From an optimization exercise on the open Yosys and OpenROAD flow, aimed at small area and a short achievable clock period; shortcuts taken in it are not production practice. Where RTL was checked, it was by simulation tests only, not by an equivalence proof against the original. Not every run is shown, and edits may drop behaviour that the tests do not exercise. The RTL of runs 7 and 15 was laid out without a check of its function.

$ cat config.mk
export PLATFORM = sky130hd
export DESIGN_NAME = Filter
export DESIGN_NICKNAME = Filter
export VERILOG_FILES = /design/flow/design.v
export SDC_FILE = /design/flow/constraint.sdc
export NUM_CORES = 4
export LEC_CHECK = 0
export CAP_MARGIN = 20
export CORE_MARGIN = 2
export CORE_UTILIZATION = 40
export PLACE_DENSITY = 0.8
export SETUP_SLACK_MARGIN = 5
export SLEW_MARGIN = 20
export SYNTH_HIERARCHICAL = 1
$ cat constraint.sdc
create_clock -name core_clock -period 14.0 [get_ports {clk}]
set_input_delay 2.8000 -clock core_clock [delete_from_list [all_inputs] [get_ports {clk}]]
set_output_delay 2.8000 -clock core_clock [all_outputs]
set_load 0.01 [all_outputs]
$ cat design.v
module FA(a, b, c, s, co);
	input a, b, c;
	output s, co;
	assign s = a ^ b ^ c;
	assign co = (a & b) | (a & c) | (b & c);
endmodule
module Filter(clk, rst, in, out);
	input clk, rst;
	input signed [31:0] in;
	output wire signed [31:0] out;
	reg [31:0] v, w1, S;
	wire n_1;
	wire n_2;
	wire n_3;
	wire n_4;
	wire n_5;
	wire n_6;
	wire n_7;
	wire n_8;
	wire n_9;
	wire n_10;
	wire n_11;
	wire n_12;
	wire n_13;
	wire n_14;
	wire n_15;
	wire n_16;
	wire n_17;
	wire n_18;
	wire n_19;
	wire n_20;
	wire n_21;
	wire n_22;
	wire n_23;
	wire n_24;
	wire n_25;
	wire n_26;
	wire n_27;
	wire n_28;
	wire n_29;
	wire n_30;
	wire n_31;
	wire n_32;
	wire n_33;
	wire n_34;
	wire n_35;
	wire n_36;
	wire n_37;
	wire n_38;
	wire n_39;
	wire n_40;
	wire n_41;
	wire n_42;
	wire n_43;
	wire n_44;
	wire n_45;
	wire n_46;
	wire n_47;
	wire n_48;
	wire n_49;
	wire n_50;
	wire n_51;
	wire n_52;
	wire n_53;
	wire n_54;
	wire n_55;
	wire n_56;
	wire n_57;
	wire n_58;
	wire n_59;
	wire n_60;
	wire n_61;
	wire n_62;
	wire n_63;
	wire n_64;
	wire n_65;
	wire n_66;
	wire n_67;
	wire n_68;
	wire n_69;
	wire n_70;
	wire n_71;
	wire n_72;
	wire n_73;
	wire n_74;
	wire n_75;
	wire n_76;
	wire n_77;
	wire n_78;
	wire n_79;
	wire n_80;
	wire n_81;
	wire n_82;
	wire n_83;
	wire n_84;
	wire n_85;
	wire n_86;
	wire n_87;
	wire n_88;
	wire n_89;
	wire n_90;
	wire n_91;
	wire n_92;
	wire n_93;
	wire n_94;
	wire n_95;
	wire n_96;
	wire n_97;
	wire n_98;
	wire n_99;
	wire n_100;
	wire n_101;
	wire n_102;
	wire n_103;
	wire n_104;
	wire n_105;
	wire n_106;
	wire n_107;
	wire n_108;
	wire n_109;
	wire n_110;
	wire n_111;
	wire n_112;
	wire n_113;
	wire n_114;
	wire n_115;
	wire n_116;
	wire n_117;
	wire n_118;
	wire n_119;
	wire n_120;
	wire n_121;
	wire n_122;
	wire n_123;
	wire n_124;
	wire n_125;
	wire n_126;
	wire n_127;
	wire n_128;
	wire n_129;
	wire n_130;
	wire n_131;
	wire n_132;
	wire n_133;
	wire n_134;
	wire n_135;
	wire n_136;
	wire n_137;
	wire n_138;
	wire n_139;
	wire n_140;
	wire n_141;
	wire n_142;
	wire n_143;
	wire n_144;
	wire n_145;
	wire n_146;
	wire n_147;
	wire n_148;
	wire n_149;
	wire n_150;
	wire n_151;
	wire n_152;
	wire n_153;
	wire n_154;
	wire n_155;
	wire n_156;
	wire n_157;
	wire n_158;
	wire n_159;
	wire n_160;
	wire n_161;
	wire n_162;
	wire n_163;
	wire n_164;
	wire n_165;
	wire n_166;
	wire n_167;
	wire n_168;
	wire n_169;
	wire n_170;
	wire n_171;
	wire n_172;
	wire n_173;
	wire n_174;
	wire n_175;
	wire n_176;
	wire n_177;
	wire n_178;
	wire n_179;
	wire n_180;
	wire n_181;
	wire n_182;
	wire n_183;
	wire n_184;
	wire n_185;
	wire n_186;
	wire n_187;
	wire n_188;
	wire n_189;
	wire n_190;
	wire n_191;
	wire n_192;
	wire n_193;
	wire n_194;
	wire n_195;
	wire n_196;
	wire n_197;
	wire n_198;
	wire n_199;
	wire n_200;
	wire n_201;
	wire n_202;
	wire n_203;
	wire n_204;
	wire n_205;
	wire n_206;
	wire n_207;
	wire n_208;
	wire n_209;
	wire n_210;
	wire n_211;
	wire n_212;
	wire n_213;
	wire n_214;
	wire n_215;
	wire n_216;
	wire n_217;
	wire n_218;
	wire n_219;
	wire n_220;
	wire n_221;
	wire n_222;
	wire n_223;
	wire n_224;
	wire n_225;
	wire n_226;
	wire n_227;
	wire n_228;
	wire n_229;
	wire n_230;
	wire n_231;
	wire n_232;
	wire n_233;
	wire n_234;
	wire n_235;
	wire n_236;
	wire n_237;
	wire n_238;
	wire n_239;
	wire n_240;
	wire n_241;
	wire n_242;
	wire n_243;
	wire n_244;
	wire n_245;
	wire [47:0] n_246;
	wire [47:0] n_247;
	wire n_248;
	wire n_249;
	wire n_250;
	wire n_251;
	wire n_252;
	wire n_253;
	wire n_254;
	wire n_255;
	wire n_256;
	wire n_257;
	wire n_258;
	wire n_259;
	wire n_260;
	wire n_261;
	wire n_262;
	wire n_263;
	wire n_264;
	wire n_265;
	wire n_266;
	wire n_267;
	wire n_268;
	wire n_269;
	wire n_270;
	wire n_271;
	wire n_272;
	wire n_273;
	wire n_274;
	wire n_275;
	wire n_276;
	wire n_277;
	wire n_278;
	wire n_279;
	wire n_280;
	wire n_281;
	wire n_282;
	wire n_283;
	wire n_284;
	wire n_285;
	wire n_286;
	wire n_287;
	wire n_288;
	wire n_289;
	wire n_290;
	wire n_291;
	wire n_292;
	wire n_293;
	wire n_294;
	wire n_295;
	wire n_296;
	wire n_297;
	wire n_298;
	wire n_299;
	wire n_300;
	wire n_301;
	wire n_302;
	wire n_303;
	wire n_304;
	wire n_305;
	wire n_306;
	wire n_307;
	wire n_308;
	wire n_309;
	wire n_310;
	wire [47:0] n_311;
	wire [47:0] n_312;
	wire n_313;
	wire n_314;
	wire n_315;
	wire n_316;
	wire n_317;
	wire n_318;
	wire n_319;
	wire n_320;
	wire n_321;
	wire n_322;
	wire n_323;
	wire n_324;
	wire n_325;
	wire n_326;
	wire n_327;
	wire n_328;
	wire n_329;
	wire n_330;
	wire n_331;
	wire n_332;
	wire n_333;
	wire n_334;
	wire n_335;
	wire n_336;
	wire n_337;
	wire n_338;
	wire n_339;
	wire n_340;
	wire n_341;
	wire n_342;
	wire n_343;
	wire n_344;
	wire n_345;
	wire n_346;
	wire n_347;
	wire n_348;
	wire n_349;
	wire n_350;
	wire n_351;
	wire n_352;
	wire n_353;
	wire n_354;
	wire n_355;
	wire n_356;
	wire n_357;
	wire n_358;
	wire n_359;
	wire n_360;
	wire n_361;
	wire n_362;
	wire n_363;
	wire n_364;
	wire n_365;
	wire n_366;
	wire n_367;
	wire n_368;
	wire n_369;
	wire n_370;
	wire n_371;
	wire n_372;
	wire n_373;
	wire n_374;
	wire n_375;
	wire n_376;
	wire n_377;
	wire n_378;
	wire n_379;
	wire n_380;
	wire n_381;
	wire n_382;
	wire n_383;
	wire n_384;
	wire n_385;
	wire n_386;
	wire n_387;
	wire n_388;
	wire n_389;
	wire n_390;
	wire n_391;
	wire n_392;
	wire n_393;
	wire n_394;
	wire n_395;
	wire n_396;
	wire n_397;
	wire n_398;
	wire n_399;
	wire n_400;
	wire n_401;
	wire n_402;
	wire n_403;
	wire n_404;
	wire n_405;
	wire n_406;
	wire n_407;
	wire n_408;
	wire n_409;
	wire n_410;
	wire n_411;
	wire n_412;
	wire n_413;
	wire n_414;
	wire n_415;
	wire n_416;
	wire n_417;
	wire n_418;
	wire n_419;
	wire n_420;
	wire n_421;
	wire n_422;
	wire n_423;
	wire n_424;
	wire n_425;
	wire n_426;
	wire n_427;
	wire n_428;
	wire n_429;
	wire n_430;
	wire n_431;
	wire n_432;
	wire n_433;
	wire n_434;
	wire n_435;
	wire n_436;
	wire n_437;
	wire n_438;
	wire n_439;
	wire n_440;
	wire n_441;
	wire n_442;
	wire n_443;
	wire n_444;
	wire n_445;
	wire n_446;
	wire n_447;
	wire n_448;
	wire n_449;
	wire n_450;
	wire n_451;
	wire n_452;
	wire n_453;
	wire n_454;
	wire n_455;
	wire n_456;
	wire n_457;
	wire n_458;
	wire n_459;
	wire n_460;
	wire n_461;
	wire n_462;
	wire n_463;
	wire n_464;
	wire n_465;
	wire n_466;
	wire n_467;
	wire n_468;
	wire n_469;
	wire n_470;
	wire n_471;
	wire n_472;
	wire n_473;
	wire n_474;
	wire n_475;
	wire n_476;
	wire n_477;
	wire n_478;
	wire n_479;
	wire n_480;
	wire n_481;
	wire n_482;
	wire n_483;
	wire n_484;
	wire n_485;
	wire n_486;
	wire n_487;
	wire n_488;
	wire n_489;
	wire n_490;
	wire n_491;
	wire n_492;
	wire n_493;
	wire n_494;
	wire n_495;
	wire n_496;
	wire n_497;
	wire n_498;
	wire n_499;
	wire n_500;
	wire n_501;
	wire n_502;
	wire n_503;
	wire n_504;
	wire n_505;
	wire n_506;
	wire n_507;
	wire n_508;
	wire n_509;
	wire n_510;
	wire n_511;
	wire n_512;
	wire n_513;
	wire n_514;
	wire n_515;
	wire n_516;
	wire n_517;
	wire n_518;
	wire n_519;
	wire n_520;
	wire n_521;
	wire n_522;
	wire n_523;
	wire n_524;
	wire n_525;
	wire n_526;
	wire n_527;
	wire n_528;
	wire n_529;
	wire n_530;
	wire n_531;
	wire n_532;
	wire n_533;
	wire n_534;
	wire n_535;
	wire n_536;
	wire n_537;
	wire n_538;
	wire n_539;
	wire n_540;
	wire n_541;
	wire n_542;
	wire n_543;
	wire n_544;
	wire n_545;
	wire n_546;
	wire n_547;
	wire n_548;
	wire n_549;
	wire n_550;
	wire n_551;
	wire n_552;
	wire n_553;
	wire n_554;
	wire n_555;
	wire n_556;
	wire n_557;
	wire n_558;
	wire n_559;
	wire n_560;
	wire n_561;
	wire n_562;
	wire n_563;
	wire n_564;
	wire n_565;
	wire n_566;
	wire n_567;
	wire n_568;
	wire n_569;
	wire n_570;
	wire n_571;
	wire n_572;
	wire n_573;
	wire n_574;
	wire n_575;
	wire n_576;
	wire n_577;
	wire n_578;
	wire n_579;
	wire n_580;
	wire n_581;
	wire n_582;
	wire n_583;
	wire n_584;
	wire n_585;
	wire n_586;
	wire n_587;
	wire n_588;
	wire n_589;
	wire n_590;
	wire n_591;
	wire n_592;
	wire n_593;
	wire n_594;
	wire n_595;
	wire n_596;
	wire n_597;
	wire n_598;
	wire n_599;
	wire n_600;
	wire n_601;
	wire n_602;
	wire n_603;
	wire n_604;
	wire n_605;
	wire n_606;
	wire n_607;
	wire n_608;
	wire n_609;
	wire n_610;
	wire n_611;
	wire n_612;
	wire n_613;
	wire n_614;
	wire n_615;
	wire n_616;
	wire n_617;
	wire n_618;
	wire n_619;
	wire n_620;
	wire n_621;
	wire n_622;
	wire n_623;
	wire n_624;
	wire n_625;
	wire n_626;
	wire n_627;
	wire n_628;
	wire n_629;
	wire n_630;
	wire n_631;
	wire n_632;
	wire n_633;
	wire n_634;
	wire n_635;
	wire n_636;
	wire n_637;
	wire n_638;
	wire n_639;
	wire n_640;
	wire n_641;
	wire n_642;
	wire n_643;
	wire n_644;
	wire n_645;
	wire n_646;
	wire n_647;
	wire n_648;
	wire n_649;
	wire n_650;
	wire n_651;
	wire n_652;
	wire n_653;
	wire n_654;
	wire n_655;
	wire n_656;
	wire n_657;
	wire n_658;
	wire n_659;
	wire n_660;
	wire n_661;
	wire n_662;
	wire n_663;
	wire n_664;
	wire n_665;
	wire n_666;
	wire n_667;
	wire n_668;
	wire n_669;
	wire n_670;
	wire n_671;
	wire n_672;
	wire n_673;
	wire n_674;
	wire n_675;
	wire n_676;
	wire n_677;
	wire n_678;
	wire n_679;
	wire n_680;
	wire n_681;
	wire n_682;
	wire n_683;
	wire n_684;
	wire n_685;
	wire n_686;
	wire n_687;
	wire n_688;
	wire n_689;
	wire n_690;
	wire n_691;
	wire n_692;
	wire n_693;
	wire n_694;
	wire n_695;
	wire n_696;
	wire n_697;
	wire n_698;
	wire n_699;
	wire n_700;
	wire n_701;
	wire n_702;
	wire n_703;
	wire n_704;
	wire n_705;
	wire n_706;
	wire n_707;
	wire n_708;
	wire n_709;
	wire n_710;
	wire n_711;
	wire n_712;
	wire n_713;
	wire n_714;
	wire n_715;
	wire n_716;
	wire n_717;
	wire n_718;
	wire n_719;
	wire n_720;
	wire n_721;
	wire n_722;
	wire n_723;
	wire n_724;
	wire n_725;
	wire n_726;
	wire n_727;
	wire n_728;
	wire n_729;
	wire n_730;
	wire n_731;
	wire n_732;
	wire [47:0] n_733;
	wire [47:0] n_734;
	wire n_735;
	wire n_736;
	wire n_737;
	wire n_738;
	wire n_739;
	wire n_740;
	wire n_741;
	wire n_742;
	wire n_743;
	wire n_744;
	wire n_745;
	wire n_746;
	wire n_747;
	wire n_748;
	wire n_749;
	wire n_750;
	wire n_751;
	wire n_752;
	wire n_753;
	wire n_754;
	wire n_755;
	wire n_756;
	wire n_757;
	wire n_758;
	wire n_759;
	wire n_760;
	wire n_761;
	wire n_762;
	wire n_763;
	wire n_764;
	wire n_765;
	wire n_766;
	wire n_767;
	wire n_768;
	wire n_769;
	wire n_770;
	wire n_771;
	wire n_772;
	wire n_773;
	wire n_774;
	wire n_775;
	wire n_776;
	wire n_777;
	wire n_778;
	wire n_779;
	wire n_780;
	wire n_781;
	wire n_782;
	wire n_783;
	wire n_784;
	wire n_785;
	wire n_786;
	wire n_787;
	wire n_788;
	wire n_789;
	wire n_790;
	wire n_791;
	wire n_792;
	wire n_793;
	wire n_794;
	wire n_795;
	wire n_796;
	wire n_797;
	wire n_798;
	wire n_799;
	wire n_800;
	wire n_801;
	wire n_802;
	wire n_803;
	wire n_804;
	wire n_805;
	wire n_806;
	wire n_807;
	wire n_808;
	wire n_809;
	wire n_810;
	wire n_811;
	wire n_812;
	wire n_813;
	wire n_814;
	wire n_815;
	wire n_816;
	wire n_817;
	wire n_818;
	wire n_819;
	wire n_820;
	wire n_821;
	wire n_822;
	wire n_823;
	wire n_824;
	wire n_825;
	wire n_826;
	wire n_827;
	wire n_828;
	wire n_829;
	wire n_830;
	wire n_831;
	wire n_832;
	wire n_833;
	wire n_834;
	wire n_835;
	wire n_836;
	wire n_837;
	wire n_838;
	wire n_839;
	wire n_840;
	wire n_841;
	wire n_842;
	wire n_843;
	wire n_844;
	wire n_845;
	wire n_846;
	wire n_847;
	wire n_848;
	wire n_849;
	wire n_850;
	wire n_851;
	wire n_852;
	wire n_853;
	wire n_854;
	wire n_855;
	wire n_856;
	wire n_857;
	wire n_858;
	wire n_859;
	wire n_860;
	wire n_861;
	wire n_862;
	wire n_863;
	wire n_864;
	wire n_865;
	wire n_866;
	wire n_867;
	wire n_868;
	wire n_869;
	wire n_870;
	wire n_871;
	wire n_872;
	wire n_873;
	wire n_874;
	wire n_875;
	wire n_876;
	wire n_877;
	wire n_878;
	wire n_879;
	wire n_880;
	wire n_881;
	wire n_882;
	wire n_883;
	wire n_884;
	wire n_885;
	wire n_886;
	wire n_887;
	wire n_888;
	wire n_889;
	wire n_890;
	wire n_891;
	wire n_892;
	wire n_893;
	wire n_894;
	wire n_895;
	wire n_896;
	wire n_897;
	wire n_898;
	wire n_899;
	wire n_900;
	wire n_901;
	wire n_902;
	wire n_903;
	wire n_904;
	wire n_905;
	wire n_906;
	wire n_907;
	wire n_908;
	wire n_909;
	wire n_910;
	wire n_911;
	wire n_912;
	wire n_913;
	wire n_914;
	wire n_915;
	wire n_916;
	wire n_917;
	wire n_918;
	wire n_919;
	wire n_920;
	wire n_921;
	wire n_922;
	wire n_923;
	wire n_924;
	wire n_925;
	wire n_926;
	wire n_927;
	wire n_928;
	wire n_929;
	wire n_930;
	wire n_931;
	wire n_932;
	wire n_933;
	wire n_934;
	wire n_935;
	wire n_936;
	wire n_937;
	wire n_938;
	wire n_939;
	wire n_940;
	wire n_941;
	wire n_942;
	wire n_943;
	wire n_944;
	wire n_945;
	wire n_946;
	wire n_947;
	wire n_948;
	wire n_949;
	wire n_950;
	wire n_951;
	wire n_952;
	wire n_953;
	wire n_954;
	wire n_955;
	wire n_956;
	wire n_957;
	wire n_958;
	wire n_959;
	wire n_960;
	wire n_961;
	wire n_962;
	wire n_963;
	wire n_964;
	wire n_965;
	wire n_966;
	wire n_967;
	wire n_968;
	wire n_969;
	wire n_970;
	wire n_971;
	wire n_972;
	wire n_973;
	wire n_974;
	wire n_975;
	wire n_976;
	wire n_977;
	wire n_978;
	wire n_979;
	wire n_980;
	wire n_981;
	wire n_982;
	wire n_983;
	wire n_984;
	wire n_985;
	wire n_986;
	wire n_987;
	wire n_988;
	wire n_989;
	wire n_990;
	wire n_991;
	wire n_992;
	wire n_993;
	wire n_994;
	wire n_995;
	wire n_996;
	wire n_997;
	wire n_998;
	wire n_999;
	wire n_1000;
	wire n_1001;
	wire n_1002;
	wire n_1003;
	wire n_1004;
	wire n_1005;
	wire n_1006;
	wire n_1007;
	wire n_1008;
	wire n_1009;
	wire n_1010;
	wire n_1011;
	wire n_1012;
	wire n_1013;
	wire n_1014;
	wire n_1015;
	wire n_1016;
	wire n_1017;
	wire n_1018;
	wire n_1019;
	wire n_1020;
	wire n_1021;
	wire n_1022;
	wire n_1023;
	wire n_1024;
	wire n_1025;
	wire n_1026;
	wire n_1027;
	wire n_1028;
	wire n_1029;
	wire n_1030;
	wire n_1031;
	wire n_1032;
	wire n_1033;
	wire n_1034;
	wire n_1035;
	wire n_1036;
	wire n_1037;
	wire n_1038;
	wire n_1039;
	wire n_1040;
	wire n_1041;
	wire n_1042;
	wire n_1043;
	wire n_1044;
	wire n_1045;
	wire n_1046;
	wire n_1047;
	wire n_1048;
	wire n_1049;
	wire n_1050;
	wire n_1051;
	wire n_1052;
	wire n_1053;
	wire n_1054;
	wire n_1055;
	wire n_1056;
	wire n_1057;
	wire n_1058;
	wire n_1059;
	wire n_1060;
	wire n_1061;
	wire n_1062;
	wire n_1063;
	wire n_1064;
	wire n_1065;
	wire n_1066;
	wire n_1067;
	wire n_1068;
	wire n_1069;
	wire n_1070;
	wire n_1071;
	wire n_1072;
	wire n_1073;
	wire n_1074;
	wire n_1075;
	wire n_1076;
	wire n_1077;
	wire n_1078;
	wire n_1079;
	wire n_1080;
	wire n_1081;
	wire n_1082;
	wire n_1083;
	wire n_1084;
	wire n_1085;
	wire n_1086;
	wire n_1087;
	wire n_1088;
	wire n_1089;
	wire n_1090;
	wire n_1091;
	wire n_1092;
	wire n_1093;
	wire n_1094;
	wire n_1095;
	wire n_1096;
	wire n_1097;
	wire n_1098;
	wire n_1099;
	wire n_1100;
	wire n_1101;
	wire n_1102;
	wire n_1103;
	wire n_1104;
	wire n_1105;
	wire n_1106;
	wire n_1107;
	wire n_1108;
	wire n_1109;
	wire n_1110;
	wire n_1111;
	wire n_1112;
	wire n_1113;
	wire n_1114;
	wire n_1115;
	wire n_1116;
	wire n_1117;
	wire n_1118;
	wire n_1119;
	wire n_1120;
	wire n_1121;
	wire n_1122;
	wire n_1123;
	wire n_1124;
	wire n_1125;
	wire n_1126;
	wire n_1127;
	wire n_1128;
	wire [47:0] n_1129;
	wire [47:0] n_1130;
	wire n_1131;
	wire n_1132;
	wire n_1133;
	wire n_1134;
	wire [47:0] y = n_246 + n_247 + 1'b1;
	wire [31:0] w = y[47:16];
	wire [47:0] po = n_311 + n_312 + 1'b1;
	assign out = po[47:16];
	wire [31:0] xk = in + 32'hd5558000;    
	wire [47:0] p1 = n_733 + n_734;
	wire [31:0] vn = p1[47:16];
	wire [33:0] w1x3 = {{2{w1[31]}}, w1} + {w1[31], w1, 1'b0};
	wire [47:0] p3 = n_1129 + n_1130;
	wire [31:0] Sn = p3[47:16];
	assign n_1 = 1'b0 ^ v[16] ^ ~v[10];
	assign n_2 = (1'b0 & v[16]) | (1'b0 & ~v[10]) | (v[16] & ~v[10]);
	FA u_n_3 (.a(v[17]), .b(~v[11]), .c(~v[7]), .s(n_3), .co(n_4));
	FA u_n_5 (.a(v[18]), .b(~v[12]), .c(~v[8]), .s(n_5), .co(n_6));
	FA u_n_9 (.a(v[19]), .b(~v[13]), .c(~v[9]), .s(n_9), .co(n_10));
	FA u_n_11 (.a(~v[6]), .b(v[3]), .c(~v[1]), .s(n_11), .co(n_12));
	FA u_n_13 (.a(v[20]), .b(~v[14]), .c(~v[10]), .s(n_13), .co(n_14));
	FA u_n_15 (.a(~v[7]), .b(v[4]), .c(~v[2]), .s(n_15), .co(n_16));
	FA u_n_17 (.a(v[21]), .b(~v[15]), .c(~v[11]), .s(n_17), .co(n_18));
	FA u_n_19 (.a(~v[8]), .b(v[5]), .c(~v[3]), .s(n_19), .co(n_20));
	FA u_n_21 (.a(v[22]), .b(~v[16]), .c(~v[12]), .s(n_21), .co(n_22));
	FA u_n_23 (.a(~v[9]), .b(v[6]), .c(~v[4]), .s(n_23), .co(n_24));
	FA u_n_25 (.a(v[23]), .b(~v[17]), .c(~v[13]), .s(n_25), .co(n_26));
	FA u_n_27 (.a(~v[10]), .b(v[7]), .c(~v[5]), .s(n_27), .co(n_28));
	FA u_n_29 (.a(v[24]), .b(~v[18]), .c(~v[14]), .s(n_29), .co(n_30));
	FA u_n_31 (.a(~v[11]), .b(v[8]), .c(~v[6]), .s(n_31), .co(n_32));
	FA u_n_33 (.a(v[25]), .b(~v[19]), .c(~v[15]), .s(n_33), .co(n_34));
	FA u_n_35 (.a(~v[12]), .b(v[9]), .c(~v[7]), .s(n_35), .co(n_36));
	FA u_n_37 (.a(v[26]), .b(~v[20]), .c(~v[16]), .s(n_37), .co(n_38));
	FA u_n_39 (.a(~v[13]), .b(v[10]), .c(~v[8]), .s(n_39), .co(n_40));
	FA u_n_41 (.a(v[27]), .b(~v[21]), .c(~v[17]), .s(n_41), .co(n_42));
	FA u_n_43 (.a(~v[14]), .b(v[11]), .c(~v[9]), .s(n_43), .co(n_44));
	FA u_n_45 (.a(v[28]), .b(~v[22]), .c(~v[18]), .s(n_45), .co(n_46));
	FA u_n_47 (.a(~v[15]), .b(v[12]), .c(~v[10]), .s(n_47), .co(n_48));
	FA u_n_49 (.a(v[29]), .b(~v[23]), .c(~v[19]), .s(n_49), .co(n_50));
	FA u_n_51 (.a(~v[16]), .b(v[13]), .c(~v[11]), .s(n_51), .co(n_52));
	FA u_n_53 (.a(v[30]), .b(~v[24]), .c(~v[20]), .s(n_53), .co(n_54));
	FA u_n_55 (.a(~v[17]), .b(v[14]), .c(~v[12]), .s(n_55), .co(n_56));
	FA u_n_57 (.a(v[31]), .b(~v[25]), .c(~v[21]), .s(n_57), .co(n_58));
	FA u_n_59 (.a(~v[18]), .b(v[15]), .c(~v[13]), .s(n_59), .co(n_60));
	FA u_n_61 (.a(v[31]), .b(~v[26]), .c(~v[22]), .s(n_61), .co(n_62));
	FA u_n_63 (.a(~v[19]), .b(v[16]), .c(~v[14]), .s(n_63), .co(n_64));
	FA u_n_65 (.a(v[31]), .b(~v[27]), .c(~v[23]), .s(n_65), .co(n_66));
	FA u_n_67 (.a(~v[20]), .b(v[17]), .c(~v[15]), .s(n_67), .co(n_68));
	FA u_n_69 (.a(v[31]), .b(~v[28]), .c(~v[24]), .s(n_69), .co(n_70));
	FA u_n_71 (.a(~v[21]), .b(v[18]), .c(~v[16]), .s(n_71), .co(n_72));
	FA u_n_73 (.a(v[31]), .b(~v[29]), .c(~v[25]), .s(n_73), .co(n_74));
	FA u_n_75 (.a(~v[22]), .b(v[19]), .c(~v[17]), .s(n_75), .co(n_76));
	FA u_n_77 (.a(v[31]), .b(~v[30]), .c(~v[26]), .s(n_77), .co(n_78));
	FA u_n_79 (.a(~v[23]), .b(v[20]), .c(~v[18]), .s(n_79), .co(n_80));
	FA u_n_81 (.a(~v[31]), .b(v[31]), .c(~v[27]), .s(n_81), .co(n_82));
	FA u_n_83 (.a(~v[24]), .b(v[21]), .c(~v[19]), .s(n_83), .co(n_84));
	assign n_85 = 1'b0 ^ ~v[28] ^ ~v[25];
	assign n_86 = (1'b0 & ~v[28]) | (1'b0 & ~v[25]) | (~v[28] & ~v[25]);
	assign n_89 = 1'b0 ^ ~v[29] ^ ~v[26];
	assign n_90 = (1'b0 & ~v[29]) | (1'b0 & ~v[26]) | (~v[29] & ~v[26]);
	assign n_93 = 1'b0 ^ ~v[30] ^ ~v[27];
	assign n_94 = (1'b0 & ~v[30]) | (1'b0 & ~v[27]) | (~v[30] & ~v[27]);
	FA u_n_97 (.a(v[31]), .b(~v[28]), .c(v[25]), .s(n_97), .co(n_98));
	FA u_n_105 (.a(v[14]), .b(~v[8]), .c(~v[4]), .s(n_105), .co(n_106));
	FA u_n_107 (.a(v[15]), .b(~v[9]), .c(~v[5]), .s(n_107), .co(n_108));
	FA u_n_109 (.a(~v[6]), .b(~v[3]), .c(v[0]), .s(n_109), .co(n_110));
	FA u_n_111 (.a(~v[4]), .b(v[1]), .c(n_2), .s(n_111), .co(n_112));
	FA u_n_113 (.a(~v[0]), .b(n_7), .c(n_4), .s(n_113), .co(n_114));
	FA u_n_115 (.a(~n_8), .b(n_6), .c(n_9), .s(n_115), .co(n_116));
	FA u_n_117 (.a(n_10), .b(n_12), .c(n_13), .s(n_117), .co(n_118));
	FA u_n_119 (.a(n_14), .b(n_16), .c(n_17), .s(n_119), .co(n_120));
	FA u_n_121 (.a(n_18), .b(n_20), .c(n_21), .s(n_121), .co(n_122));
	FA u_n_123 (.a(n_22), .b(n_24), .c(n_25), .s(n_123), .co(n_124));
	FA u_n_125 (.a(n_26), .b(n_28), .c(n_29), .s(n_125), .co(n_126));
	FA u_n_127 (.a(n_30), .b(n_32), .c(n_33), .s(n_127), .co(n_128));
	FA u_n_129 (.a(n_34), .b(n_36), .c(n_37), .s(n_129), .co(n_130));
	FA u_n_131 (.a(n_38), .b(n_40), .c(n_41), .s(n_131), .co(n_132));
	FA u_n_133 (.a(n_42), .b(n_44), .c(n_45), .s(n_133), .co(n_134));
	FA u_n_135 (.a(n_46), .b(n_48), .c(n_49), .s(n_135), .co(n_136));
	FA u_n_137 (.a(n_50), .b(n_52), .c(n_53), .s(n_137), .co(n_138));
	FA u_n_139 (.a(n_54), .b(n_56), .c(n_57), .s(n_139), .co(n_140));
	FA u_n_141 (.a(n_58), .b(n_60), .c(n_61), .s(n_141), .co(n_142));
	FA u_n_143 (.a(n_62), .b(n_64), .c(n_65), .s(n_143), .co(n_144));
	FA u_n_145 (.a(n_66), .b(n_68), .c(n_69), .s(n_145), .co(n_146));
	FA u_n_147 (.a(n_70), .b(n_72), .c(n_73), .s(n_147), .co(n_148));
	FA u_n_149 (.a(n_74), .b(n_76), .c(n_77), .s(n_149), .co(n_150));
	FA u_n_151 (.a(n_78), .b(n_80), .c(n_81), .s(n_151), .co(n_152));
	FA u_n_153 (.a(n_87), .b(n_82), .c(n_84), .s(n_153), .co(n_154));
	FA u_n_155 (.a(~n_88), .b(n_91), .c(n_86), .s(n_155), .co(n_156));
	FA u_n_157 (.a(~n_92), .b(n_95), .c(n_90), .s(n_157), .co(n_158));
	FA u_n_159 (.a(~v[23]), .b(~n_96), .c(n_94), .s(n_159), .co(n_160));
	FA u_n_161 (.a(v[26]), .b(~v[24]), .c(n_99), .s(n_161), .co(n_162));
	FA u_n_163 (.a(v[27]), .b(~v[25]), .c(~n_100), .s(n_163), .co(n_164));
	FA u_n_165 (.a(v[31]), .b(v[28]), .c(~v[26]), .s(n_165), .co(n_166));
	FA u_n_173 (.a(v[11]), .b(~v[5]), .c(~v[1]), .s(n_173), .co(n_174));
	FA u_n_175 (.a(v[12]), .b(~v[6]), .c(~v[2]), .s(n_175), .co(n_176));
	FA u_n_177 (.a(~v[3]), .b(~v[0]), .c(n_103), .s(n_177), .co(n_178));
	FA u_n_179 (.a(~v[1]), .b(~n_104), .c(n_105), .s(n_179), .co(n_180));
	FA u_n_181 (.a(~v[2]), .b(n_106), .c(n_107), .s(n_181), .co(n_182));
	FA u_n_183 (.a(n_108), .b(n_109), .c(n_1), .s(n_183), .co(n_184));
	FA u_n_185 (.a(n_110), .b(n_3), .c(n_111), .s(n_185), .co(n_186));
	FA u_n_187 (.a(n_5), .b(n_112), .c(n_113), .s(n_187), .co(n_188));
	FA u_n_189 (.a(n_11), .b(n_114), .c(n_115), .s(n_189), .co(n_190));
	FA u_n_191 (.a(n_15), .b(n_116), .c(n_117), .s(n_191), .co(n_192));
	FA u_n_193 (.a(n_19), .b(n_118), .c(n_119), .s(n_193), .co(n_194));
	FA u_n_195 (.a(n_23), .b(n_120), .c(n_121), .s(n_195), .co(n_196));
	FA u_n_197 (.a(n_27), .b(n_122), .c(n_123), .s(n_197), .co(n_198));
	FA u_n_199 (.a(n_31), .b(n_124), .c(n_125), .s(n_199), .co(n_200));
	FA u_n_201 (.a(n_35), .b(n_126), .c(n_127), .s(n_201), .co(n_202));
	FA u_n_203 (.a(n_39), .b(n_128), .c(n_129), .s(n_203), .co(n_204));
	FA u_n_205 (.a(n_43), .b(n_130), .c(n_131), .s(n_205), .co(n_206));
	FA u_n_207 (.a(n_47), .b(n_132), .c(n_133), .s(n_207), .co(n_208));
	FA u_n_209 (.a(n_51), .b(n_134), .c(n_135), .s(n_209), .co(n_210));
	FA u_n_211 (.a(n_55), .b(n_136), .c(n_137), .s(n_211), .co(n_212));
	FA u_n_213 (.a(n_59), .b(n_138), .c(n_139), .s(n_213), .co(n_214));
	FA u_n_215 (.a(n_63), .b(n_140), .c(n_141), .s(n_215), .co(n_216));
	FA u_n_217 (.a(n_67), .b(n_142), .c(n_143), .s(n_217), .co(n_218));
	FA u_n_219 (.a(n_71), .b(n_144), .c(n_145), .s(n_219), .co(n_220));
	FA u_n_221 (.a(n_75), .b(n_146), .c(n_147), .s(n_221), .co(n_222));
	FA u_n_223 (.a(n_79), .b(n_148), .c(n_149), .s(n_223), .co(n_224));
	FA u_n_225 (.a(n_83), .b(n_150), .c(n_151), .s(n_225), .co(n_226));
	FA u_n_227 (.a(n_85), .b(n_152), .c(n_153), .s(n_227), .co(n_228));
	FA u_n_229 (.a(n_89), .b(n_154), .c(n_155), .s(n_229), .co(n_230));
	FA u_n_231 (.a(n_93), .b(n_156), .c(n_157), .s(n_231), .co(n_232));
	FA u_n_233 (.a(n_97), .b(n_158), .c(n_159), .s(n_233), .co(n_234));
	FA u_n_235 (.a(n_98), .b(n_161), .c(n_160), .s(n_235), .co(n_236));
	FA u_n_237 (.a(n_101), .b(n_163), .c(n_162), .s(n_237), .co(n_238));
	FA u_n_239 (.a(~n_102), .b(n_165), .c(n_164), .s(n_239), .co(n_240));
	FA u_n_241 (.a(~v[27]), .b(~n_167), .c(n_166), .s(n_241), .co(n_242));
	FA u_n_243 (.a(~v[28]), .b(n_168), .c(~n_169), .s(n_243), .co(n_244));
	FA u_n_245 (.a(~v[31]), .b(~v[29]), .c(n_170), .s(n_245), .co(n_1131));
	FA u_n_250 (.a(S[1]), .b(n_184), .c(n_185), .s(n_250), .co(n_251));
	FA u_n_252 (.a(S[2]), .b(n_186), .c(n_187), .s(n_252), .co(n_253));
	FA u_n_254 (.a(S[3]), .b(n_188), .c(n_189), .s(n_254), .co(n_255));
	FA u_n_256 (.a(S[4]), .b(n_190), .c(n_191), .s(n_256), .co(n_257));
	FA u_n_258 (.a(S[5]), .b(n_192), .c(n_193), .s(n_258), .co(n_259));
	FA u_n_260 (.a(S[6]), .b(n_194), .c(n_195), .s(n_260), .co(n_261));
	FA u_n_262 (.a(S[7]), .b(n_196), .c(n_197), .s(n_262), .co(n_263));
	FA u_n_264 (.a(S[8]), .b(n_198), .c(n_199), .s(n_264), .co(n_265));
	FA u_n_266 (.a(S[9]), .b(n_200), .c(n_201), .s(n_266), .co(n_267));
	FA u_n_268 (.a(S[10]), .b(n_202), .c(n_203), .s(n_268), .co(n_269));
	FA u_n_270 (.a(S[11]), .b(n_204), .c(n_205), .s(n_270), .co(n_271));
	FA u_n_272 (.a(S[12]), .b(n_206), .c(n_207), .s(n_272), .co(n_273));
	FA u_n_274 (.a(S[13]), .b(n_208), .c(n_209), .s(n_274), .co(n_275));
	FA u_n_276 (.a(S[14]), .b(n_210), .c(n_211), .s(n_276), .co(n_277));
	FA u_n_278 (.a(S[15]), .b(n_212), .c(n_213), .s(n_278), .co(n_279));
	FA u_n_280 (.a(S[16]), .b(n_214), .c(n_215), .s(n_280), .co(n_281));
	FA u_n_282 (.a(S[17]), .b(n_216), .c(n_217), .s(n_282), .co(n_283));
	FA u_n_284 (.a(S[18]), .b(n_218), .c(n_219), .s(n_284), .co(n_285));
	FA u_n_286 (.a(S[19]), .b(n_220), .c(n_221), .s(n_286), .co(n_287));
	FA u_n_288 (.a(S[20]), .b(n_222), .c(n_223), .s(n_288), .co(n_289));
	FA u_n_290 (.a(S[21]), .b(n_224), .c(n_225), .s(n_290), .co(n_291));
	FA u_n_292 (.a(S[22]), .b(n_226), .c(n_227), .s(n_292), .co(n_293));
	FA u_n_294 (.a(S[23]), .b(n_228), .c(n_229), .s(n_294), .co(n_295));
	FA u_n_296 (.a(S[24]), .b(n_230), .c(n_231), .s(n_296), .co(n_297));
	FA u_n_298 (.a(S[25]), .b(n_232), .c(n_233), .s(n_298), .co(n_299));
	FA u_n_300 (.a(S[26]), .b(n_234), .c(n_235), .s(n_300), .co(n_301));
	FA u_n_302 (.a(S[27]), .b(n_237), .c(n_236), .s(n_302), .co(n_303));
	FA u_n_304 (.a(S[28]), .b(n_239), .c(n_238), .s(n_304), .co(n_305));
	FA u_n_306 (.a(S[29]), .b(n_241), .c(n_240), .s(n_306), .co(n_307));
	FA u_n_308 (.a(S[30]), .b(n_243), .c(n_242), .s(n_308), .co(n_309));
	FA u_n_310 (.a(S[31]), .b(n_245), .c(n_244), .s(n_310), .co(n_1132));
	FA u_n_315 (.a(w[13]), .b(w[11]), .c(w[9]), .s(n_315), .co(n_316));
	FA u_n_317 (.a(w[14]), .b(w[12]), .c(w[10]), .s(n_317), .co(n_318));
	FA u_n_321 (.a(w[15]), .b(w[13]), .c(w[11]), .s(n_321), .co(n_322));
	FA u_n_323 (.a(w[9]), .b(w[7]), .c(w[5]), .s(n_323), .co(n_324));
	FA u_n_325 (.a(xk[0]), .b(w[16]), .c(w[14]), .s(n_325), .co(n_326));
	FA u_n_327 (.a(w[12]), .b(w[10]), .c(w[8]), .s(n_327), .co(n_328));
	FA u_n_331 (.a(xk[1]), .b(w[17]), .c(w[15]), .s(n_331), .co(n_332));
	FA u_n_333 (.a(w[13]), .b(w[11]), .c(w[9]), .s(n_333), .co(n_334));
	FA u_n_335 (.a(w[7]), .b(w[5]), .c(w[3]), .s(n_335), .co(n_336));
	FA u_n_337 (.a(xk[2]), .b(w[18]), .c(w[16]), .s(n_337), .co(n_338));
	FA u_n_339 (.a(w[14]), .b(w[12]), .c(w[10]), .s(n_339), .co(n_340));
	FA u_n_341 (.a(w[8]), .b(w[6]), .c(w[4]), .s(n_341), .co(n_342));
	FA u_n_343 (.a(xk[3]), .b(w[19]), .c(w[17]), .s(n_343), .co(n_344));
	FA u_n_345 (.a(w[15]), .b(w[13]), .c(w[11]), .s(n_345), .co(n_346));
	FA u_n_347 (.a(w[9]), .b(w[7]), .c(w[5]), .s(n_347), .co(n_348));
	FA u_n_349 (.a(xk[4]), .b(w[20]), .c(w[18]), .s(n_349), .co(n_350));
	FA u_n_351 (.a(w[16]), .b(w[14]), .c(w[12]), .s(n_351), .co(n_352));
	FA u_n_353 (.a(w[10]), .b(w[8]), .c(w[6]), .s(n_353), .co(n_354));
	FA u_n_355 (.a(xk[5]), .b(w[21]), .c(w[19]), .s(n_355), .co(n_356));
	FA u_n_357 (.a(w[17]), .b(w[15]), .c(w[13]), .s(n_357), .co(n_358));
	FA u_n_359 (.a(w[11]), .b(w[9]), .c(w[7]), .s(n_359), .co(n_360));
	FA u_n_361 (.a(xk[6]), .b(w[22]), .c(w[20]), .s(n_361), .co(n_362));
	FA u_n_363 (.a(w[18]), .b(w[16]), .c(w[14]), .s(n_363), .co(n_364));
	FA u_n_365 (.a(w[12]), .b(w[10]), .c(w[8]), .s(n_365), .co(n_366));
	FA u_n_367 (.a(xk[7]), .b(w[23]), .c(w[21]), .s(n_367), .co(n_368));
	FA u_n_369 (.a(w[19]), .b(w[17]), .c(w[15]), .s(n_369), .co(n_370));
	FA u_n_371 (.a(w[13]), .b(w[11]), .c(w[9]), .s(n_371), .co(n_372));
	FA u_n_373 (.a(xk[8]), .b(w[24]), .c(w[22]), .s(n_373), .co(n_374));
	FA u_n_375 (.a(w[20]), .b(w[18]), .c(w[16]), .s(n_375), .co(n_376));
	FA u_n_377 (.a(w[14]), .b(w[12]), .c(w[10]), .s(n_377), .co(n_378));
	FA u_n_379 (.a(xk[9]), .b(w[25]), .c(w[23]), .s(n_379), .co(n_380));
	FA u_n_381 (.a(w[21]), .b(w[19]), .c(w[17]), .s(n_381), .co(n_382));
	FA u_n_383 (.a(w[15]), .b(w[13]), .c(w[11]), .s(n_383), .co(n_384));
	FA u_n_385 (.a(xk[10]), .b(w[26]), .c(w[24]), .s(n_385), .co(n_386));
	FA u_n_387 (.a(w[22]), .b(w[20]), .c(w[18]), .s(n_387), .co(n_388));
	FA u_n_389 (.a(w[16]), .b(w[14]), .c(w[12]), .s(n_389), .co(n_390));
	FA u_n_391 (.a(xk[11]), .b(w[27]), .c(w[25]), .s(n_391), .co(n_392));
	FA u_n_393 (.a(w[23]), .b(w[21]), .c(w[19]), .s(n_393), .co(n_394));
	FA u_n_395 (.a(w[17]), .b(w[15]), .c(w[13]), .s(n_395), .co(n_396));
	FA u_n_397 (.a(xk[12]), .b(w[28]), .c(w[26]), .s(n_397), .co(n_398));
	FA u_n_399 (.a(w[24]), .b(w[22]), .c(w[20]), .s(n_399), .co(n_400));
	FA u_n_401 (.a(w[18]), .b(w[16]), .c(w[14]), .s(n_401), .co(n_402));
	FA u_n_403 (.a(xk[13]), .b(w[29]), .c(w[27]), .s(n_403), .co(n_404));
	FA u_n_405 (.a(w[25]), .b(w[23]), .c(w[21]), .s(n_405), .co(n_406));
	FA u_n_407 (.a(w[19]), .b(w[17]), .c(w[15]), .s(n_407), .co(n_408));
	FA u_n_409 (.a(xk[14]), .b(w[30]), .c(w[28]), .s(n_409), .co(n_410));
	FA u_n_411 (.a(w[26]), .b(w[24]), .c(w[22]), .s(n_411), .co(n_412));
	FA u_n_413 (.a(w[20]), .b(w[18]), .c(w[16]), .s(n_413), .co(n_414));
	FA u_n_415 (.a(xk[15]), .b(~w[31]), .c(w[29]), .s(n_415), .co(n_416));
	FA u_n_417 (.a(w[27]), .b(w[25]), .c(w[23]), .s(n_417), .co(n_418));
	FA u_n_419 (.a(w[21]), .b(w[19]), .c(w[17]), .s(n_419), .co(n_420));
	FA u_n_421 (.a(xk[16]), .b(w[30]), .c(w[28]), .s(n_421), .co(n_422));
	FA u_n_423 (.a(w[26]), .b(w[24]), .c(w[22]), .s(n_423), .co(n_424));
	FA u_n_427 (.a(xk[17]), .b(~w[31]), .c(w[29]), .s(n_427), .co(n_428));
	FA u_n_429 (.a(w[27]), .b(w[25]), .c(w[23]), .s(n_429), .co(n_430));
	FA u_n_433 (.a(xk[18]), .b(w[30]), .c(w[28]), .s(n_433), .co(n_434));
	FA u_n_435 (.a(w[26]), .b(w[24]), .c(w[22]), .s(n_435), .co(n_436));
	FA u_n_437 (.a(xk[19]), .b(~w[31]), .c(w[29]), .s(n_437), .co(n_438));
	FA u_n_441 (.a(xk[20]), .b(w[30]), .c(w[28]), .s(n_441), .co(n_442));
	FA u_n_447 (.a(w[9]), .b(w[7]), .c(w[5]), .s(n_447), .co(n_448));
	FA u_n_449 (.a(w[10]), .b(w[8]), .c(w[6]), .s(n_449), .co(n_450));
	FA u_n_453 (.a(w[11]), .b(w[9]), .c(w[7]), .s(n_453), .co(n_454));
	FA u_n_455 (.a(w[5]), .b(w[3]), .c(w[1]), .s(n_455), .co(n_456));
	FA u_n_457 (.a(w[8]), .b(w[6]), .c(w[4]), .s(n_457), .co(n_458));
	FA u_n_459 (.a(w[2]), .b(w[0]), .c(n_313), .s(n_459), .co(n_460));
	FA u_n_461 (.a(w[7]), .b(w[5]), .c(w[3]), .s(n_461), .co(n_462));
	FA u_n_463 (.a(w[1]), .b(n_314), .c(n_315), .s(n_463), .co(n_464));
	FA u_n_465 (.a(w[4]), .b(w[2]), .c(w[0]), .s(n_465), .co(n_466));
	FA u_n_467 (.a(n_319), .b(n_316), .c(n_317), .s(n_467), .co(n_468));
	FA u_n_469 (.a(w[3]), .b(w[1]), .c(n_320), .s(n_469), .co(n_470));
	FA u_n_471 (.a(n_318), .b(n_321), .c(n_323), .s(n_471), .co(n_472));
	FA u_n_473 (.a(w[2]), .b(n_329), .c(n_322), .s(n_473), .co(n_474));
	FA u_n_475 (.a(n_324), .b(n_325), .c(n_327), .s(n_475), .co(n_476));
	FA u_n_477 (.a(n_330), .b(n_326), .c(n_328), .s(n_477), .co(n_478));
	FA u_n_479 (.a(n_331), .b(n_333), .c(n_335), .s(n_479), .co(n_480));
	FA u_n_481 (.a(n_332), .b(n_334), .c(n_336), .s(n_481), .co(n_482));
	FA u_n_483 (.a(n_337), .b(n_339), .c(n_341), .s(n_483), .co(n_484));
	FA u_n_485 (.a(n_338), .b(n_340), .c(n_342), .s(n_485), .co(n_486));
	FA u_n_487 (.a(n_343), .b(n_345), .c(n_347), .s(n_487), .co(n_488));
	FA u_n_489 (.a(n_344), .b(n_346), .c(n_348), .s(n_489), .co(n_490));
	FA u_n_491 (.a(n_349), .b(n_351), .c(n_353), .s(n_491), .co(n_492));
	FA u_n_493 (.a(n_350), .b(n_352), .c(n_354), .s(n_493), .co(n_494));
	FA u_n_495 (.a(n_355), .b(n_357), .c(n_359), .s(n_495), .co(n_496));
	FA u_n_497 (.a(n_356), .b(n_358), .c(n_360), .s(n_497), .co(n_498));
	FA u_n_499 (.a(n_361), .b(n_363), .c(n_365), .s(n_499), .co(n_500));
	FA u_n_501 (.a(n_362), .b(n_364), .c(n_366), .s(n_501), .co(n_502));
	FA u_n_503 (.a(n_367), .b(n_369), .c(n_371), .s(n_503), .co(n_504));
	FA u_n_505 (.a(n_368), .b(n_370), .c(n_372), .s(n_505), .co(n_506));
	FA u_n_507 (.a(n_373), .b(n_375), .c(n_377), .s(n_507), .co(n_508));
	FA u_n_509 (.a(n_374), .b(n_376), .c(n_378), .s(n_509), .co(n_510));
	FA u_n_511 (.a(n_379), .b(n_381), .c(n_383), .s(n_511), .co(n_512));
	FA u_n_513 (.a(n_380), .b(n_382), .c(n_384), .s(n_513), .co(n_514));
	FA u_n_515 (.a(n_385), .b(n_387), .c(n_389), .s(n_515), .co(n_516));
	FA u_n_517 (.a(n_386), .b(n_388), .c(n_390), .s(n_517), .co(n_518));
	FA u_n_519 (.a(n_391), .b(n_393), .c(n_395), .s(n_519), .co(n_520));
	FA u_n_521 (.a(n_392), .b(n_394), .c(n_396), .s(n_521), .co(n_522));
	FA u_n_523 (.a(n_397), .b(n_399), .c(n_401), .s(n_523), .co(n_524));
	FA u_n_525 (.a(n_398), .b(n_400), .c(n_402), .s(n_525), .co(n_526));
	FA u_n_527 (.a(n_403), .b(n_405), .c(n_407), .s(n_527), .co(n_528));
	FA u_n_529 (.a(n_404), .b(n_406), .c(n_408), .s(n_529), .co(n_530));
	FA u_n_531 (.a(n_409), .b(n_411), .c(n_413), .s(n_531), .co(n_532));
	FA u_n_533 (.a(n_410), .b(n_412), .c(n_414), .s(n_533), .co(n_534));
	FA u_n_535 (.a(n_415), .b(n_417), .c(n_419), .s(n_535), .co(n_536));
	FA u_n_537 (.a(n_425), .b(n_416), .c(n_418), .s(n_537), .co(n_538));
	FA u_n_539 (.a(n_420), .b(n_421), .c(n_423), .s(n_539), .co(n_540));
	FA u_n_541 (.a(n_426), .b(n_431), .c(n_422), .s(n_541), .co(n_542));
	FA u_n_543 (.a(n_424), .b(n_427), .c(n_429), .s(n_543), .co(n_544));
	FA u_n_545 (.a(w[20]), .b(n_432), .c(n_428), .s(n_545), .co(n_546));
	FA u_n_547 (.a(n_430), .b(n_433), .c(n_435), .s(n_547), .co(n_548));
	FA u_n_549 (.a(w[23]), .b(w[21]), .c(n_439), .s(n_549), .co(n_550));
	FA u_n_551 (.a(n_434), .b(n_436), .c(n_437), .s(n_551), .co(n_552));
	FA u_n_553 (.a(w[26]), .b(w[24]), .c(w[22]), .s(n_553), .co(n_554));
	FA u_n_555 (.a(n_440), .b(n_438), .c(n_441), .s(n_555), .co(n_556));
	FA u_n_557 (.a(w[29]), .b(w[27]), .c(w[25]), .s(n_557), .co(n_558));
	FA u_n_559 (.a(w[23]), .b(~n_443), .c(n_442), .s(n_559), .co(n_560));
	FA u_n_561 (.a(xk[22]), .b(w[30]), .c(w[28]), .s(n_561), .co(n_562));
	FA u_n_563 (.a(w[26]), .b(w[24]), .c(n_444), .s(n_563), .co(n_564));
	FA u_n_565 (.a(xk[23]), .b(~w[31]), .c(w[29]), .s(n_565), .co(n_566));
	FA u_n_569 (.a(xk[24]), .b(w[30]), .c(w[28]), .s(n_569), .co(n_570));
	FA u_n_575 (.a(w[7]), .b(w[5]), .c(w[3]), .s(n_575), .co(n_576));
	FA u_n_577 (.a(w[4]), .b(w[2]), .c(w[0]), .s(n_577), .co(n_578));
	FA u_n_579 (.a(w[3]), .b(w[1]), .c(n_446), .s(n_579), .co(n_580));
	FA u_n_581 (.a(w[0]), .b(n_451), .c(n_448), .s(n_581), .co(n_582));
	FA u_n_583 (.a(n_452), .b(n_450), .c(n_453), .s(n_583), .co(n_584));
	FA u_n_585 (.a(n_454), .b(n_456), .c(n_457), .s(n_585), .co(n_586));
	FA u_n_587 (.a(n_458), .b(n_461), .c(n_460), .s(n_587), .co(n_588));
	FA u_n_589 (.a(n_462), .b(n_465), .c(n_464), .s(n_589), .co(n_590));
	FA u_n_591 (.a(n_466), .b(n_469), .c(n_468), .s(n_591), .co(n_592));
	FA u_n_593 (.a(n_470), .b(n_473), .c(n_472), .s(n_593), .co(n_594));
	FA u_n_595 (.a(n_474), .b(n_477), .c(n_476), .s(n_595), .co(n_596));
	FA u_n_597 (.a(n_478), .b(n_481), .c(n_480), .s(n_597), .co(n_598));
	FA u_n_599 (.a(n_482), .b(n_485), .c(n_484), .s(n_599), .co(n_600));
	FA u_n_601 (.a(n_486), .b(n_489), .c(n_488), .s(n_601), .co(n_602));
	FA u_n_603 (.a(n_490), .b(n_493), .c(n_492), .s(n_603), .co(n_604));
	FA u_n_605 (.a(n_494), .b(n_497), .c(n_496), .s(n_605), .co(n_606));
	FA u_n_607 (.a(n_498), .b(n_501), .c(n_500), .s(n_607), .co(n_608));
	FA u_n_609 (.a(n_502), .b(n_505), .c(n_504), .s(n_609), .co(n_610));
	FA u_n_611 (.a(n_506), .b(n_509), .c(n_508), .s(n_611), .co(n_612));
	FA u_n_613 (.a(n_510), .b(n_513), .c(n_512), .s(n_613), .co(n_614));
	FA u_n_615 (.a(n_514), .b(n_517), .c(n_516), .s(n_615), .co(n_616));
	FA u_n_617 (.a(n_518), .b(n_521), .c(n_520), .s(n_617), .co(n_618));
	FA u_n_619 (.a(n_522), .b(n_525), .c(n_524), .s(n_619), .co(n_620));
	FA u_n_621 (.a(n_526), .b(n_529), .c(n_528), .s(n_621), .co(n_622));
	FA u_n_623 (.a(n_530), .b(n_533), .c(n_532), .s(n_623), .co(n_624));
	FA u_n_625 (.a(n_534), .b(n_537), .c(n_536), .s(n_625), .co(n_626));
	FA u_n_627 (.a(n_538), .b(n_541), .c(n_540), .s(n_627), .co(n_628));
	FA u_n_629 (.a(n_542), .b(n_545), .c(n_544), .s(n_629), .co(n_630));
	FA u_n_631 (.a(n_549), .b(n_546), .c(n_548), .s(n_631), .co(n_632));
	FA u_n_633 (.a(n_553), .b(n_550), .c(n_552), .s(n_633), .co(n_634));
	FA u_n_635 (.a(n_554), .b(n_557), .c(n_559), .s(n_635), .co(n_636));
	FA u_n_637 (.a(n_558), .b(n_561), .c(n_563), .s(n_637), .co(n_638));
	FA u_n_639 (.a(n_567), .b(n_562), .c(n_565), .s(n_639), .co(n_640));
	FA u_n_641 (.a(w[26]), .b(n_568), .c(n_566), .s(n_641), .co(n_642));
	FA u_n_643 (.a(w[29]), .b(w[27]), .c(~n_571), .s(n_643), .co(n_644));
	FA u_n_645 (.a(xk[26]), .b(w[30]), .c(w[28]), .s(n_645), .co(n_646));
	FA u_n_651 (.a(w[5]), .b(w[3]), .c(w[1]), .s(n_651), .co(n_652));
	FA u_n_653 (.a(w[2]), .b(w[0]), .c(n_573), .s(n_653), .co(n_654));
	FA u_n_655 (.a(w[1]), .b(n_574), .c(n_575), .s(n_655), .co(n_656));
	FA u_n_657 (.a(n_445), .b(n_576), .c(n_577), .s(n_657), .co(n_658));
	FA u_n_659 (.a(n_578), .b(n_447), .c(n_579), .s(n_659), .co(n_660));
	FA u_n_661 (.a(n_449), .b(n_580), .c(n_581), .s(n_661), .co(n_662));
	FA u_n_663 (.a(n_455), .b(n_582), .c(n_583), .s(n_663), .co(n_664));
	FA u_n_665 (.a(n_459), .b(n_584), .c(n_585), .s(n_665), .co(n_666));
	FA u_n_667 (.a(n_586), .b(n_463), .c(n_587), .s(n_667), .co(n_668));
	FA u_n_669 (.a(n_467), .b(n_588), .c(n_589), .s(n_669), .co(n_670));
	FA u_n_671 (.a(n_471), .b(n_590), .c(n_591), .s(n_671), .co(n_672));
	FA u_n_673 (.a(n_475), .b(n_592), .c(n_593), .s(n_673), .co(n_674));
	FA u_n_675 (.a(n_479), .b(n_594), .c(n_595), .s(n_675), .co(n_676));
	FA u_n_677 (.a(n_483), .b(n_596), .c(n_597), .s(n_677), .co(n_678));
	FA u_n_679 (.a(n_487), .b(n_598), .c(n_599), .s(n_679), .co(n_680));
	FA u_n_681 (.a(n_491), .b(n_600), .c(n_601), .s(n_681), .co(n_682));
	FA u_n_683 (.a(n_495), .b(n_602), .c(n_603), .s(n_683), .co(n_684));
	FA u_n_685 (.a(n_499), .b(n_604), .c(n_605), .s(n_685), .co(n_686));
	FA u_n_687 (.a(n_503), .b(n_606), .c(n_607), .s(n_687), .co(n_688));
	FA u_n_689 (.a(n_507), .b(n_608), .c(n_609), .s(n_689), .co(n_690));
	FA u_n_691 (.a(n_511), .b(n_610), .c(n_611), .s(n_691), .co(n_692));
	FA u_n_693 (.a(n_515), .b(n_612), .c(n_613), .s(n_693), .co(n_694));
	FA u_n_695 (.a(n_519), .b(n_614), .c(n_615), .s(n_695), .co(n_696));
	FA u_n_697 (.a(n_523), .b(n_616), .c(n_617), .s(n_697), .co(n_698));
	FA u_n_699 (.a(n_527), .b(n_618), .c(n_619), .s(n_699), .co(n_700));
	FA u_n_701 (.a(n_531), .b(n_620), .c(n_621), .s(n_701), .co(n_702));
	FA u_n_703 (.a(n_535), .b(n_622), .c(n_623), .s(n_703), .co(n_704));
	FA u_n_705 (.a(n_539), .b(n_624), .c(n_625), .s(n_705), .co(n_706));
	FA u_n_707 (.a(n_543), .b(n_626), .c(n_627), .s(n_707), .co(n_708));
	FA u_n_709 (.a(n_547), .b(n_628), .c(n_629), .s(n_709), .co(n_710));
	FA u_n_711 (.a(n_551), .b(n_630), .c(n_631), .s(n_711), .co(n_712));
	FA u_n_713 (.a(n_555), .b(n_632), .c(n_633), .s(n_713), .co(n_714));
	FA u_n_715 (.a(n_556), .b(n_634), .c(n_635), .s(n_715), .co(n_716));
	FA u_n_717 (.a(n_560), .b(n_637), .c(n_636), .s(n_717), .co(n_718));
	FA u_n_719 (.a(n_564), .b(n_639), .c(n_638), .s(n_719), .co(n_720));
	FA u_n_721 (.a(n_569), .b(n_641), .c(n_640), .s(n_721), .co(n_722));
	FA u_n_723 (.a(n_570), .b(n_643), .c(n_642), .s(n_723), .co(n_724));
	FA u_n_725 (.a(n_572), .b(n_645), .c(n_644), .s(n_725), .co(n_726));
	FA u_n_727 (.a(w[29]), .b(~n_647), .c(n_646), .s(n_727), .co(n_728));
	FA u_n_729 (.a(xk[28]), .b(w[30]), .c(n_648), .s(n_729), .co(n_730));
	assign n_737 = 1'b1 ^ w1[2] ^ w1x3[16];
	assign n_738 = (1'b1 & w1[2]) | (1'b1 & w1x3[16]) | (w1[2] & w1x3[16]);
	FA u_n_739 (.a(w1x3[12]), .b(w1x3[8]), .c(w1x3[4]), .s(n_739), .co(n_740));
	FA u_n_741 (.a(w1[3]), .b(w1x3[17]), .c(w1x3[13]), .s(n_741), .co(n_742));
	FA u_n_743 (.a(w1x3[9]), .b(w1x3[5]), .c(w1x3[1]), .s(n_743), .co(n_744));
	FA u_n_745 (.a(w1[4]), .b(w1x3[18]), .c(w1x3[14]), .s(n_745), .co(n_746));
	FA u_n_747 (.a(w1x3[10]), .b(w1x3[6]), .c(w1x3[2]), .s(n_747), .co(n_748));
	FA u_n_749 (.a(w1[5]), .b(w1x3[19]), .c(w1x3[15]), .s(n_749), .co(n_750));
	FA u_n_751 (.a(w1x3[11]), .b(w1x3[7]), .c(w1x3[3]), .s(n_751), .co(n_752));
	FA u_n_753 (.a(w1[6]), .b(w1x3[20]), .c(w1x3[16]), .s(n_753), .co(n_754));
	FA u_n_755 (.a(w1x3[12]), .b(w1x3[8]), .c(w1x3[4]), .s(n_755), .co(n_756));
	FA u_n_757 (.a(w1[7]), .b(w1x3[21]), .c(w1x3[17]), .s(n_757), .co(n_758));
	FA u_n_759 (.a(w1x3[13]), .b(w1x3[9]), .c(w1x3[5]), .s(n_759), .co(n_760));
	FA u_n_761 (.a(w1[8]), .b(w1x3[22]), .c(w1x3[18]), .s(n_761), .co(n_762));
	FA u_n_763 (.a(w1x3[14]), .b(w1x3[10]), .c(w1x3[6]), .s(n_763), .co(n_764));
	FA u_n_765 (.a(w1[9]), .b(w1x3[23]), .c(w1x3[19]), .s(n_765), .co(n_766));
	FA u_n_767 (.a(w1x3[15]), .b(w1x3[11]), .c(w1x3[7]), .s(n_767), .co(n_768));
	FA u_n_769 (.a(w1[10]), .b(w1x3[24]), .c(w1x3[20]), .s(n_769), .co(n_770));
	FA u_n_771 (.a(w1x3[16]), .b(w1x3[12]), .c(w1x3[8]), .s(n_771), .co(n_772));
	FA u_n_773 (.a(w1[11]), .b(w1x3[25]), .c(w1x3[21]), .s(n_773), .co(n_774));
	FA u_n_775 (.a(w1x3[17]), .b(w1x3[13]), .c(w1x3[9]), .s(n_775), .co(n_776));
	FA u_n_777 (.a(w1[12]), .b(w1x3[26]), .c(w1x3[22]), .s(n_777), .co(n_778));
	FA u_n_779 (.a(w1x3[18]), .b(w1x3[14]), .c(w1x3[10]), .s(n_779), .co(n_780));
	FA u_n_781 (.a(w1[13]), .b(w1x3[27]), .c(w1x3[23]), .s(n_781), .co(n_782));
	FA u_n_783 (.a(w1x3[19]), .b(w1x3[15]), .c(w1x3[11]), .s(n_783), .co(n_784));
	FA u_n_785 (.a(w1[14]), .b(w1x3[28]), .c(w1x3[24]), .s(n_785), .co(n_786));
	FA u_n_787 (.a(w1x3[20]), .b(w1x3[16]), .c(w1x3[12]), .s(n_787), .co(n_788));
	FA u_n_789 (.a(w1[15]), .b(w1x3[29]), .c(w1x3[25]), .s(n_789), .co(n_790));
	FA u_n_791 (.a(w1x3[21]), .b(w1x3[17]), .c(w1x3[13]), .s(n_791), .co(n_792));
	FA u_n_793 (.a(w1[16]), .b(w1x3[30]), .c(w1x3[26]), .s(n_793), .co(n_794));
	FA u_n_795 (.a(w1x3[22]), .b(w1x3[18]), .c(w1x3[14]), .s(n_795), .co(n_796));
	FA u_n_797 (.a(w1[17]), .b(w1x3[31]), .c(w1x3[27]), .s(n_797), .co(n_798));
	FA u_n_799 (.a(w1x3[23]), .b(w1x3[19]), .c(w1x3[15]), .s(n_799), .co(n_800));
	FA u_n_801 (.a(w1[18]), .b(w1x3[32]), .c(w1x3[28]), .s(n_801), .co(n_802));
	FA u_n_803 (.a(w1x3[24]), .b(w1x3[20]), .c(w1x3[16]), .s(n_803), .co(n_804));
	assign n_805 = 1'b1 ^ w1[19] ^ ~w1x3[33];
	assign n_806 = (1'b1 & w1[19]) | (1'b1 & ~w1x3[33]) | (w1[19] & ~w1x3[33]);
	FA u_n_807 (.a(w1x3[29]), .b(w1x3[25]), .c(w1x3[21]), .s(n_807), .co(n_808));
	assign n_811 = 1'b1 ^ w1[20] ^ w1x3[30];
	assign n_812 = (1'b1 & w1[20]) | (1'b1 & w1x3[30]) | (w1[20] & w1x3[30]);
	FA u_n_813 (.a(w1x3[26]), .b(w1x3[22]), .c(w1x3[18]), .s(n_813), .co(n_814));
	assign n_817 = 1'b1 ^ w1[21] ^ w1x3[31];
	assign n_818 = (1'b1 & w1[21]) | (1'b1 & w1x3[31]) | (w1[21] & w1x3[31]);
	FA u_n_819 (.a(w1x3[27]), .b(w1x3[23]), .c(w1x3[19]), .s(n_819), .co(n_820));
	assign n_823 = 1'b1 ^ w1[22] ^ w1x3[32];
	assign n_824 = (1'b1 & w1[22]) | (1'b1 & w1x3[32]) | (w1[22] & w1x3[32]);
	FA u_n_825 (.a(w1x3[28]), .b(w1x3[24]), .c(w1x3[20]), .s(n_825), .co(n_826));
	FA u_n_829 (.a(w1[23]), .b(~w1x3[33]), .c(w1x3[29]), .s(n_829), .co(n_830));
	FA u_n_831 (.a(w1x3[25]), .b(w1x3[21]), .c(~w[22]), .s(n_831), .co(n_832));
	assign n_833 = 1'b1 ^ w1[24] ^ w1x3[30];
	assign n_834 = (1'b1 & w1[24]) | (1'b1 & w1x3[30]) | (w1[24] & w1x3[30]);
	assign n_837 = 1'b1 ^ w1[25] ^ w1x3[31];
	assign n_838 = (1'b1 & w1[25]) | (1'b1 & w1x3[31]) | (w1[25] & w1x3[31]);
	assign n_841 = 1'b1 ^ w1[26] ^ w1x3[32];
	assign n_842 = (1'b1 & w1[26]) | (1'b1 & w1x3[32]) | (w1[26] & w1x3[32]);
	FA u_n_845 (.a(w1[27]), .b(~w1x3[33]), .c(w1x3[29]), .s(n_845), .co(n_846));
	FA u_n_857 (.a(~n_735), .b(w1x3[15]), .c(w1x3[11]), .s(n_857), .co(n_858));
	FA u_n_861 (.a(n_736), .b(w1x3[0]), .c(n_737), .s(n_861), .co(n_862));
	FA u_n_863 (.a(n_739), .b(~w[1]), .c(~w[0]), .s(n_863), .co(n_864));
	FA u_n_865 (.a(n_738), .b(n_740), .c(n_741), .s(n_865), .co(n_866));
	FA u_n_867 (.a(n_743), .b(~w[2]), .c(~w[1]), .s(n_867), .co(n_868));
	FA u_n_869 (.a(n_742), .b(n_744), .c(n_745), .s(n_869), .co(n_870));
	FA u_n_871 (.a(n_747), .b(~w[3]), .c(~w[2]), .s(n_871), .co(n_872));
	FA u_n_873 (.a(n_746), .b(n_748), .c(n_749), .s(n_873), .co(n_874));
	FA u_n_875 (.a(n_751), .b(~w[4]), .c(~w[3]), .s(n_875), .co(n_876));
	FA u_n_877 (.a(n_750), .b(n_752), .c(n_753), .s(n_877), .co(n_878));
	FA u_n_879 (.a(n_755), .b(~w[5]), .c(~w[4]), .s(n_879), .co(n_880));
	FA u_n_881 (.a(n_754), .b(n_756), .c(n_757), .s(n_881), .co(n_882));
	FA u_n_883 (.a(n_759), .b(~w[6]), .c(~w[5]), .s(n_883), .co(n_884));
	FA u_n_885 (.a(n_758), .b(n_760), .c(n_761), .s(n_885), .co(n_886));
	FA u_n_887 (.a(n_763), .b(~w[7]), .c(~w[6]), .s(n_887), .co(n_888));
	FA u_n_889 (.a(n_762), .b(n_764), .c(n_765), .s(n_889), .co(n_890));
	FA u_n_891 (.a(n_767), .b(~w[8]), .c(~w[7]), .s(n_891), .co(n_892));
	FA u_n_893 (.a(n_766), .b(n_768), .c(n_769), .s(n_893), .co(n_894));
	FA u_n_895 (.a(n_771), .b(~w[9]), .c(~w[8]), .s(n_895), .co(n_896));
	FA u_n_897 (.a(n_770), .b(n_772), .c(n_773), .s(n_897), .co(n_898));
	FA u_n_899 (.a(n_775), .b(~w[10]), .c(~w[9]), .s(n_899), .co(n_900));
	FA u_n_901 (.a(n_774), .b(n_776), .c(n_777), .s(n_901), .co(n_902));
	FA u_n_903 (.a(n_779), .b(~w[11]), .c(~w[10]), .s(n_903), .co(n_904));
	FA u_n_905 (.a(n_778), .b(n_780), .c(n_781), .s(n_905), .co(n_906));
	FA u_n_907 (.a(n_783), .b(~w[12]), .c(~w[11]), .s(n_907), .co(n_908));
	FA u_n_909 (.a(n_782), .b(n_784), .c(n_785), .s(n_909), .co(n_910));
	FA u_n_911 (.a(n_787), .b(~w[13]), .c(~w[12]), .s(n_911), .co(n_912));
	FA u_n_913 (.a(n_786), .b(n_788), .c(n_789), .s(n_913), .co(n_914));
	FA u_n_915 (.a(n_791), .b(~w[14]), .c(~w[13]), .s(n_915), .co(n_916));
	FA u_n_917 (.a(n_790), .b(n_792), .c(n_793), .s(n_917), .co(n_918));
	FA u_n_919 (.a(n_795), .b(~w[15]), .c(~w[14]), .s(n_919), .co(n_920));
	FA u_n_921 (.a(n_794), .b(n_796), .c(n_797), .s(n_921), .co(n_922));
	FA u_n_923 (.a(n_799), .b(~w[16]), .c(~w[15]), .s(n_923), .co(n_924));
	FA u_n_925 (.a(n_798), .b(n_800), .c(n_801), .s(n_925), .co(n_926));
	FA u_n_927 (.a(n_803), .b(~w[17]), .c(~w[16]), .s(n_927), .co(n_928));
	FA u_n_929 (.a(n_802), .b(n_804), .c(n_805), .s(n_929), .co(n_930));
	FA u_n_931 (.a(n_807), .b(~w[17]), .c(~n_809), .s(n_931), .co(n_932));
	FA u_n_933 (.a(n_806), .b(n_808), .c(n_811), .s(n_933), .co(n_934));
	FA u_n_935 (.a(n_813), .b(n_810), .c(n_815), .s(n_935), .co(n_936));
	FA u_n_937 (.a(n_812), .b(n_814), .c(n_817), .s(n_937), .co(n_938));
	FA u_n_939 (.a(n_819), .b(~n_816), .c(n_821), .s(n_939), .co(n_940));
	FA u_n_941 (.a(n_818), .b(n_820), .c(n_823), .s(n_941), .co(n_942));
	FA u_n_943 (.a(n_825), .b(~n_822), .c(n_827), .s(n_943), .co(n_944));
	FA u_n_945 (.a(n_824), .b(n_826), .c(n_829), .s(n_945), .co(n_946));
	FA u_n_947 (.a(~w[21]), .b(~n_828), .c(n_831), .s(n_947), .co(n_948));
	FA u_n_949 (.a(n_835), .b(n_830), .c(n_833), .s(n_949), .co(n_950));
	FA u_n_951 (.a(~w[23]), .b(~w[22]), .c(n_832), .s(n_951), .co(n_952));
	FA u_n_953 (.a(n_836), .b(n_839), .c(n_834), .s(n_953), .co(n_954));
	FA u_n_955 (.a(n_837), .b(~w[24]), .c(~w[23]), .s(n_955), .co(n_956));
	FA u_n_957 (.a(n_840), .b(n_843), .c(n_838), .s(n_957), .co(n_958));
	FA u_n_959 (.a(n_841), .b(~w[25]), .c(~w[24]), .s(n_959), .co(n_960));
	FA u_n_961 (.a(w1x3[25]), .b(n_844), .c(n_842), .s(n_961), .co(n_962));
	FA u_n_963 (.a(n_845), .b(~w[26]), .c(~w[25]), .s(n_963), .co(n_964));
	FA u_n_965 (.a(~n_847), .b(w1x3[30]), .c(w1x3[26]), .s(n_965), .co(n_966));
	FA u_n_967 (.a(n_846), .b(~w[27]), .c(~w[26]), .s(n_967), .co(n_968));
	FA u_n_969 (.a(n_848), .b(~n_849), .c(w1x3[31]), .s(n_969), .co(n_970));
	FA u_n_971 (.a(w1x3[27]), .b(~w[28]), .c(~w[27]), .s(n_971), .co(n_972));
	FA u_n_973 (.a(n_850), .b(~n_851), .c(w1x3[32]), .s(n_973), .co(n_974));
	FA u_n_975 (.a(w1x3[28]), .b(~w[29]), .c(~w[28]), .s(n_975), .co(n_976));
	FA u_n_977 (.a(n_852), .b(n_853), .c(~w1x3[33]), .s(n_977), .co(n_978));
	FA u_n_979 (.a(w1x3[29]), .b(~w[30]), .c(~w[29]), .s(n_979), .co(n_980));
	assign n_981 = 1'b1 ^ ~n_854 ^ w1x3[30];
	FA u_n_985 (.a(w1x3[13]), .b(w1x3[9]), .c(w1x3[5]), .s(n_985), .co(n_986));
	FA u_n_987 (.a(w1x3[10]), .b(w1x3[6]), .c(w1x3[2]), .s(n_987), .co(n_988));
	FA u_n_989 (.a(n_856), .b(n_859), .c(n_857), .s(n_989), .co(n_990));
	FA u_n_991 (.a(n_860), .b(n_858), .c(n_861), .s(n_991), .co(n_992));
	FA u_n_993 (.a(n_862), .b(n_865), .c(n_864), .s(n_993), .co(n_994));
	FA u_n_995 (.a(n_866), .b(n_869), .c(n_868), .s(n_995), .co(n_996));
	FA u_n_997 (.a(n_870), .b(n_873), .c(n_872), .s(n_997), .co(n_998));
	FA u_n_999 (.a(n_874), .b(n_877), .c(n_876), .s(n_999), .co(n_1000));
	FA u_n_1001 (.a(n_878), .b(n_881), .c(n_880), .s(n_1001), .co(n_1002));
	FA u_n_1003 (.a(n_882), .b(n_885), .c(n_884), .s(n_1003), .co(n_1004));
	FA u_n_1005 (.a(n_886), .b(n_889), .c(n_888), .s(n_1005), .co(n_1006));
	FA u_n_1007 (.a(n_890), .b(n_893), .c(n_892), .s(n_1007), .co(n_1008));
	FA u_n_1009 (.a(n_894), .b(n_897), .c(n_896), .s(n_1009), .co(n_1010));
	FA u_n_1011 (.a(n_898), .b(n_901), .c(n_900), .s(n_1011), .co(n_1012));
	FA u_n_1013 (.a(n_902), .b(n_905), .c(n_904), .s(n_1013), .co(n_1014));
	FA u_n_1015 (.a(n_906), .b(n_909), .c(n_908), .s(n_1015), .co(n_1016));
	FA u_n_1017 (.a(n_910), .b(n_913), .c(n_912), .s(n_1017), .co(n_1018));
	FA u_n_1019 (.a(n_914), .b(n_917), .c(n_916), .s(n_1019), .co(n_1020));
	FA u_n_1021 (.a(n_918), .b(n_921), .c(n_920), .s(n_1021), .co(n_1022));
	FA u_n_1023 (.a(n_922), .b(n_925), .c(n_924), .s(n_1023), .co(n_1024));
	FA u_n_1025 (.a(n_926), .b(n_929), .c(n_928), .s(n_1025), .co(n_1026));
	FA u_n_1027 (.a(n_930), .b(n_933), .c(n_932), .s(n_1027), .co(n_1028));
	FA u_n_1029 (.a(n_934), .b(n_937), .c(n_936), .s(n_1029), .co(n_1030));
	FA u_n_1031 (.a(n_938), .b(n_941), .c(n_940), .s(n_1031), .co(n_1032));
	FA u_n_1033 (.a(n_942), .b(n_945), .c(n_944), .s(n_1033), .co(n_1034));
	FA u_n_1035 (.a(n_946), .b(n_949), .c(n_951), .s(n_1035), .co(n_1036));
	FA u_n_1037 (.a(n_950), .b(n_953), .c(n_955), .s(n_1037), .co(n_1038));
	FA u_n_1039 (.a(n_954), .b(n_957), .c(n_956), .s(n_1039), .co(n_1040));
	FA u_n_1041 (.a(n_958), .b(n_961), .c(n_960), .s(n_1041), .co(n_1042));
	FA u_n_1043 (.a(n_965), .b(n_962), .c(n_964), .s(n_1043), .co(n_1044));
	FA u_n_1045 (.a(n_966), .b(n_969), .c(n_968), .s(n_1045), .co(n_1046));
	FA u_n_1047 (.a(n_970), .b(n_973), .c(n_972), .s(n_1047), .co(n_1048));
	FA u_n_1049 (.a(n_974), .b(n_977), .c(n_976), .s(n_1049), .co(n_1050));
	FA u_n_1051 (.a(n_978), .b(n_981), .c(~n_982), .s(n_1051), .co(n_1133));
	FA u_n_1054 (.a(w1x3[9]), .b(w1x3[5]), .c(w1x3[1]), .s(n_1054), .co(n_1055));
	FA u_n_1056 (.a(w1x3[10]), .b(w1x3[6]), .c(w1x3[2]), .s(n_1056), .co(n_1057));
	FA u_n_1058 (.a(w1x3[11]), .b(w1x3[7]), .c(w1x3[3]), .s(n_1058), .co(n_1059));
	FA u_n_1060 (.a(w1x3[4]), .b(w1x3[0]), .c(n_983), .s(n_1060), .co(n_1061));
	FA u_n_1062 (.a(w1x3[1]), .b(n_984), .c(n_985), .s(n_1062), .co(n_1063));
	FA u_n_1064 (.a(n_855), .b(n_986), .c(n_987), .s(n_1064), .co(n_1065));
	FA u_n_1066 (.a(n_988), .b(n_989), .c(~w[0]), .s(n_1066), .co(n_1067));
	FA u_n_1068 (.a(n_990), .b(n_991), .c(n_863), .s(n_1068), .co(n_1069));
	FA u_n_1070 (.a(n_992), .b(n_867), .c(n_993), .s(n_1070), .co(n_1071));
	FA u_n_1072 (.a(n_871), .b(n_994), .c(n_995), .s(n_1072), .co(n_1073));
	FA u_n_1074 (.a(n_875), .b(n_996), .c(n_997), .s(n_1074), .co(n_1075));
	FA u_n_1076 (.a(n_879), .b(n_998), .c(n_999), .s(n_1076), .co(n_1077));
	FA u_n_1078 (.a(n_883), .b(n_1000), .c(n_1001), .s(n_1078), .co(n_1079));
	FA u_n_1080 (.a(n_887), .b(n_1002), .c(n_1003), .s(n_1080), .co(n_1081));
	FA u_n_1082 (.a(n_891), .b(n_1004), .c(n_1005), .s(n_1082), .co(n_1083));
	FA u_n_1084 (.a(n_895), .b(n_1006), .c(n_1007), .s(n_1084), .co(n_1085));
	FA u_n_1086 (.a(n_899), .b(n_1008), .c(n_1009), .s(n_1086), .co(n_1087));
	FA u_n_1088 (.a(n_903), .b(n_1010), .c(n_1011), .s(n_1088), .co(n_1089));
	FA u_n_1090 (.a(n_907), .b(n_1012), .c(n_1013), .s(n_1090), .co(n_1091));
	FA u_n_1092 (.a(n_911), .b(n_1014), .c(n_1015), .s(n_1092), .co(n_1093));
	FA u_n_1094 (.a(n_915), .b(n_1016), .c(n_1017), .s(n_1094), .co(n_1095));
	FA u_n_1096 (.a(n_919), .b(n_1018), .c(n_1019), .s(n_1096), .co(n_1097));
	FA u_n_1098 (.a(n_923), .b(n_1020), .c(n_1021), .s(n_1098), .co(n_1099));
	FA u_n_1100 (.a(n_927), .b(n_1022), .c(n_1023), .s(n_1100), .co(n_1101));
	FA u_n_1102 (.a(n_931), .b(n_1024), .c(n_1025), .s(n_1102), .co(n_1103));
	FA u_n_1104 (.a(n_935), .b(n_1026), .c(n_1027), .s(n_1104), .co(n_1105));
	FA u_n_1106 (.a(n_939), .b(n_1028), .c(n_1029), .s(n_1106), .co(n_1107));
	FA u_n_1108 (.a(n_943), .b(n_1030), .c(n_1031), .s(n_1108), .co(n_1109));
	FA u_n_1110 (.a(n_947), .b(n_1032), .c(n_1033), .s(n_1110), .co(n_1111));
	FA u_n_1112 (.a(n_948), .b(n_1034), .c(n_1035), .s(n_1112), .co(n_1113));
	FA u_n_1114 (.a(n_952), .b(n_1037), .c(n_1036), .s(n_1114), .co(n_1115));
	FA u_n_1116 (.a(n_959), .b(n_1039), .c(n_1038), .s(n_1116), .co(n_1117));
	FA u_n_1118 (.a(n_963), .b(n_1040), .c(n_1041), .s(n_1118), .co(n_1119));
	FA u_n_1120 (.a(n_967), .b(n_1042), .c(n_1043), .s(n_1120), .co(n_1121));
	FA u_n_1122 (.a(n_971), .b(n_1044), .c(n_1045), .s(n_1122), .co(n_1123));
	FA u_n_1124 (.a(n_975), .b(n_1046), .c(n_1047), .s(n_1124), .co(n_1125));
	FA u_n_1126 (.a(n_979), .b(n_1048), .c(n_1049), .s(n_1126), .co(n_1127));
	FA u_n_1128 (.a(n_980), .b(n_1051), .c(n_1050), .s(n_1128), .co(n_1134));
	assign n_7 = v[5] ^ v[2];
	assign n_8 = v[5] & ~v[2];
	assign n_87 = v[22] ^ v[20];
	assign n_88 = ~v[22] & v[20];
	assign n_91 = v[23] ^ v[21];
	assign n_92 = ~v[23] & v[21];
	assign n_95 = v[24] ^ v[22];
	assign n_96 = ~v[24] & v[22];
	assign n_99 = 1'b0 ^ v[29];
	assign n_100 = ~1'b0 & v[29];
	assign n_101 = 1'b0 ^ v[30];
	assign n_102 = ~1'b0 & v[30];
	assign n_103 = v[13] ^ v[7];
	assign n_104 = ~v[13] & v[7];
	assign n_167 = 1'b0 ^ v[29];
	assign n_168 = 1'b0 | v[29];
	assign n_169 = 1'b0 ^ v[30];
	assign n_170 = 1'b0 | v[30];
	assign n_171 = v[10] ^ v[4];
	assign n_172 = ~v[10] & v[4];
	assign n_248 = S[0] ^ n_182;
	assign n_249 = S[0] & n_182;
	assign n_313 = w[12] ^ w[10];
	assign n_314 = w[12] & w[10];
	assign n_319 = w[8] ^ w[6];
	assign n_320 = w[8] & w[6];
	assign n_329 = w[6] ^ w[4];
	assign n_330 = w[6] & w[4];
	assign n_425 = w[20] ^ w[18];
	assign n_426 = w[20] & w[18];
	assign n_431 = w[21] ^ w[19];
	assign n_432 = w[21] & w[19];
	assign n_439 = w[27] ^ w[25];
	assign n_440 = w[27] & w[25];
	assign n_443 = xk[21] ^ w[31];
	assign n_444 = xk[21] & ~w[31];
	assign n_445 = w[8] ^ w[6];
	assign n_446 = w[8] & w[6];
	assign n_451 = w[4] ^ w[2];
	assign n_452 = w[4] & w[2];
	assign n_567 = w[27] ^ w[25];
	assign n_568 = w[27] & w[25];
	assign n_571 = xk[25] ^ w[31];
	assign n_572 = xk[25] & ~w[31];
	assign n_573 = w[6] ^ w[4];
	assign n_574 = w[6] & w[4];
	assign n_647 = xk[27] ^ w[31];
	assign n_648 = xk[27] & ~w[31];
	assign n_649 = w[4] ^ w[2];
	assign n_650 = w[4] & w[2];
	assign n_731 = xk[29] ^ w[31];
	assign n_732 = xk[29] & ~w[31];
	assign n_735 = 1'b0 ^ w1[1];
	assign n_736 = ~1'b0 & w1[1];
	assign n_809 = w1x3[17] ^ w[18];
	assign n_810 = w1x3[17] & ~w[18];
	assign n_815 = w[19] ^ w[18];
	assign n_816 = w[19] | w[18];
	assign n_821 = w[20] ^ w[19];
	assign n_822 = w[20] | w[19];
	assign n_827 = w[21] ^ w[20];
	assign n_828 = w[21] | w[20];
	assign n_835 = w1x3[26] ^ w1x3[22];
	assign n_836 = w1x3[26] & w1x3[22];
	assign n_839 = w1x3[27] ^ w1x3[23];
	assign n_840 = w1x3[27] & w1x3[23];
	assign n_843 = w1x3[28] ^ w1x3[24];
	assign n_844 = w1x3[28] & w1x3[24];
	assign n_847 = 1'b0 ^ w1[28];
	assign n_848 = ~1'b0 & w1[28];
	assign n_849 = 1'b0 ^ w1[29];
	assign n_850 = ~1'b0 & w1[29];
	assign n_851 = 1'b0 ^ w1[30];
	assign n_852 = ~1'b0 & w1[30];
	assign n_853 = 1'b0 ^ w1[31];
	assign n_854 = 1'b0 | w1[31];
	assign n_855 = w1[0] ^ w1x3[14];
	assign n_856 = w1[0] & w1x3[14];
	assign n_859 = w1x3[7] ^ w1x3[3];
	assign n_860 = w1x3[7] & w1x3[3];
	assign n_982 = w[31] ^ w[30];
	assign n_983 = w1x3[12] ^ w1x3[8];
	assign n_984 = w1x3[12] & w1x3[8];
	assign n_1052 = w1x3[8] ^ w1x3[4];
	assign n_1053 = w1x3[8] & w1x3[4];
	assign n_246 = {n_245, n_243, n_241, n_239, n_237, n_234, n_232, n_230, n_228, n_226, n_224, n_222, n_220, n_218, n_216, n_214, n_212, n_210, n_208, n_206, n_204, n_202, n_200, n_198, n_196, n_194, n_192, n_190, n_188, n_186, n_184, n_182, n_180, n_178, n_176, n_174, ~n_172, ~v[0], v[9], v[8], v[7], v[6], v[5], v[4], v[3], v[2], v[1], v[0]};
	assign n_247 = {n_244, n_242, n_240, n_238, n_236, n_235, n_233, n_231, n_229, n_227, n_225, n_223, n_221, n_219, n_217, n_215, n_213, n_211, n_209, n_207, n_205, n_203, n_201, n_199, n_197, n_195, n_193, n_191, n_189, n_187, n_185, n_183, n_181, n_179, n_177, n_175, n_173, n_171, ~v[3], ~v[2], ~v[1], ~v[0], 1'b1, 1'b1, 1'b1, 1'b1, 1'b1, 1'b1};
	assign n_311 = {n_309, n_307, n_305, n_303, n_301, n_299, n_297, n_295, n_293, n_291, n_289, n_287, n_285, n_283, n_281, n_279, n_277, n_275, n_273, n_271, n_269, n_267, n_265, n_263, n_261, n_259, n_257, n_255, n_253, n_251, n_249, n_183, n_180, n_178, n_176, n_174, ~n_172, ~v[0], v[9], v[8], v[7], v[6], v[5], v[4], v[3], v[2], v[1], v[0]};
	assign n_312 = {n_310, n_308, n_306, n_304, n_302, n_300, n_298, n_296, n_294, n_292, n_290, n_288, n_286, n_284, n_282, n_280, n_278, n_276, n_274, n_272, n_270, n_268, n_266, n_264, n_262, n_260, n_258, n_256, n_254, n_252, n_250, n_248, n_181, n_179, n_177, n_175, n_173, n_171, ~v[3], ~v[2], ~v[1], ~v[0], 1'b1, 1'b1, 1'b1, 1'b1, 1'b1, 1'b1};
	assign n_733 = {xk[31], xk[30], ~n_731, n_729, n_727, n_725, n_723, n_721, n_719, n_716, n_714, n_712, n_710, n_708, n_706, n_704, n_702, n_700, n_698, n_696, n_694, n_692, n_690, n_688, n_686, n_684, n_682, n_680, n_678, n_676, n_674, n_672, n_670, n_668, n_666, n_664, n_662, n_660, n_658, n_656, n_654, n_652, n_650, w[0], w[3], w[2], w[1], w[0]};
	assign n_734 = {1'b0, n_732, n_730, n_728, n_726, n_724, n_722, n_720, n_718, n_717, n_715, n_713, n_711, n_709, n_707, n_705, n_703, n_701, n_699, n_697, n_695, n_693, n_691, n_689, n_687, n_685, n_683, n_681, n_679, n_677, n_675, n_673, n_671, n_669, n_667, n_665, n_663, n_661, n_659, n_657, n_655, n_653, n_651, n_649, w[1], w[0], 1'b0, 1'b0};
	assign n_1129 = {n_1127, n_1125, n_1123, n_1121, n_1119, n_1117, n_1116, n_1113, n_1111, n_1109, n_1107, n_1105, n_1103, n_1101, n_1099, n_1097, n_1095, n_1093, n_1091, n_1089, n_1087, n_1085, n_1083, n_1081, n_1079, n_1077, n_1075, n_1073, n_1071, n_1069, n_1067, n_1065, n_1063, n_1061, n_1059, n_1057, n_1055, n_1053, w1x3[0], w1x3[7], w1x3[6], w1x3[5], w1x3[4], w1x3[3], w1x3[2], w1x3[1], w1x3[0], 1'b0};
	assign n_1130 = {n_1128, n_1126, n_1124, n_1122, n_1120, n_1118, n_1115, n_1114, n_1112, n_1110, n_1108, n_1106, n_1104, n_1102, n_1100, n_1098, n_1096, n_1094, n_1092, n_1090, n_1088, n_1086, n_1084, n_1082, n_1080, n_1078, n_1076, n_1074, n_1072, n_1070, n_1068, n_1066, n_1064, n_1062, n_1060, n_1058, n_1056, n_1054, n_1052, w1x3[3], w1x3[2], w1x3[1], w1x3[0], 1'b0, 1'b0, 1'b0, 1'b0, 1'b0};
	always @(posedge clk or negedge rst)
		if (!rst) begin
			v <= 32'd0; w1 <= 32'd0; S <= 32'd0;
		end else begin
			v <= vn; w1 <= w; S <= Sn;
		end
endmodule
$ cat run.sh
#!/bin/bash
# synth_recipe.tcl (not shown) runs the flow's synth.tcl, then flattens the netlist and writes it again
# the make line also repeats each setting of config.mk as NAME=value (left out here)
make -C /OpenROAD-flow-scripts/flow DESIGN_CONFIG=/design/flow/config.mk WORK_HOME=/design/flow/orfs CLKGATE_MAP_FILE= SYNTH_SCRIPT=/design/flow/synth_recipe.tcl finish
==> results.sh, run 1 <==
export IMPL_crit_slowest_cell="fa_1"
export IMPL_grt_pass1_vias=17450
export IMPL_cts_htree_levels=3
export IMPL_crit_chain="fa_1 > fa_1 > fa_1 > fa_1 > ha_1 > a21o_1 > a21o_1 > a21oi_2 > o21ai_0 > a221o_1 > a21oi_2 > o21ai_1 > o41ai_4 > buf_4 > xnor2_1 > clkdlybuf4s50_1"
export IMPL_startpoint_type="register"
export IMPL_setup_tns_ps=0
export IMPL_hpwl_um=54300
export IMPL_clk_path_buf_depth=2
export IMPL_synth_seq_cells=96
export IMPL_dieWidth_um=239
export IMPL_crit_family="adder cells"
export IMPL_core_um2=54900
export IMPL_setup_viol=0
export IMPL_end_kind="output port"
export IMPL_status="finished clean"
export IMPL_timing_fmax_mhz=113
export IMPL_ios=66
export IMPL_root_buffer="clkbuf_16"
export IMPL_dp_cells=2684
export IMPL_ant_nets=0
export IMPL_viasPerCell=5.79
export IMPL_synth_seq_area_share_pct=10.9
export IMPL_netlist_area_um2=22100
export IMPL_relSlewSlack_pct=27.4
export IMPL_numPortBuffers=65
export IMPL_tritoncts="yes"
export IMPL_dieHeight_um=239
export IMPL_hold_viol=0
export IMPL_slowest_delay_ps=570
export IMPL_yosys_warnings=7
export IMPL_cts_sinks=96
export IMPL_final_max_slew_viol_count=0
export IMPL_num_antenna_cells=0
export IMPL_critPathArrivalTime_ps=6030
export IMPL_critPathRequiredTime_ps=11200
export IMPL_grt_max_degree=55
export IMPL_drive_above_1_share_pct=12.4
export IMPL_hp_class="reg -> reg"
export IMPL_worst_pin_slew_ps=1080
export IMPL_initial_core_util_pct=40.2
export IMPL_yosys_top_cells_area="fa_1 46%, ha_1 13%, dfrtp_1 11%"
export IMPL_rsz0062_at_grt="true"
export IMPL_yosys_cell_types_count=81
export IMPL_crit_top_cell="fa_1"
export IMPL_dr_pass1_iters=8
export IMPL_synth_enable_flop_cells=0
export IMPL_nets=2821
export IMPL_overflow=0
export IMPL_synth_top_area_cell="fa_1"
export IMPL_setup_slack_ps=5170
export IMPL_avgSynthCellArea_um2=11.7
export IMPL_synthCells=1893
export IMPL_synth_ff_type="dfrtp_1"
export IMPL_grt_pass1_wl_um=99400
export IMPL_yosys_area_top_type_share_pct=46.2
export IMPL_ctsHoldBuffers=0
export IMPL_critPathBufInv=2
export IMPL_drv_cap=0
export IMPL_yosys_top_cells_count="509 x fa_1, 226 x ha_1, 128 x inv_1, 116 x a21oi_1, 115 x a21o_1"
export IMPL_clkTransAtPathRegs_ps=70
export IMPL_gp_congestion=0.990
export IMPL_hold_ws_ps=1320
export IMPL_drtIter0Drc=1189
export IMPL_worst_path_max_fanout=9
export IMPL_async_flop_share_pct=100
export IMPL_numCtsBuffers=9
export IMPL_place_ws_ps=4120
export IMPL_min_period_ps=8830
export IMPL_path_class="reg -> out"
export IMPL_antenna_found_initial=0
export IMPL_syn_num_nets=2662
export IMPL_route_detailed_drc=0
export IMPL_syn2layout_area_growth_pct=14.4
export IMPL_final_period_utilization_pct=63.1
export IMPL_yosysMostFrequentCell="fa_1"
run 1: worst min-delay path, delay by kind of cell, from the launching register on:
kind	cells	cell delay, ps
adders and majority gates	3	640
DFF	1	440
xor gates and xnor gates	2	200
run 1: metrics by stage:
stage,area [µm²],utilization [%]
floorplan,22100,-
global placement,23900,43.5
detailed placement,23900,43.5
CTS,24600,44.9
global route,25300,46.0
finish,25300,46.0
run 1: per-layer routing:
metal,wire length (µm),track usage [%],vias to the layer above
met4,2410,7.92,0
met5,0,0,-
met1,26200,30.4,8421
met3,4080,4.30,127
met2,30400,38.1,577
li1,-,-,6858
run 1: modules after synthesis (local to each module, per instance):
module  cells inside  flip-flops and latches  copies in the design
Filter          1385                      96                     1
FA                 1                       0                   508
run 1: logic make-up (layout without fill, tap and decap cells):
logic type / after synthesis / after routing / share of synthesized area (%)
AO/OA/AOI/OAI: 435 / 435 / 13.6
XOR/XNOR: 163 / 163 / 6.53
adder cells (fa/ha/maj): 735 / 735 / 59.0
buffers and inverters: 141 / 304 / 2.43
flip-flops: 96 / 96 / 10.9
multiplexers: 3 / 3 / 0.142
AND/OR/NAND/NOR: 320 / 320 / 7.47
run 1: cells in the final DEF (no fill, tap or decap), types with 52 or more instances in the layout:
master,netlist,final
fa_1,509,505
a21oi_1,116,105
ha_1,226,209
buf_4,2,86
xor2_1,63,57
nor2_1,84,80
a21o_1,115,114
dfrtp_1,96,80
inv_1,128,108
clkdlybuf4s50_1,0,63
o21ai_0,60,52
nand2_1,59,59
xnor2_1,99,93
run 1: registers in the layout, summed over array words and instances (netlist names):
register / flops
S: 32
v: 32
w1: 32
run 1: layout make-up:
cell class	instances	area [µm²]
sequential	96	2420
clock buffer	11	253
timing repair buffer	161	1430
fill	4911	29600
multi-input combinational	1656	19700
clock inverter	4	53.8
inverter	128	489
tap	704	881
run 1: final timing paths:
| check | startpoint | to | slack, ps | cells after the start |
|---|---|---|---|---|
| max | v[31] | out[29] | 5170 | 16 |
| min in group asynchronous | rst | w1[0] | 2410 | 1 |
| max in group asynchronous | rst | w1[7] | 10380 | 2 |
| max reg2reg | v[19] | v[30] | 5190 | 31 |
| min reg2reg | w1[28] | S[31] | 1320 | 5 |
| min | w1[28] | S[31] | 1320 | 5 |
run 1: timing repair:
item,in CTS,in global routing
setup buffers,17,44
pin swaps,9,16
resized for setup,78,67
setup endpoints to repair,32,23
Fig. 1: run 1, the metal 3 layer
Scale: 2 px per µm.
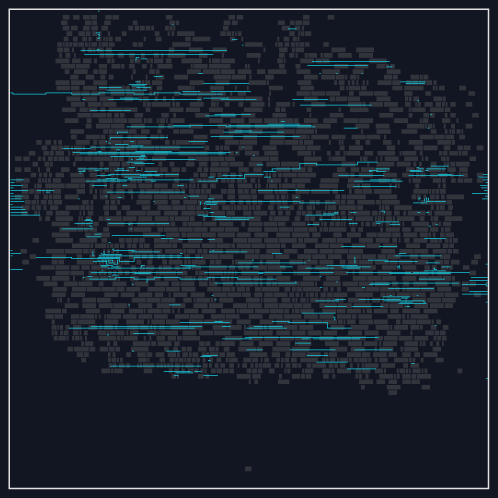
main direction	horizontal
nets with wire on the layer	254
share of all routed wire	6.5%
wire length on this layer	4080 µm
final WL: 63100 µm
met3 usage: 4.30%
DR vias: 16.0k

Fig. 2: run 1, finished layout with every layer on
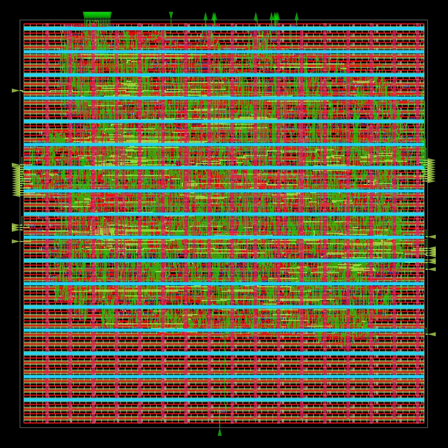
row count: 86
fin cells: 2760
die area: 57100 µm²
fin area: 25300 µm²

Fig. 3: run 1, clock wires, drivers and flops
Scale: 2 px per µm.
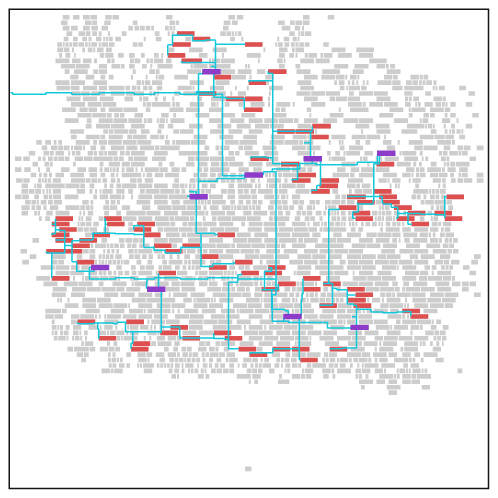
[clock wires] cyan | length: 1750 µm
[flip-flops] red | count: 96
[clock drivers] purple | count: 9
routed clock nets	10
Fin Clk Skew: 12.2 ps
clock latency (worst-skew pair): 390 ps

Fig. 4: run 1, routed metal per tile
Scale: 1.5 px per µm. 24 x 24 tiles, from dark purple (low) to yellow (high), scaled to the fullest tile. Values are wire area over tile area, all layers added.
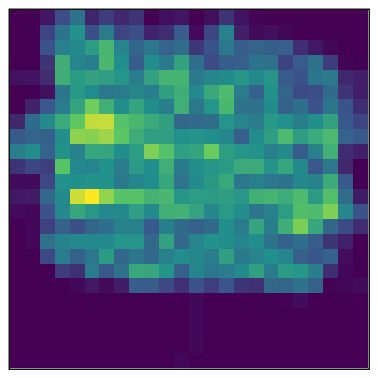
tiles over half the peak	22%
fullest tile	0.62
emptiest ninth of the die	south-west
post-DR wirelength/cell: 22.9 µm
GRT Overall Usage: 23.0%

Fig. 5: run 1, cell sizes after repair
Scale: 2 px per µm.
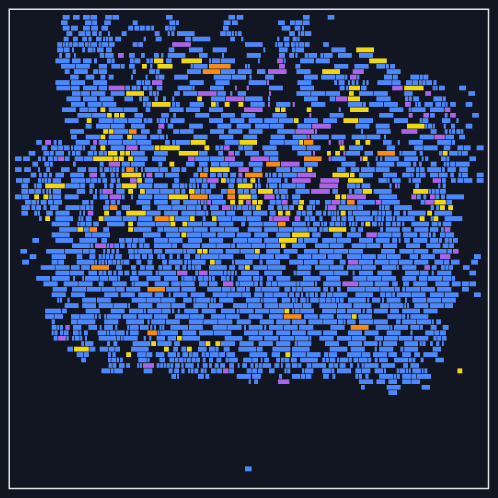

==> run 2, diff against run 1 <==
--- a/config.mk
+++ b/config.mk
@@ -10,3 +10,2 @@
 export CORE_UTILIZATION = 40
-export PLACE_DENSITY = 0.8
 export SETUP_SLACK_MARGIN = 5
Fig. 6: run 2, cell sizes after repair
Scale: 2 px per µm.
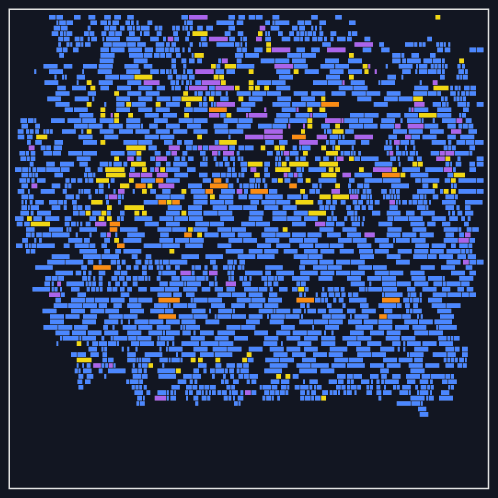
size	color	cells	most used
_6 and larger	orange	23	clkbuf_16
_2 cells	purple	94	dfrtp_2
_3 and _4 cells	yellow	140	buf_4
_0 and _1 cells	blue	1808	fa_1
Final WS setup: 5160 ps
Buffers, non-clock: 169
Layout area overhead: 14.3%
fin area: 25200 µm²

Fig. 7: run 2, the metal 3 layer
Scale: 2 px per µm.
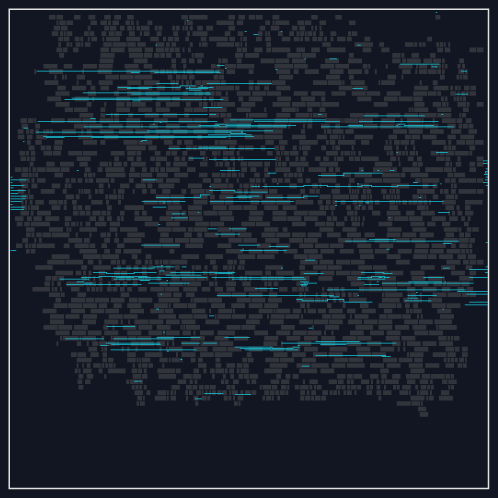
final WL: 61800 µm
met3 usage: 4.76%
DR vias: 15.3k

==> run 2 against run 1 <==
  * Still clean
  * Design area is 0.11% lower
  * Sequential share of layout area about the same
  * Critical path type is now reg -> reg
  * Largest cell class unchanged
==> results.sh, run 2 <==
export IMPL_rows=86
export IMPL_async_flop_share_pct=100
export IMPL_overflow=0
export IMPL_clock_skew_final_ps=13.0
export IMPL_setup_tns_ps=0
export IMPL_ant_nets=0
export IMPL_yosysMostFrequentCell="fa_1"
export IMPL_gp_congestion=0.969
export IMPL_grt_max_degree=61
export IMPL_critPathRequiredTime_ps=14310
export IMPL_crit_slowest_cell="fa_1"
export IMPL_route_detailed_drc=0
export IMPL_dieHeight_um=239
export IMPL_avgSynthCellArea_um2=11.7
export IMPL_viasPerCell=5.53
export IMPL_crit_top_cell="fa_1"
export IMPL_synth_seq_cells=96
export IMPL_drtIter0Drc=978
export IMPL_yosys_area_top_type_share_pct=46.2
export IMPL_cts_sinks=96
export IMPL_synth_enable_flop_cells=0
export IMPL_grt_pass1_vias=16992
export IMPL_grt_pass1_wl_um=97400
export IMPL_hp_class="reg -> reg"
export IMPL_status="finished clean"
export IMPL_core_um2=54900
export IMPL_numPortBuffers=65
export IMPL_final_period_utilization_pct=63.2
export IMPL_ios=66
export IMPL_startpoint_type="register"
export IMPL_die_area_um2=57100
export IMPL_hpwl_um=53900
export IMPL_dieWidth_um=239
export IMPL_yosys_warnings=7
export IMPL_cts_htree_levels=3
export IMPL_clk_latency_ps=400
export IMPL_final_cell_count_no_fill=2769
export IMPL_yosys_top_cells_count="509 x fa_1, 226 x ha_1, 128 x inv_1, 116 x a21oi_1, 115 x a21o_1"
export IMPL_relSlewSlack_pct=30.6
export IMPL_syn_num_nets=2662
export IMPL_antenna_found_initial=1
export IMPL_hold_viol=0
export IMPL_nets=2829
export IMPL_netlist_area_um2=22100
export IMPL_final_common_cell="fa_1"
export IMPL_tritoncts="yes"
Fig. 8: run 2, routed metal per tile
Scale: 1.5 px per µm. 24 x 24 tiles, from dark purple (low) to yellow (high), scaled to the fullest tile. Values are wire area over tile area, all layers added.
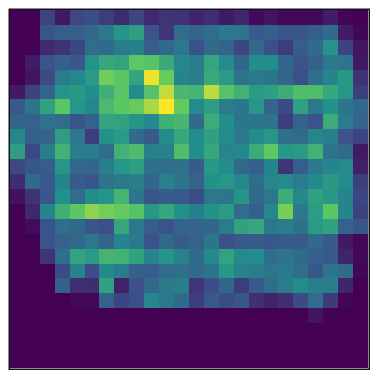
GRT Overall Usage: 22.9%
post-DR wirelength/cell: 22.3 µm

run 2: cell counts after synthesis:
No cell type changed its count.
run 2: layer usage:
layer  global-route usage (%)  routed length [µm]  vias up  part of all wire (%)
met5                        0                  13        -                 0.021
met4                     7.95                2240        2                   3.6
met3                     4.76                3540       99                   5.7
met2                     37.6               29700      362                    48
met1                     30.1               26300     7985                    43
li1                         -                   -     6876                     -
run 2: worst paths after layout:
kind	startpoint	endpoint	slack [ps]	cells after the start
max	v[25]	v[30]	5160	30
min	v[30]	w1[31]	1170	3
max reg2reg	v[25]	v[30]	5160	30
min reg2reg	v[30]	w1[31]	1170	3
max in group asynchronous	rst	S[29]	10290	2
min in group asynchronous	rst	v[8]	2390	1
run 2: cell families (layout without fill, tap and decap cells):
kind of cell / after synthesis / in the layout / synth area share, %
muxes: 3 / 3 / 0.142
buffers and inverters: 141 / 313 / 2.43
xor gates and xnor gates: 163 / 163 / 6.53
and+or+nand+nor: 320 / 320 / 7.47
AOI/OAI and AO/OA: 435 / 435 / 13.6
DFF: 96 / 96 / 10.9
adders and majority gates: 735 / 735 / 59.0
run 2: final cells by class:
class                           count  area, µm²
Fill cell                        5064      29600
Multi-Input combinational cell   1656      19600
Sequential cell                    96       2430
Timing Repair Buffer              169       1490
Tap cell                          704        881
Inverter                          128        510
Clock buffer                       10        229
Clock inverter                      6       77.6
run 2: what timing repair did:
action / CTS / global route
pin swaps: 6 / 13
buffers inserted: 20 / 42
gates resized for setup: 84 / 58
hold buffers: 0 / 0
cloned: 0 / 0
setup endpoints to repair: 30 / 20
run 2: worst max-delay path, delay by kind of cell, from the launching register on:
kind / cells / cell delay [ps]
AND/OR/NAND/NOR: 4 / 1120
AO/OA/AOI/OAI: 11 / 2110
buffers and inverters: 4 / 700
XOR/XNOR: 2 / 350
flip-flops: 1 / 440
adder cells (fa/ha/maj): 9 / 4020
run 2: per-stage QoR:
step	util, %	worst slack [ps]	instance area [µm²]
final	46.0	5160	25200
after global routing	46.0	4880	25200
after CTS	45.0	5000	24700
after detailed placement	43.6	4500	23900
after global placement	43.6	4630	23900
after floorplan	-	5110	22100
run 2: modules after synthesis (local to each module, per instance):
| module | area [µm²] | cells | flip-flops and latches |
|---|---|---|---|
| Filter | 11900 | 1385 | 96 |
| FA | 20.0 | 1 | 0 |
Fig. 9: run 2, clock wires, drivers and flops
Scale: 2 px per µm.
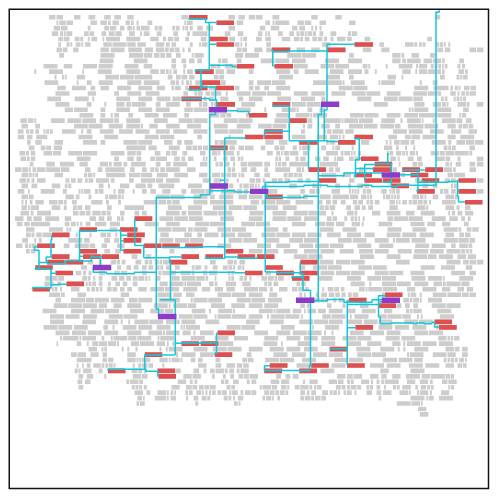

==> run 3, diff against run 2 <==
--- a/config.mk
+++ b/config.mk
@@ -10,3 +10,3 @@
 export CORE_UTILIZATION = 40
-export SETUP_SLACK_MARGIN = 5
+export SETUP_SLACK_MARGIN = 4.5
 export SLEW_MARGIN = 20
Fig. 10: run 3, clock wires, drivers and flops
Scale: 2 px per µm.
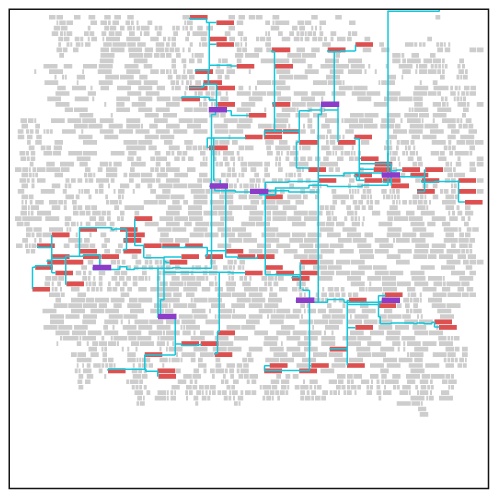
[flip-flops] red | count: 96
[clock wires] cyan | length: 1920 µm
[clock drivers] purple | count: 9
routed clock nets	10
Fin Clk Skew: 18.2 ps
clock latency (worst-skew pair): 400 ps

Fig. 11: run 3, cell sizes after repair
Scale: 2 px per µm.
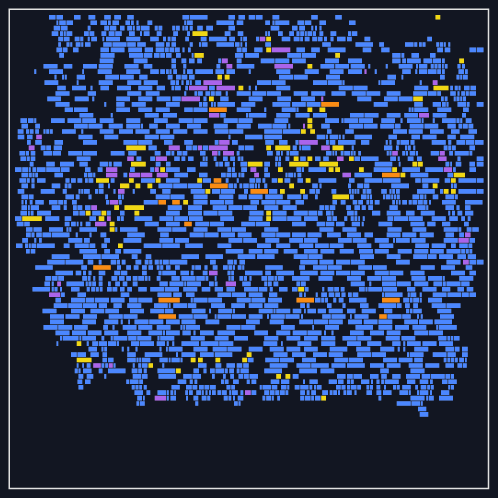
size	color	cells	most used
_6 and larger	orange	15	clkbuf_16
_0 and _1 cells	blue	1866	fa_1
_2 cells	purple	57	dfrtp_2
_3 and _4 cells	yellow	85	buf_4
Buffers, non-clock: 127
Final WS setup: 4790 ps

==> run 3 against run 2 <==
  * Sequential share of layout area is 0.17 points higher
  * Maximum frequency is 3.9% lower
  * Synthesized cell count stayed put
  * Via count is 1.4% lower
  * Largest cell class unchanged
  * Still clean on timing, DRC and antenna
  * Count of clock-buffer cells in the layout stayed put
==> results.sh, run 3 <==
export IMPL_status="finished clean"
export IMPL_syn2layout_area_growth_pct=11.5
export IMPL_dieHeight_um=239
export IMPL_final_period_utilization_pct=65.8
export IMPL_wl_per_cell_um=22.3
export IMPL_crit_slowest_cell="fa_1"
export IMPL_netlist_area_um2=22100
export IMPL_crit_path_end="out[31]"
export IMPL_async_flop_share_pct=100
export IMPL_ant_nets=0
export IMPL_postLayoutCoreUtil_pct=44.8
export IMPL_dieWidth_um=239
export IMPL_reg2reg_slack_ps=4810
export IMPL_tritoncts="yes"
export IMPL_critPathRequiredTime_ps=11200
export IMPL_antenna_found_initial=1
export IMPL_yosys_warnings=7
export IMPL_rr_startpoint="v[18]"
export IMPL_hpwl_um=53900
export IMPL_cts_htree_levels=3
export IMPL_gp_congestion=0.969
export IMPL_worst_pin_slew_ps=1040
export IMPL_viasPerCell=5.54
export IMPL_final_common_cell="fa_1"
export IMPL_grt_pass1_wl_um=96500
export IMPL_startpoint_type="register"
export IMPL_rr_worst_depth=30
export IMPL_core_um2=54900
export IMPL_critPathBufInv=3
export IMPL_syn_num_nets=2662
export IMPL_place_ws_ps=4500
export IMPL_fillCellCount=5102
export IMPL_crit_start="v[14]"
export IMPL_yosys_area_top_type_share_pct=46.2
export IMPL_ctsHoldBuffers=0
export IMPL_synth_enable_flop_cells=0
export IMPL_synth_seq_cells=96
export IMPL_route_detailed_drc=0
export IMPL_hold_viol=0
export IMPL_numPortBuffers=65
export IMPL_rows=86
export IMPL_path_depth=18
export IMPL_final_cell_count_no_fill=2727
export IMPL_overflow=0
export IMPL_crit_family="adder cells"
export IMPL_grt_max_degree=61
export IMPL_avgSynthCellArea_um2=11.7
export IMPL_grt_pass1_vias=16780
export IMPL_die_area_um2=57100
export IMPL_setup_tns_ps=0
export IMPL_timing_rr_end="v[30]"
export IMPL_crit_top_cell="fa_1"
export IMPL_nets=2787
export IMPL_grt_usage_pct=22.6
export IMPL_yosys_top_cells_count="509 x fa_1, 226 x ha_1, 128 x inv_1, 116 x a21oi_1, 115 x a21o_1"
export IMPL_drtIter0Drc=841
export IMPL_cts_sinks=96
export IMPL_relSlewSlack_pct=30.3
export IMPL_yosysMostFrequentCell="fa_1"
export IMPL_ios=66
export IMPL_hp_class="reg -> reg"
Fig. 12: run 3, the metal 3 layer
Scale: 2 px per µm.
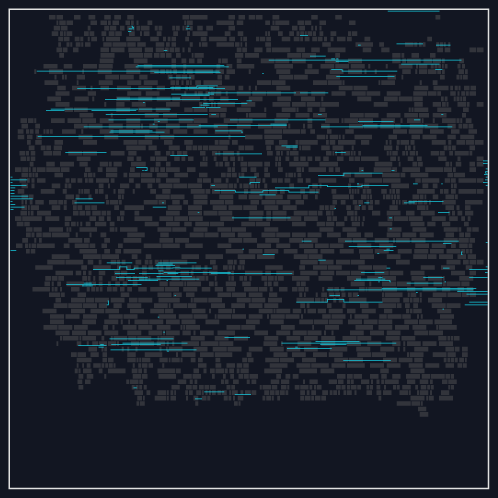
met3 usage: 3.43%
final WL: 60800 µm
DR vias: 15.1k

-- run 3: cell count changes in the layout (fill, tap and decap cells not counted), moves of 9 or more --
cell     change
dfrtp_2     -11
buf_4       -34
inv_2        -9
ha_1         +9
dfrtp_1     +12
inv_1       +15
a21oi_1      +9
-- run 3: logic make-up (layout without fill, tap and decap cells) --
| kind of cell | Yosys count | count (layout) | synth area share (%) |
|---|---|---|---|
| compound gates | 435 | 435 | 13.6 |
| xor+xnor | 163 | 163 | 6.53 |
| mux | 3 | 3 | 0.142 |
| simple gates | 320 | 320 | 7.47 |
| flops | 96 | 96 | 10.9 |
| fa+ha+maj | 735 | 735 | 59.0 |
| buf+inv | 141 | 271 | 2.43 |
-- run 3: routing by layer --
metal / vias up / wire length [µm] / GRT usage, %
met5: - / 13 / 0
met2: 320 / 29900 / 38.2
li1: 6793 / - / -
met4: 2 / 1420 / 5.55
met1: 7929 / 26500 / 30.5
met3: 66 / 2950 / 3.43
-- run 3: metrics by stage --
stage          hold slack [ps]  instance area (µm²)
5_1_grt                   1300                24600
2_1_floorplan              955                22100
4_1_cts                   1280                24200
3_3_place_gp              1290                23900
3_5_place_dp              1260                23900
6_report                  1270                24600
-- run 3: final cells by class --
class	count	area (µm²)	area share [%]
clock buffers	10	229	0.931
clock inverters	6	77.6	0.315
inverters	128	492	2.00
multi-input cells	1656	19400	78.8
flip-flops and latches	96	2410	9.80
well taps	704	881	3.58
repair buffers	127	1120	4.57
-- run 3: worst min-delay path, cell delays in order, from the launching register on --
cell and delay, ps:
dfrtp_1 570, fa_1 350, xor2_1 170, xnor2_1 140
-- run 3: modules after synthesis, one instance, submodules excluded --
module / area, µm² / cells / flops+latches
FA: 20.0 / 1 / 0
Filter: 11900 / 1385 / 96
-- run 3: what timing repair did --
item / 4_1_cts / 5_1_grt
setup endpoints to repair: 7 / 25
gates resized for setup: 3 / 52
pin swaps: 1 / 6
buffers inserted: 1 / 19
-- run 3: how the worst min path moves through the flow --
stage                from  endpoint  cells after the start
finish              v[29]    w1[31]                      3
CTS                 v[29]    w1[31]                      3
detailed placement  v[29]    w1[31]                      3
global route        v[29]    w1[31]                      3
global placement    v[29]    w1[31]                      3
floorplan           v[29]    w1[31]                      3
Fig. 13: run 3, finished layout with every layer on
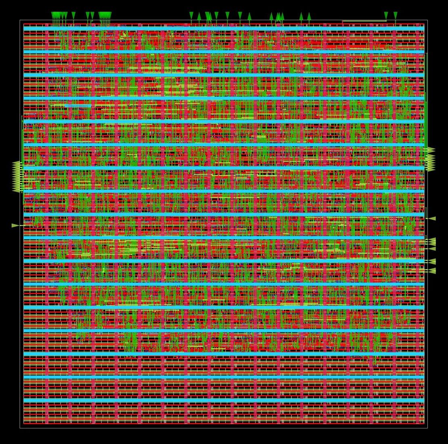

==> run 4, diff against run 3 <==
==> flow/run.sh (new file) <==
#!/bin/bash
set -euo pipefail
bash standard.sh SETUP_SLACK_MARGIN=6 finish > standard_flow.log 2>&1
==> standard.sh (new file) <==
#!/bin/bash
# synth_recipe.tcl (not shown) runs the flow's synth.tcl, then flattens the netlist and writes it again
# the make line also repeats each setting of config.mk as NAME=value (left out here)
make -C /OpenROAD-flow-scripts/flow DESIGN_CONFIG=/design/flow/config.mk WORK_HOME=/design/flow/orfs CLKGATE_MAP_FILE= SYNTH_SCRIPT=/design/flow/synth_recipe.tcl "${@:-finish}"
--- a/config.mk
+++ b/config.mk
@@ -10,3 +10,2 @@
 export CORE_UTILIZATION = 40
-export SETUP_SLACK_MARGIN = 4.5
 export SLEW_MARGIN = 20
removed: run.sh
Fig. 14: run 4, finished layout with every layer on
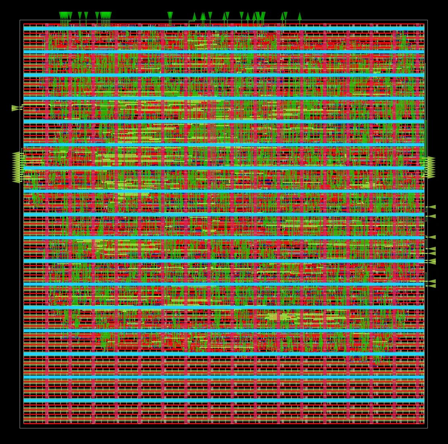
# IOs: 66
fin area: 27900 µm²
final WL: 66200 µm

Fig. 15: run 4, clock wires, drivers and flops
Scale: 2 px per µm.
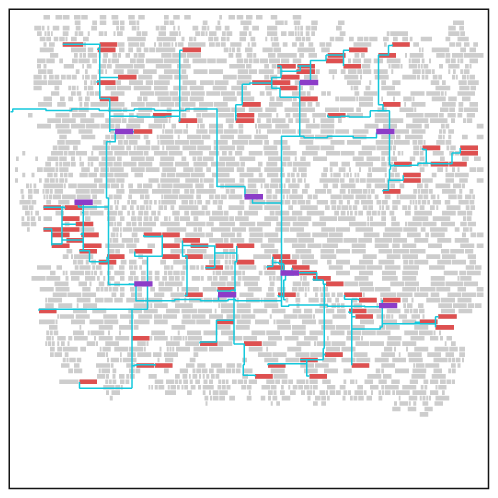
[clock drivers] purple | count: 9
[flip-flops] red | count: 96
[clock wires] cyan | length: 1860 µm
routed clock nets	10
clock latency (worst-skew pair): 390 ps
Fin Clk Skew: 12.1 ps

Fig. 16: run 4, routed metal per tile
Scale: 1.5 px per µm. 24 x 24 tiles, from dark purple (low) to yellow (high), scaled to the fullest tile. Values are wire area over tile area, all layers added.
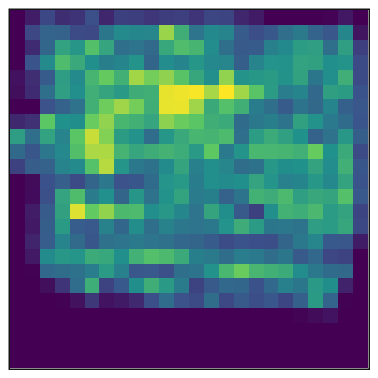
post-DR wirelength/cell: 23.1 µm
DR vias: 16.0k
GRT Overall Usage: 24.4%

==> run 4 against run 3 <==
  * Still clean on timing, DRC and antenna
  * Sequential share of layout area down 1.1 points
  * Flip-flop and latch count did not move
  * Register-to-register slack better by 540 ps
  * Clock skew decreased by 6.0 ps
  * Die area unchanged
  * Hold slack gained 14 ps
  * Core utilization increased by 6.0 points
  * Largest cell class unchanged
  * Highest routed layer is now met4
==> results.sh, run 4 <==
export IMPL_syn_num_nets=2662
export IMPL_dieWidth_um=239
export IMPL_overflow=0
export IMPL_nets=2931
export IMPL_core_um2=54900
export IMPL_netlist_area_um2=22100
export IMPL_ant_nets=0
export IMPL_worst_pin_slew_ps=1040
export IMPL_relSlewSlack_pct=29.9
export IMPL_startpoint_type="register"
export IMPL_synthXorXnorAreaFrac_pct=6.53
export IMPL_avgSynthCellArea_um2=11.7
export IMPL_tritoncts="yes"
export IMPL_yosys_top_cells_count="509 x fa_1, 226 x ha_1, 128 x inv_1, 116 x a21oi_1, 115 x a21o_1"
export IMPL_hold_viol=0
export IMPL_postLayoutCoreUtil_pct=50.8
export IMPL_yosysMostFrequentCell="fa_1"
export IMPL_hp_class="reg -> reg"
export IMPL_final_period_utilization_pct=61.8
export IMPL_synth_compound_area_share_pct=13.6
export IMPL_gp_congestion=0.974
export IMPL_synth_top_family_by_area="adder cells"
export IMPL_final_common_cell="fa_1"
export IMPL_timing_rr_end="v[30]"
export IMPL_rows=86
export IMPL_grt_pass1_wl_um=104000
export IMPL_yosys_area_top_type_share_pct=46.2
export IMPL_crit_slowest_cell="fa_2"
export IMPL_worst_hold_startpoint="w1[30]"
export IMPL_status="finished clean"
export IMPL_whs_path_depth=5
export IMPL_synth_enable_flop_cells=0
export IMPL_synth_seq_cells=96
export IMPL_setup_tns_ps=0
export IMPL_drtIter0Drc=1092
export IMPL_cts_sinks=96
==> run 4: logic make-up after synthesis <==
| kind of cell | Yosys count |
|---|---|
| fa+ha+maj | 735 |
| simple gates | 320 |
| flops | 96 |
| xor+xnor | 163 |
| buf+inv | 141 |
| compound gates | 435 |
| mux | 3 |
==> run 4: worst max-delay path: cells and delay by family, from the launching register on <==
family	cells	cell delay, ps
AO/OA/AOI/OAI	14	2600
adder cells (fa/ha/maj)	9	3890
buffers and inverters	2	220
flip-flops	1	370
XOR/XNOR	2	330
AND/OR/NAND/NOR	4	1130
==> run 4: metal layers <==
layer / GRT usage, % / wire length, µm / part of all wire (%) / vias up
li1: - / - / - / 7073
met1: 32.6 / 27600 / 42 / 8405
met2: 41.1 / 32900 / 50 / 469
met3: 4.53 / 3890 / 5.9 / 79
met4: 6.29 / 1870 / 2.8 / 0
met5: 0 / 0 / 0 / -
==> run 4: modules after synthesis (local to each module, per instance) <==
module	flops+latches	times used	cells inside
FA	0	508	1
Filter	96	1	1385
==> run 4: area by class of cell <==
| type | count | area, µm² |
|---|---|---|
| fill | 4745 | 27000 |
| multi-input combinational | 1656 | 21400 |
| sequential | 96 | 2430 |
| timing repair buffer | 271 | 2400 |
| tap | 704 | 881 |
| inverter | 128 | 513 |
| clock buffer | 12 | 256 |
| clock inverter | 4 | 28.8 |
==> run 4: worst max-delay path by stage <==
stage / startpoint / end / cells after the start
after floorplan: v[31] / v[30] / 29
final: v[9] / v[30] / 31
after CTS: v[9] / v[30] / 30
after detailed placement: v[11] / v[23] / 26
after global placement: v[11] / v[23] / 28
after global routing: v[9] / v[30] / 30
==> run 4: stage by stage <==
stage | std cells | hold slack (ps)
3_3_place_gp | 2676 | 1310
2_1_floorplan | 1893 | 1000
5_1_grt | 2871 | 1390
3_5_place_dp | 2676 | 1310
4_1_cts | 2829 | 1330
6_report | 2871 | 1280
==> run 4: timing repair <==
item,4_1_cts,5_1_grt
setup endpoints to repair,67,69
hold endpoints to repair,0,0
hold buffers,0,0
setup buffers,137,42
pin swaps,144,91
resized for setup,341,145
Fig. 17: run 4, the metal 3 layer
Scale: 2 px per µm.
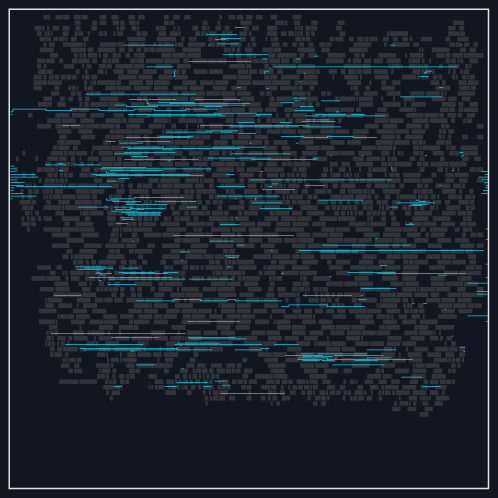

--- run 5: outline of the changes from run 4 ---
design.v: 1788 -> 2198 lines; modules unchanged: 1
  Filter: edited, 1782 -> 2192 lines
==> run.sh (new file) <==
#!/bin/bash
# synth_recipe.tcl (not shown) runs the flow's synth.tcl, then flattens the netlist and writes it again
# the make line also repeats each setting of config.mk as NAME=value (left out here)
make -C /OpenROAD-flow-scripts/flow DESIGN_CONFIG=/design/flow/config.mk WORK_HOME=/design/flow/orfs CLKGATE_MAP_FILE= SYNTH_SCRIPT=/design/flow/synth_recipe.tcl finish
--- a/config.mk
+++ b/config.mk
@@ -6,7 +6,8 @@
 export NUM_CORES = 4
 export LEC_CHECK = 0
-export CAP_MARGIN = 20
+export CAP_MARGIN = 0
 export CORE_MARGIN = 2
 export CORE_UTILIZATION = 40
-export SLEW_MARGIN = 20
+export SETUP_SLACK_MARGIN = 5
+export SLEW_MARGIN = 0
 export SYNTH_HIERARCHICAL = 1
removed: flow/run.sh
removed: standard.sh
Fig. 18: run 5, the metal 3 layer
Scale: 2 px per µm.
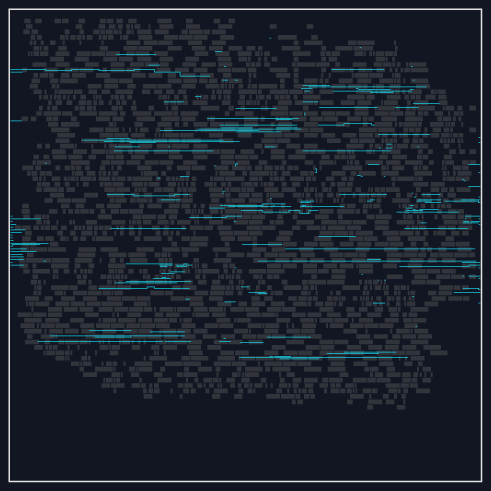
longest straight run	109 µm
share of all routed wire	4.6%
wire length on this layer	2560 µm
nets with wire on the layer	151
main direction	horizontal
met3 usage: 3.58%
DR vias: 14.4k
final WL: 56000 µm

Fig. 19: run 5, routed metal per tile
Scale: 1.5 px per µm. 24 x 24 tiles, from dark purple (low) to yellow (high), scaled to the fullest tile. Values are wire area over tile area, all layers added.
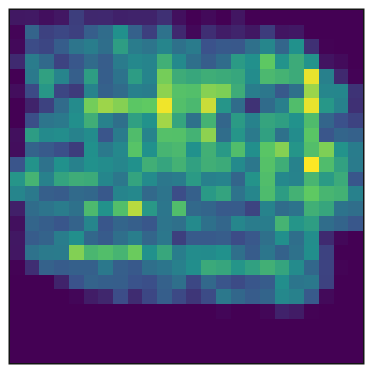
GRT Overall Usage: 21.2%
post-DR wirelength/cell: 21.1 µm

Fig. 20: run 5, cell sizes after repair
Scale: 2 px per µm.
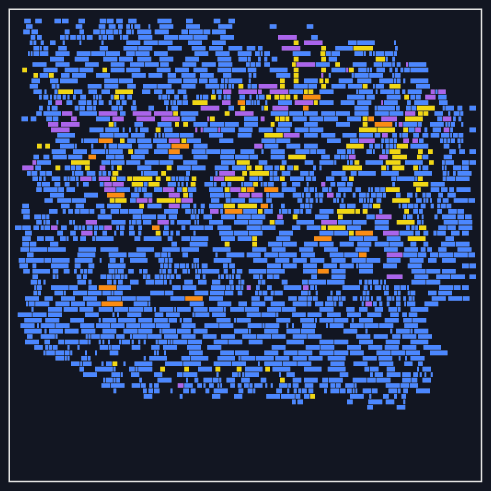
size	color	cells	most used
_2 cells	purple	90	dfrtp_2
_0 and _1 cells	blue	1696	fa_1
_6 and larger	orange	22	clkbuf_16
_3 and _4 cells	yellow	153	buf_4
Layout area overhead: 15.9%
fin area: 24800 µm²

==> run 5 against run 4 <==
  * Synthesized cell count shrank 6.0%
  * Critical endpoint is now out[21]
  * Still clean on timing, DRC and antenna
  * Clock skew is essentially flat
  * Count of clock-buffer cells in the layout shrank 3
  * Critical path depth shrank 14
  * Via count shrank 10%
  * Register-to-register slack lost 230 ps
==> results.sh, run 5 <==
export IMPL_syn_num_nets=2565
export IMPL_cts_sinks=96
export IMPL_async_flop_share_pct=100
export IMPL_num_antenna_cells=0
export IMPL_yosys_area_share_simple_pct=6.56
export IMPL_die_area_um2=55400
export IMPL_numPortBuffers=65
export IMPL_setup_viol=0
export IMPL_overflow=0
export IMPL_route_detailed_drc=0
export IMPL_avgSynthCellArea_um2=12.0
export IMPL_synth_enable_flop_cells=0
export IMPL_synthCells=1780
export IMPL_grt_pass1_wl_um=89900
export IMPL_hpwl_um=48900
export IMPL_final_period_utilization_pct=63.5
export IMPL_critPathBufInv=3
export IMPL_postLayoutCoreUtil_pct=47.0
export IMPL_ant_nets=0
export IMPL_clk_path_buf_depth=2
export IMPL_yosys_warnings=7
export IMPL_yosysMostFrequentCell="fa_1"
export IMPL_reg2reg_slack_ps=5120
export IMPL_relSlewSlack_pct=29.1
export IMPL_setup_tns_ps=0
export IMPL_worst_pin_slew_ps=1060
export IMPL_grt_pass1_vias=16073
export IMPL_final_max_slew_viol_count=0
export IMPL_clock_skew_final_ps=12.4
export IMPL_final_common_cell="fa_1"
export IMPL_final_cell_mix="513 x fa_1, 212 x ha_1, 133 x inv_1"
export IMPL_hold_ws_ps=1140
export IMPL_hold_viol=0
export IMPL_dieWidth_um=235
export IMPL_hp_class="reg -> reg"
export IMPL_cts_htree_levels=3
export IMPL_crit_chain="inv_2 > fa_1 > fa_1 > fa_2 > fa_1 > ha_1 > a21o_1 > o21bai_1 > a21boi_1 > o21ai_1 > nor3_2 > a211oi_2 > o311ai_2 > buf_4 > nand2b_1 > xor2_1 > clkdlybuf4s50_1"
export IMPL_numCtsBuffers=9
export IMPL_synthXorXnorAreaFrac_pct=5.89
export IMPL_synth_compound_area_share_pct=11.3
export IMPL_tritoncts="yes"
export IMPL_dr_pass1_iters=5
export IMPL_netlist_area_um2=21400
export IMPL_ios=66
export IMPL_yosys_top_cells_count="523 x fa_1, 228 x ha_1, 154 x inv_1, 96 x dfrtp_1, 94 x a21oi_1"
export IMPL_crit_family="adder cells"
export IMPL_yosys_area_top_type_share_pct=48.9
export IMPL_synth_top_area_cell="fa_1"
export IMPL_drv_cap=0
export IMPL_antenna_found_initial=0
export IMPL_rows=84
export IMPL_crit_top_cell="fa_1"
export IMPL_gp_congestion=1.00
export IMPL_path_class="reg -> out"
export IMPL_synthAdderAreaFrac_pct=62.2
export IMPL_clk_latency_ps=390
export IMPL_end_kind="output port"
export IMPL_worst_path_max_fanout=5
export IMPL_rsz0062_at_grt="true"
export IMPL_slowest_delay_ps=620
export IMPL_root_buffer="clkbuf_16"
export IMPL_drtIter0Drc=788
export IMPL_synth_seq_cells=96
export IMPL_dpl_cell_area_um2=23300
export IMPL_viasPerCell=5.42
export IMPL_core_um2=52800
export IMPL_nets=2741
export IMPL_synth_top_family_by_area="adder cells"
export IMPL_startpoint_type="register"
export IMPL_dieHeight_um=235
export IMPL_critPathRequiredTime_ps=11200
export IMPL_synth_seq_area_share_pct=11.2
export IMPL_crit_slowest_cell="clkdlybuf4s50_1"
export IMPL_fillCellCount=4787
export IMPL_clkTransAtPathRegs_ps=80
export IMPL_muxShareOfSynthArea_pct=0.0468
export IMPL_drive_above_1_share_pct=13.5
export IMPL_status="finished clean"
run 5: cell types whose count changed in the layout (fill, tap and decap cells not counted), moves of 15 or more:
cell and change:
buf_4 -67, fa_1 +64, fa_2 -50, ha_1 +42, a21o_1 -34, ha_4 -32, inv_1 +30, buf_6 -18
a21oi_2 -16, buf_2 -15
run 5: cell families after synthesis:
group                    Yosys count
multiplexers                       1
AND/OR/NAND/NOR                  282
XOR/XNOR                         144
flip-flops                        96
adder cells (fa/ha/maj)          751
buffers and inverters            159
AO/OA/AOI/OAI                    347
run 5: area by class of cell:
cell class	instances	area, µm²	area share, %
well taps	688	861	3.47
multi-input cells	1525	19100	76.9
repair buffers	170	1500	6.04
flip-flops and latches	96	2420	9.77
inverters	154	613	2.47
clock inverters	7	100	0.403
clock buffers	9	225	0.908
run 5: repair_timing:
| item | CTS | global route |
|---|---|---|
| buffers inserted | 14 | 53 |
| pin swaps | 14 | 53 |
| gates resized for setup | 59 | 101 |
| endpoints found under the hold margin | 0 | 0 |
| setup endpoints to repair | 42 | 31 |
| hold buffers | 0 | 0 |
run 5: final timing paths:
| kind | startpoint | to | cells past startpoint |
|---|---|---|---|
| setup / recovery | v[20] | out[21] | 17 |
| hold / removal | v[30] | w1[31] | 3 |
| setup reg to reg | v[19] | v[24] | 33 |
| hold reg to reg | v[30] | w1[31] | 3 |
| max in group asynchronous | rst | S[9] | 2 |
| min in group asynchronous | rst | v[29] | 1 |
run 5: per-layer routing:
| metal | up-vias | part of all wire, % | GRT usage (%) |
|---|---|---|---|
| met5 | - | 0 | 0 |
| met4 | 0 | 2.4 | 5.21 |
| met3 | 56 | 4.6 | 3.58 |
| met2 | 296 | 50 | 36.2 |
| met1 | 7594 | 43 | 28.3 |
| li1 | 6412 | - | - |
run 5: per-stage QoR:
step | instances | setup WS, ps
3_3_place_gp | 2566 | 4100
4_1_cts | 2596 | 4990
6_report | 2649 | 5110
2_1_floorplan | 1780 | 5000
5_1_grt | 2649 | 4800
3_5_place_dp | 2566 | 3920
run 5: per-module statistics from Yosys (local to each module, per instance):
module  cells  copies in the design
Filter   1272                     1
FA          1                   508
run 5: tightest hold or removal path: stages, from the launching register on:
cell     delay (ps)
dfrtp_2         470
fa_1            290
xor2_1          160
xnor2_1         170
Fig. 21: run 5, clock wires, drivers and flops
Scale: 2 px per µm.
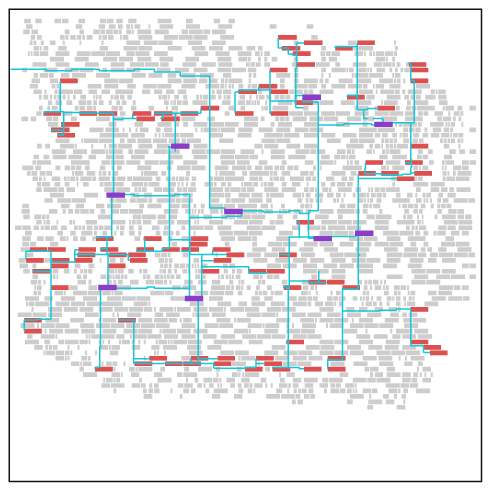

==> run 6, diff against run 5 <==
--- a/config.mk
+++ b/config.mk
@@ -7,3 +7,3 @@
 export LEC_CHECK = 0
-export CAP_MARGIN = 0
+export CAP_MARGIN = 20
 export CORE_MARGIN = 2
@@ -11,3 +11,3 @@
 export SETUP_SLACK_MARGIN = 5
-export SLEW_MARGIN = 0
+export SLEW_MARGIN = 20
 export SYNTH_HIERARCHICAL = 1
Fig. 22: run 6, clock wires, drivers and flops
Scale: 2 px per µm.
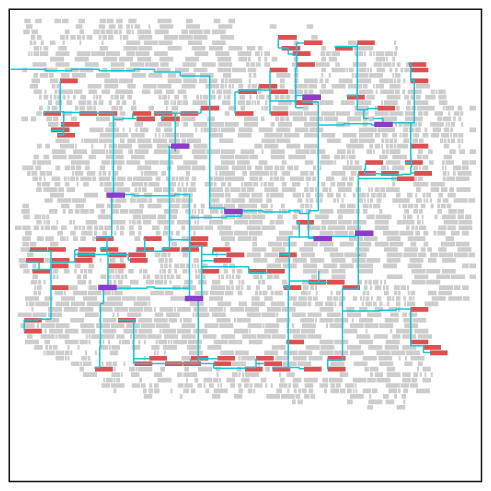
[flip-flops] red | count: 96
[clock wires] cyan | length: 2000 µm
[clock drivers] purple | count: 9
flops lie	spread over the die
routed clock nets	10
Fin Clk Skew: 12.4 ps

Fig. 23: run 6, finished layout with every layer on
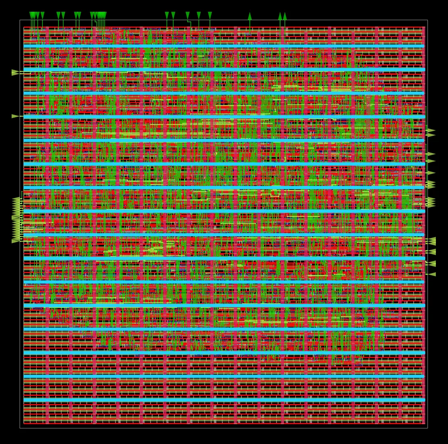
die area: 55400 µm²
fin area: 24800 µm²

==> run 6 against run 5 <==
  * Still clean
  * Register-to-register slack is essentially flat
  * Count of clock-buffer cells in the layout is the same
  * Cell count did not move
  * Largest cell class unchanged
==> results.sh, run 6 <==
export IMPL_synth_seq_cells=96
export IMPL_overflow=0
export IMPL_route_detailed_drc=0
export IMPL_relSlewSlack_pct=29.6
export IMPL_worst_pin_slew_ps=1050
export IMPL_cts_sinks=96
export IMPL_clk_path_buf_depth=2
export IMPL_hpwl_um=48900
export IMPL_drtIter0Drc=786
export IMPL_yosys_area_top_type_share_pct=48.9
export IMPL_setup_slack_ps=5110
export IMPL_hp_class="reg -> reg"
export IMPL_async_flop_share_pct=100
export IMPL_crit_top_cell="fa_1"
export IMPL_rr_worst_depth=33
export IMPL_setup_viol=0
export IMPL_nets=2741
export IMPL_final_common_cell="fa_1"
export IMPL_place_ws_ps=3920
export IMPL_yosys_top_cells_count="523 x fa_1, 228 x ha_1, 154 x inv_1, 96 x dfrtp_1, 94 x a21oi_1"
export IMPL_numCtsBuffers=9
export IMPL_gp_congestion=1.00
export IMPL_synth_enable_flop_cells=0
export IMPL_yosysMostFrequentCell="fa_1"
export IMPL_status="finished clean"
export IMPL_grt_pass1_wl_um=89900
export IMPL_viasPerCell=5.42
export IMPL_grt_usage_pct=21.2
export IMPL_timing_rr_end="v[24]"
export IMPL_crit_slowest_cell="fa_2"
export IMPL_root_buffer="clkbuf_16"
export IMPL_netlist_area_um2=21400
export IMPL_startpoint_type="register"
export IMPL_dieHeight_um=235
export IMPL_worst_path_max_fanout=4
export IMPL_reg2reg_slack_ps=5110
export IMPL_critPathRequiredTime_ps=14310
export IMPL_ios=66
export IMPL_clk_latency_ps=390
export IMPL_slowest_delay_ps=590
export IMPL_ctsHoldBuffers=0
export IMPL_postLayoutCoreUtil_pct=47.0
export IMPL_yosys_warnings=7
export IMPL_rr_startpoint="v[19]"
export IMPL_hold_viol=0
export IMPL_antenna_found_initial=0
export IMPL_synthCells=1780
export IMPL_worst_hold_startpoint="v[30]"
export IMPL_hold_path_end="w1[31]"
export IMPL_dr_pass1_iters=5
export IMPL_tritoncts="yes"
export IMPL_hold_ws_ps=1140
export IMPL_syn2layout_area_growth_pct=15.9
export IMPL_num_antenna_cells=0
export IMPL_vias=14358
export IMPL_syn_num_nets=2565
export IMPL_rows=84
export IMPL_setup_tns_ps=0
export IMPL_end_kind="register"
export IMPL_core_um2=52800
export IMPL_synth_seq_area_share_pct=11.2
export IMPL_rsz0062_at_grt="true"
export IMPL_drv_cap=0
export IMPL_cts_htree_levels=3
export IMPL_final_period_utilization_pct=63.5
export IMPL_dieWidth_um=235
export IMPL_avgSynthCellArea_um2=12.0
export IMPL_final_cell_mix="513 x fa_1, 212 x ha_1, 133 x inv_1"
export IMPL_ant_nets=0
export IMPL_grt_pass1_vias=16073
export IMPL_clkTransAtPathRegs_ps=80
export IMPL_grt_max_degree=58
export IMPL_final_max_slew_viol_count=0
export IMPL_path_class="reg -> reg"
Fig. 24: run 6, routed metal per tile
Scale: 1.5 px per µm. 24 x 24 tiles, from dark purple (low) to yellow (high), scaled to the fullest tile. Values are wire area over tile area, all layers added.
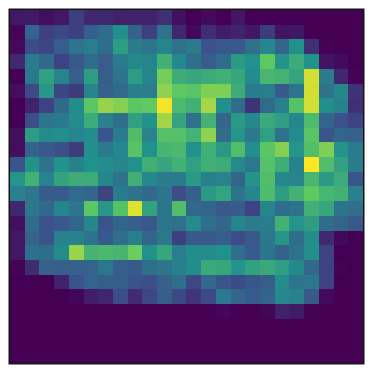
fullest tile	0.50
nearly empty tiles	23%
tiles over half the peak	23%
mean over tiles	0.16
final WL: 56000 µm
post-DR wirelength/cell: 21.1 µm

-- run 6: cell types whose count changed in the layout (fill, tap and decap cells not counted) --
| cell | change |
|---|---|
| xnor2_1 | -1 |
| xnor2_2 | +1 |
-- run 6: layout make-up --
cell class                      instances  area (µm²)
Clock buffer                            9         225
Clock inverter                          7         100
Fill cell                            4787       27900
Inverter                              154         613
Multi-Input combinational cell       1525       19100
Sequential cell                        96        2420
Tap cell                              688         861
Timing Repair Buffer                  170        1500
-- run 6: routing by layer --
layer	track usage [%]	vias to the layer above	share of wire, %
met3	3.58	54	4.5
met2	36.2	303	50
met4	5.21	0	2.4
met5	0	-	0
li1	-	6414	-
met1	28.3	7587	43
-- run 6: Yosys stat by module, one instance, submodules excluded --
module	flip-flops and latches	area (µm²)
Filter	96	11200
FA	0	20.0
-- run 6: cells by family after synthesis --
kind of cell	Yosys count	share of synthesized area, %
multiplexers	1	0.0468
XOR/XNOR	144	5.89
AO/OA/AOI/OAI	347	11.3
adder cells (fa/ha/maj)	751	62.2
flip-flops	96	11.2
buffers and inverters	159	2.79
AND/OR/NAND/NOR	282	6.56
-- run 6: metrics by stage --
| step | instances | area, µm² |
|---|---|---|
| floorplan | 1780 | 21400 |
| CTS | 2596 | 24000 |
| finish | 2649 | 24800 |
| global placement | 2566 | 23300 |
| global route | 2649 | 24800 |
| detailed placement | 2566 | 23300 |
-- run 6: what timing repair did --
item / in CTS / in global routing
setup buffers: 14 / 53
pin swaps: 14 / 53
setup endpoints to repair: 42 / 31
gates resized for setup: 59 / 101
-- run 6: worst max-delay path, delay by kind of cell, from the launching register on --
family | cells | cell delay, ps
adder cells (fa/ha/maj) | 9 | 3970
AO/OA/AOI/OAI | 11 | 2290
AND/OR/NAND/NOR | 8 | 1360
buffers and inverters | 3 | 450
flip-flops | 1 | 440
XOR/XNOR | 2 | 300
-- run 6: worst max path at each step --
stage          startpoint  endpoint  slack, ps  depth (start not counted)
2_1_floorplan       v[15]     v[31]       5000                         31
3_3_place_gp        v[15]     v[31]       4100                         31
3_5_place_dp        v[11]     v[31]       3920                         31
4_1_cts              v[7]     v[31]       4990                         31
5_1_grt             v[19]     v[31]       4800                         29
6_report            v[19]     v[24]       5110                         33
Fig. 25: run 6, cell sizes after repair
Scale: 2 px per µm.
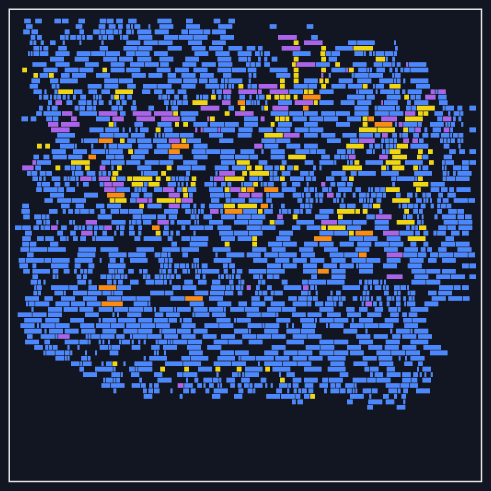

==> run 7: too many edits to list; what changed since run 6 <==
design.v: 2198 -> 3321 lines; modules unchanged: 1
  Filter: edited, 2192 -> 3315 lines
Fig. 26: run 7, cell sizes after repair
Scale: 2 px per µm.
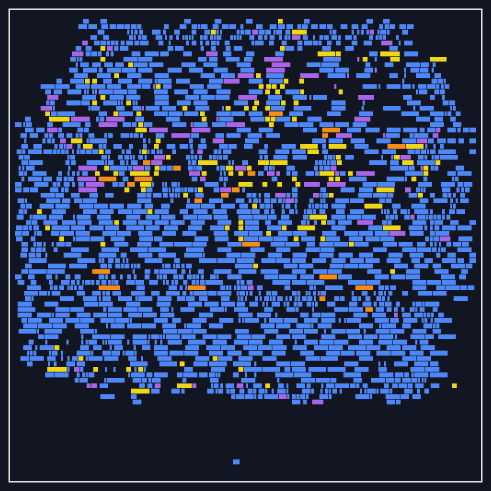
Buffers, non-clock: 164
Layout area overhead: 14.6%
fin area: 24600 µm²

Fig. 27: run 7, the metal 3 layer
Scale: 2 px per µm.
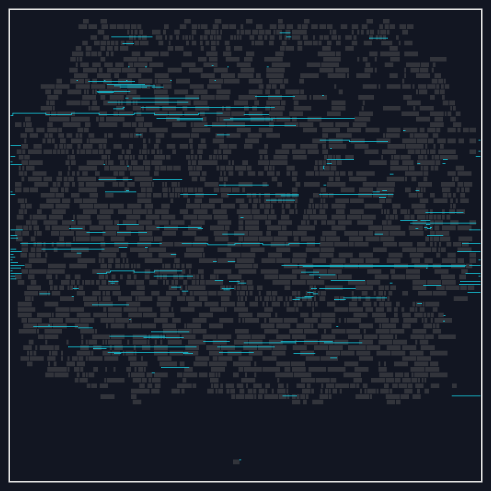
met3 usage: 2.79%
final WL: 56000 µm
DR vias: 14.2k

Fig. 28: run 7, clock wires, drivers and flops
Scale: 2 px per µm.
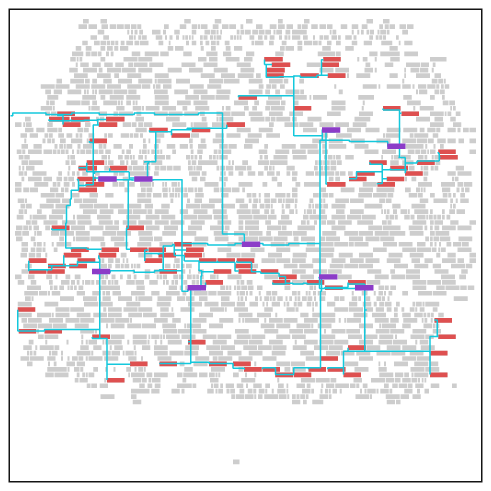
clock latency (worst-skew pair): 380 ps
Fin Clk Skew: 9.83 ps

==> run 7 against run 6 <==
  * Clock skew decreased by 2.6 ps
  * Design area decreased by 1.0%
  * Cell count increased by 0.26%
  * Critical path depth decreased by 16
  * Core utilization decreased by 0.49 points
  * Count of clock-buffer cells in the layout unchanged
  * Worst setup slack improved by 66 ps
  * Sequential share of layout area increased by 0.12 points
  * Flip-flop and latch count unchanged
  * Wire length about the same
  * Critical path type is now reg -> out
  * Critical endpoint is now out[20]
==> results.sh, run 7 <==
export IMPL_status="finished clean"
export IMPL_hp_class="reg -> reg"
export IMPL_worst_hold_startpoint="v[29]"
export IMPL_grt_usage_pct=21.3
export IMPL_ios=66
export IMPL_critPathRequiredTime_ps=11200
export IMPL_setup_tns_ps=0
export IMPL_clk_path_buf_depth=2
export IMPL_path_class="reg -> out"
export IMPL_fillCellCount=4844
export IMPL_num_antenna_cells=0
export IMPL_crit_start="v[15]"
export IMPL_crit_family="adder cells"
export IMPL_overflow=0
export IMPL_syn_num_nets=2573
export IMPL_crit_top_cell="fa_1"
export IMPL_yosys_warnings=7
export IMPL_grt_max_degree=66
export IMPL_final_max_slew_viol_count=0
export IMPL_root_buffer="clkbuf_16"
export IMPL_end_kind="output port"
export IMPL_synthCells=1788
export IMPL_setup_slack_ps=5180
export IMPL_clkTransAtPathRegs_ps=80
export IMPL_slowest_delay_ps=560
export IMPL_dr_pass1_iters=7
export IMPL_final_common_cell="fa_1"
export IMPL_yosys_top_cells_count="523 x fa_1, 228 x ha_1, 160 x inv_1, 109 x a21oi_1, 99 x xnor2_1"
export IMPL_tritoncts="yes"
export IMPL_die_area_um2=55400
export IMPL_async_flop_share_pct=100
export IMPL_dieHeight_um=235
export IMPL_crit_slowest_cell="clkdlybuf4s50_1"
export IMPL_netlist_area_um2=21400
export IMPL_ant_nets=0
export IMPL_yosysMostFrequentCell="fa_1"
export IMPL_final_period_utilization_pct=63.0
export IMPL_relSlewSlack_pct=30.7
export IMPL_cts_sinks=96
export IMPL_dieWidth_um=235
run 7: changes by cell type in the layout (fill, tap and decap cells not counted), moves of 8 or more:
cell and delta:
nand2_1 +9, and3_1 +9, xnor2_1 +16, nand4_1 -10, inv_4 -9, a21oi_1 +9, nand2b_1 +10, a21o_1 -15
o21ai_0 +8, nor2b_1 +9, nor2_1 -8, clkinvlp_4 +9, o21bai_1 +8
run 7: cell families (layout without fill, tap and decap cells):
family	count (synthesis)	count (layout)	synth area share, %
AND/OR/NAND/NOR	288	288	6.80
adder cells (fa/ha/maj)	751	751	62.2
flip-flops	96	96	11.2
multiplexers	1	1	0.0467
buffers and inverters	160	340	2.80
XOR/XNOR	149	149	6.09
AO/OA/AOI/OAI	343	343	10.9
run 7: path summary, 6_finish.rpt:
path / end / slack (ps) / depth (start not counted)
max in group asynchronous: v[31] / 10160 / 2
worst max register to register: v[31] / 5180 / 34
worst min register to register: w1[31] / 1240 / 3
worst min-delay path: w1[31] / 1240 / 3
worst max-delay path: out[20] / 5180 / 17
min in group asynchronous: w1[2] / 2410 / 1
run 7: Yosys stat by module, one instance, submodules excluded:
module  flops+latches  cell area (µm²)
Filter             96            11300
FA                  0             20.0
run 7: layout make-up:
type                            instances  area [µm²]  share of cell area [%]
Multi-Input combinational cell       1532       18900                    76.9
Sequential cell                        96        2430                    9.89
Timing Repair Buffer                  164        1430                    5.82
Tap cell                              688         861                    3.51
Inverter                              160         643                    2.62
Clock buffer                            9         225                   0.917
Clock inverter                          7        86.3                   0.352
run 7: routing by layer:
| metal | vias to the layer above | GRT usage, % | share of wire (%) |
|---|---|---|---|
| li1 | 6394 | - | - |
| met1 | 7465 | 28.3 | 43 |
| met2 | 290 | 36.4 | 50 |
| met3 | 65 | 2.79 | 3.9 |
| met4 | 0 | 6.54 | 3.2 |
| met5 | - | 0 | 0 |
run 7: worst min-delay path: cells and delay by family (launching register included):
| family | cells | cell delay, ps |
|---|---|---|
| XOR/XNOR | 2 | 330 |
| adder cells (fa/ha/maj) | 1 | 290 |
| flip-flops | 1 | 530 |
run 7: through the flow:
step	instance area, µm²	instances	hold slack (ps)	utilization, %
CTS	24000	2617	1240	45.4
global placement	23300	2579	1230	44.1
detailed placement	23300	2579	1290	44.1
finish	24600	2656	1240	46.5
global route	24600	2656	1310	46.5
floorplan	21400	1788	954	-
run 7: repair_timing:
action	4_1_cts	5_1_grt
endpoints found under the setup margin	29	31
buffers inserted	22	39
pin swaps	5	22
cloned	0	0
resized for setup	60	62
Fig. 29: run 7, finished layout with every layer on
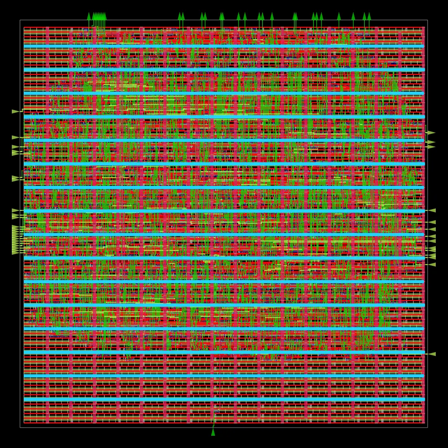

--- run 8: outline of the changes from run 7 ---
design.v: 3321 -> 5572 lines; modules unchanged: 1
  Filter: edited, 3315 -> 5566 lines
--- a/config.mk
+++ b/config.mk
@@ -9,4 +9,5 @@
 export CORE_MARGIN = 2
 export CORE_UTILIZATION = 40
+export GPL_ROUTABILITY_DRIVEN = 0
 export SETUP_SLACK_MARGIN = 5
 export SLEW_MARGIN = 20
Fig. 30: run 8, finished layout with every layer on
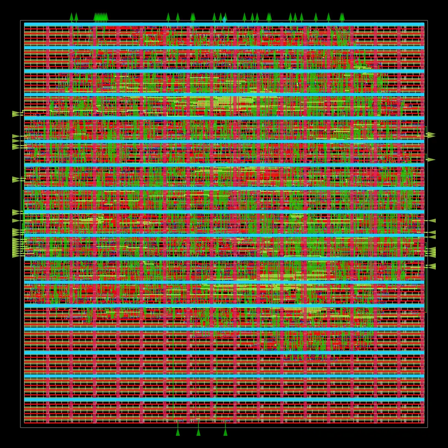
fin area: 24300 µm²
row count: 85
final WL: 57600 µm
Die H: 236 µm
die area: 55800 µm²

Fig. 31: run 8, cell sizes after repair
Scale: 2 px per µm.
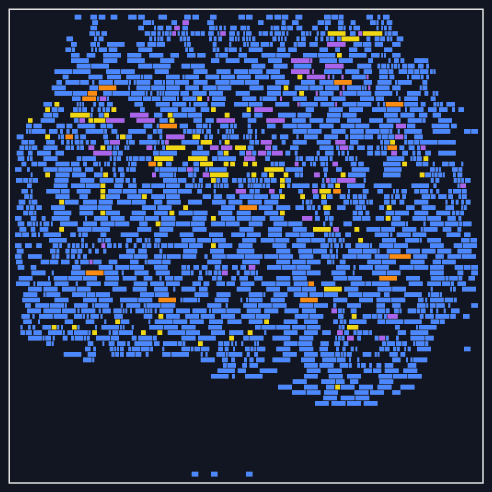
Buffers, non-clock: 136
Layout area overhead: 12.6%
Final WS setup: 5250 ps

Fig. 32: run 8, the metal 3 layer
Scale: 2 px per µm.
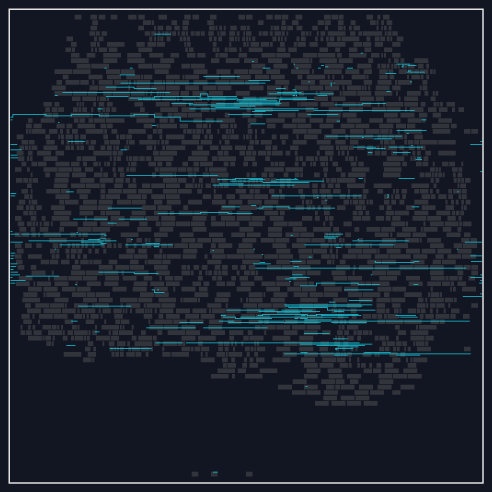
main direction	horizontal
nets with wire on the layer	164
longest straight run	105 µm
share of all routed wire	5.6%
met3 usage: 4.44%
DR vias: 14.6k

==> run 8 against run 7 <==
  * Critical endpoint is now v[27]
  * Largest cell class unchanged
  * Wire length increased by 2.9%
  * Die area increased by 0.59%
  * Sequential share of layout area increased by 0.076 points
  * Cell count increased by 0.26%
==> results.sh, run 8 <==
export IMPL_yosys_warnings=7
export IMPL_drive_above_1_share_pct=9.30
export IMPL_largestRegisters="S (32), v (32), w1 (32)"
export IMPL_tritoncts="yes"
export IMPL_drtIter0Drc=798
export IMPL_startpoint_type="register"
export IMPL_root_buffer="clkbuf_16"
export IMPL_viasPerCell=5.48
export IMPL_final_period_utilization_pct=62.5
export IMPL_grt_pass1_wl_um=91800
export IMPL_critPathRequiredTime_ps=14310
export IMPL_drv_cap=0
export IMPL_final_common_cell="fa_1"
export IMPL_yosysMostFrequentCell="fa_1"
export IMPL_syn_num_nets=2609
export IMPL_synth_ff_type="dfrtp_1"
export IMPL_crit_top_cell="fa_1"
export IMPL_clk_path_buf_depth=2
export IMPL_clk_latency_ps=390
export IMPL_dieWidth_um=236
export IMPL_nets=2748
export IMPL_cts_sinks=96
export IMPL_async_flop_share_pct=100
export IMPL_ant_nets=0
export IMPL_synth_seq_cells=96
export IMPL_ctsHoldBuffers=0
export IMPL_worst_path_max_fanout=9
export IMPL_synth_seq_area_share_pct=11.1
export IMPL_dpl_cell_area_um2=23400
export IMPL_synth_top_area_cell="fa_1"
export IMPL_cts_htree_levels=3
export IMPL_final_max_slew_viol_count=0
export IMPL_overflow=0
export IMPL_end_kind="register"
export IMPL_ios=66
export IMPL_avgSynthCellArea_um2=11.8
export IMPL_crit_slowest_cell="fa_1"
export IMPL_dr_pass1_iters=5
export IMPL_grt_pass1_vias=16526
export IMPL_yosys_top_cells_count="523 x fa_1, 229 x ha_1, 157 x inv_1, 118 x a21oi_1, 99 x xnor2_1"
export IMPL_setup_tns_ps=0
export IMPL_crit_family="adder cells"
export IMPL_clock_skew_final_ps=11.4
export IMPL_hp_class="reg -> reg"
export IMPL_route_detailed_drc=0
export IMPL_numCtsBuffers=9
export IMPL_path_class="reg -> reg"
export IMPL_antenna_found_initial=0
export IMPL_yosys_top_cells_area="fa_1 49%, ha_1 13%, dfrtp_1 11%"
export IMPL_min_period_ps=8750
export IMPL_synthCells=1823
export IMPL_clkTransAtPathRegs_ps=80
export IMPL_netlist_area_um2=21600
export IMPL_num_antenna_cells=0
export IMPL_hpwl_um=50300
export IMPL_slowest_delay_ps=560
export IMPL_setup_viol=0
export IMPL_status="finished clean"
export IMPL_grt_usage_pct=21.9
export IMPL_relSlewSlack_pct=32.7
export IMPL_grt_max_degree=73
==> run 8: logic make-up (layout without fill, tap and decap cells) <==
group | after synthesis | count (layout) | share of synthesized area (%)
XOR/XNOR | 153 | 153 | 6.22
AO/OA/AOI/OAI | 385 | 385 | 11.6
adder cells (fa/ha/maj) | 752 | 752 | 61.9
buffers and inverters | 165 | 309 | 2.91
AND/OR/NAND/NOR | 272 | 272 | 6.27
flip-flops | 96 | 96 | 11.1
==> run 8: worst register-to-register path, delay by kind of cell (launching register included) <==
kind                       cells  cell delay [ps]
AOI/OAI and AO/OA             16             2970
and+or+nand+nor                4              400
xor gates and xnor gates       2              290
buffers and inverters          2              410
adders and majority gates      9             4090
DFF                            1              520
==> run 8: Yosys stat by module (local to each module, per instance) <==
module,times used,cells inside,flip-flops and latches
Filter,1,1315,96
FA,508,1,0
==> run 8: final cells by class <==
cell class	count	area, µm²
multi-input cells	1562	18900
clock inverters	4	51.3
repair buffers	136	1210
fillers	5013	29300
well taps	696	871
flip-flops and latches	96	2420
inverters	157	599
clock buffers	12	256
==> run 8: stage by stage <==
step | hold WS, ps | instances | util [%] | setup slack (ps)
after floorplan | 973 | 1823 | - | 5280
after global placement | 1220 | 2614 | 43.6 | 4800
after detailed placement | 1230 | 2614 | 43.6 | 4660
after CTS | 1240 | 2633 | 44.4 | 5000
after global routing | 1280 | 2663 | 45.3 | 4830
final | 1230 | 2663 | 45.3 | 5250
==> run 8: what timing repair did <==
action,CTS,global route
setup buffers,3,30
setup endpoints to repair,18,38
resized for setup,28,61
pin swaps,1,12
==> run 8: metal layers <==
| layer | track usage, % | share of wire, % | vias up |
|---|---|---|---|
| met3 | 4.44 | 5.6 | 100 |
| met4 | 7.84 | 3.9 | 0 |
| li1 | - | - | 6464 |
| met2 | 37.8 | 50 | 361 |
| met1 | 27.3 | 40 | 7675 |
| met5 | 0 | 0 | - |
==> run 8: worst paths after layout <==
check	from	endpoint	slack, ps	cells past startpoint
min	v[29]	w1[31]	1230	3
min reg2reg	v[29]	w1[31]	1230	3
max reg2reg	v[24]	v[27]	5250	33
max in group asynchronous	rst	v[5]	10530	2
min in group asynchronous	rst	w1[24]	2330	1
max	v[24]	v[27]	5250	33
Fig. 33: run 8, routed metal per tile
Scale: 1.5 px per µm. 24 x 24 tiles, from dark purple (low) to yellow (high), scaled to the fullest tile. Values are wire area over tile area, all layers added.
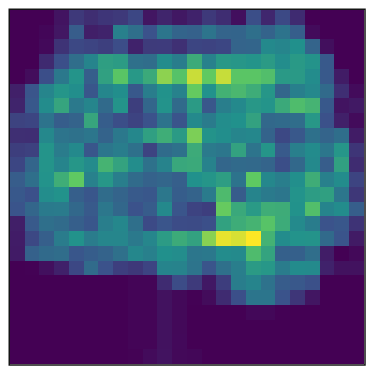

==> run 9, diff against run 8 <==
--- a/config.mk
+++ b/config.mk
@@ -10,3 +10,2 @@
 export CORE_UTILIZATION = 40
-export GPL_ROUTABILITY_DRIVEN = 0
 export SETUP_SLACK_MARGIN = 5
Fig. 34: run 9, routed metal per tile
Scale: 1.5 px per µm. 24 x 24 tiles, from dark purple (low) to yellow (high), scaled to the fullest tile. Values are wire area over tile area, all layers added.
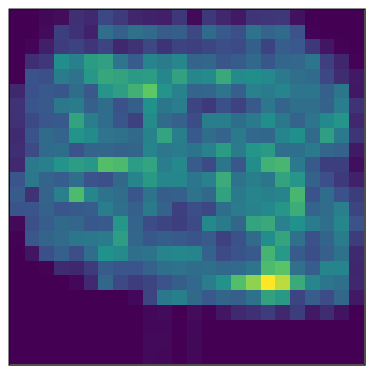
post-DR wirelength/cell: 22.0 µm
GRT Overall Usage: 22.4%
final WL: 58700 µm

Fig. 35: run 9, finished layout with every layer on
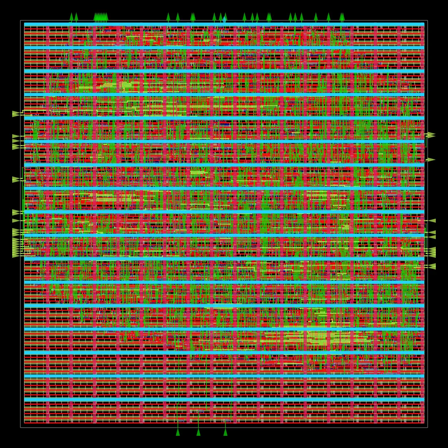
Die X: 236 µm
fin cells: 2672
fin area: 24400 µm²
final core occ: 45.6%

==> run 9 against run 8 <==
  * Via count is 0.86% lower
  * First-iteration DRC count is 8.5% lower
  * Register-to-register slack hardly changed
  * Core utilization is 0.30 points higher
  * Flip-flop and latch count stayed put
  * Synthesized cell count stayed put
  * Cell count is 0.34% higher
  * Maximum frequency hardly changed
  * Hold slack worse by 0.55 ps
  * Still clean
==> results.sh, run 9 <==
export IMPL_status="finished clean"
export IMPL_global_route_usage_met1_pct=28.2
export IMPL_root_buffer="clkbuf_16"
export IMPL_dr_pass1_iters=7
export IMPL_grt_pass1_vias=16340
export IMPL_synth_top_area_cell="fa_1"
export IMPL_timing_rr_end="v[27]"
export IMPL_final_period_utilization_pct=62.5
export IMPL_final_max_slew_viol_count=0
export IMPL_end_kind="register"
export IMPL_grt_pass1_wl_um=93300
export IMPL_tritoncts="yes"
export IMPL_yosys_warnings=7
export IMPL_worst_hold_startpoint="w1[30]"
export IMPL_setup_tns_ps=0
export IMPL_relSlewSlack_pct=26.8
export IMPL_hpwl_um=51400
export IMPL_clk_path_buf_depth=2
export IMPL_top_usage_layer="met2"
export IMPL_grt_util_met2_pct=39.1
export IMPL_dpl_cell_area_um2=23400
export IMPL_crit_top_cell="fa_1"
export IMPL_syn_num_nets=2609
export IMPL_hp_class="reg -> reg"
export IMPL_rows=85
export IMPL_synth_ff_type="dfrtp_1"
export IMPL_cts_sinks=96
export IMPL_synth_seq_area_share_pct=11.1
export IMPL_worst_path_max_fanout=9
export IMPL_startpoint_type="register"
export IMPL_numCtsBuffers=9
export IMPL_async_flop_share_pct=100
export IMPL_die_area_um2=55800
export IMPL_path_class="reg -> reg"
export IMPL_critPathRequiredTime_ps=14320
export IMPL_drive_above_1_share_pct=10.4
export IMPL_grt_max_degree=52
export IMPL_slowest_delay_ps=520
export IMPL_route_detailed_drc=0
export IMPL_ios=66
export IMPL_overflow=0
export IMPL_yosys_top_cells_count="523 x fa_1, 229 x ha_1, 157 x inv_1, 118 x a21oi_1, 99 x xnor2_1"
export IMPL_ctsHoldBuffers=0
export IMPL_nets=2757
export IMPL_ant_nets=0
export IMPL_min_period_ps=8750
export IMPL_synth_seq_cells=96
export IMPL_yosys_top_cells_area="fa_1 49%, ha_1 13%, dfrtp_1 11%"
export IMPL_final_common_cell="fa_1"
export IMPL_whs_path_depth=5
export IMPL_yosysMostFrequentCell="fa_1"
export IMPL_fillCellCount=4949
export IMPL_reg2reg_slack_ps=5250
export IMPL_rr_startpoint="v[13]"
export IMPL_crit_slowest_cell="fa_1"
export IMPL_antenna_found_initial=0
export IMPL_setup_viol=0
export IMPL_hold_path_end="S[31]"
export IMPL_syn2layout_area_growth_pct=13.4
export IMPL_num_antenna_cells=0
export IMPL_viasPerCell=5.42
export IMPL_vias=14475
Fig. 36: run 9, clock wires, drivers and flops
Scale: 2 px per µm.
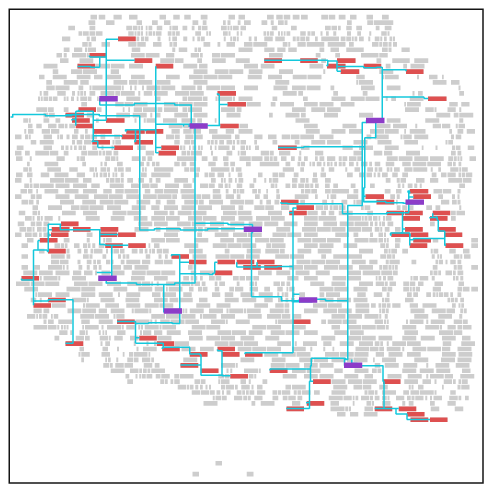
[flip-flops] red | count: 96
[clock wires] cyan | length: 2040 µm
[clock drivers] purple | count: 9
routed clock nets	10
flops lie	spread over the die
clock latency (worst-skew pair): 400 ps
Fin Clk Skew: 15.4 ps

-- run 9: cell counts after synthesis --
No cell type changed its count.
-- run 9: logic make-up (layout without fill, tap and decap cells) --
group | after synthesis | in the layout | share of synthesized area [%]
compound gates | 385 | 385 | 11.6
xor+xnor | 153 | 153 | 6.22
fa+ha+maj | 752 | 752 | 61.9
buf+inv | 165 | 318 | 2.91
flops | 96 | 96 | 11.1
simple gates | 272 | 272 | 6.27
-- run 9: timing repair --
item / CTS / global route
endpoints found under the hold margin: 0 / 0
pin swaps: 5 / 15
buffers inserted: 8 / 35
setup endpoints to repair: 22 / 28
resized for setup: 51 / 62
-- run 9: Yosys stat by module (local to each module, per instance) --
module / cells inside / times used
Filter: 1315 / 1
FA: 1 / 508
-- run 9: cell type report --
cell class | count | area (µm²) | area share (%)
Clock buffer | 11 | 243 | 0.993
Inverter | 157 | 619 | 2.53
Clock inverter | 5 | 38.8 | 0.159
Tap cell | 696 | 871 | 3.56
Multi-Input combinational cell | 1562 | 19000 | 77.6
Timing Repair Buffer | 145 | 1290 | 5.28
Sequential cell | 96 | 2420 | 9.91
-- run 9: per-layer routing --
metal | vias to the layer above | wire [µm]
met3 | 68 | 2870
met5 | - | 0
met1 | 7573 | 24500
met2 | 338 | 29700
met4 | 0 | 1630
li1 | 6496 | -
-- run 9: metrics by stage --
step                      hold WS, ps  setup slack, ps  util [%]  cells
after floorplan                   973             5280         -   1823
after detailed placement         1240             4450      43.6   2613
after global placement           1230             4610      43.6   2613
final                            1230             5250      45.6   2672
after global routing             1330             4880      45.6   2672
after CTS                        1250             5010      44.6   2637
-- run 9: worst max-delay path, delay by kind of cell (launching register included) --
family / cells / cell delay, ps
AOI/OAI and AO/OA: 15 / 2680
buffers and inverters: 3 / 620
xor gates and xnor gates: 2 / 290
and+or+nand+nor: 2 / 550
DFF: 1 / 400
adders and majority gates: 9 / 4100
-- run 9: how the worst max path moves through the flow --
stage,end,slack [ps],cells past startpoint
3_5_place_dp,v[27],4450,30
5_1_grt,v[27],4880,34
3_3_place_gp,v[31],4610,33
6_report,v[27],5250,31
2_1_floorplan,v[27],5280,33
4_1_cts,out[25],5010,18
Fig. 37: run 9, the metal 3 layer
Scale: 2 px per µm.
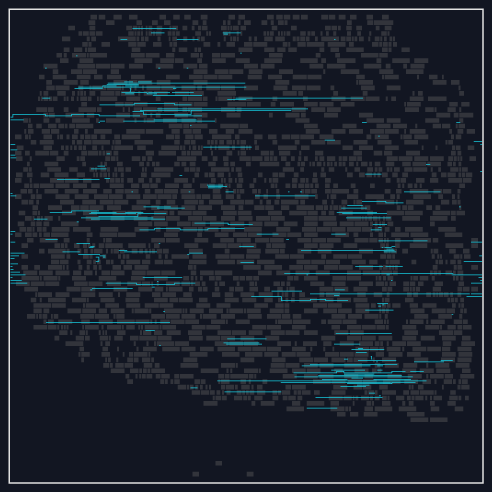

==> run 10, diff against run 9 <==
--- a/config.mk
+++ b/config.mk
@@ -9,3 +9,3 @@
 export CORE_MARGIN = 2
-export CORE_UTILIZATION = 40
+export CORE_UTILIZATION = 55
 export SETUP_SLACK_MARGIN = 5
Fig. 38: run 10, the metal 3 layer
Scale: 2 px per µm.
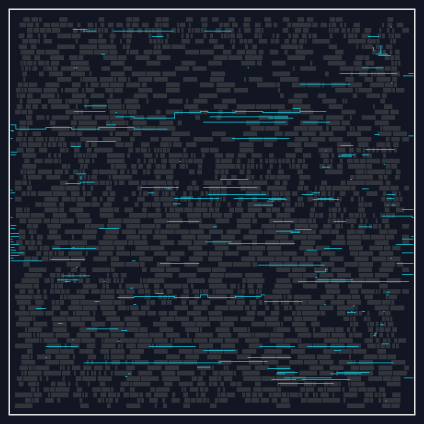
share of all routed wire	3.2%
longest straight run	68.5 µm
nets with wire on the layer	131
met3 usage: 3.26%
DR vias: 14.4k
final WL: 56000 µm

Fig. 39: run 10, clock wires, drivers and flops
Scale: 3 px per µm.
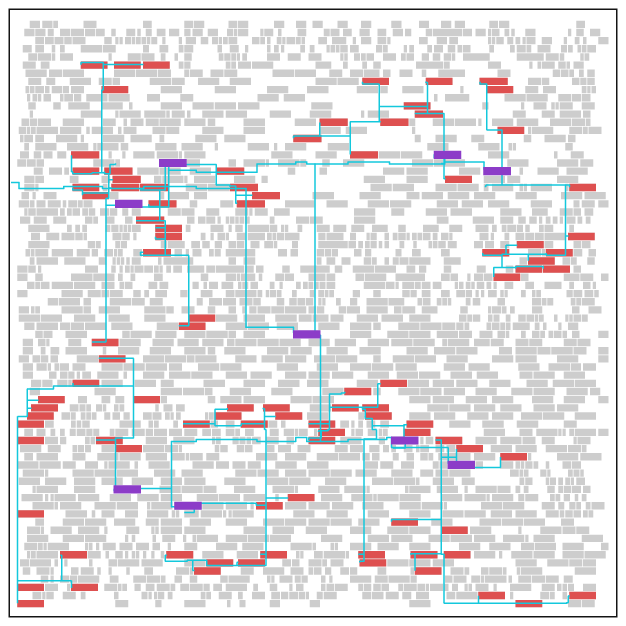
[flip-flops] red | count: 96
[clock drivers] purple | count: 9
[clock wires] cyan | length: 1860 µm
flops lie	spread over the die
Fin Clk Skew: 13.8 ps
clock latency (worst-skew pair): 390 ps

==> run 10 against run 9 <==
  * Still clean on timing, DRC and antenna
  * Design area is 1.6% lower
  * Critical path depth unchanged
  * Non-clock buffer count fell by 12
  * Flip-flop and latch count is the same
  * Wire length shrank 4.7%
  * First-iteration DRC count is 11% lower
  * Worst setup slack got worse by 32 ps
  * Register-to-register slack lost 30 ps
  * Cell count decreased by 7.1%
==> results.sh, run 10 <==
export IMPL_status="finished clean"
export IMPL_crit_slowest_cell="or4_1"
export IMPL_syn2layout_area_growth_pct=11.6
export IMPL_synth_ff_type="dfrtp_1"
export IMPL_worst_path_max_fanout=6
export IMPL_setup_tns_ps=0
export IMPL_grt_pass1_vias=16211
export IMPL_antenna_found_initial=0
export IMPL_yosysMostFrequentCell="fa_1"
export IMPL_min_period_ps=8780
export IMPL_yosys_top_cells_count="523 x fa_1, 229 x ha_1, 157 x inv_1, 118 x a21oi_1, 99 x xnor2_1"
export IMPL_dieWidth_um=202
export IMPL_final_max_slew_viol_count=0
export IMPL_end_kind="register"
export IMPL_synth_top_area_cell="fa_1"
export IMPL_yosys_top_cells_area="fa_1 49%, ha_1 13%, dfrtp_1 11%"
export IMPL_crit_top_cell="fa_1"
export IMPL_startpoint_type="register"
export IMPL_critPathRequiredTime_ps=14270
export IMPL_syn_num_nets=2609
export IMPL_overflow=0
export IMPL_clk_path_buf_depth=2
export IMPL_route_detailed_drc=0
export IMPL_hpwl_um=49000
export IMPL_root_buffer="clkbuf_16"
export IMPL_yosys_warnings=7
export IMPL_num_antenna_cells=0
export IMPL_grt_pass1_wl_um=90400
export IMPL_cts_sinks=96
export IMPL_synth_seq_cells=96
export IMPL_final_common_cell="fa_1"
export IMPL_path_class="reg -> reg"
export IMPL_grt_max_degree=52
export IMPL_setup_viol=0
Fig. 40: run 10, routed metal per tile
Scale: 2 px per µm. 20 x 20 tiles, from dark purple (low) to yellow (high), scaled to the fullest tile. Values are wire area over tile area, all layers added.
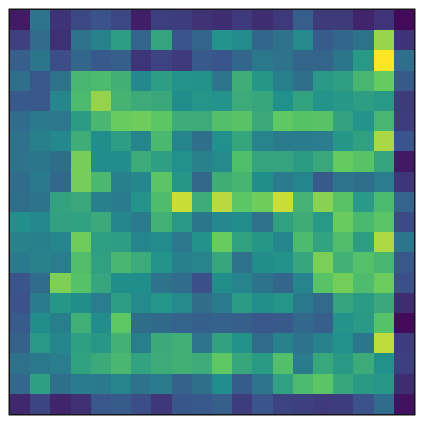
mean over tiles	0.21
tiles over half the peak	43%
fullest tile	0.45
GRT Overall Usage: 29.7%
post-DR wirelength/cell: 22.5 µm

## run 10: cell counts after synthesis
Identical to the previous run, type by type.
## run 10: cells by family (layout without fill, tap and decap cells)
logic type / after synthesis / in the layout / synth area share [%]
AOI/OAI and AO/OA: 385 / 385 / 11.6
xor gates and xnor gates: 153 / 153 / 6.22
adders and majority gates: 752 / 752 / 61.9
buffers and inverters: 165 / 306 / 2.91
DFF: 96 / 96 / 11.1
and+or+nand+nor: 272 / 272 / 6.27
## run 10: area by class of cell
class,count,area (µm²),share of cell area (%)
clock buffers,10,239,0.993
multi-input cells,1562,18900,78.5
inverters,157,617,2.56
flip-flops and latches,96,2420,10.1
well taps,518,648,2.69
clock inverters,6,58.8,0.244
repair buffers,133,1190,4.94
## run 10: what timing repair did
| item | CTS | global route |
|---|---|---|
| resized for setup | 43 | 59 |
| pin swaps | 3 | 11 |
| endpoints found under the setup margin | 18 | 34 |
| gates cloned | 0 | 1 |
| buffers inserted | 5 | 27 |
| hold buffers | 0 | 0 |
## run 10: critical path, delay by kind of cell, from the launching register on
kind | cells | cell delay, ps
adders and majority gates | 9 | 4050
and+or+nand+nor | 8 | 1740
AOI/OAI and AO/OA | 9 | 1660
DFF | 1 | 430
xor gates and xnor gates | 2 | 310
buffers and inverters | 3 | 450
## run 10: modules after synthesis, one instance, submodules excluded
| module | cell area [µm²] | copies in the design |
|---|---|---|
| Filter | 11400 | 1 |
| FA | 20.0 | 508 |
## run 10: routing by layer
metal,vias up,global-route usage [%],routed length (µm),share of wire (%)
met5,-,0,0,0
li1,6475,-,-,-
met2,273,54.1,29800,53
met1,7593,38.4,23000,41
met4,0,6.51,1310,2.3
met3,61,3.26,1810,3.2
## run 10: through the flow
step           utilization (%)  worst slack (ps)  instance area [µm²]  cells
6_report                  62.2              5220                24100   2482
5_1_grt                   62.2              4850                24100   2482
4_1_cts                   61.0              5000                23600   2454
3_5_place_dp              59.8              4510                23100   2433
3_3_place_gp              59.8              4780                23100   2433
2_1_floorplan                -              5280                21600   1823
## run 10: path summary, 6_finish.rpt
path	start	end	slack, ps	cells past startpoint
setup / recovery	v[17]	v[29]	5220	31
hold / removal	v[29]	w1[31]	1220	3
setup reg to reg	v[17]	v[29]	5220	31
hold reg to reg	v[29]	w1[31]	1220	3
max in group asynchronous	rst	v[31]	10300	2
min in group asynchronous	rst	w1[0]	2510	1
Fig. 41: run 10, cell sizes after repair
Scale: 3 px per µm.
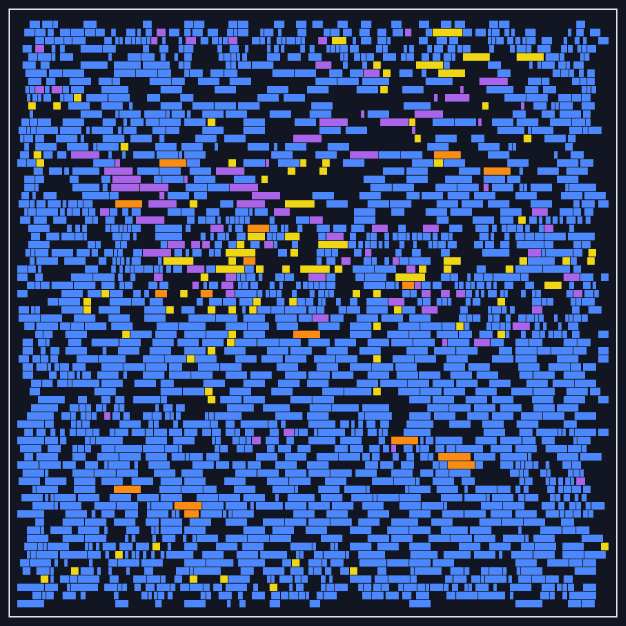

==> run 11, diff against run 10 <==
--- a/design.v
+++ b/design.v
@@ -806,2 +806,3 @@
 	wire [31:0] w;
+	wire [31:0] wn;
 	wire n_795;
@@ -3556,2 +3557,34 @@
 	assign w[31] = n_342 ^ n_791;
+	assign wn[0] = ~(n_280 ^ n_633);
+	assign wn[1] = ~(n_282 ^ n_699);
+	assign wn[2] = ~(n_284 ^ n_701);
+	assign wn[3] = ~(n_286 ^ n_703);
+	assign wn[4] = ~(n_288 ^ n_705);
+	assign wn[5] = ~(n_290 ^ n_707);
+	assign wn[6] = ~(n_292 ^ n_709);
+	assign wn[7] = ~(n_294 ^ n_711);
+	assign wn[8] = ~(n_296 ^ n_713);
+	assign wn[9] = ~(n_298 ^ n_715);
+	assign wn[10] = ~(n_300 ^ n_717);
+	assign wn[11] = ~(n_302 ^ n_719);
+	assign wn[12] = ~(n_304 ^ n_721);
+	assign wn[13] = ~(n_306 ^ n_723);
+	assign wn[14] = ~(n_308 ^ n_725);
+	assign wn[15] = ~(n_310 ^ n_727);
+	assign wn[16] = ~(n_312 ^ n_729);
+	assign wn[17] = ~(n_314 ^ n_763);
+	assign wn[18] = ~(n_316 ^ n_765);
+	assign wn[19] = ~(n_318 ^ n_767);
+	assign wn[20] = ~(n_320 ^ n_769);
+	assign wn[21] = ~(n_322 ^ n_771);
+	assign wn[22] = ~(n_324 ^ n_773);
+	assign wn[23] = ~(n_326 ^ n_775);
+	assign wn[24] = ~(n_328 ^ n_777);
+	assign wn[25] = ~(n_330 ^ n_779);
+	assign wn[26] = ~(n_332 ^ n_781);
+	assign wn[27] = ~(n_334 ^ n_783);
+	assign wn[28] = ~(n_336 ^ n_785);
+	assign wn[29] = ~(n_338 ^ n_787);
+	assign wn[30] = ~(n_340 ^ n_789);
+	assign wn[31] = ~(n_342 ^ n_791);
 	assign n_860 = n_858[0] ^ n_859[0];
@@ -5330,3 +5363,3 @@
 	FA u_n_2657 (.a(w1[23]), .b(~w1x3[33]), .c(w1x3[29]), .s(n_2657), .co(n_2658));
-	FA u_n_2659 (.a(w1x3[25]), .b(w1x3[21]), .c(~w[22]), .s(n_2659), .co(n_2660));
+	FA u_n_2659 (.a(w1x3[25]), .b(w1x3[21]), .c(wn[22]), .s(n_2659), .co(n_2660));
 	assign n_2661 = 1'b1 ^ w1[24] ^ w1x3[30];
@@ -5340,37 +5373,37 @@
 	FA u_n_2689 (.a(n_2564), .b(w1x3[0]), .c(n_2565), .s(n_2689), .co(n_2690));
-	FA u_n_2691 (.a(n_2567), .b(~w[1]), .c(~w[0]), .s(n_2691), .co(n_2692));
+	FA u_n_2691 (.a(n_2567), .b(wn[1]), .c(wn[0]), .s(n_2691), .co(n_2692));
 	FA u_n_2693 (.a(n_2566), .b(n_2568), .c(n_2569), .s(n_2693), .co(n_2694));
-	FA u_n_2695 (.a(n_2571), .b(~w[2]), .c(~w[1]), .s(n_2695), .co(n_2696));
+	FA u_n_2695 (.a(n_2571), .b(wn[2]), .c(wn[1]), .s(n_2695), .co(n_2696));
 	FA u_n_2697 (.a(n_2570), .b(n_2572), .c(n_2573), .s(n_2697), .co(n_2698));
-	FA u_n_2699 (.a(n_2575), .b(~w[3]), .c(~w[2]), .s(n_2699), .co(n_2700));
+	FA u_n_2699 (.a(n_2575), .b(wn[3]), .c(wn[2]), .s(n_2699), .co(n_2700));
 	FA u_n_2701 (.a(n_2574), .b(n_2576), .c(n_2577), .s(n_2701), .co(n_2702));
-	FA u_n_2703 (.a(n_2579), .b(~w[4]), .c(~w[3]), .s(n_2703), .co(n_2704));
+	FA u_n_2703 (.a(n_2579), .b(wn[4]), .c(wn[3]), .s(n_2703), .co(n_2704));
 	FA u_n_2705 (.a(n_2578), .b(n_2580), .c(n_2581), .s(n_2705), .co(n_2706));
-	FA u_n_2707 (.a(n_2583), .b(~w[5]), .c(~w[4]), .s(n_2707), .co(n_2708));
+	FA u_n_2707 (.a(n_2583), .b(wn[5]), .c(wn[4]), .s(n_2707), .co(n_2708));
 	FA u_n_2709 (.a(n_2582), .b(n_2584), .c(n_2585), .s(n_2709), .co(n_2710));
-	FA u_n_2711 (.a(n_2587), .b(~w[6]), .c(~w[5]), .s(n_2711), .co(n_2712));
+	FA u_n_2711 (.a(n_2587), .b(wn[6]), .c(wn[5]), .s(n_2711), .co(n_2712));
 	FA u_n_2713 (.a(n_2586), .b(n_2588), .c(n_2589), .s(n_2713), .co(n_2714));
-	FA u_n_2715 (.a(n_2591), .b(~w[7]), .c(~w[6]), .s(n_2715), .co(n_2716));
+	FA u_n_2715 (.a(n_2591), .b(wn[7]), .c(wn[6]), .s(n_2715), .co(n_2716));
 	FA u_n_2717 (.a(n_2590), .b(n_2592), .c(n_2593), .s(n_2717), .co(n_2718));
-	FA u_n_2719 (.a(n_2595), .b(~w[8]), .c(~w[7]), .s(n_2719), .co(n_2720));
+	FA u_n_2719 (.a(n_2595), .b(wn[8]), .c(wn[7]), .s(n_2719), .co(n_2720));
 	FA u_n_2721 (.a(n_2594), .b(n_2596), .c(n_2597), .s(n_2721), .co(n_2722));
-	FA u_n_2723 (.a(n_2599), .b(~w[9]), .c(~w[8]), .s(n_2723), .co(n_2724));
+	FA u_n_2723 (.a(n_2599), .b(wn[9]), .c(wn[8]), .s(n_2723), .co(n_2724));
 	FA u_n_2725 (.a(n_2598), .b(n_2600), .c(n_2601), .s(n_2725), .co(n_2726));
-	FA u_n_2727 (.a(n_2603), .b(~w[10]), .c(~w[9]), .s(n_2727), .co(n_2728));
+	FA u_n_2727 (.a(n_2603), .b(wn[10]), .c(wn[9]), .s(n_2727), .co(n_2728));
 	FA u_n_2729 (.a(n_2602), .b(n_2604), .c(n_2605), .s(n_2729), .co(n_2730));
-	FA u_n_2731 (.a(n_2607), .b(~w[11]), .c(~w[10]), .s(n_2731), .co(n_2732));
+	FA u_n_2731 (.a(n_2607), .b(wn[11]), .c(wn[10]), .s(n_2731), .co(n_2732));
 	FA u_n_2733 (.a(n_2606), .b(n_2608), .c(n_2609), .s(n_2733), .co(n_2734));
-	FA u_n_2735 (.a(n_2611), .b(~w[12]), .c(~w[11]), .s(n_2735), .co(n_2736));
+	FA u_n_2735 (.a(n_2611), .b(wn[12]), .c(wn[11]), .s(n_2735), .co(n_2736));
 	FA u_n_2737 (.a(n_2610), .b(n_2612), .c(n_2613), .s(n_2737), .co(n_2738));
-	FA u_n_2739 (.a(n_2615), .b(~w[13]), .c(~w[12]), .s(n_2739), .co(n_2740));
+	FA u_n_2739 (.a(n_2615), .b(wn[13]), .c(wn[12]), .s(n_2739), .co(n_2740));
 	FA u_n_2741 (.a(n_2614), .b(n_2616), .c(n_2617), .s(n_2741), .co(n_2742));
-	FA u_n_2743 (.a(n_2619), .b(~w[14]), .c(~w[13]), .s(n_2743), .co(n_2744));
+	FA u_n_2743 (.a(n_2619), .b(wn[14]), .c(wn[13]), .s(n_2743), .co(n_2744));
 	FA u_n_2745 (.a(n_2618), .b(n_2620), .c(n_2621), .s(n_2745), .co(n_2746));
-	FA u_n_2747 (.a(n_2623), .b(~w[15]), .c(~w[14]), .s(n_2747), .co(n_2748));
+	FA u_n_2747 (.a(n_2623), .b(wn[15]), .c(wn[14]), .s(n_2747), .co(n_2748));
 	FA u_n_2749 (.a(n_2622), .b(n_2624), .c(n_2625), .s(n_2749), .co(n_2750));
-	FA u_n_2751 (.a(n_2627), .b(~w[16]), .c(~w[15]), .s(n_2751), .co(n_2752));
+	FA u_n_2751 (.a(n_2627), .b(wn[16]), .c(wn[15]), .s(n_2751), .co(n_2752));
 	FA u_n_2753 (.a(n_2626), .b(n_2628), .c(n_2629), .s(n_2753), .co(n_2754));
-	FA u_n_2755 (.a(n_2631), .b(~w[17]), .c(~w[16]), .s(n_2755), .co(n_2756));
+	FA u_n_2755 (.a(n_2631), .b(wn[17]), .c(wn[16]), .s(n_2755), .co(n_2756));
 	FA u_n_2757 (.a(n_2630), .b(n_2632), .c(n_2633), .s(n_2757), .co(n_2758));
-	FA u_n_2759 (.a(n_2635), .b(~w[17]), .c(~n_2637), .s(n_2759), .co(n_2760));
+	FA u_n_2759 (.a(n_2635), .b(wn[17]), .c(n_2637), .s(n_2759), .co(n_2760));
 	FA u_n_2761 (.a(n_2634), .b(n_2636), .c(n_2639), .s(n_2761), .co(n_2762));
@@ -5378,23 +5411,23 @@
 	FA u_n_2765 (.a(n_2640), .b(n_2642), .c(n_2645), .s(n_2765), .co(n_2766));
-	FA u_n_2767 (.a(n_2647), .b(~n_2644), .c(n_2649), .s(n_2767), .co(n_2768));
+	FA u_n_2767 (.a(n_2647), .b(n_2644), .c(n_2649), .s(n_2767), .co(n_2768));
 	FA u_n_2769 (.a(n_2646), .b(n_2648), .c(n_2651), .s(n_2769), .co(n_2770));
-	FA u_n_2771 (.a(n_2653), .b(~n_2650), .c(n_2655), .s(n_2771), .co(n_2772));
+	FA u_n_2771 (.a(n_2653), .b(n_2650), .c(n_2655), .s(n_2771), .co(n_2772));
 	FA u_n_2773 (.a(n_2652), .b(n_2654), .c(n_2657), .s(n_2773), .co(n_2774));
-	FA u_n_2775 (.a(~w[21]), .b(~n_2656), .c(n_2659), .s(n_2775), .co(n_2776));
+	FA u_n_2775 (.a(wn[21]), .b(n_2656), .c(n_2659), .s(n_2775), .co(n_2776));
 	FA u_n_2777 (.a(n_2663), .b(n_2658), .c(n_2661), .s(n_2777), .co(n_2778));
-	FA u_n_2779 (.a(~w[23]), .b(~w[22]), .c(n_2660), .s(n_2779), .co(n_2780));
+	FA u_n_2779 (.a(wn[23]), .b(wn[22]), .c(n_2660), .s(n_2779), .co(n_2780));
 	FA u_n_2781 (.a(n_2664), .b(n_2667), .c(n_2662), .s(n_2781), .co(n_2782));
-	FA u_n_2783 (.a(n_2665), .b(~w[24]), .c(~w[23]), .s(n_2783), .co(n_2784));
+	FA u_n_2783 (.a(n_2665), .b(wn[24]), .c(wn[23]), .s(n_2783), .co(n_2784));
 	FA u_n_2785 (.a(n_2668), .b(n_2671), .c(n_2666), .s(n_2785), .co(n_2786));
-	FA u_n_2787 (.a(n_2669), .b(~w[25]), .c(~w[24]), .s(n_2787), .co(n_2788));
+	FA u_n_2787 (.a(n_2669), .b(wn[25]), .c(wn[24]), .s(n_2787), .co(n_2788));
 	FA u_n_2789 (.a(w1x3[25]), .b(n_2672), .c(n_2670), .s(n_2789), .co(n_2790));
-	FA u_n_2791 (.a(n_2673), .b(~w[26]), .c(~w[25]), .s(n_2791), .co(n_2792));
+	FA u_n_2791 (.a(n_2673), .b(wn[26]), .c(wn[25]), .s(n_2791), .co(n_2792));
 	FA u_n_2793 (.a(~n_2675), .b(w1x3[30]), .c(w1x3[26]), .s(n_2793), .co(n_2794));
-	FA u_n_2795 (.a(n_2674), .b(~w[27]), .c(~w[26]), .s(n_2795), .co(n_2796));
+	FA u_n_2795 (.a(n_2674), .b(wn[27]), .c(wn[26]), .s(n_2795), .co(n_2796));
 	FA u_n_2797 (.a(n_2676), .b(~n_2677), .c(w1x3[31]), .s(n_2797), .co(n_2798));
-	FA u_n_2799 (.a(w1x3[27]), .b(~w[28]), .c(~w[27]), .s(n_2799), .co(n_2800));
+	FA u_n_2799 (.a(w1x3[27]), .b(wn[28]), .c(wn[27]), .s(n_2799), .co(n_2800));
 	FA u_n_2801 (.a(n_2678), .b(~n_2679), .c(w1x3[32]), .s(n_2801), .co(n_2802));
-	FA u_n_2803 (.a(w1x3[28]), .b(~w[29]), .c(~w[28]), .s(n_2803), .co(n_2804));
+	FA u_n_2803 (.a(w1x3[28]), .b(wn[29]), .c(wn[28]), .s(n_2803), .co(n_2804));
 	FA u_n_2805 (.a(n_2680), .b(n_2681), .c(~w1x3[33]), .s(n_2805), .co(n_2806));
-	FA u_n_2807 (.a(w1x3[29]), .b(~w[30]), .c(~w[29]), .s(n_2807), .co(n_2808));
+	FA u_n_2807 (.a(w1x3[29]), .b(wn[30]), .c(wn[29]), .s(n_2807), .co(n_2808));
 	assign n_2809 = 1'b1 ^ ~n_2682 ^ w1x3[30];
@@ -5440,3 +5473,3 @@
 	FA u_n_2892 (.a(n_2683), .b(n_2814), .c(n_2815), .s(n_2892), .co(n_2893));
-	FA u_n_2894 (.a(n_2816), .b(n_2817), .c(~w[0]), .s(n_2894), .co(n_2895));
+	FA u_n_2894 (.a(n_2816), .b(n_2817), .c(wn[0]), .s(n_2894), .co(n_2895));
 	FA u_n_2896 (.a(n_2818), .b(n_2819), .c(n_2691), .s(n_2896), .co(n_2897));
@@ -5526,10 +5559,10 @@
 	assign n_2564 = ~1'b0 & w1[1];
-	assign n_2637 = w1x3[17] ^ w[18];
-	assign n_2638 = w1x3[17] & ~w[18];
-	assign n_2643 = w[19] ^ w[18];
-	assign n_2644 = w[19] | w[18];
-	assign n_2649 = w[20] ^ w[19];
-	assign n_2650 = w[20] | w[19];
-	assign n_2655 = w[21] ^ w[20];
-	assign n_2656 = w[21] | w[20];
+	assign n_2637 = w1x3[17] ^ wn[18];
+	assign n_2638 = w1x3[17] & wn[18];
+	assign n_2643 = wn[19] ^ wn[18];
+	assign n_2644 = wn[19] & wn[18];
+	assign n_2649 = wn[20] ^ wn[19];
+	assign n_2650 = wn[20] & wn[19];
+	assign n_2655 = wn[21] ^ wn[20];
+	assign n_2656 = wn[21] & wn[20];
 	assign n_2663 = w1x3[26] ^ w1x3[22];
@@ -5552,3 +5585,3 @@
 	assign n_2688 = w1x3[7] & w1x3[3];
-	assign n_2810 = w[31] ^ w[30];
+	assign n_2810 = wn[31] ^ wn[30];
 	assign n_2811 = w1x3[12] ^ w1x3[8];
==> flow/run.sh (new file) <==
#!/bin/bash
set -euo pipefail
bash standard.sh "BUFFER_PORTS_ARGS=-buffer_cell sky130_fd_sc_hd__buf_2" RECOVER_POWER=60 finish > standard_flow.log 2>&1
==> standard.sh (new file) <==
#!/bin/bash
# synth_recipe.tcl (not shown) runs the flow's synth.tcl, then flattens the netlist and writes it again
# the make line also repeats each setting of config.mk as NAME=value (left out here)
make -C /OpenROAD-flow-scripts/flow DESIGN_CONFIG=/design/flow/config.mk WORK_HOME=/design/flow/orfs CLKGATE_MAP_FILE= SYNTH_SCRIPT=/design/flow/synth_recipe.tcl "${@:-finish}"
--- a/config.mk
+++ b/config.mk
@@ -9,3 +9,3 @@
 export CORE_MARGIN = 2
-export CORE_UTILIZATION = 55
+export CORE_UTILIZATION = 40
 export SETUP_SLACK_MARGIN = 5
removed: run.sh
Fig. 42: run 11, cell sizes after repair
Scale: 2 px per µm.
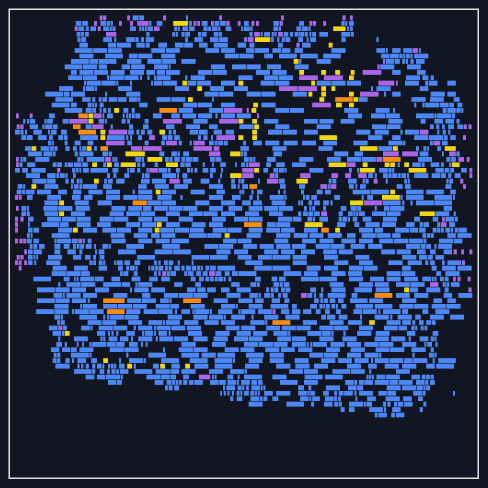
size	color	cells	most used
_6 and larger	orange	16	clkbuf_16
_0 and _1 cells	blue	1656	fa_1
_3 and _4 cells	yellow	84	buf_4
_2 cells	purple	137	buf_2
fin area: 23500 µm²
Final WS setup: 4250 ps
Layout area overhead: 11.2%
Buffers, non-clock: 142

Fig. 43: run 11, the metal 3 layer
Scale: 2 px per µm.
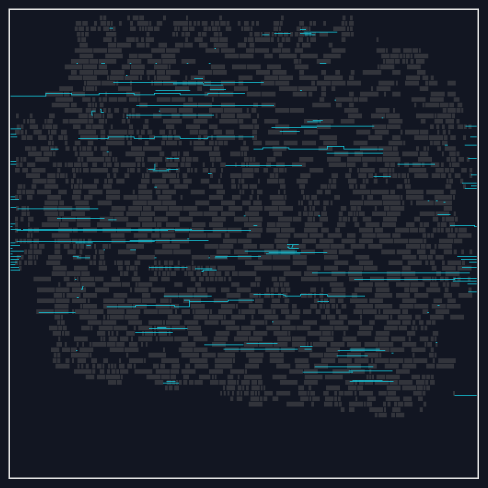
share of all routed wire	4.0%
nets with wire on the layer	125
met3 usage: 3.44%
final WL: 54200 µm

==> run 11 against run 10 <==
  * The layout now fails its checks (max-capacitance violations, max-slew violations)
  * Via count is 4.2% lower
  * Count of clock-buffer cells in the layout unchanged
  * Clock skew shrank 3.4 ps
  * First-iteration DRC count grew 9.7%
  * Design area is 2.4% lower
  * Sequential share of layout area is 0.24 points higher
==> results.sh, run 11 <==
export IMPL_status="failed layout checks"
export IMPL_violations="max-capacitance violations, max-slew violations"
export IMPL_final_period_utilization_pct=69.6
export IMPL_wl_per_cell_um=21.0
export IMPL_yosysMostFrequentCell="fa_1"
export IMPL_ctsHoldBuffers=0
export IMPL_cts_sinks=96
export IMPL_vias=13795
export IMPL_drv_cap=5
export IMPL_critPathRequiredTime_ps=14280
export IMPL_largestRegisters="S (32), v (32), w1 (32)"
export IMPL_timing_fmax_mhz=103
export IMPL_worst_path_max_fanout=9
export IMPL_syn_num_nets=2521
export IMPL_dpl_cell_area_um2=22600
export IMPL_reg2reg_slack_ps=4250
export IMPL_yosys_cell_types_count=66
export IMPL_clock_skew_final_ps=10.5
export IMPL_ios=66
export IMPL_path_class="reg -> reg"
export IMPL_clk_path_buf_depth=2
export IMPL_yosys_top_cells_count="523 x fa_1, 229 x ha_1, 162 x inv_1, 106 x a21oi_1, 97 x xnor2_1"
export IMPL_final_common_cell="fa_1"
export IMPL_hp_class="reg -> reg"
export IMPL_core_um2=52300
export IMPL_postLayoutCoreUtil_pct=44.9
export IMPL_setup_viol=0
export IMPL_rows=84
export IMPL_setup_tns_ps=0
export IMPL_root_buffer="clkbuf_16"
export IMPL_final_max_slew_viol_count=131
export IMPL_drive_above_1_share_pct=12.5
export IMPL_whs_path_depth=5
export IMPL_grt_pass1_vias=15474
export IMPL_startpoint_type="register"
export IMPL_crit_top_cell="fa_1"
export IMPL_grt_pass1_wl_um=86000
export IMPL_clk_latency_ps=390
export IMPL_yosys_warnings=7
export IMPL_antenna_found_initial=0
export IMPL_route_detailed_drc=0
export IMPL_hpwl_um=47400
export IMPL_rr_worst_depth=32
export IMPL_yosys_top_cells_area="fa_1 50%, ha_1 14%, dfrtp_1 11%"
export IMPL_synth_seq_cells=96
export IMPL_avgSynthCellArea_um2=12.2
export IMPL_ant_nets=0
export IMPL_grt_usage_pct=21.3
export IMPL_synth_top_area_cell="fa_1"
export IMPL_grt_max_degree=51
export IMPL_overflow=0
export IMPL_final_cell_mix="520 x fa_1, 221 x ha_1, 145 x inv_1"
export IMPL_crit_slowest_cell="clkbuf_1"
export IMPL_min_period_ps=9750
export IMPL_end_kind="register"
export IMPL_synth_ff_type="dfrtp_1"
Fig. 44: run 11, finished layout with every layer on
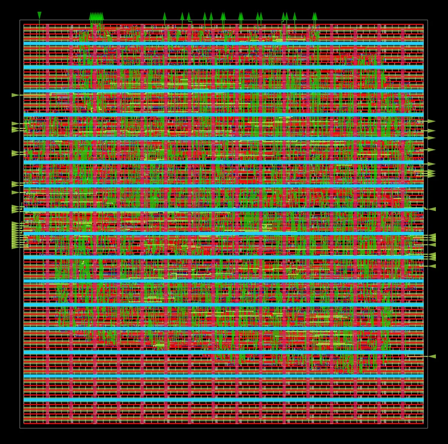
Die X: 234 µm
fin cells: 2582
die area: 54700 µm²

==> run 11: cell count changes in the layout (fill, tap and decap cells not counted), sizes merged, moves of 5 or more <==
| cell | before | now |
|---|---|---|
| a21oi | 121 | 112 |
| o311ai | 0 | 5 |
| a31oi | 9 | 15 |
| and2 | 10 | 4 |
| nand2 | 63 | 42 |
| a211oi | 15 | 9 |
| clkdlybuf4s50 | 62 | 0 |
| o21ai | 74 | 45 |
| nand4 | 19 | 13 |
| clkbuf | 10 | 34 |
| buf | 69 | 118 |
| xor2 | 54 | 41 |
| nor2 | 63 | 70 |
==> run 11: kinds of logic after synthesis <==
kind of cell               synth area share (%)
AOI/OAI and AO/OA                          10.7
xor gates and xnor gates                   5.80
muxes                                    0.0474
and+or+nand+nor                            6.03
DFF                                        11.4
adders and majority gates                  63.1
buffers and inverters                      2.88
==> run 11: per-layer routing <==
layer | vias up | track usage, % | share of wire, %
met1 | 7312 | 27.2 | 42
li1 | 6180 | - | -
met4 | 0 | 5.50 | 2.6
met3 | 56 | 3.44 | 4.0
met2 | 247 | 37.5 | 52
met5 | - | 0 | 0
==> run 11: cell type report <==
cell class                 instances  area (µm²)
multi-input combinational       1477       18400
inverter                         162         644
antenna                            1        2.50
clock buffer                      10         239
sequential                        96        2420
timing repair buffer             142         841
tap                              688         861
fill                            4859       28900
clock inverter                     6        68.8
==> run 11: Yosys stat by module (local to each module, per instance) <==
| module | area (µm²) | flip-flops and latches | times used | cells |
|---|---|---|---|---|
| Filter | 11000 | 96 | 1 | 1227 |
| FA | 20.0 | 0 | 508 | 1 |
==> run 11: stage by stage <==
step | std cells | worst slack (ps)
finish | 2582 | 4250
global route | 2581 | 3780
CTS | 2542 | 4960
detailed placement | 2519 | 4490
global placement | 2519 | 4540
floorplan | 1735 | 5230
==> run 11: path summary, 6_finish.rpt <==
kind | startpoint | to
setup / recovery | v[13] | v[25]
hold / removal | v[29] | w1[31]
setup reg to reg | v[13] | v[25]
hold reg to reg | v[29] | w1[31]
max in group asynchronous | rst | v[22]
min in group asynchronous | rst | w1[1]
==> run 11: worst max-delay path, delay by kind of cell (launching register included) <==
| family | cells | cell delay (ps) |
|---|---|---|
| xor+xnor | 1 | 130 |
| buf+inv | 3 | 1170 |
| fa+ha+maj | 9 | 4160 |
| simple gates | 5 | 700 |
| flops | 1 | 360 |
| compound gates | 14 | 3120 |
==> run 11: timing repair <==
item | in CTS | in global routing
cloned | 0 | 1
setup buffers | 7 | 38
hold endpoints to repair | 0 | 0
pin swaps | 2 | 17
endpoints found under the setup margin | 17 | 35
resized for setup | 28 | 65
Fig. 45: run 11, routed metal per tile
Scale: 1.5 px per µm. 23 x 23 tiles, from dark purple (low) to yellow (high), scaled to the fullest tile. Values are wire area over tile area, all layers added.
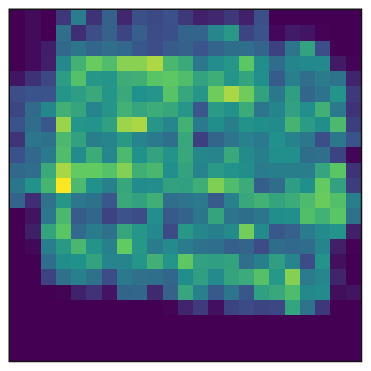

==> run 12, diff against run 11 <==
==> run.sh (new file) <==
#!/bin/bash
# synth_recipe.tcl (not shown) runs the flow's synth.tcl, then flattens the netlist and writes it again
# the make line also repeats each setting of config.mk as NAME=value (left out here)
make -C /OpenROAD-flow-scripts/flow DESIGN_CONFIG=/design/flow/config.mk WORK_HOME=/design/flow/orfs CLKGATE_MAP_FILE= SYNTH_SCRIPT=/design/flow/synth_recipe.tcl finish
removed: flow/run.sh
removed: standard.sh
Fig. 46: run 12, routed metal per tile
Scale: 1.5 px per µm. 23 x 23 tiles, from dark purple (low) to yellow (high), scaled to the fullest tile. Values are wire area over tile area, all layers added.
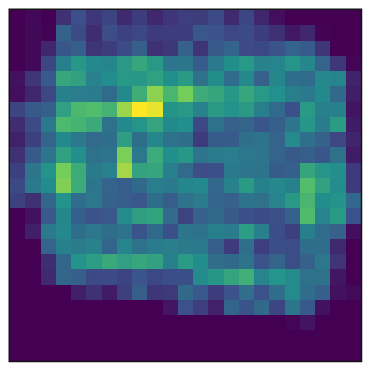
post-DR wirelength/cell: 21.1 µm
final WL: 54500 µm
GRT Overall Usage: 21.3%
DR vias: 13.8k

Fig. 47: run 12, clock wires, drivers and flops
Scale: 2 px per µm.
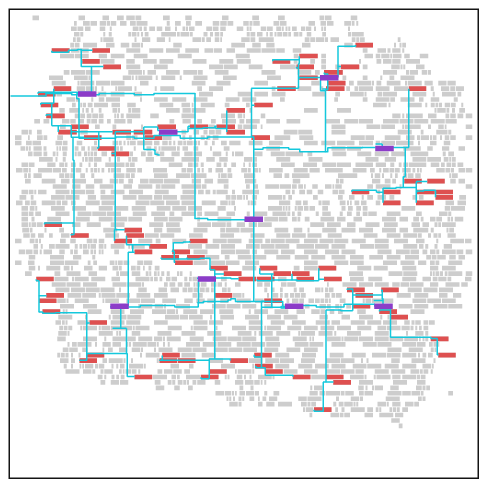
[clock wires] cyan | length: 2000 µm
[clock drivers] purple | count: 9
[flip-flops] red | count: 96
flops lie	spread over the die
clock latency (worst-skew pair): 400 ps
Fin Clk Skew: 13.3 ps

Fig. 48: run 12, cell sizes after repair
Scale: 2 px per µm.
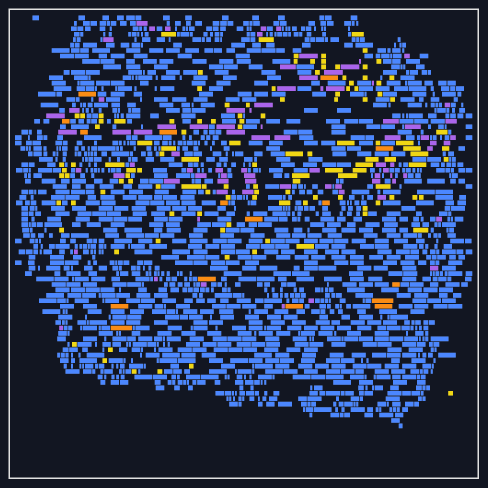
Layout area overhead: 14.1%
Final WS setup: 5230 ps
Buffers, non-clock: 150
fin area: 24100 µm²

==> run 12 against run 11 <==
  * The run now finishes clean
  * Design area grew 2.6%
  * Die area is the same
  * Synthesized cell count is the same
  * Flip-flop and latch count is the same
  * Sequential share of layout area shrank 0.27 points
  * Cell count grew 0.23%
  * First-iteration DRC count shrank 16%
  * Critical endpoint is now out[30]
  * Largest cell class unchanged
  * Critical path depth shrank 16
  * Via count grew 0.17%
  * Core utilization grew 1.2 points
==> results.sh, run 12 <==
export IMPL_status="finished clean"
export IMPL_crit_family="adder cells"
export IMPL_core_um2=52300
export IMPL_critPathArrivalTime_ps=5970
export IMPL_yosysMostFrequentCell="fa_1"
export IMPL_crit_chain="clkinvlp_4 > fa_2 > fa_1 > fa_2 > fa_1 > ha_1 > nand4_1 > or4_4 > a21oi_4 > a31o_4 > a31o_2 > a21oi_2 > a311oi_2 > a21oi_1 > xnor2_1 > clkdlybuf4s50_1"
export IMPL_nets=2682
export IMPL_synth_compound_area_share_pct=10.7
export IMPL_use_met3_pct=3.03
export IMPL_end_kind="output port"
export IMPL_antenna_found_initial=0
export IMPL_setup_viol=0
export IMPL_crit_slowest_cell="fa_2"
export IMPL_gp_congestion=0.904
export IMPL_yosys_top_cells_count="523 x fa_1, 229 x ha_1, 162 x inv_1, 106 x a21oi_1, 97 x xnor2_1"
export IMPL_yosys_area_top_type_share_pct=49.6
export IMPL_synth_top_area_cell="fa_1"
export IMPL_final_cell_mix="517 x fa_1, 216 x ha_1, 145 x inv_1"
export IMPL_synth_seq_cells=96
export IMPL_numCtsBuffers=9
export IMPL_final_common_cell="fa_1"
export IMPL_tritoncts="yes"
export IMPL_worst_path_max_fanout=6
export IMPL_ios=66
export IMPL_min_period_ps=8770
export IMPL_numPortBuffers=65
export IMPL_multi_input_area_um2=18600
export IMPL_largestRegisters="S (32), v (32), w1 (32)"
export IMPL_async_flop_share_pct=100
export IMPL_cts_sinks=96
export IMPL_die_area_um2=54700
export IMPL_critPathRequiredTime_ps=11200
export IMPL_drv_cap=0
export IMPL_drtIter0Drc=598
export IMPL_grt_util_met2_pct=38.0
export IMPL_startpoint_type="register"
export IMPL_viasPerCell=5.34
export IMPL_grt_pass1_vias=15682
export IMPL_dieHeight_um=234
export IMPL_grt_pass1_wl_um=86200
export IMPL_synth_top_family_by_area="adder cells"
export IMPL_synth_ff_type="dfrtp_1"
export IMPL_relSlewSlack_pct=28.2
export IMPL_global_route_usage_met1_pct=26.8
export IMPL_synth_seq_area_share_pct=11.4
export IMPL_synthAdderAreaFrac_pct=63.1
export IMPL_rows=84
export IMPL_yosys_cell_types_count=66
export IMPL_root_buffer="clkbuf_16"
export IMPL_synthXorXnorAreaFrac_pct=5.80
export IMPL_rsz0062_at_grt="false"
export IMPL_dpl_cell_area_um2=22900
export IMPL_clk_path_buf_depth=2
export IMPL_synth_enable_flop_cells=0
export IMPL_synthCells=1735
export IMPL_hold_viol=0
export IMPL_dr_pass1_iters=5
export IMPL_overflow=0
export IMPL_muxShareOfSynthArea_pct=0.0474
export IMPL_route_detailed_drc=0
export IMPL_yosys_area_share_simple_pct=6.03
export IMPL_timing_fmax_mhz=114
export IMPL_top_usage_layer="met2"
export IMPL_cts_htree_levels=3
export IMPL_fillCellCount=4805
export IMPL_final_max_slew_viol_count=0
export IMPL_syn_num_nets=2521
export IMPL_yosys_top_cells_area="fa_1 50%, ha_1 14%, dfrtp_1 11%"
export IMPL_yosys_warnings=7
export IMPL_seqCellArea_um2=2420
export IMPL_path_class="reg -> out"
export IMPL_final_period_utilization_pct=62.6
export IMPL_avgSynthCellArea_um2=12.2
export IMPL_grt_max_degree=74
export IMPL_ant_nets=0
export IMPL_setup_tns_ps=0
export IMPL_num_antenna_cells=0
export IMPL_worst_pin_slew_ps=1070
export IMPL_dieWidth_um=234
export IMPL_critPathBufInv=2
export IMPL_slowest_delay_ps=600
export IMPL_drive_above_1_share_pct=11.7
export IMPL_initial_core_util_pct=40.4
export IMPL_hpwl_um=47700
export IMPL_netlist_area_um2=21100
export IMPL_hp_class="reg -> reg"
export IMPL_clkTransAtPathRegs_ps=80
-- run 12: cell counts after synthesis --
Identical to the previous run, type by type.
-- run 12: path summary, 6_finish.rpt --
path                             from       to  slack, ps  cells past startpoint
max in group asynchronous         rst    v[22]      10570                      2
min in group asynchronous         rst    w1[0]       2320                      1
worst min-delay path            v[29]   w1[31]       1260                      5
worst min register to register  v[29]   w1[31]       1260                      5
worst max register to register  v[13]    v[25]       5240                     34
worst max-delay path            v[13]  out[30]       5230                     16
-- run 12: logic make-up (layout without fill, tap and decap cells) --
family / count (synthesis) / after routing
XOR/XNOR: 139 / 139
AND/OR/NAND/NOR: 251 / 251
multiplexers: 1 / 1
flip-flops: 96 / 96
AO/OA/AOI/OAI: 334 / 334
adder cells (fa/ha/maj): 752 / 752
buffers and inverters: 162 / 327
-- run 12: per-stage QoR --
stage	instances	utilization [%]	setup slack (ps)	hold WS, ps
after global routing	2588	46.1	4960	1340
after CTS	2542	44.7	4900	1380
after floorplan	1735	-	5230	1090
after global placement	2519	43.8	4580	1360
after detailed placement	2519	43.8	4380	1350
final	2588	46.1	5230	1260
-- run 12: metal layers --
layer  part of all wire, %  vias up
met5                     0        -
met4                   3.2        0
met3                   3.6       62
met2                    51      253
met1                    42     7334
li1                      -     6169
-- run 12: Yosys stat by module, one instance, submodules excluded --
module | flip-flops and latches | area, µm² | cells
Filter | 96 | 11000 | 1227
FA | 0 | 20.0 | 1
-- run 12: repair_timing --
item / CTS / global route
gates resized for setup: 23 / 85
setup endpoints to repair: 24 / 42
cloned: 0 / 1
setup buffers: 8 / 45
hold buffers: 0 / 0
pin swaps: 3 / 17
-- run 12: tightest hold or removal path: stages, from the launching register on --
cell	delay, ps
dfrtp_2	500
fa_1	270
xnor2_1	150
xnor2_1	90
buf_6	160
inv_1	60
-- run 12: area by class of cell --
| class | instances | area share [%] |
|---|---|---|
| Timing Repair Buffer | 150 | 5.41 |
| Clock buffer | 9 | 0.934 |
| Clock inverter | 6 | 0.353 |
| Sequential cell | 96 | 10.1 |
| Tap cell | 688 | 3.57 |
| Multi-Input combinational cell | 1477 | 77.0 |
| Inverter | 162 | 2.67 |
Fig. 49: run 12, the metal 3 layer
Scale: 2 px per µm.
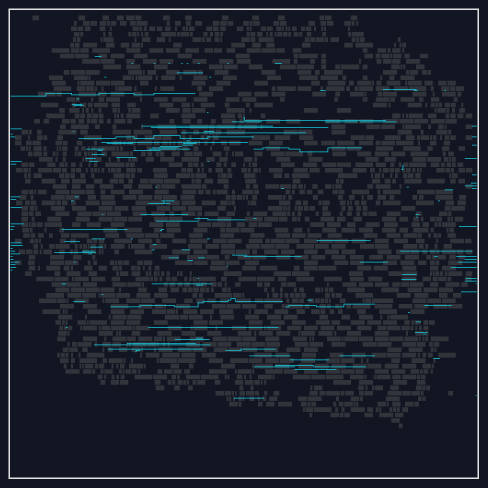

==> run 13, diff against run 12 <==
==> flow/run.sh (new file) <==
#!/bin/bash
set -euo pipefail
bash standard.sh "BUFFER_PORTS_ARGS=-buffer_cell sky130_fd_sc_hd__buf_2" RECOVER_POWER=20 finish > standard_flow.log 2>&1
==> standard.sh (new file) <==
#!/bin/bash
# synth_recipe.tcl (not shown) runs the flow's synth.tcl, then flattens the netlist and writes it again
# the make line also repeats each setting of config.mk as NAME=value (left out here)
make -C /OpenROAD-flow-scripts/flow DESIGN_CONFIG=/design/flow/config.mk WORK_HOME=/design/flow/orfs CLKGATE_MAP_FILE= SYNTH_SCRIPT=/design/flow/synth_recipe.tcl "${@:-finish}"
removed: run.sh
Fig. 50: run 13, the metal 3 layer
Scale: 2 px per µm.
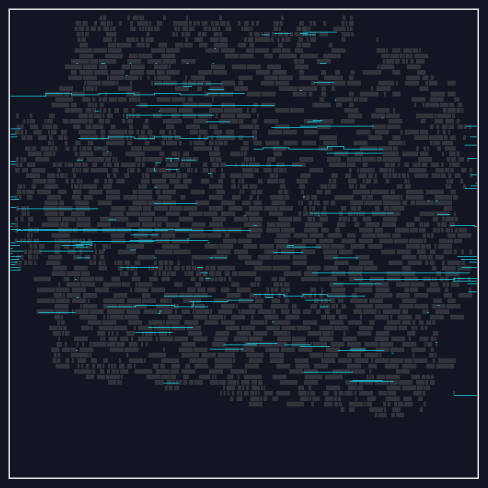
DR vias: 13.8k
final WL: 54200 µm

Fig. 51: run 13, routed metal per tile
Scale: 1.5 px per µm. 23 x 23 tiles, from dark purple (low) to yellow (high), scaled to the fullest tile. Values are wire area over tile area, all layers added.
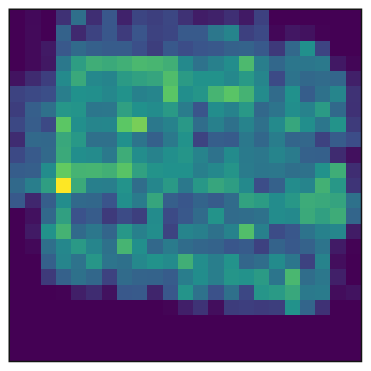
GRT Overall Usage: 21.3%
post-DR wirelength/cell: 21.0 µm

==> run 13 against run 12 <==
  * Now fails the layout checks on max-capacitance violations, max-slew violations
  * Hold slack gained 83 ps
  * Count of clock-buffer cells in the layout grew 1
  * Global-route usage is essentially flat
  * Design area shrank 1.9%
  * Via count shrank 0.42%
  * Flip-flop and latch count is the same
  * Clock skew shrank 3.5 ps
  * Critical path type is now reg -> reg
  * Highest routed layer unchanged
==> results.sh, run 13 <==
export IMPL_clk_path_buf_depth=2
export IMPL_synth_seq_area_share_pct=11.4
export IMPL_core_um2=52300
export IMPL_drv_cap=1
export IMPL_gp_congestion=0.876
export IMPL_async_flop_share_pct=100
export IMPL_crit_slowest_cell="fa_1"
export IMPL_nets=2674
export IMPL_numCtsBuffers=9
export IMPL_crit_top_cell="fa_1"
export IMPL_syn_num_nets=2521
export IMPL_viasPerCell=5.33
export IMPL_cts_htree_levels=3
export IMPL_final_max_slew_viol_count=48
export IMPL_grt_pass1_wl_um=86000
export IMPL_hold_ws_ps=1340
export IMPL_antenna_found_initial=0
export IMPL_dr_pass1_iters=5
export IMPL_min_period_ps=8790
export IMPL_final_common_cell="fa_1"
export IMPL_tritoncts="yes"
export IMPL_worst_pin_slew_ps=3230
export IMPL_avgSynthCellArea_um2=12.2
export IMPL_yosys_top_cells_count="523 x fa_1, 229 x ha_1, 162 x inv_1, 106 x a21oi_1, 97 x xnor2_1"
export IMPL_yosys_top_cells_area="fa_1 50%, ha_1 14%, dfrtp_1 11%"
export IMPL_yosys_cell_types_count=66
export IMPL_grt_pass1_vias=15474
export IMPL_clk_latency_ps=390
export IMPL_yosysMostFrequentCell="fa_1"
export IMPL_setup_viol=0
export IMPL_synth_ff_type="dfrtp_1"
export IMPL_yosys_warnings=7
export IMPL_startpoint_type="register"
export IMPL_dr_wl_met2_um=27900
export IMPL_synth_seq_cells=96
export IMPL_wl_met1_um=22900
export IMPL_wl_met3_um=2020
export IMPL_route_detailed_drc=0
export IMPL_hold_viol=0
export IMPL_critPathRequiredTime_ps=14280
export IMPL_dieWidth_um=234
export IMPL_ant_nets=0
export IMPL_worst_path_max_fanout=6
export IMPL_critPathArrivalTime_ps=9070
export IMPL_largestRegisters="S (32), v (32), w1 (32)"
export IMPL_setup_tns_ps=0
export IMPL_end_kind="register"
export IMPL_cts_sinks=96
export IMPL_initial_core_util_pct=40.4
export IMPL_drtIter0Drc=710
export IMPL_status="failed layout checks"
export IMPL_clkTransAtPathRegs_ps=80
export IMPL_overflow=0
export IMPL_final_cell_mix="520 x fa_1, 221 x ha_1, 145 x inv_1"
export IMPL_ios=66
export IMPL_fillCellCount=4808
export IMPL_violations="max-capacitance violations, max-slew violations"
export IMPL_drive_above_1_share_pct=14.4
export IMPL_relSlewSlack_pct=-115
export IMPL_rows=84
export IMPL_grt_max_degree=51
export IMPL_syn2layout_area_growth_pct=11.9
export IMPL_synth_enable_flop_cells=0
export IMPL_netlist_area_um2=21100
export IMPL_rsz0062_at_grt="true"
export IMPL_clock_skew_final_ps=9.81
export IMPL_synthCells=1735
export IMPL_timing_fmax_mhz=114
export IMPL_hpwl_um=47400
export IMPL_num_antenna_cells=0
export IMPL_yosys_area_top_type_share_pct=49.6
export IMPL_synth_top_area_cell="fa_1"
export IMPL_final_period_utilization_pct=62.8
export IMPL_die_area_um2=54700
export IMPL_slowest_delay_ps=600
export IMPL_hp_class="reg -> reg"
export IMPL_routed_top_layer="met4"
export IMPL_root_buffer="clkbuf_16"
export IMPL_numPortBuffers=65
export IMPL_path_class="reg -> reg"
Fig. 52: run 13, finished layout with every layer on
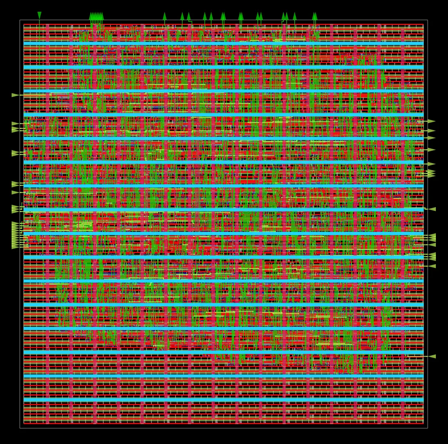
Die H: 234 µm
final core occ: 45.2%
fin area: 23600 µm²
fin cells: 2581

==> run 13: cell counts after synthesis <==
No cell type changed its count.
==> run 13: modules after synthesis, one instance, submodules excluded <==
module / cell area [µm²] / flops+latches
FA: 20.0 / 0
Filter: 11000 / 96
==> run 13: critical path, delay by kind of cell, from the launching register on <==
family / cells / cell delay [ps]
adders and majority gates: 9 / 4160
AOI/OAI and AO/OA: 16 / 2960
DFF: 1 / 480
and+or+nand+nor: 5 / 720
xor gates and xnor gates: 1 / 190
buffers and inverters: 1 / 170
==> run 13: routing by layer <==
layer | up-vias | track usage (%)
met3 | 58 | 3.44
met4 | 0 | 5.50
met1 | 7292 | 27.2
li1 | 6177 | -
met5 | - | 0
met2 | 233 | 37.5
==> run 13: path summary, 6_finish.rpt <==
check | startpoint | end | slack, ps | cells after the start
max reg2reg | v[20] | v[25] | 5210 | 32
min in group asynchronous | rst | w1[1] | 3470 | 1
max in group asynchronous | rst | v[6] | 8450 | 1
max | v[20] | v[25] | 5210 | 32
min reg2reg | v[30] | w1[31] | 1340 | 5
min | v[30] | w1[31] | 1340 | 5
==> run 13: timing repair <==
| item | 4_1_cts | 5_1_grt |
|---|---|---|
| hold buffers | 0 | 0 |
| buffers inserted | 7 | 38 |
| gates cloned | 0 | 1 |
| pin swaps | 2 | 17 |
| gates resized for setup | 28 | 65 |
| endpoints found under the hold margin | 0 | 0 |
| endpoints found under the setup margin | 17 | 35 |
==> run 13: logic make-up (layout without fill, tap and decap cells) <==
| logic type | count (synthesis) | count (layout) | synth area share, % |
|---|---|---|---|
| XOR/XNOR | 139 | 139 | 5.80 |
| flip-flops | 96 | 96 | 11.4 |
| adder cells (fa/ha/maj) | 752 | 752 | 63.1 |
| AO/OA/AOI/OAI | 334 | 334 | 10.7 |
| multiplexers | 1 | 1 | 0.0474 |
| AND/OR/NAND/NOR | 251 | 251 | 6.03 |
| buffers and inverters | 162 | 320 | 2.88 |
==> run 13: area by class of cell <==
type | instances | area [µm²] | share of cell area (%)
Clock inverter | 6 | 68.8 | 0.291
Tap cell | 688 | 861 | 3.64
Timing Repair Buffer | 142 | 931 | 3.94
Clock buffer | 10 | 239 | 1.01
Sequential cell | 96 | 2420 | 10.3
Multi-Input combinational cell | 1477 | 18500 | 78.1
Inverter | 162 | 647 | 2.74
==> run 13: through the flow <==
stage | cells | worst slack (ps) | utilization [%] | cell area [µm²]
floorplan | 1735 | 5230 | - | 21100
global placement | 2519 | 4540 | 43.2 | 22600
detailed placement | 2519 | 4490 | 43.2 | 22600
CTS | 2542 | 4960 | 44.1 | 23100
global route | 2581 | 4940 | 45.2 | 23600
finish | 2581 | 5210 | 45.2 | 23600
Fig. 53: run 13, cell sizes after repair
Scale: 2 px per µm.
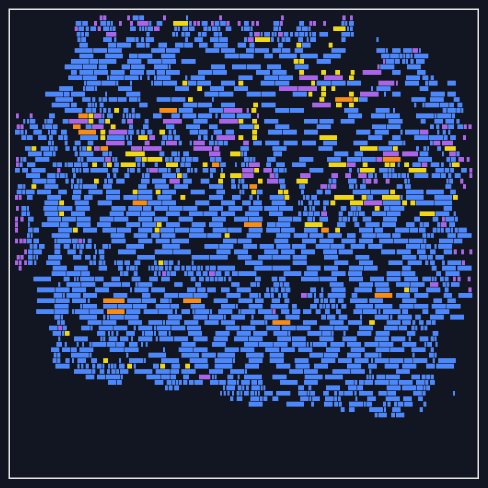

==> run 14, diff against run 13 <==
==> flow/run.sh (replaced) <==
#!/bin/bash
# The standard layout (standard.sh), with the port buffers that every
# input and output gets made from buf_2 cells instead of the flow's own pick.
set -euo pipefail
bash standard.sh "BUFFER_PORTS_ARGS=-buffer_cell sky130_fd_sc_hd__buf_2" finish > standard_flow.log 2>&1
Fig. 54: run 14, cell sizes after repair
Scale: 2 px per µm.
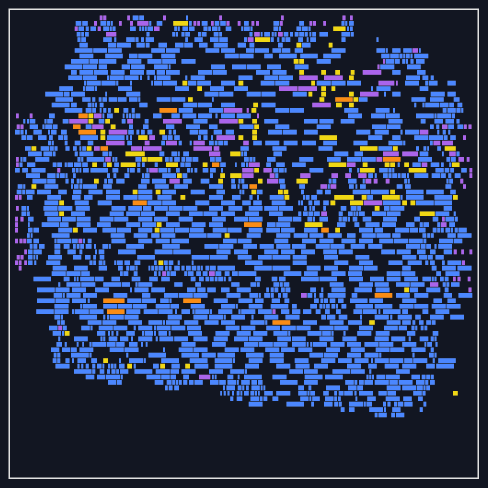
size	color	cells	most used
_2 cells	purple	146	buf_2
_6 and larger	orange	17	clkbuf_16
_0 and _1 cells	blue	1620	fa_1
_3 and _4 cells	yellow	110	buf_4
Final WS setup: 5210 ps
fin area: 23600 µm²
Layout area overhead: 11.9%

Fig. 55: run 14, finished layout with every layer on
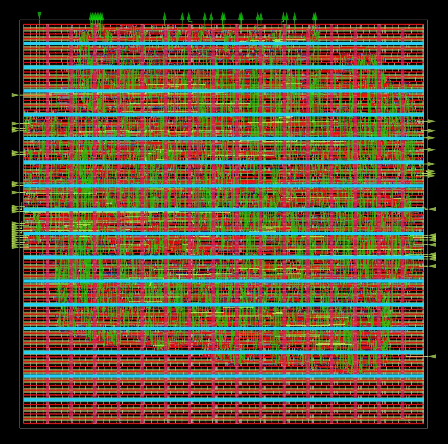
final WL: 54200 µm
row count: 84
final core occ: 45.2%

==> run 14 against run 13 <==
  * The run now finishes clean
  * Highest routed layer unchanged
  * Count of clock-buffer cells in the layout is the same
  * Hold slack about the same
  * Critical path type unchanged
  * Maximum frequency hardly changed
==> results.sh, run 14 <==
export IMPL_numPortBuffers=65
export IMPL_top_usage_layer="met2"
export IMPL_relSlewSlack_pct=25.2
export IMPL_drv_cap=0
export IMPL_overflow=0
export IMPL_hp_class="reg -> reg"
export IMPL_rsz0062_at_grt="true"
export IMPL_final_period_utilization_pct=62.8
export IMPL_root_buffer="clkbuf_16"
export IMPL_use_met3_pct=3.44
export IMPL_grt_util_met2_pct=37.5
export IMPL_core_um2=52300
export IMPL_viasPerCell=5.33
export IMPL_setup_viol=0
export IMPL_yosys_area_top_type_share_pct=49.6
export IMPL_nets=2674
export IMPL_min_period_ps=8790
export IMPL_grt_usage_pct=21.3
export IMPL_dieHeight_um=234
export IMPL_synth_seq_area_share_pct=11.4
export IMPL_final_max_slew_viol_count=0
export IMPL_hold_viol=0
export IMPL_synthCells=1735
export IMPL_crit_top_cell="fa_1"
export IMPL_antenna_found_initial=0
export IMPL_syn_num_nets=2521
export IMPL_numCtsBuffers=9
export IMPL_synth_seq_cells=96
export IMPL_synth_enable_flop_cells=0
export IMPL_worst_pin_slew_ps=1110
export IMPL_status="finished clean"
export IMPL_ios=66
export IMPL_path_class="reg -> reg"
export IMPL_critPathArrivalTime_ps=9070
export IMPL_dp_cells=2519
export IMPL_fillCellCount=4806
export IMPL_grt_max_degree=51
export IMPL_yosys_top_cells_count="523 x fa_1, 229 x ha_1, 162 x inv_1, 106 x a21oi_1, 97 x xnor2_1"
export IMPL_final_cell_count_no_fill=2581
export IMPL_final_cell_mix="520 x fa_1, 221 x ha_1, 145 x inv_1"
export IMPL_drtIter0Drc=682
export IMPL_end_kind="register"
export IMPL_yosys_top_cells_area="fa_1 50%, ha_1 14%, dfrtp_1 11%"
export IMPL_yosysMostFrequentCell="fa_1"
export IMPL_wl_per_cell_um=21.0
export IMPL_dieWidth_um=234
export IMPL_critPathRequiredTime_ps=14280
export IMPL_tritoncts="yes"
export IMPL_netlist_area_um2=21100
export IMPL_gp_congestion=0.876
export IMPL_num_antenna_cells=0
export IMPL_synth_top_area_cell="fa_1"
export IMPL_route_detailed_drc=0
export IMPL_avgSynthCellArea_um2=12.2
export IMPL_ant_nets=0
export IMPL_yosys_cell_types_count=66
export IMPL_drive_above_1_share_pct=14.4
export IMPL_grt_pass1_vias=15474
export IMPL_yosys_warnings=7
export IMPL_hpwl_um=47400
export IMPL_cts_htree_levels=3
export IMPL_largestRegisters="S (32), v (32), w1 (32)"
export IMPL_synth_ff_type="dfrtp_1"
export IMPL_startpoint_type="register"
export IMPL_clock_skew_final_ps=9.95
export IMPL_slowest_delay_ps=600
export IMPL_setup_tns_ps=0
export IMPL_async_flop_share_pct=100
export IMPL_global_route_usage_met1_pct=27.2
export IMPL_die_area_um2=54700
export IMPL_cts_sinks=96
export IMPL_clkTransAtPathRegs_ps=80
export IMPL_timing_fmax_mhz=114
Fig. 56: run 14, the metal 3 layer
Scale: 2 px per µm.
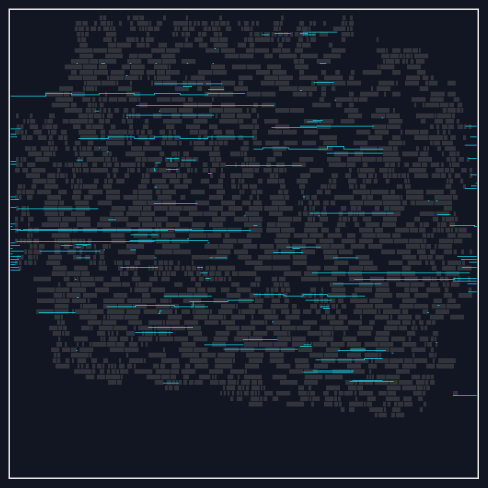
wire length on this layer	2060 µm
main direction	horizontal
nets with wire on the layer	121
share of all routed wire	3.8%
DR vias: 13.8k

-- run 14: final timing paths --
kind,cells past startpoint,slack (ps),end,startpoint
setup / recovery,32,5210,v[25],v[20]
hold / removal,5,1340,w1[31],v[30]
setup reg to reg,32,5210,v[25],v[20]
hold reg to reg,5,1340,w1[31],v[30]
max in group asynchronous,2,10280,v[22],rst
min in group asynchronous,1,2480,w1[1],rst
-- run 14: modules after synthesis, one instance, submodules excluded --
module  flip-flops and latches  cells  copies in the design
FA                           0      1                   508
Filter                      96   1227                     1
-- run 14: routing by layer --
metal  routed length [µm]  vias to the layer above
li1                     -                     6177
met1                22900                     7290
met2                27800                      240
met3                 2060                       58
met4                 1420                        0
met5                    0                        -
-- run 14: cells by family (layout without fill, tap and decap cells) --
logic type               after synthesis  count (layout)  synth area share [%]
buffers and inverters                162             320                  2.88
adder cells (fa/ha/maj)              752             752                  63.1
AND/OR/NAND/NOR                      251             251                  6.03
XOR/XNOR                             139             139                  5.80
multiplexers                           1               1                0.0474
flip-flops                            96              96                  11.4
AO/OA/AOI/OAI                        334             334                  10.7
-- run 14: timing repair --
item / 4_1_cts / 5_1_grt
setup endpoints to repair: 17 / 35
setup buffers: 7 / 38
cloned: 0 / 1
hold buffers: 0 / 0
pin swaps: 2 / 17
resized for setup: 28 / 65
-- run 14: area by class of cell --
class | instances | area [µm²] | share of cell area (%)
clock buffers | 10 | 239 | 1.01
clock inverters | 6 | 68.8 | 0.291
repair buffers | 142 | 935 | 3.95
multi-input cells | 1477 | 18500 | 78.1
inverters | 162 | 647 | 2.74
well taps | 688 | 861 | 3.64
flip-flops and latches | 96 | 2420 | 10.3
-- run 14: worst max-delay path, delay by kind of cell, from the launching register on --
family	cells	cell delay [ps]
XOR/XNOR	1	190
AO/OA/AOI/OAI	16	2960
AND/OR/NAND/NOR	5	720
buffers and inverters	1	170
adder cells (fa/ha/maj)	9	4160
flip-flops	1	480
-- run 14: per-stage QoR --
| step | util, % | area (µm²) | setup slack [ps] |
|---|---|---|---|
| 2_1_floorplan | - | 21100 | 5230 |
| 3_3_place_gp | 43.2 | 22600 | 4540 |
| 3_5_place_dp | 43.2 | 22600 | 4490 |
| 4_1_cts | 44.1 | 23100 | 4960 |
| 5_1_grt | 45.2 | 23600 | 4940 |
| 6_report | 45.2 | 23600 | 5210 |
Fig. 57: run 14, routed metal per tile
Scale: 1.5 px per µm. 23 x 23 tiles, from dark purple (low) to yellow (high), scaled to the fullest tile. Values are wire area over tile area, all layers added.
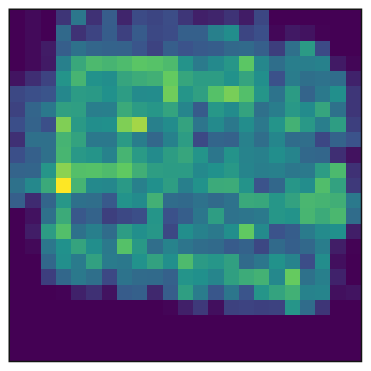

==> run 15: too many edits to list; what changed since run 14 <==
design.v: 5605 -> 6695 lines; modules unchanged: 1
  Filter: edited, 5599 -> 6689 lines
==> run.sh (new file) <==
#!/bin/bash
# synth_recipe.tcl (not shown) runs the flow's synth.tcl, then flattens the netlist and writes it again
# the make line also repeats each setting of config.mk as NAME=value (left out here)
make -C /OpenROAD-flow-scripts/flow DESIGN_CONFIG=/design/flow/config.mk WORK_HOME=/design/flow/orfs CLKGATE_MAP_FILE= SYNTH_SCRIPT=/design/flow/synth_recipe.tcl finish
removed: flow/run.sh
removed: standard.sh
Fig. 58: run 15, routed metal per tile
Scale: 1.5 px per µm. 24 x 24 tiles, from dark purple (low) to yellow (high), scaled to the fullest tile. Values are wire area over tile area, all layers added.
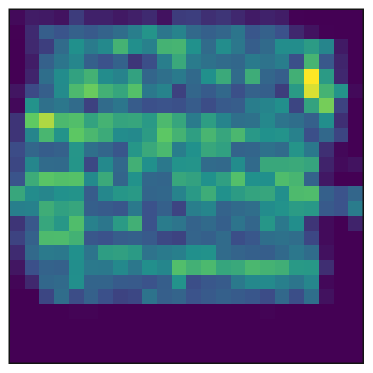
GRT Overall Usage: 19.9%
DR vias: 14.0k

Fig. 59: run 15, clock wires, drivers and flops
Scale: 2 px per µm.
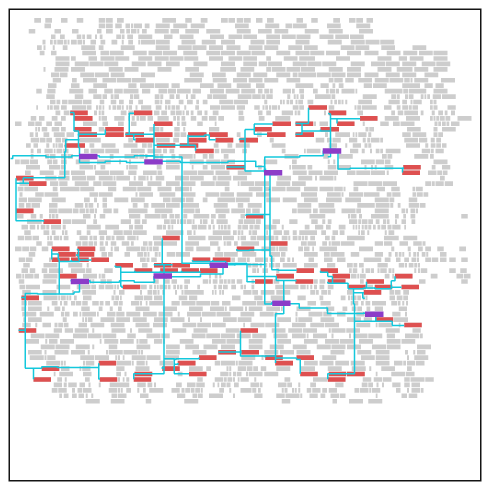
[flip-flops] red | count: 96
[clock drivers] purple | count: 9
[clock wires] cyan | length: 1780 µm
routed clock nets	10
Fin Clk Skew: 10.3 ps
clock latency (worst-skew pair): 370 ps

==> run 15 against run 14 <==
  * Core utilization up 1.4 points
  * Wire length down 2.7%
  * Flip-flop and latch count unchanged
  * Highest routed layer unchanged
  * Count of clock-buffer cells in the layout up 1
  * Global-route usage down 1.4 points
  * Largest cell class unchanged
  * Design area up 3.8%
  * Sequential share of layout area down 0.33 points
==> results.sh, run 15 <==
export IMPL_status="finished clean"
export IMPL_numCtsBuffers=9
export IMPL_syn_num_nets=2554
export IMPL_initial_core_util_pct=40.6
export IMPL_avgSynthCellArea_um2=12.1
export IMPL_timing_rr_end="v[27]"
export IMPL_gp_congestion=0.904
export IMPL_viasPerCell=5.36
export IMPL_hp_class="reg -> reg"
export IMPL_multi_input_area_um2=18900
export IMPL_critPathArrivalTime_ps=5990
export IMPL_yosysMostFrequentCell="fa_1"
export IMPL_final_period_utilization_pct=62.8
export IMPL_relSlewSlack_pct=30.6
export IMPL_synth_enable_flop_cells=0
export IMPL_grt_max_degree=65
export IMPL_timing_fmax_mhz=114
export IMPL_num_antenna_cells=0
export IMPL_critPathRequiredTime_ps=11200
export IMPL_rows=84
export IMPL_rr_startpoint="v[26]"
export IMPL_nets=2711
export IMPL_setup_viol=0
export IMPL_async_flop_share_pct=100
export IMPL_final_cell_mix="507 x fa_1, 206 x ha_1, 135 x inv_1"
export IMPL_yosys_area_top_type_share_pct=49.0
export IMPL_hpwl_um=46400
export IMPL_drive_above_1_share_pct=13.5
export IMPL_ios=66
export IMPL_yosys_top_cells_area="fa_1 49%, ha_1 13%, dfrtp_1 11%"
export IMPL_rsz0062_at_grt="true"
export IMPL_crit_start="v[17]"
export IMPL_dieHeight_um=235
export IMPL_netlist_area_um2=21400
export IMPL_yosys_cell_types_count=68
export IMPL_overflow=0
export IMPL_cts_htree_levels=3
export IMPL_ant_nets=0
export IMPL_final_max_slew_viol_count=0
export IMPL_synth_seq_area_share_pct=11.3
export IMPL_clkTransAtPathRegs_ps=70
export IMPL_drv_cap=0
export IMPL_seqCellArea_um2=2430
export IMPL_syn2layout_area_growth_pct=14.9
export IMPL_grt_pass1_vias=15397
export IMPL_rr_worst_depth=32
export IMPL_hold_viol=0
export IMPL_root_buffer="clkbuf_16"
export IMPL_whs_path_depth=3
export IMPL_setup_slack_ps=5210
export IMPL_startpoint_type="register"
export IMPL_antenna_found_initial=0
export IMPL_largestRegisters="S (32), v (32), w1 (32)"
export IMPL_reg2reg_slack_ps=5280
export IMPL_yosys_top_cells_count="523 x fa_1, 229 x ha_1, 157 x inv_1, 97 x a21oi_1, 97 x xnor2_1"
export IMPL_numPortBuffers=65
export IMPL_synthCells=1768
export IMPL_wl_per_cell_um=20.1
export IMPL_synth_ff_type="dfrtp_1"
export IMPL_end_kind="output port"
export IMPL_synth_top_area_cell="fa_1"
export IMPL_worst_hold_startpoint="v[29]"
export IMPL_tritoncts="yes"
export IMPL_crit_path_end="out[23]"
export IMPL_route_detailed_drc=0
export IMPL_cts_sinks=96
export IMPL_yosys_warnings=7
export IMPL_drtIter0Drc=740
export IMPL_setup_tns_ps=0
export IMPL_min_period_ps=8790
export IMPL_fillCellCount=4818
export IMPL_path_class="reg -> out"
export IMPL_synth_seq_cells=96
export IMPL_dieWidth_um=235
export IMPL_worst_pin_slew_ps=1030
export IMPL_core_um2=52700
export IMPL_place_ws_ps=4500
Fig. 60: run 15, finished layout with every layer on
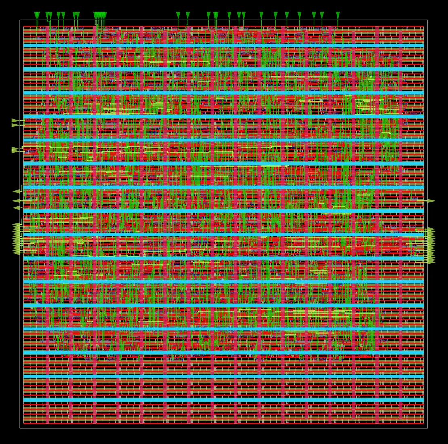
die area: 55200 µm²
final WL: 52700 µm
fin area: 24500 µm²

## run 15: changes by cell type after synthesis, sizes merged, moves of 6 or more
| cell | delta |
|---|---|
| o21bai | +9 |
| a31oi | -7 |
| a21o | +7 |
| a21oi | -11 |
| nand4 | +12 |
| o21ai | +6 |
| xor2 | +6 |
| nor2 | +20 |
## run 15: metal layers
metal | track usage, % | wire length, µm | vias up
met5 | 0 | 0 | -
met4 | 2.93 | 618 | 0
met3 | 3.04 | 2150 | 29
met2 | 33.7 | 26700 | 289
met1 | 27.6 | 23300 | 7397
li1 | - | - | 6305
## run 15: cell families after synthesis
family | share of synthesized area, %
multiplexers | 0.0469
AO/OA/AOI/OAI | 11.5
AND/OR/NAND/NOR | 6.02
XOR/XNOR | 5.91
buffers and inverters | 2.86
adder cells (fa/ha/maj) | 62.5
flip-flops | 11.3
## run 15: timing repair
action	CTS	global route
hold buffers	0	0
resized for setup	65	106
setup endpoints to repair	31	27
buffers inserted	14	33
pin swaps	6	35
## run 15: worst min path at each step
| stage | end | slack (ps) |
|---|---|---|
| CTS | S[0] | 1240 |
| global route | w1[31] | 1240 |
| finish | w1[31] | 1170 |
| global placement | S[0] | 1210 |
| detailed placement | S[0] | 1220 |
| floorplan | w1[31] | 980 |
## run 15: modules after synthesis (local to each module, per instance)
module,flops+latches,cells,copies in the design
FA,0,1,508
Filter,96,1260,1
## run 15: per-stage QoR
stage | std cells | cell area (µm²) | utilization [%]
5_1_grt | 2618 | 24500 | 46.6
3_3_place_gp | 2555 | 23100 | 44.0
6_report | 2618 | 24500 | 46.6
4_1_cts | 2585 | 23800 | 45.1
3_5_place_dp | 2555 | 23100 | 44.0
2_1_floorplan | 1768 | 21400 | -
## run 15: layout make-up
cell class | instances | area share (%)
inverter | 157 | 2.60
tap | 688 | 3.51
multi-input combinational | 1510 | 77.2
sequential | 96 | 9.92
clock buffer | 11 | 0.949
timing repair buffer | 151 | 5.54
clock inverter | 5 | 0.235
## run 15: worst max-delay path: stages (launching register included)
cell	delay, ps
dfrtp_2	440
buf_12	150
fa_2	400
fa_1	500
fa_2	630
fa_1	440
ha_1	350
a21oi_1	160
o21ai_0	170
a221oi_2	350
o21ai_2	140
o2111ai_2	320
a21oi_2	150
o21ai_2	230
nand2b_4	110
a21oi_2	180
o21bai_1	90
xor2_1	220
clkdlybuf4s50_1	590

[static timing again, ports no longer ideal]
The results above use ideal ports. As a check the final layouts listed here were re-extracted and re-timed, cells and wires unchanged.
Step 1 sets driving cells, clkbuf_16 on the clock port and buf_2 on the other inputs (assumed; they add their load-dependent delay and slew).
Step 2 moves the port delays by t, midway between the first and last clock arrival at a register: inputs arrive t later, outputs are due t later. That takes back most of the time a late clock gives input paths.
Three values: ideal ports, drivers, drivers and shift; two values: the first two.
run | t, ns | setup slack, ns | hold slack, ns
run 1 | 0.433 | 5.167 / 5.115 / 5.192 | 1.317 / 1.317 / 1.317
run 2 | 0.447 | 5.156 / 5.156 / 5.156 | 1.168 / 1.168 / 1.168
run 3 | 0.445 | 4.793 / 4.739 / 4.812 | 1.270 / 1.270 / 1.270
run 4 | 0.437 | 5.354 / 5.354 / 5.354 | 1.284 / 1.284 / 1.284
run 5 | 0.436 | 5.114 / 5.061 / 5.115 | 1.142 / 1.142 / 1.142
run 6 | 0.436 | 5.110 / 5.061 / 5.110 | 1.142 / 1.142 / 1.142
run 7 | 0.428 | 5.176 / 5.122 / 5.181 | 1.238 / 1.238 / 1.238
run 8 | 0.439 | 5.247 / 5.221 / 5.247 | 1.232 / 1.232 / 1.232
run 9 | 0.449 | 5.255 / 5.248 / 5.255 | 1.231 / 1.231 / 1.231
run 10 | 0.431 | 5.222 / 5.222 / 5.222 | 1.221 / 1.221 / 1.221
run 11 | 0.436 | 4.250 / 4.250 / 4.250 | 1.322 / 1.322 / 1.322
run 12 | 0.448 | 5.232 / 5.177 / 5.238 | 1.260 / 1.260 / 1.260
run 13 | 0.436 | 5.209 / 5.209 / 5.209 | 1.343 / 1.343 / 1.343
run 14 | 0.437 | 5.210 / 5.210 / 5.210 | 1.343 / 1.343 / 1.343
run 15 | 0.421 | 5.211 / 5.160 / 5.277 | 1.174 / 1.174 / 1.174
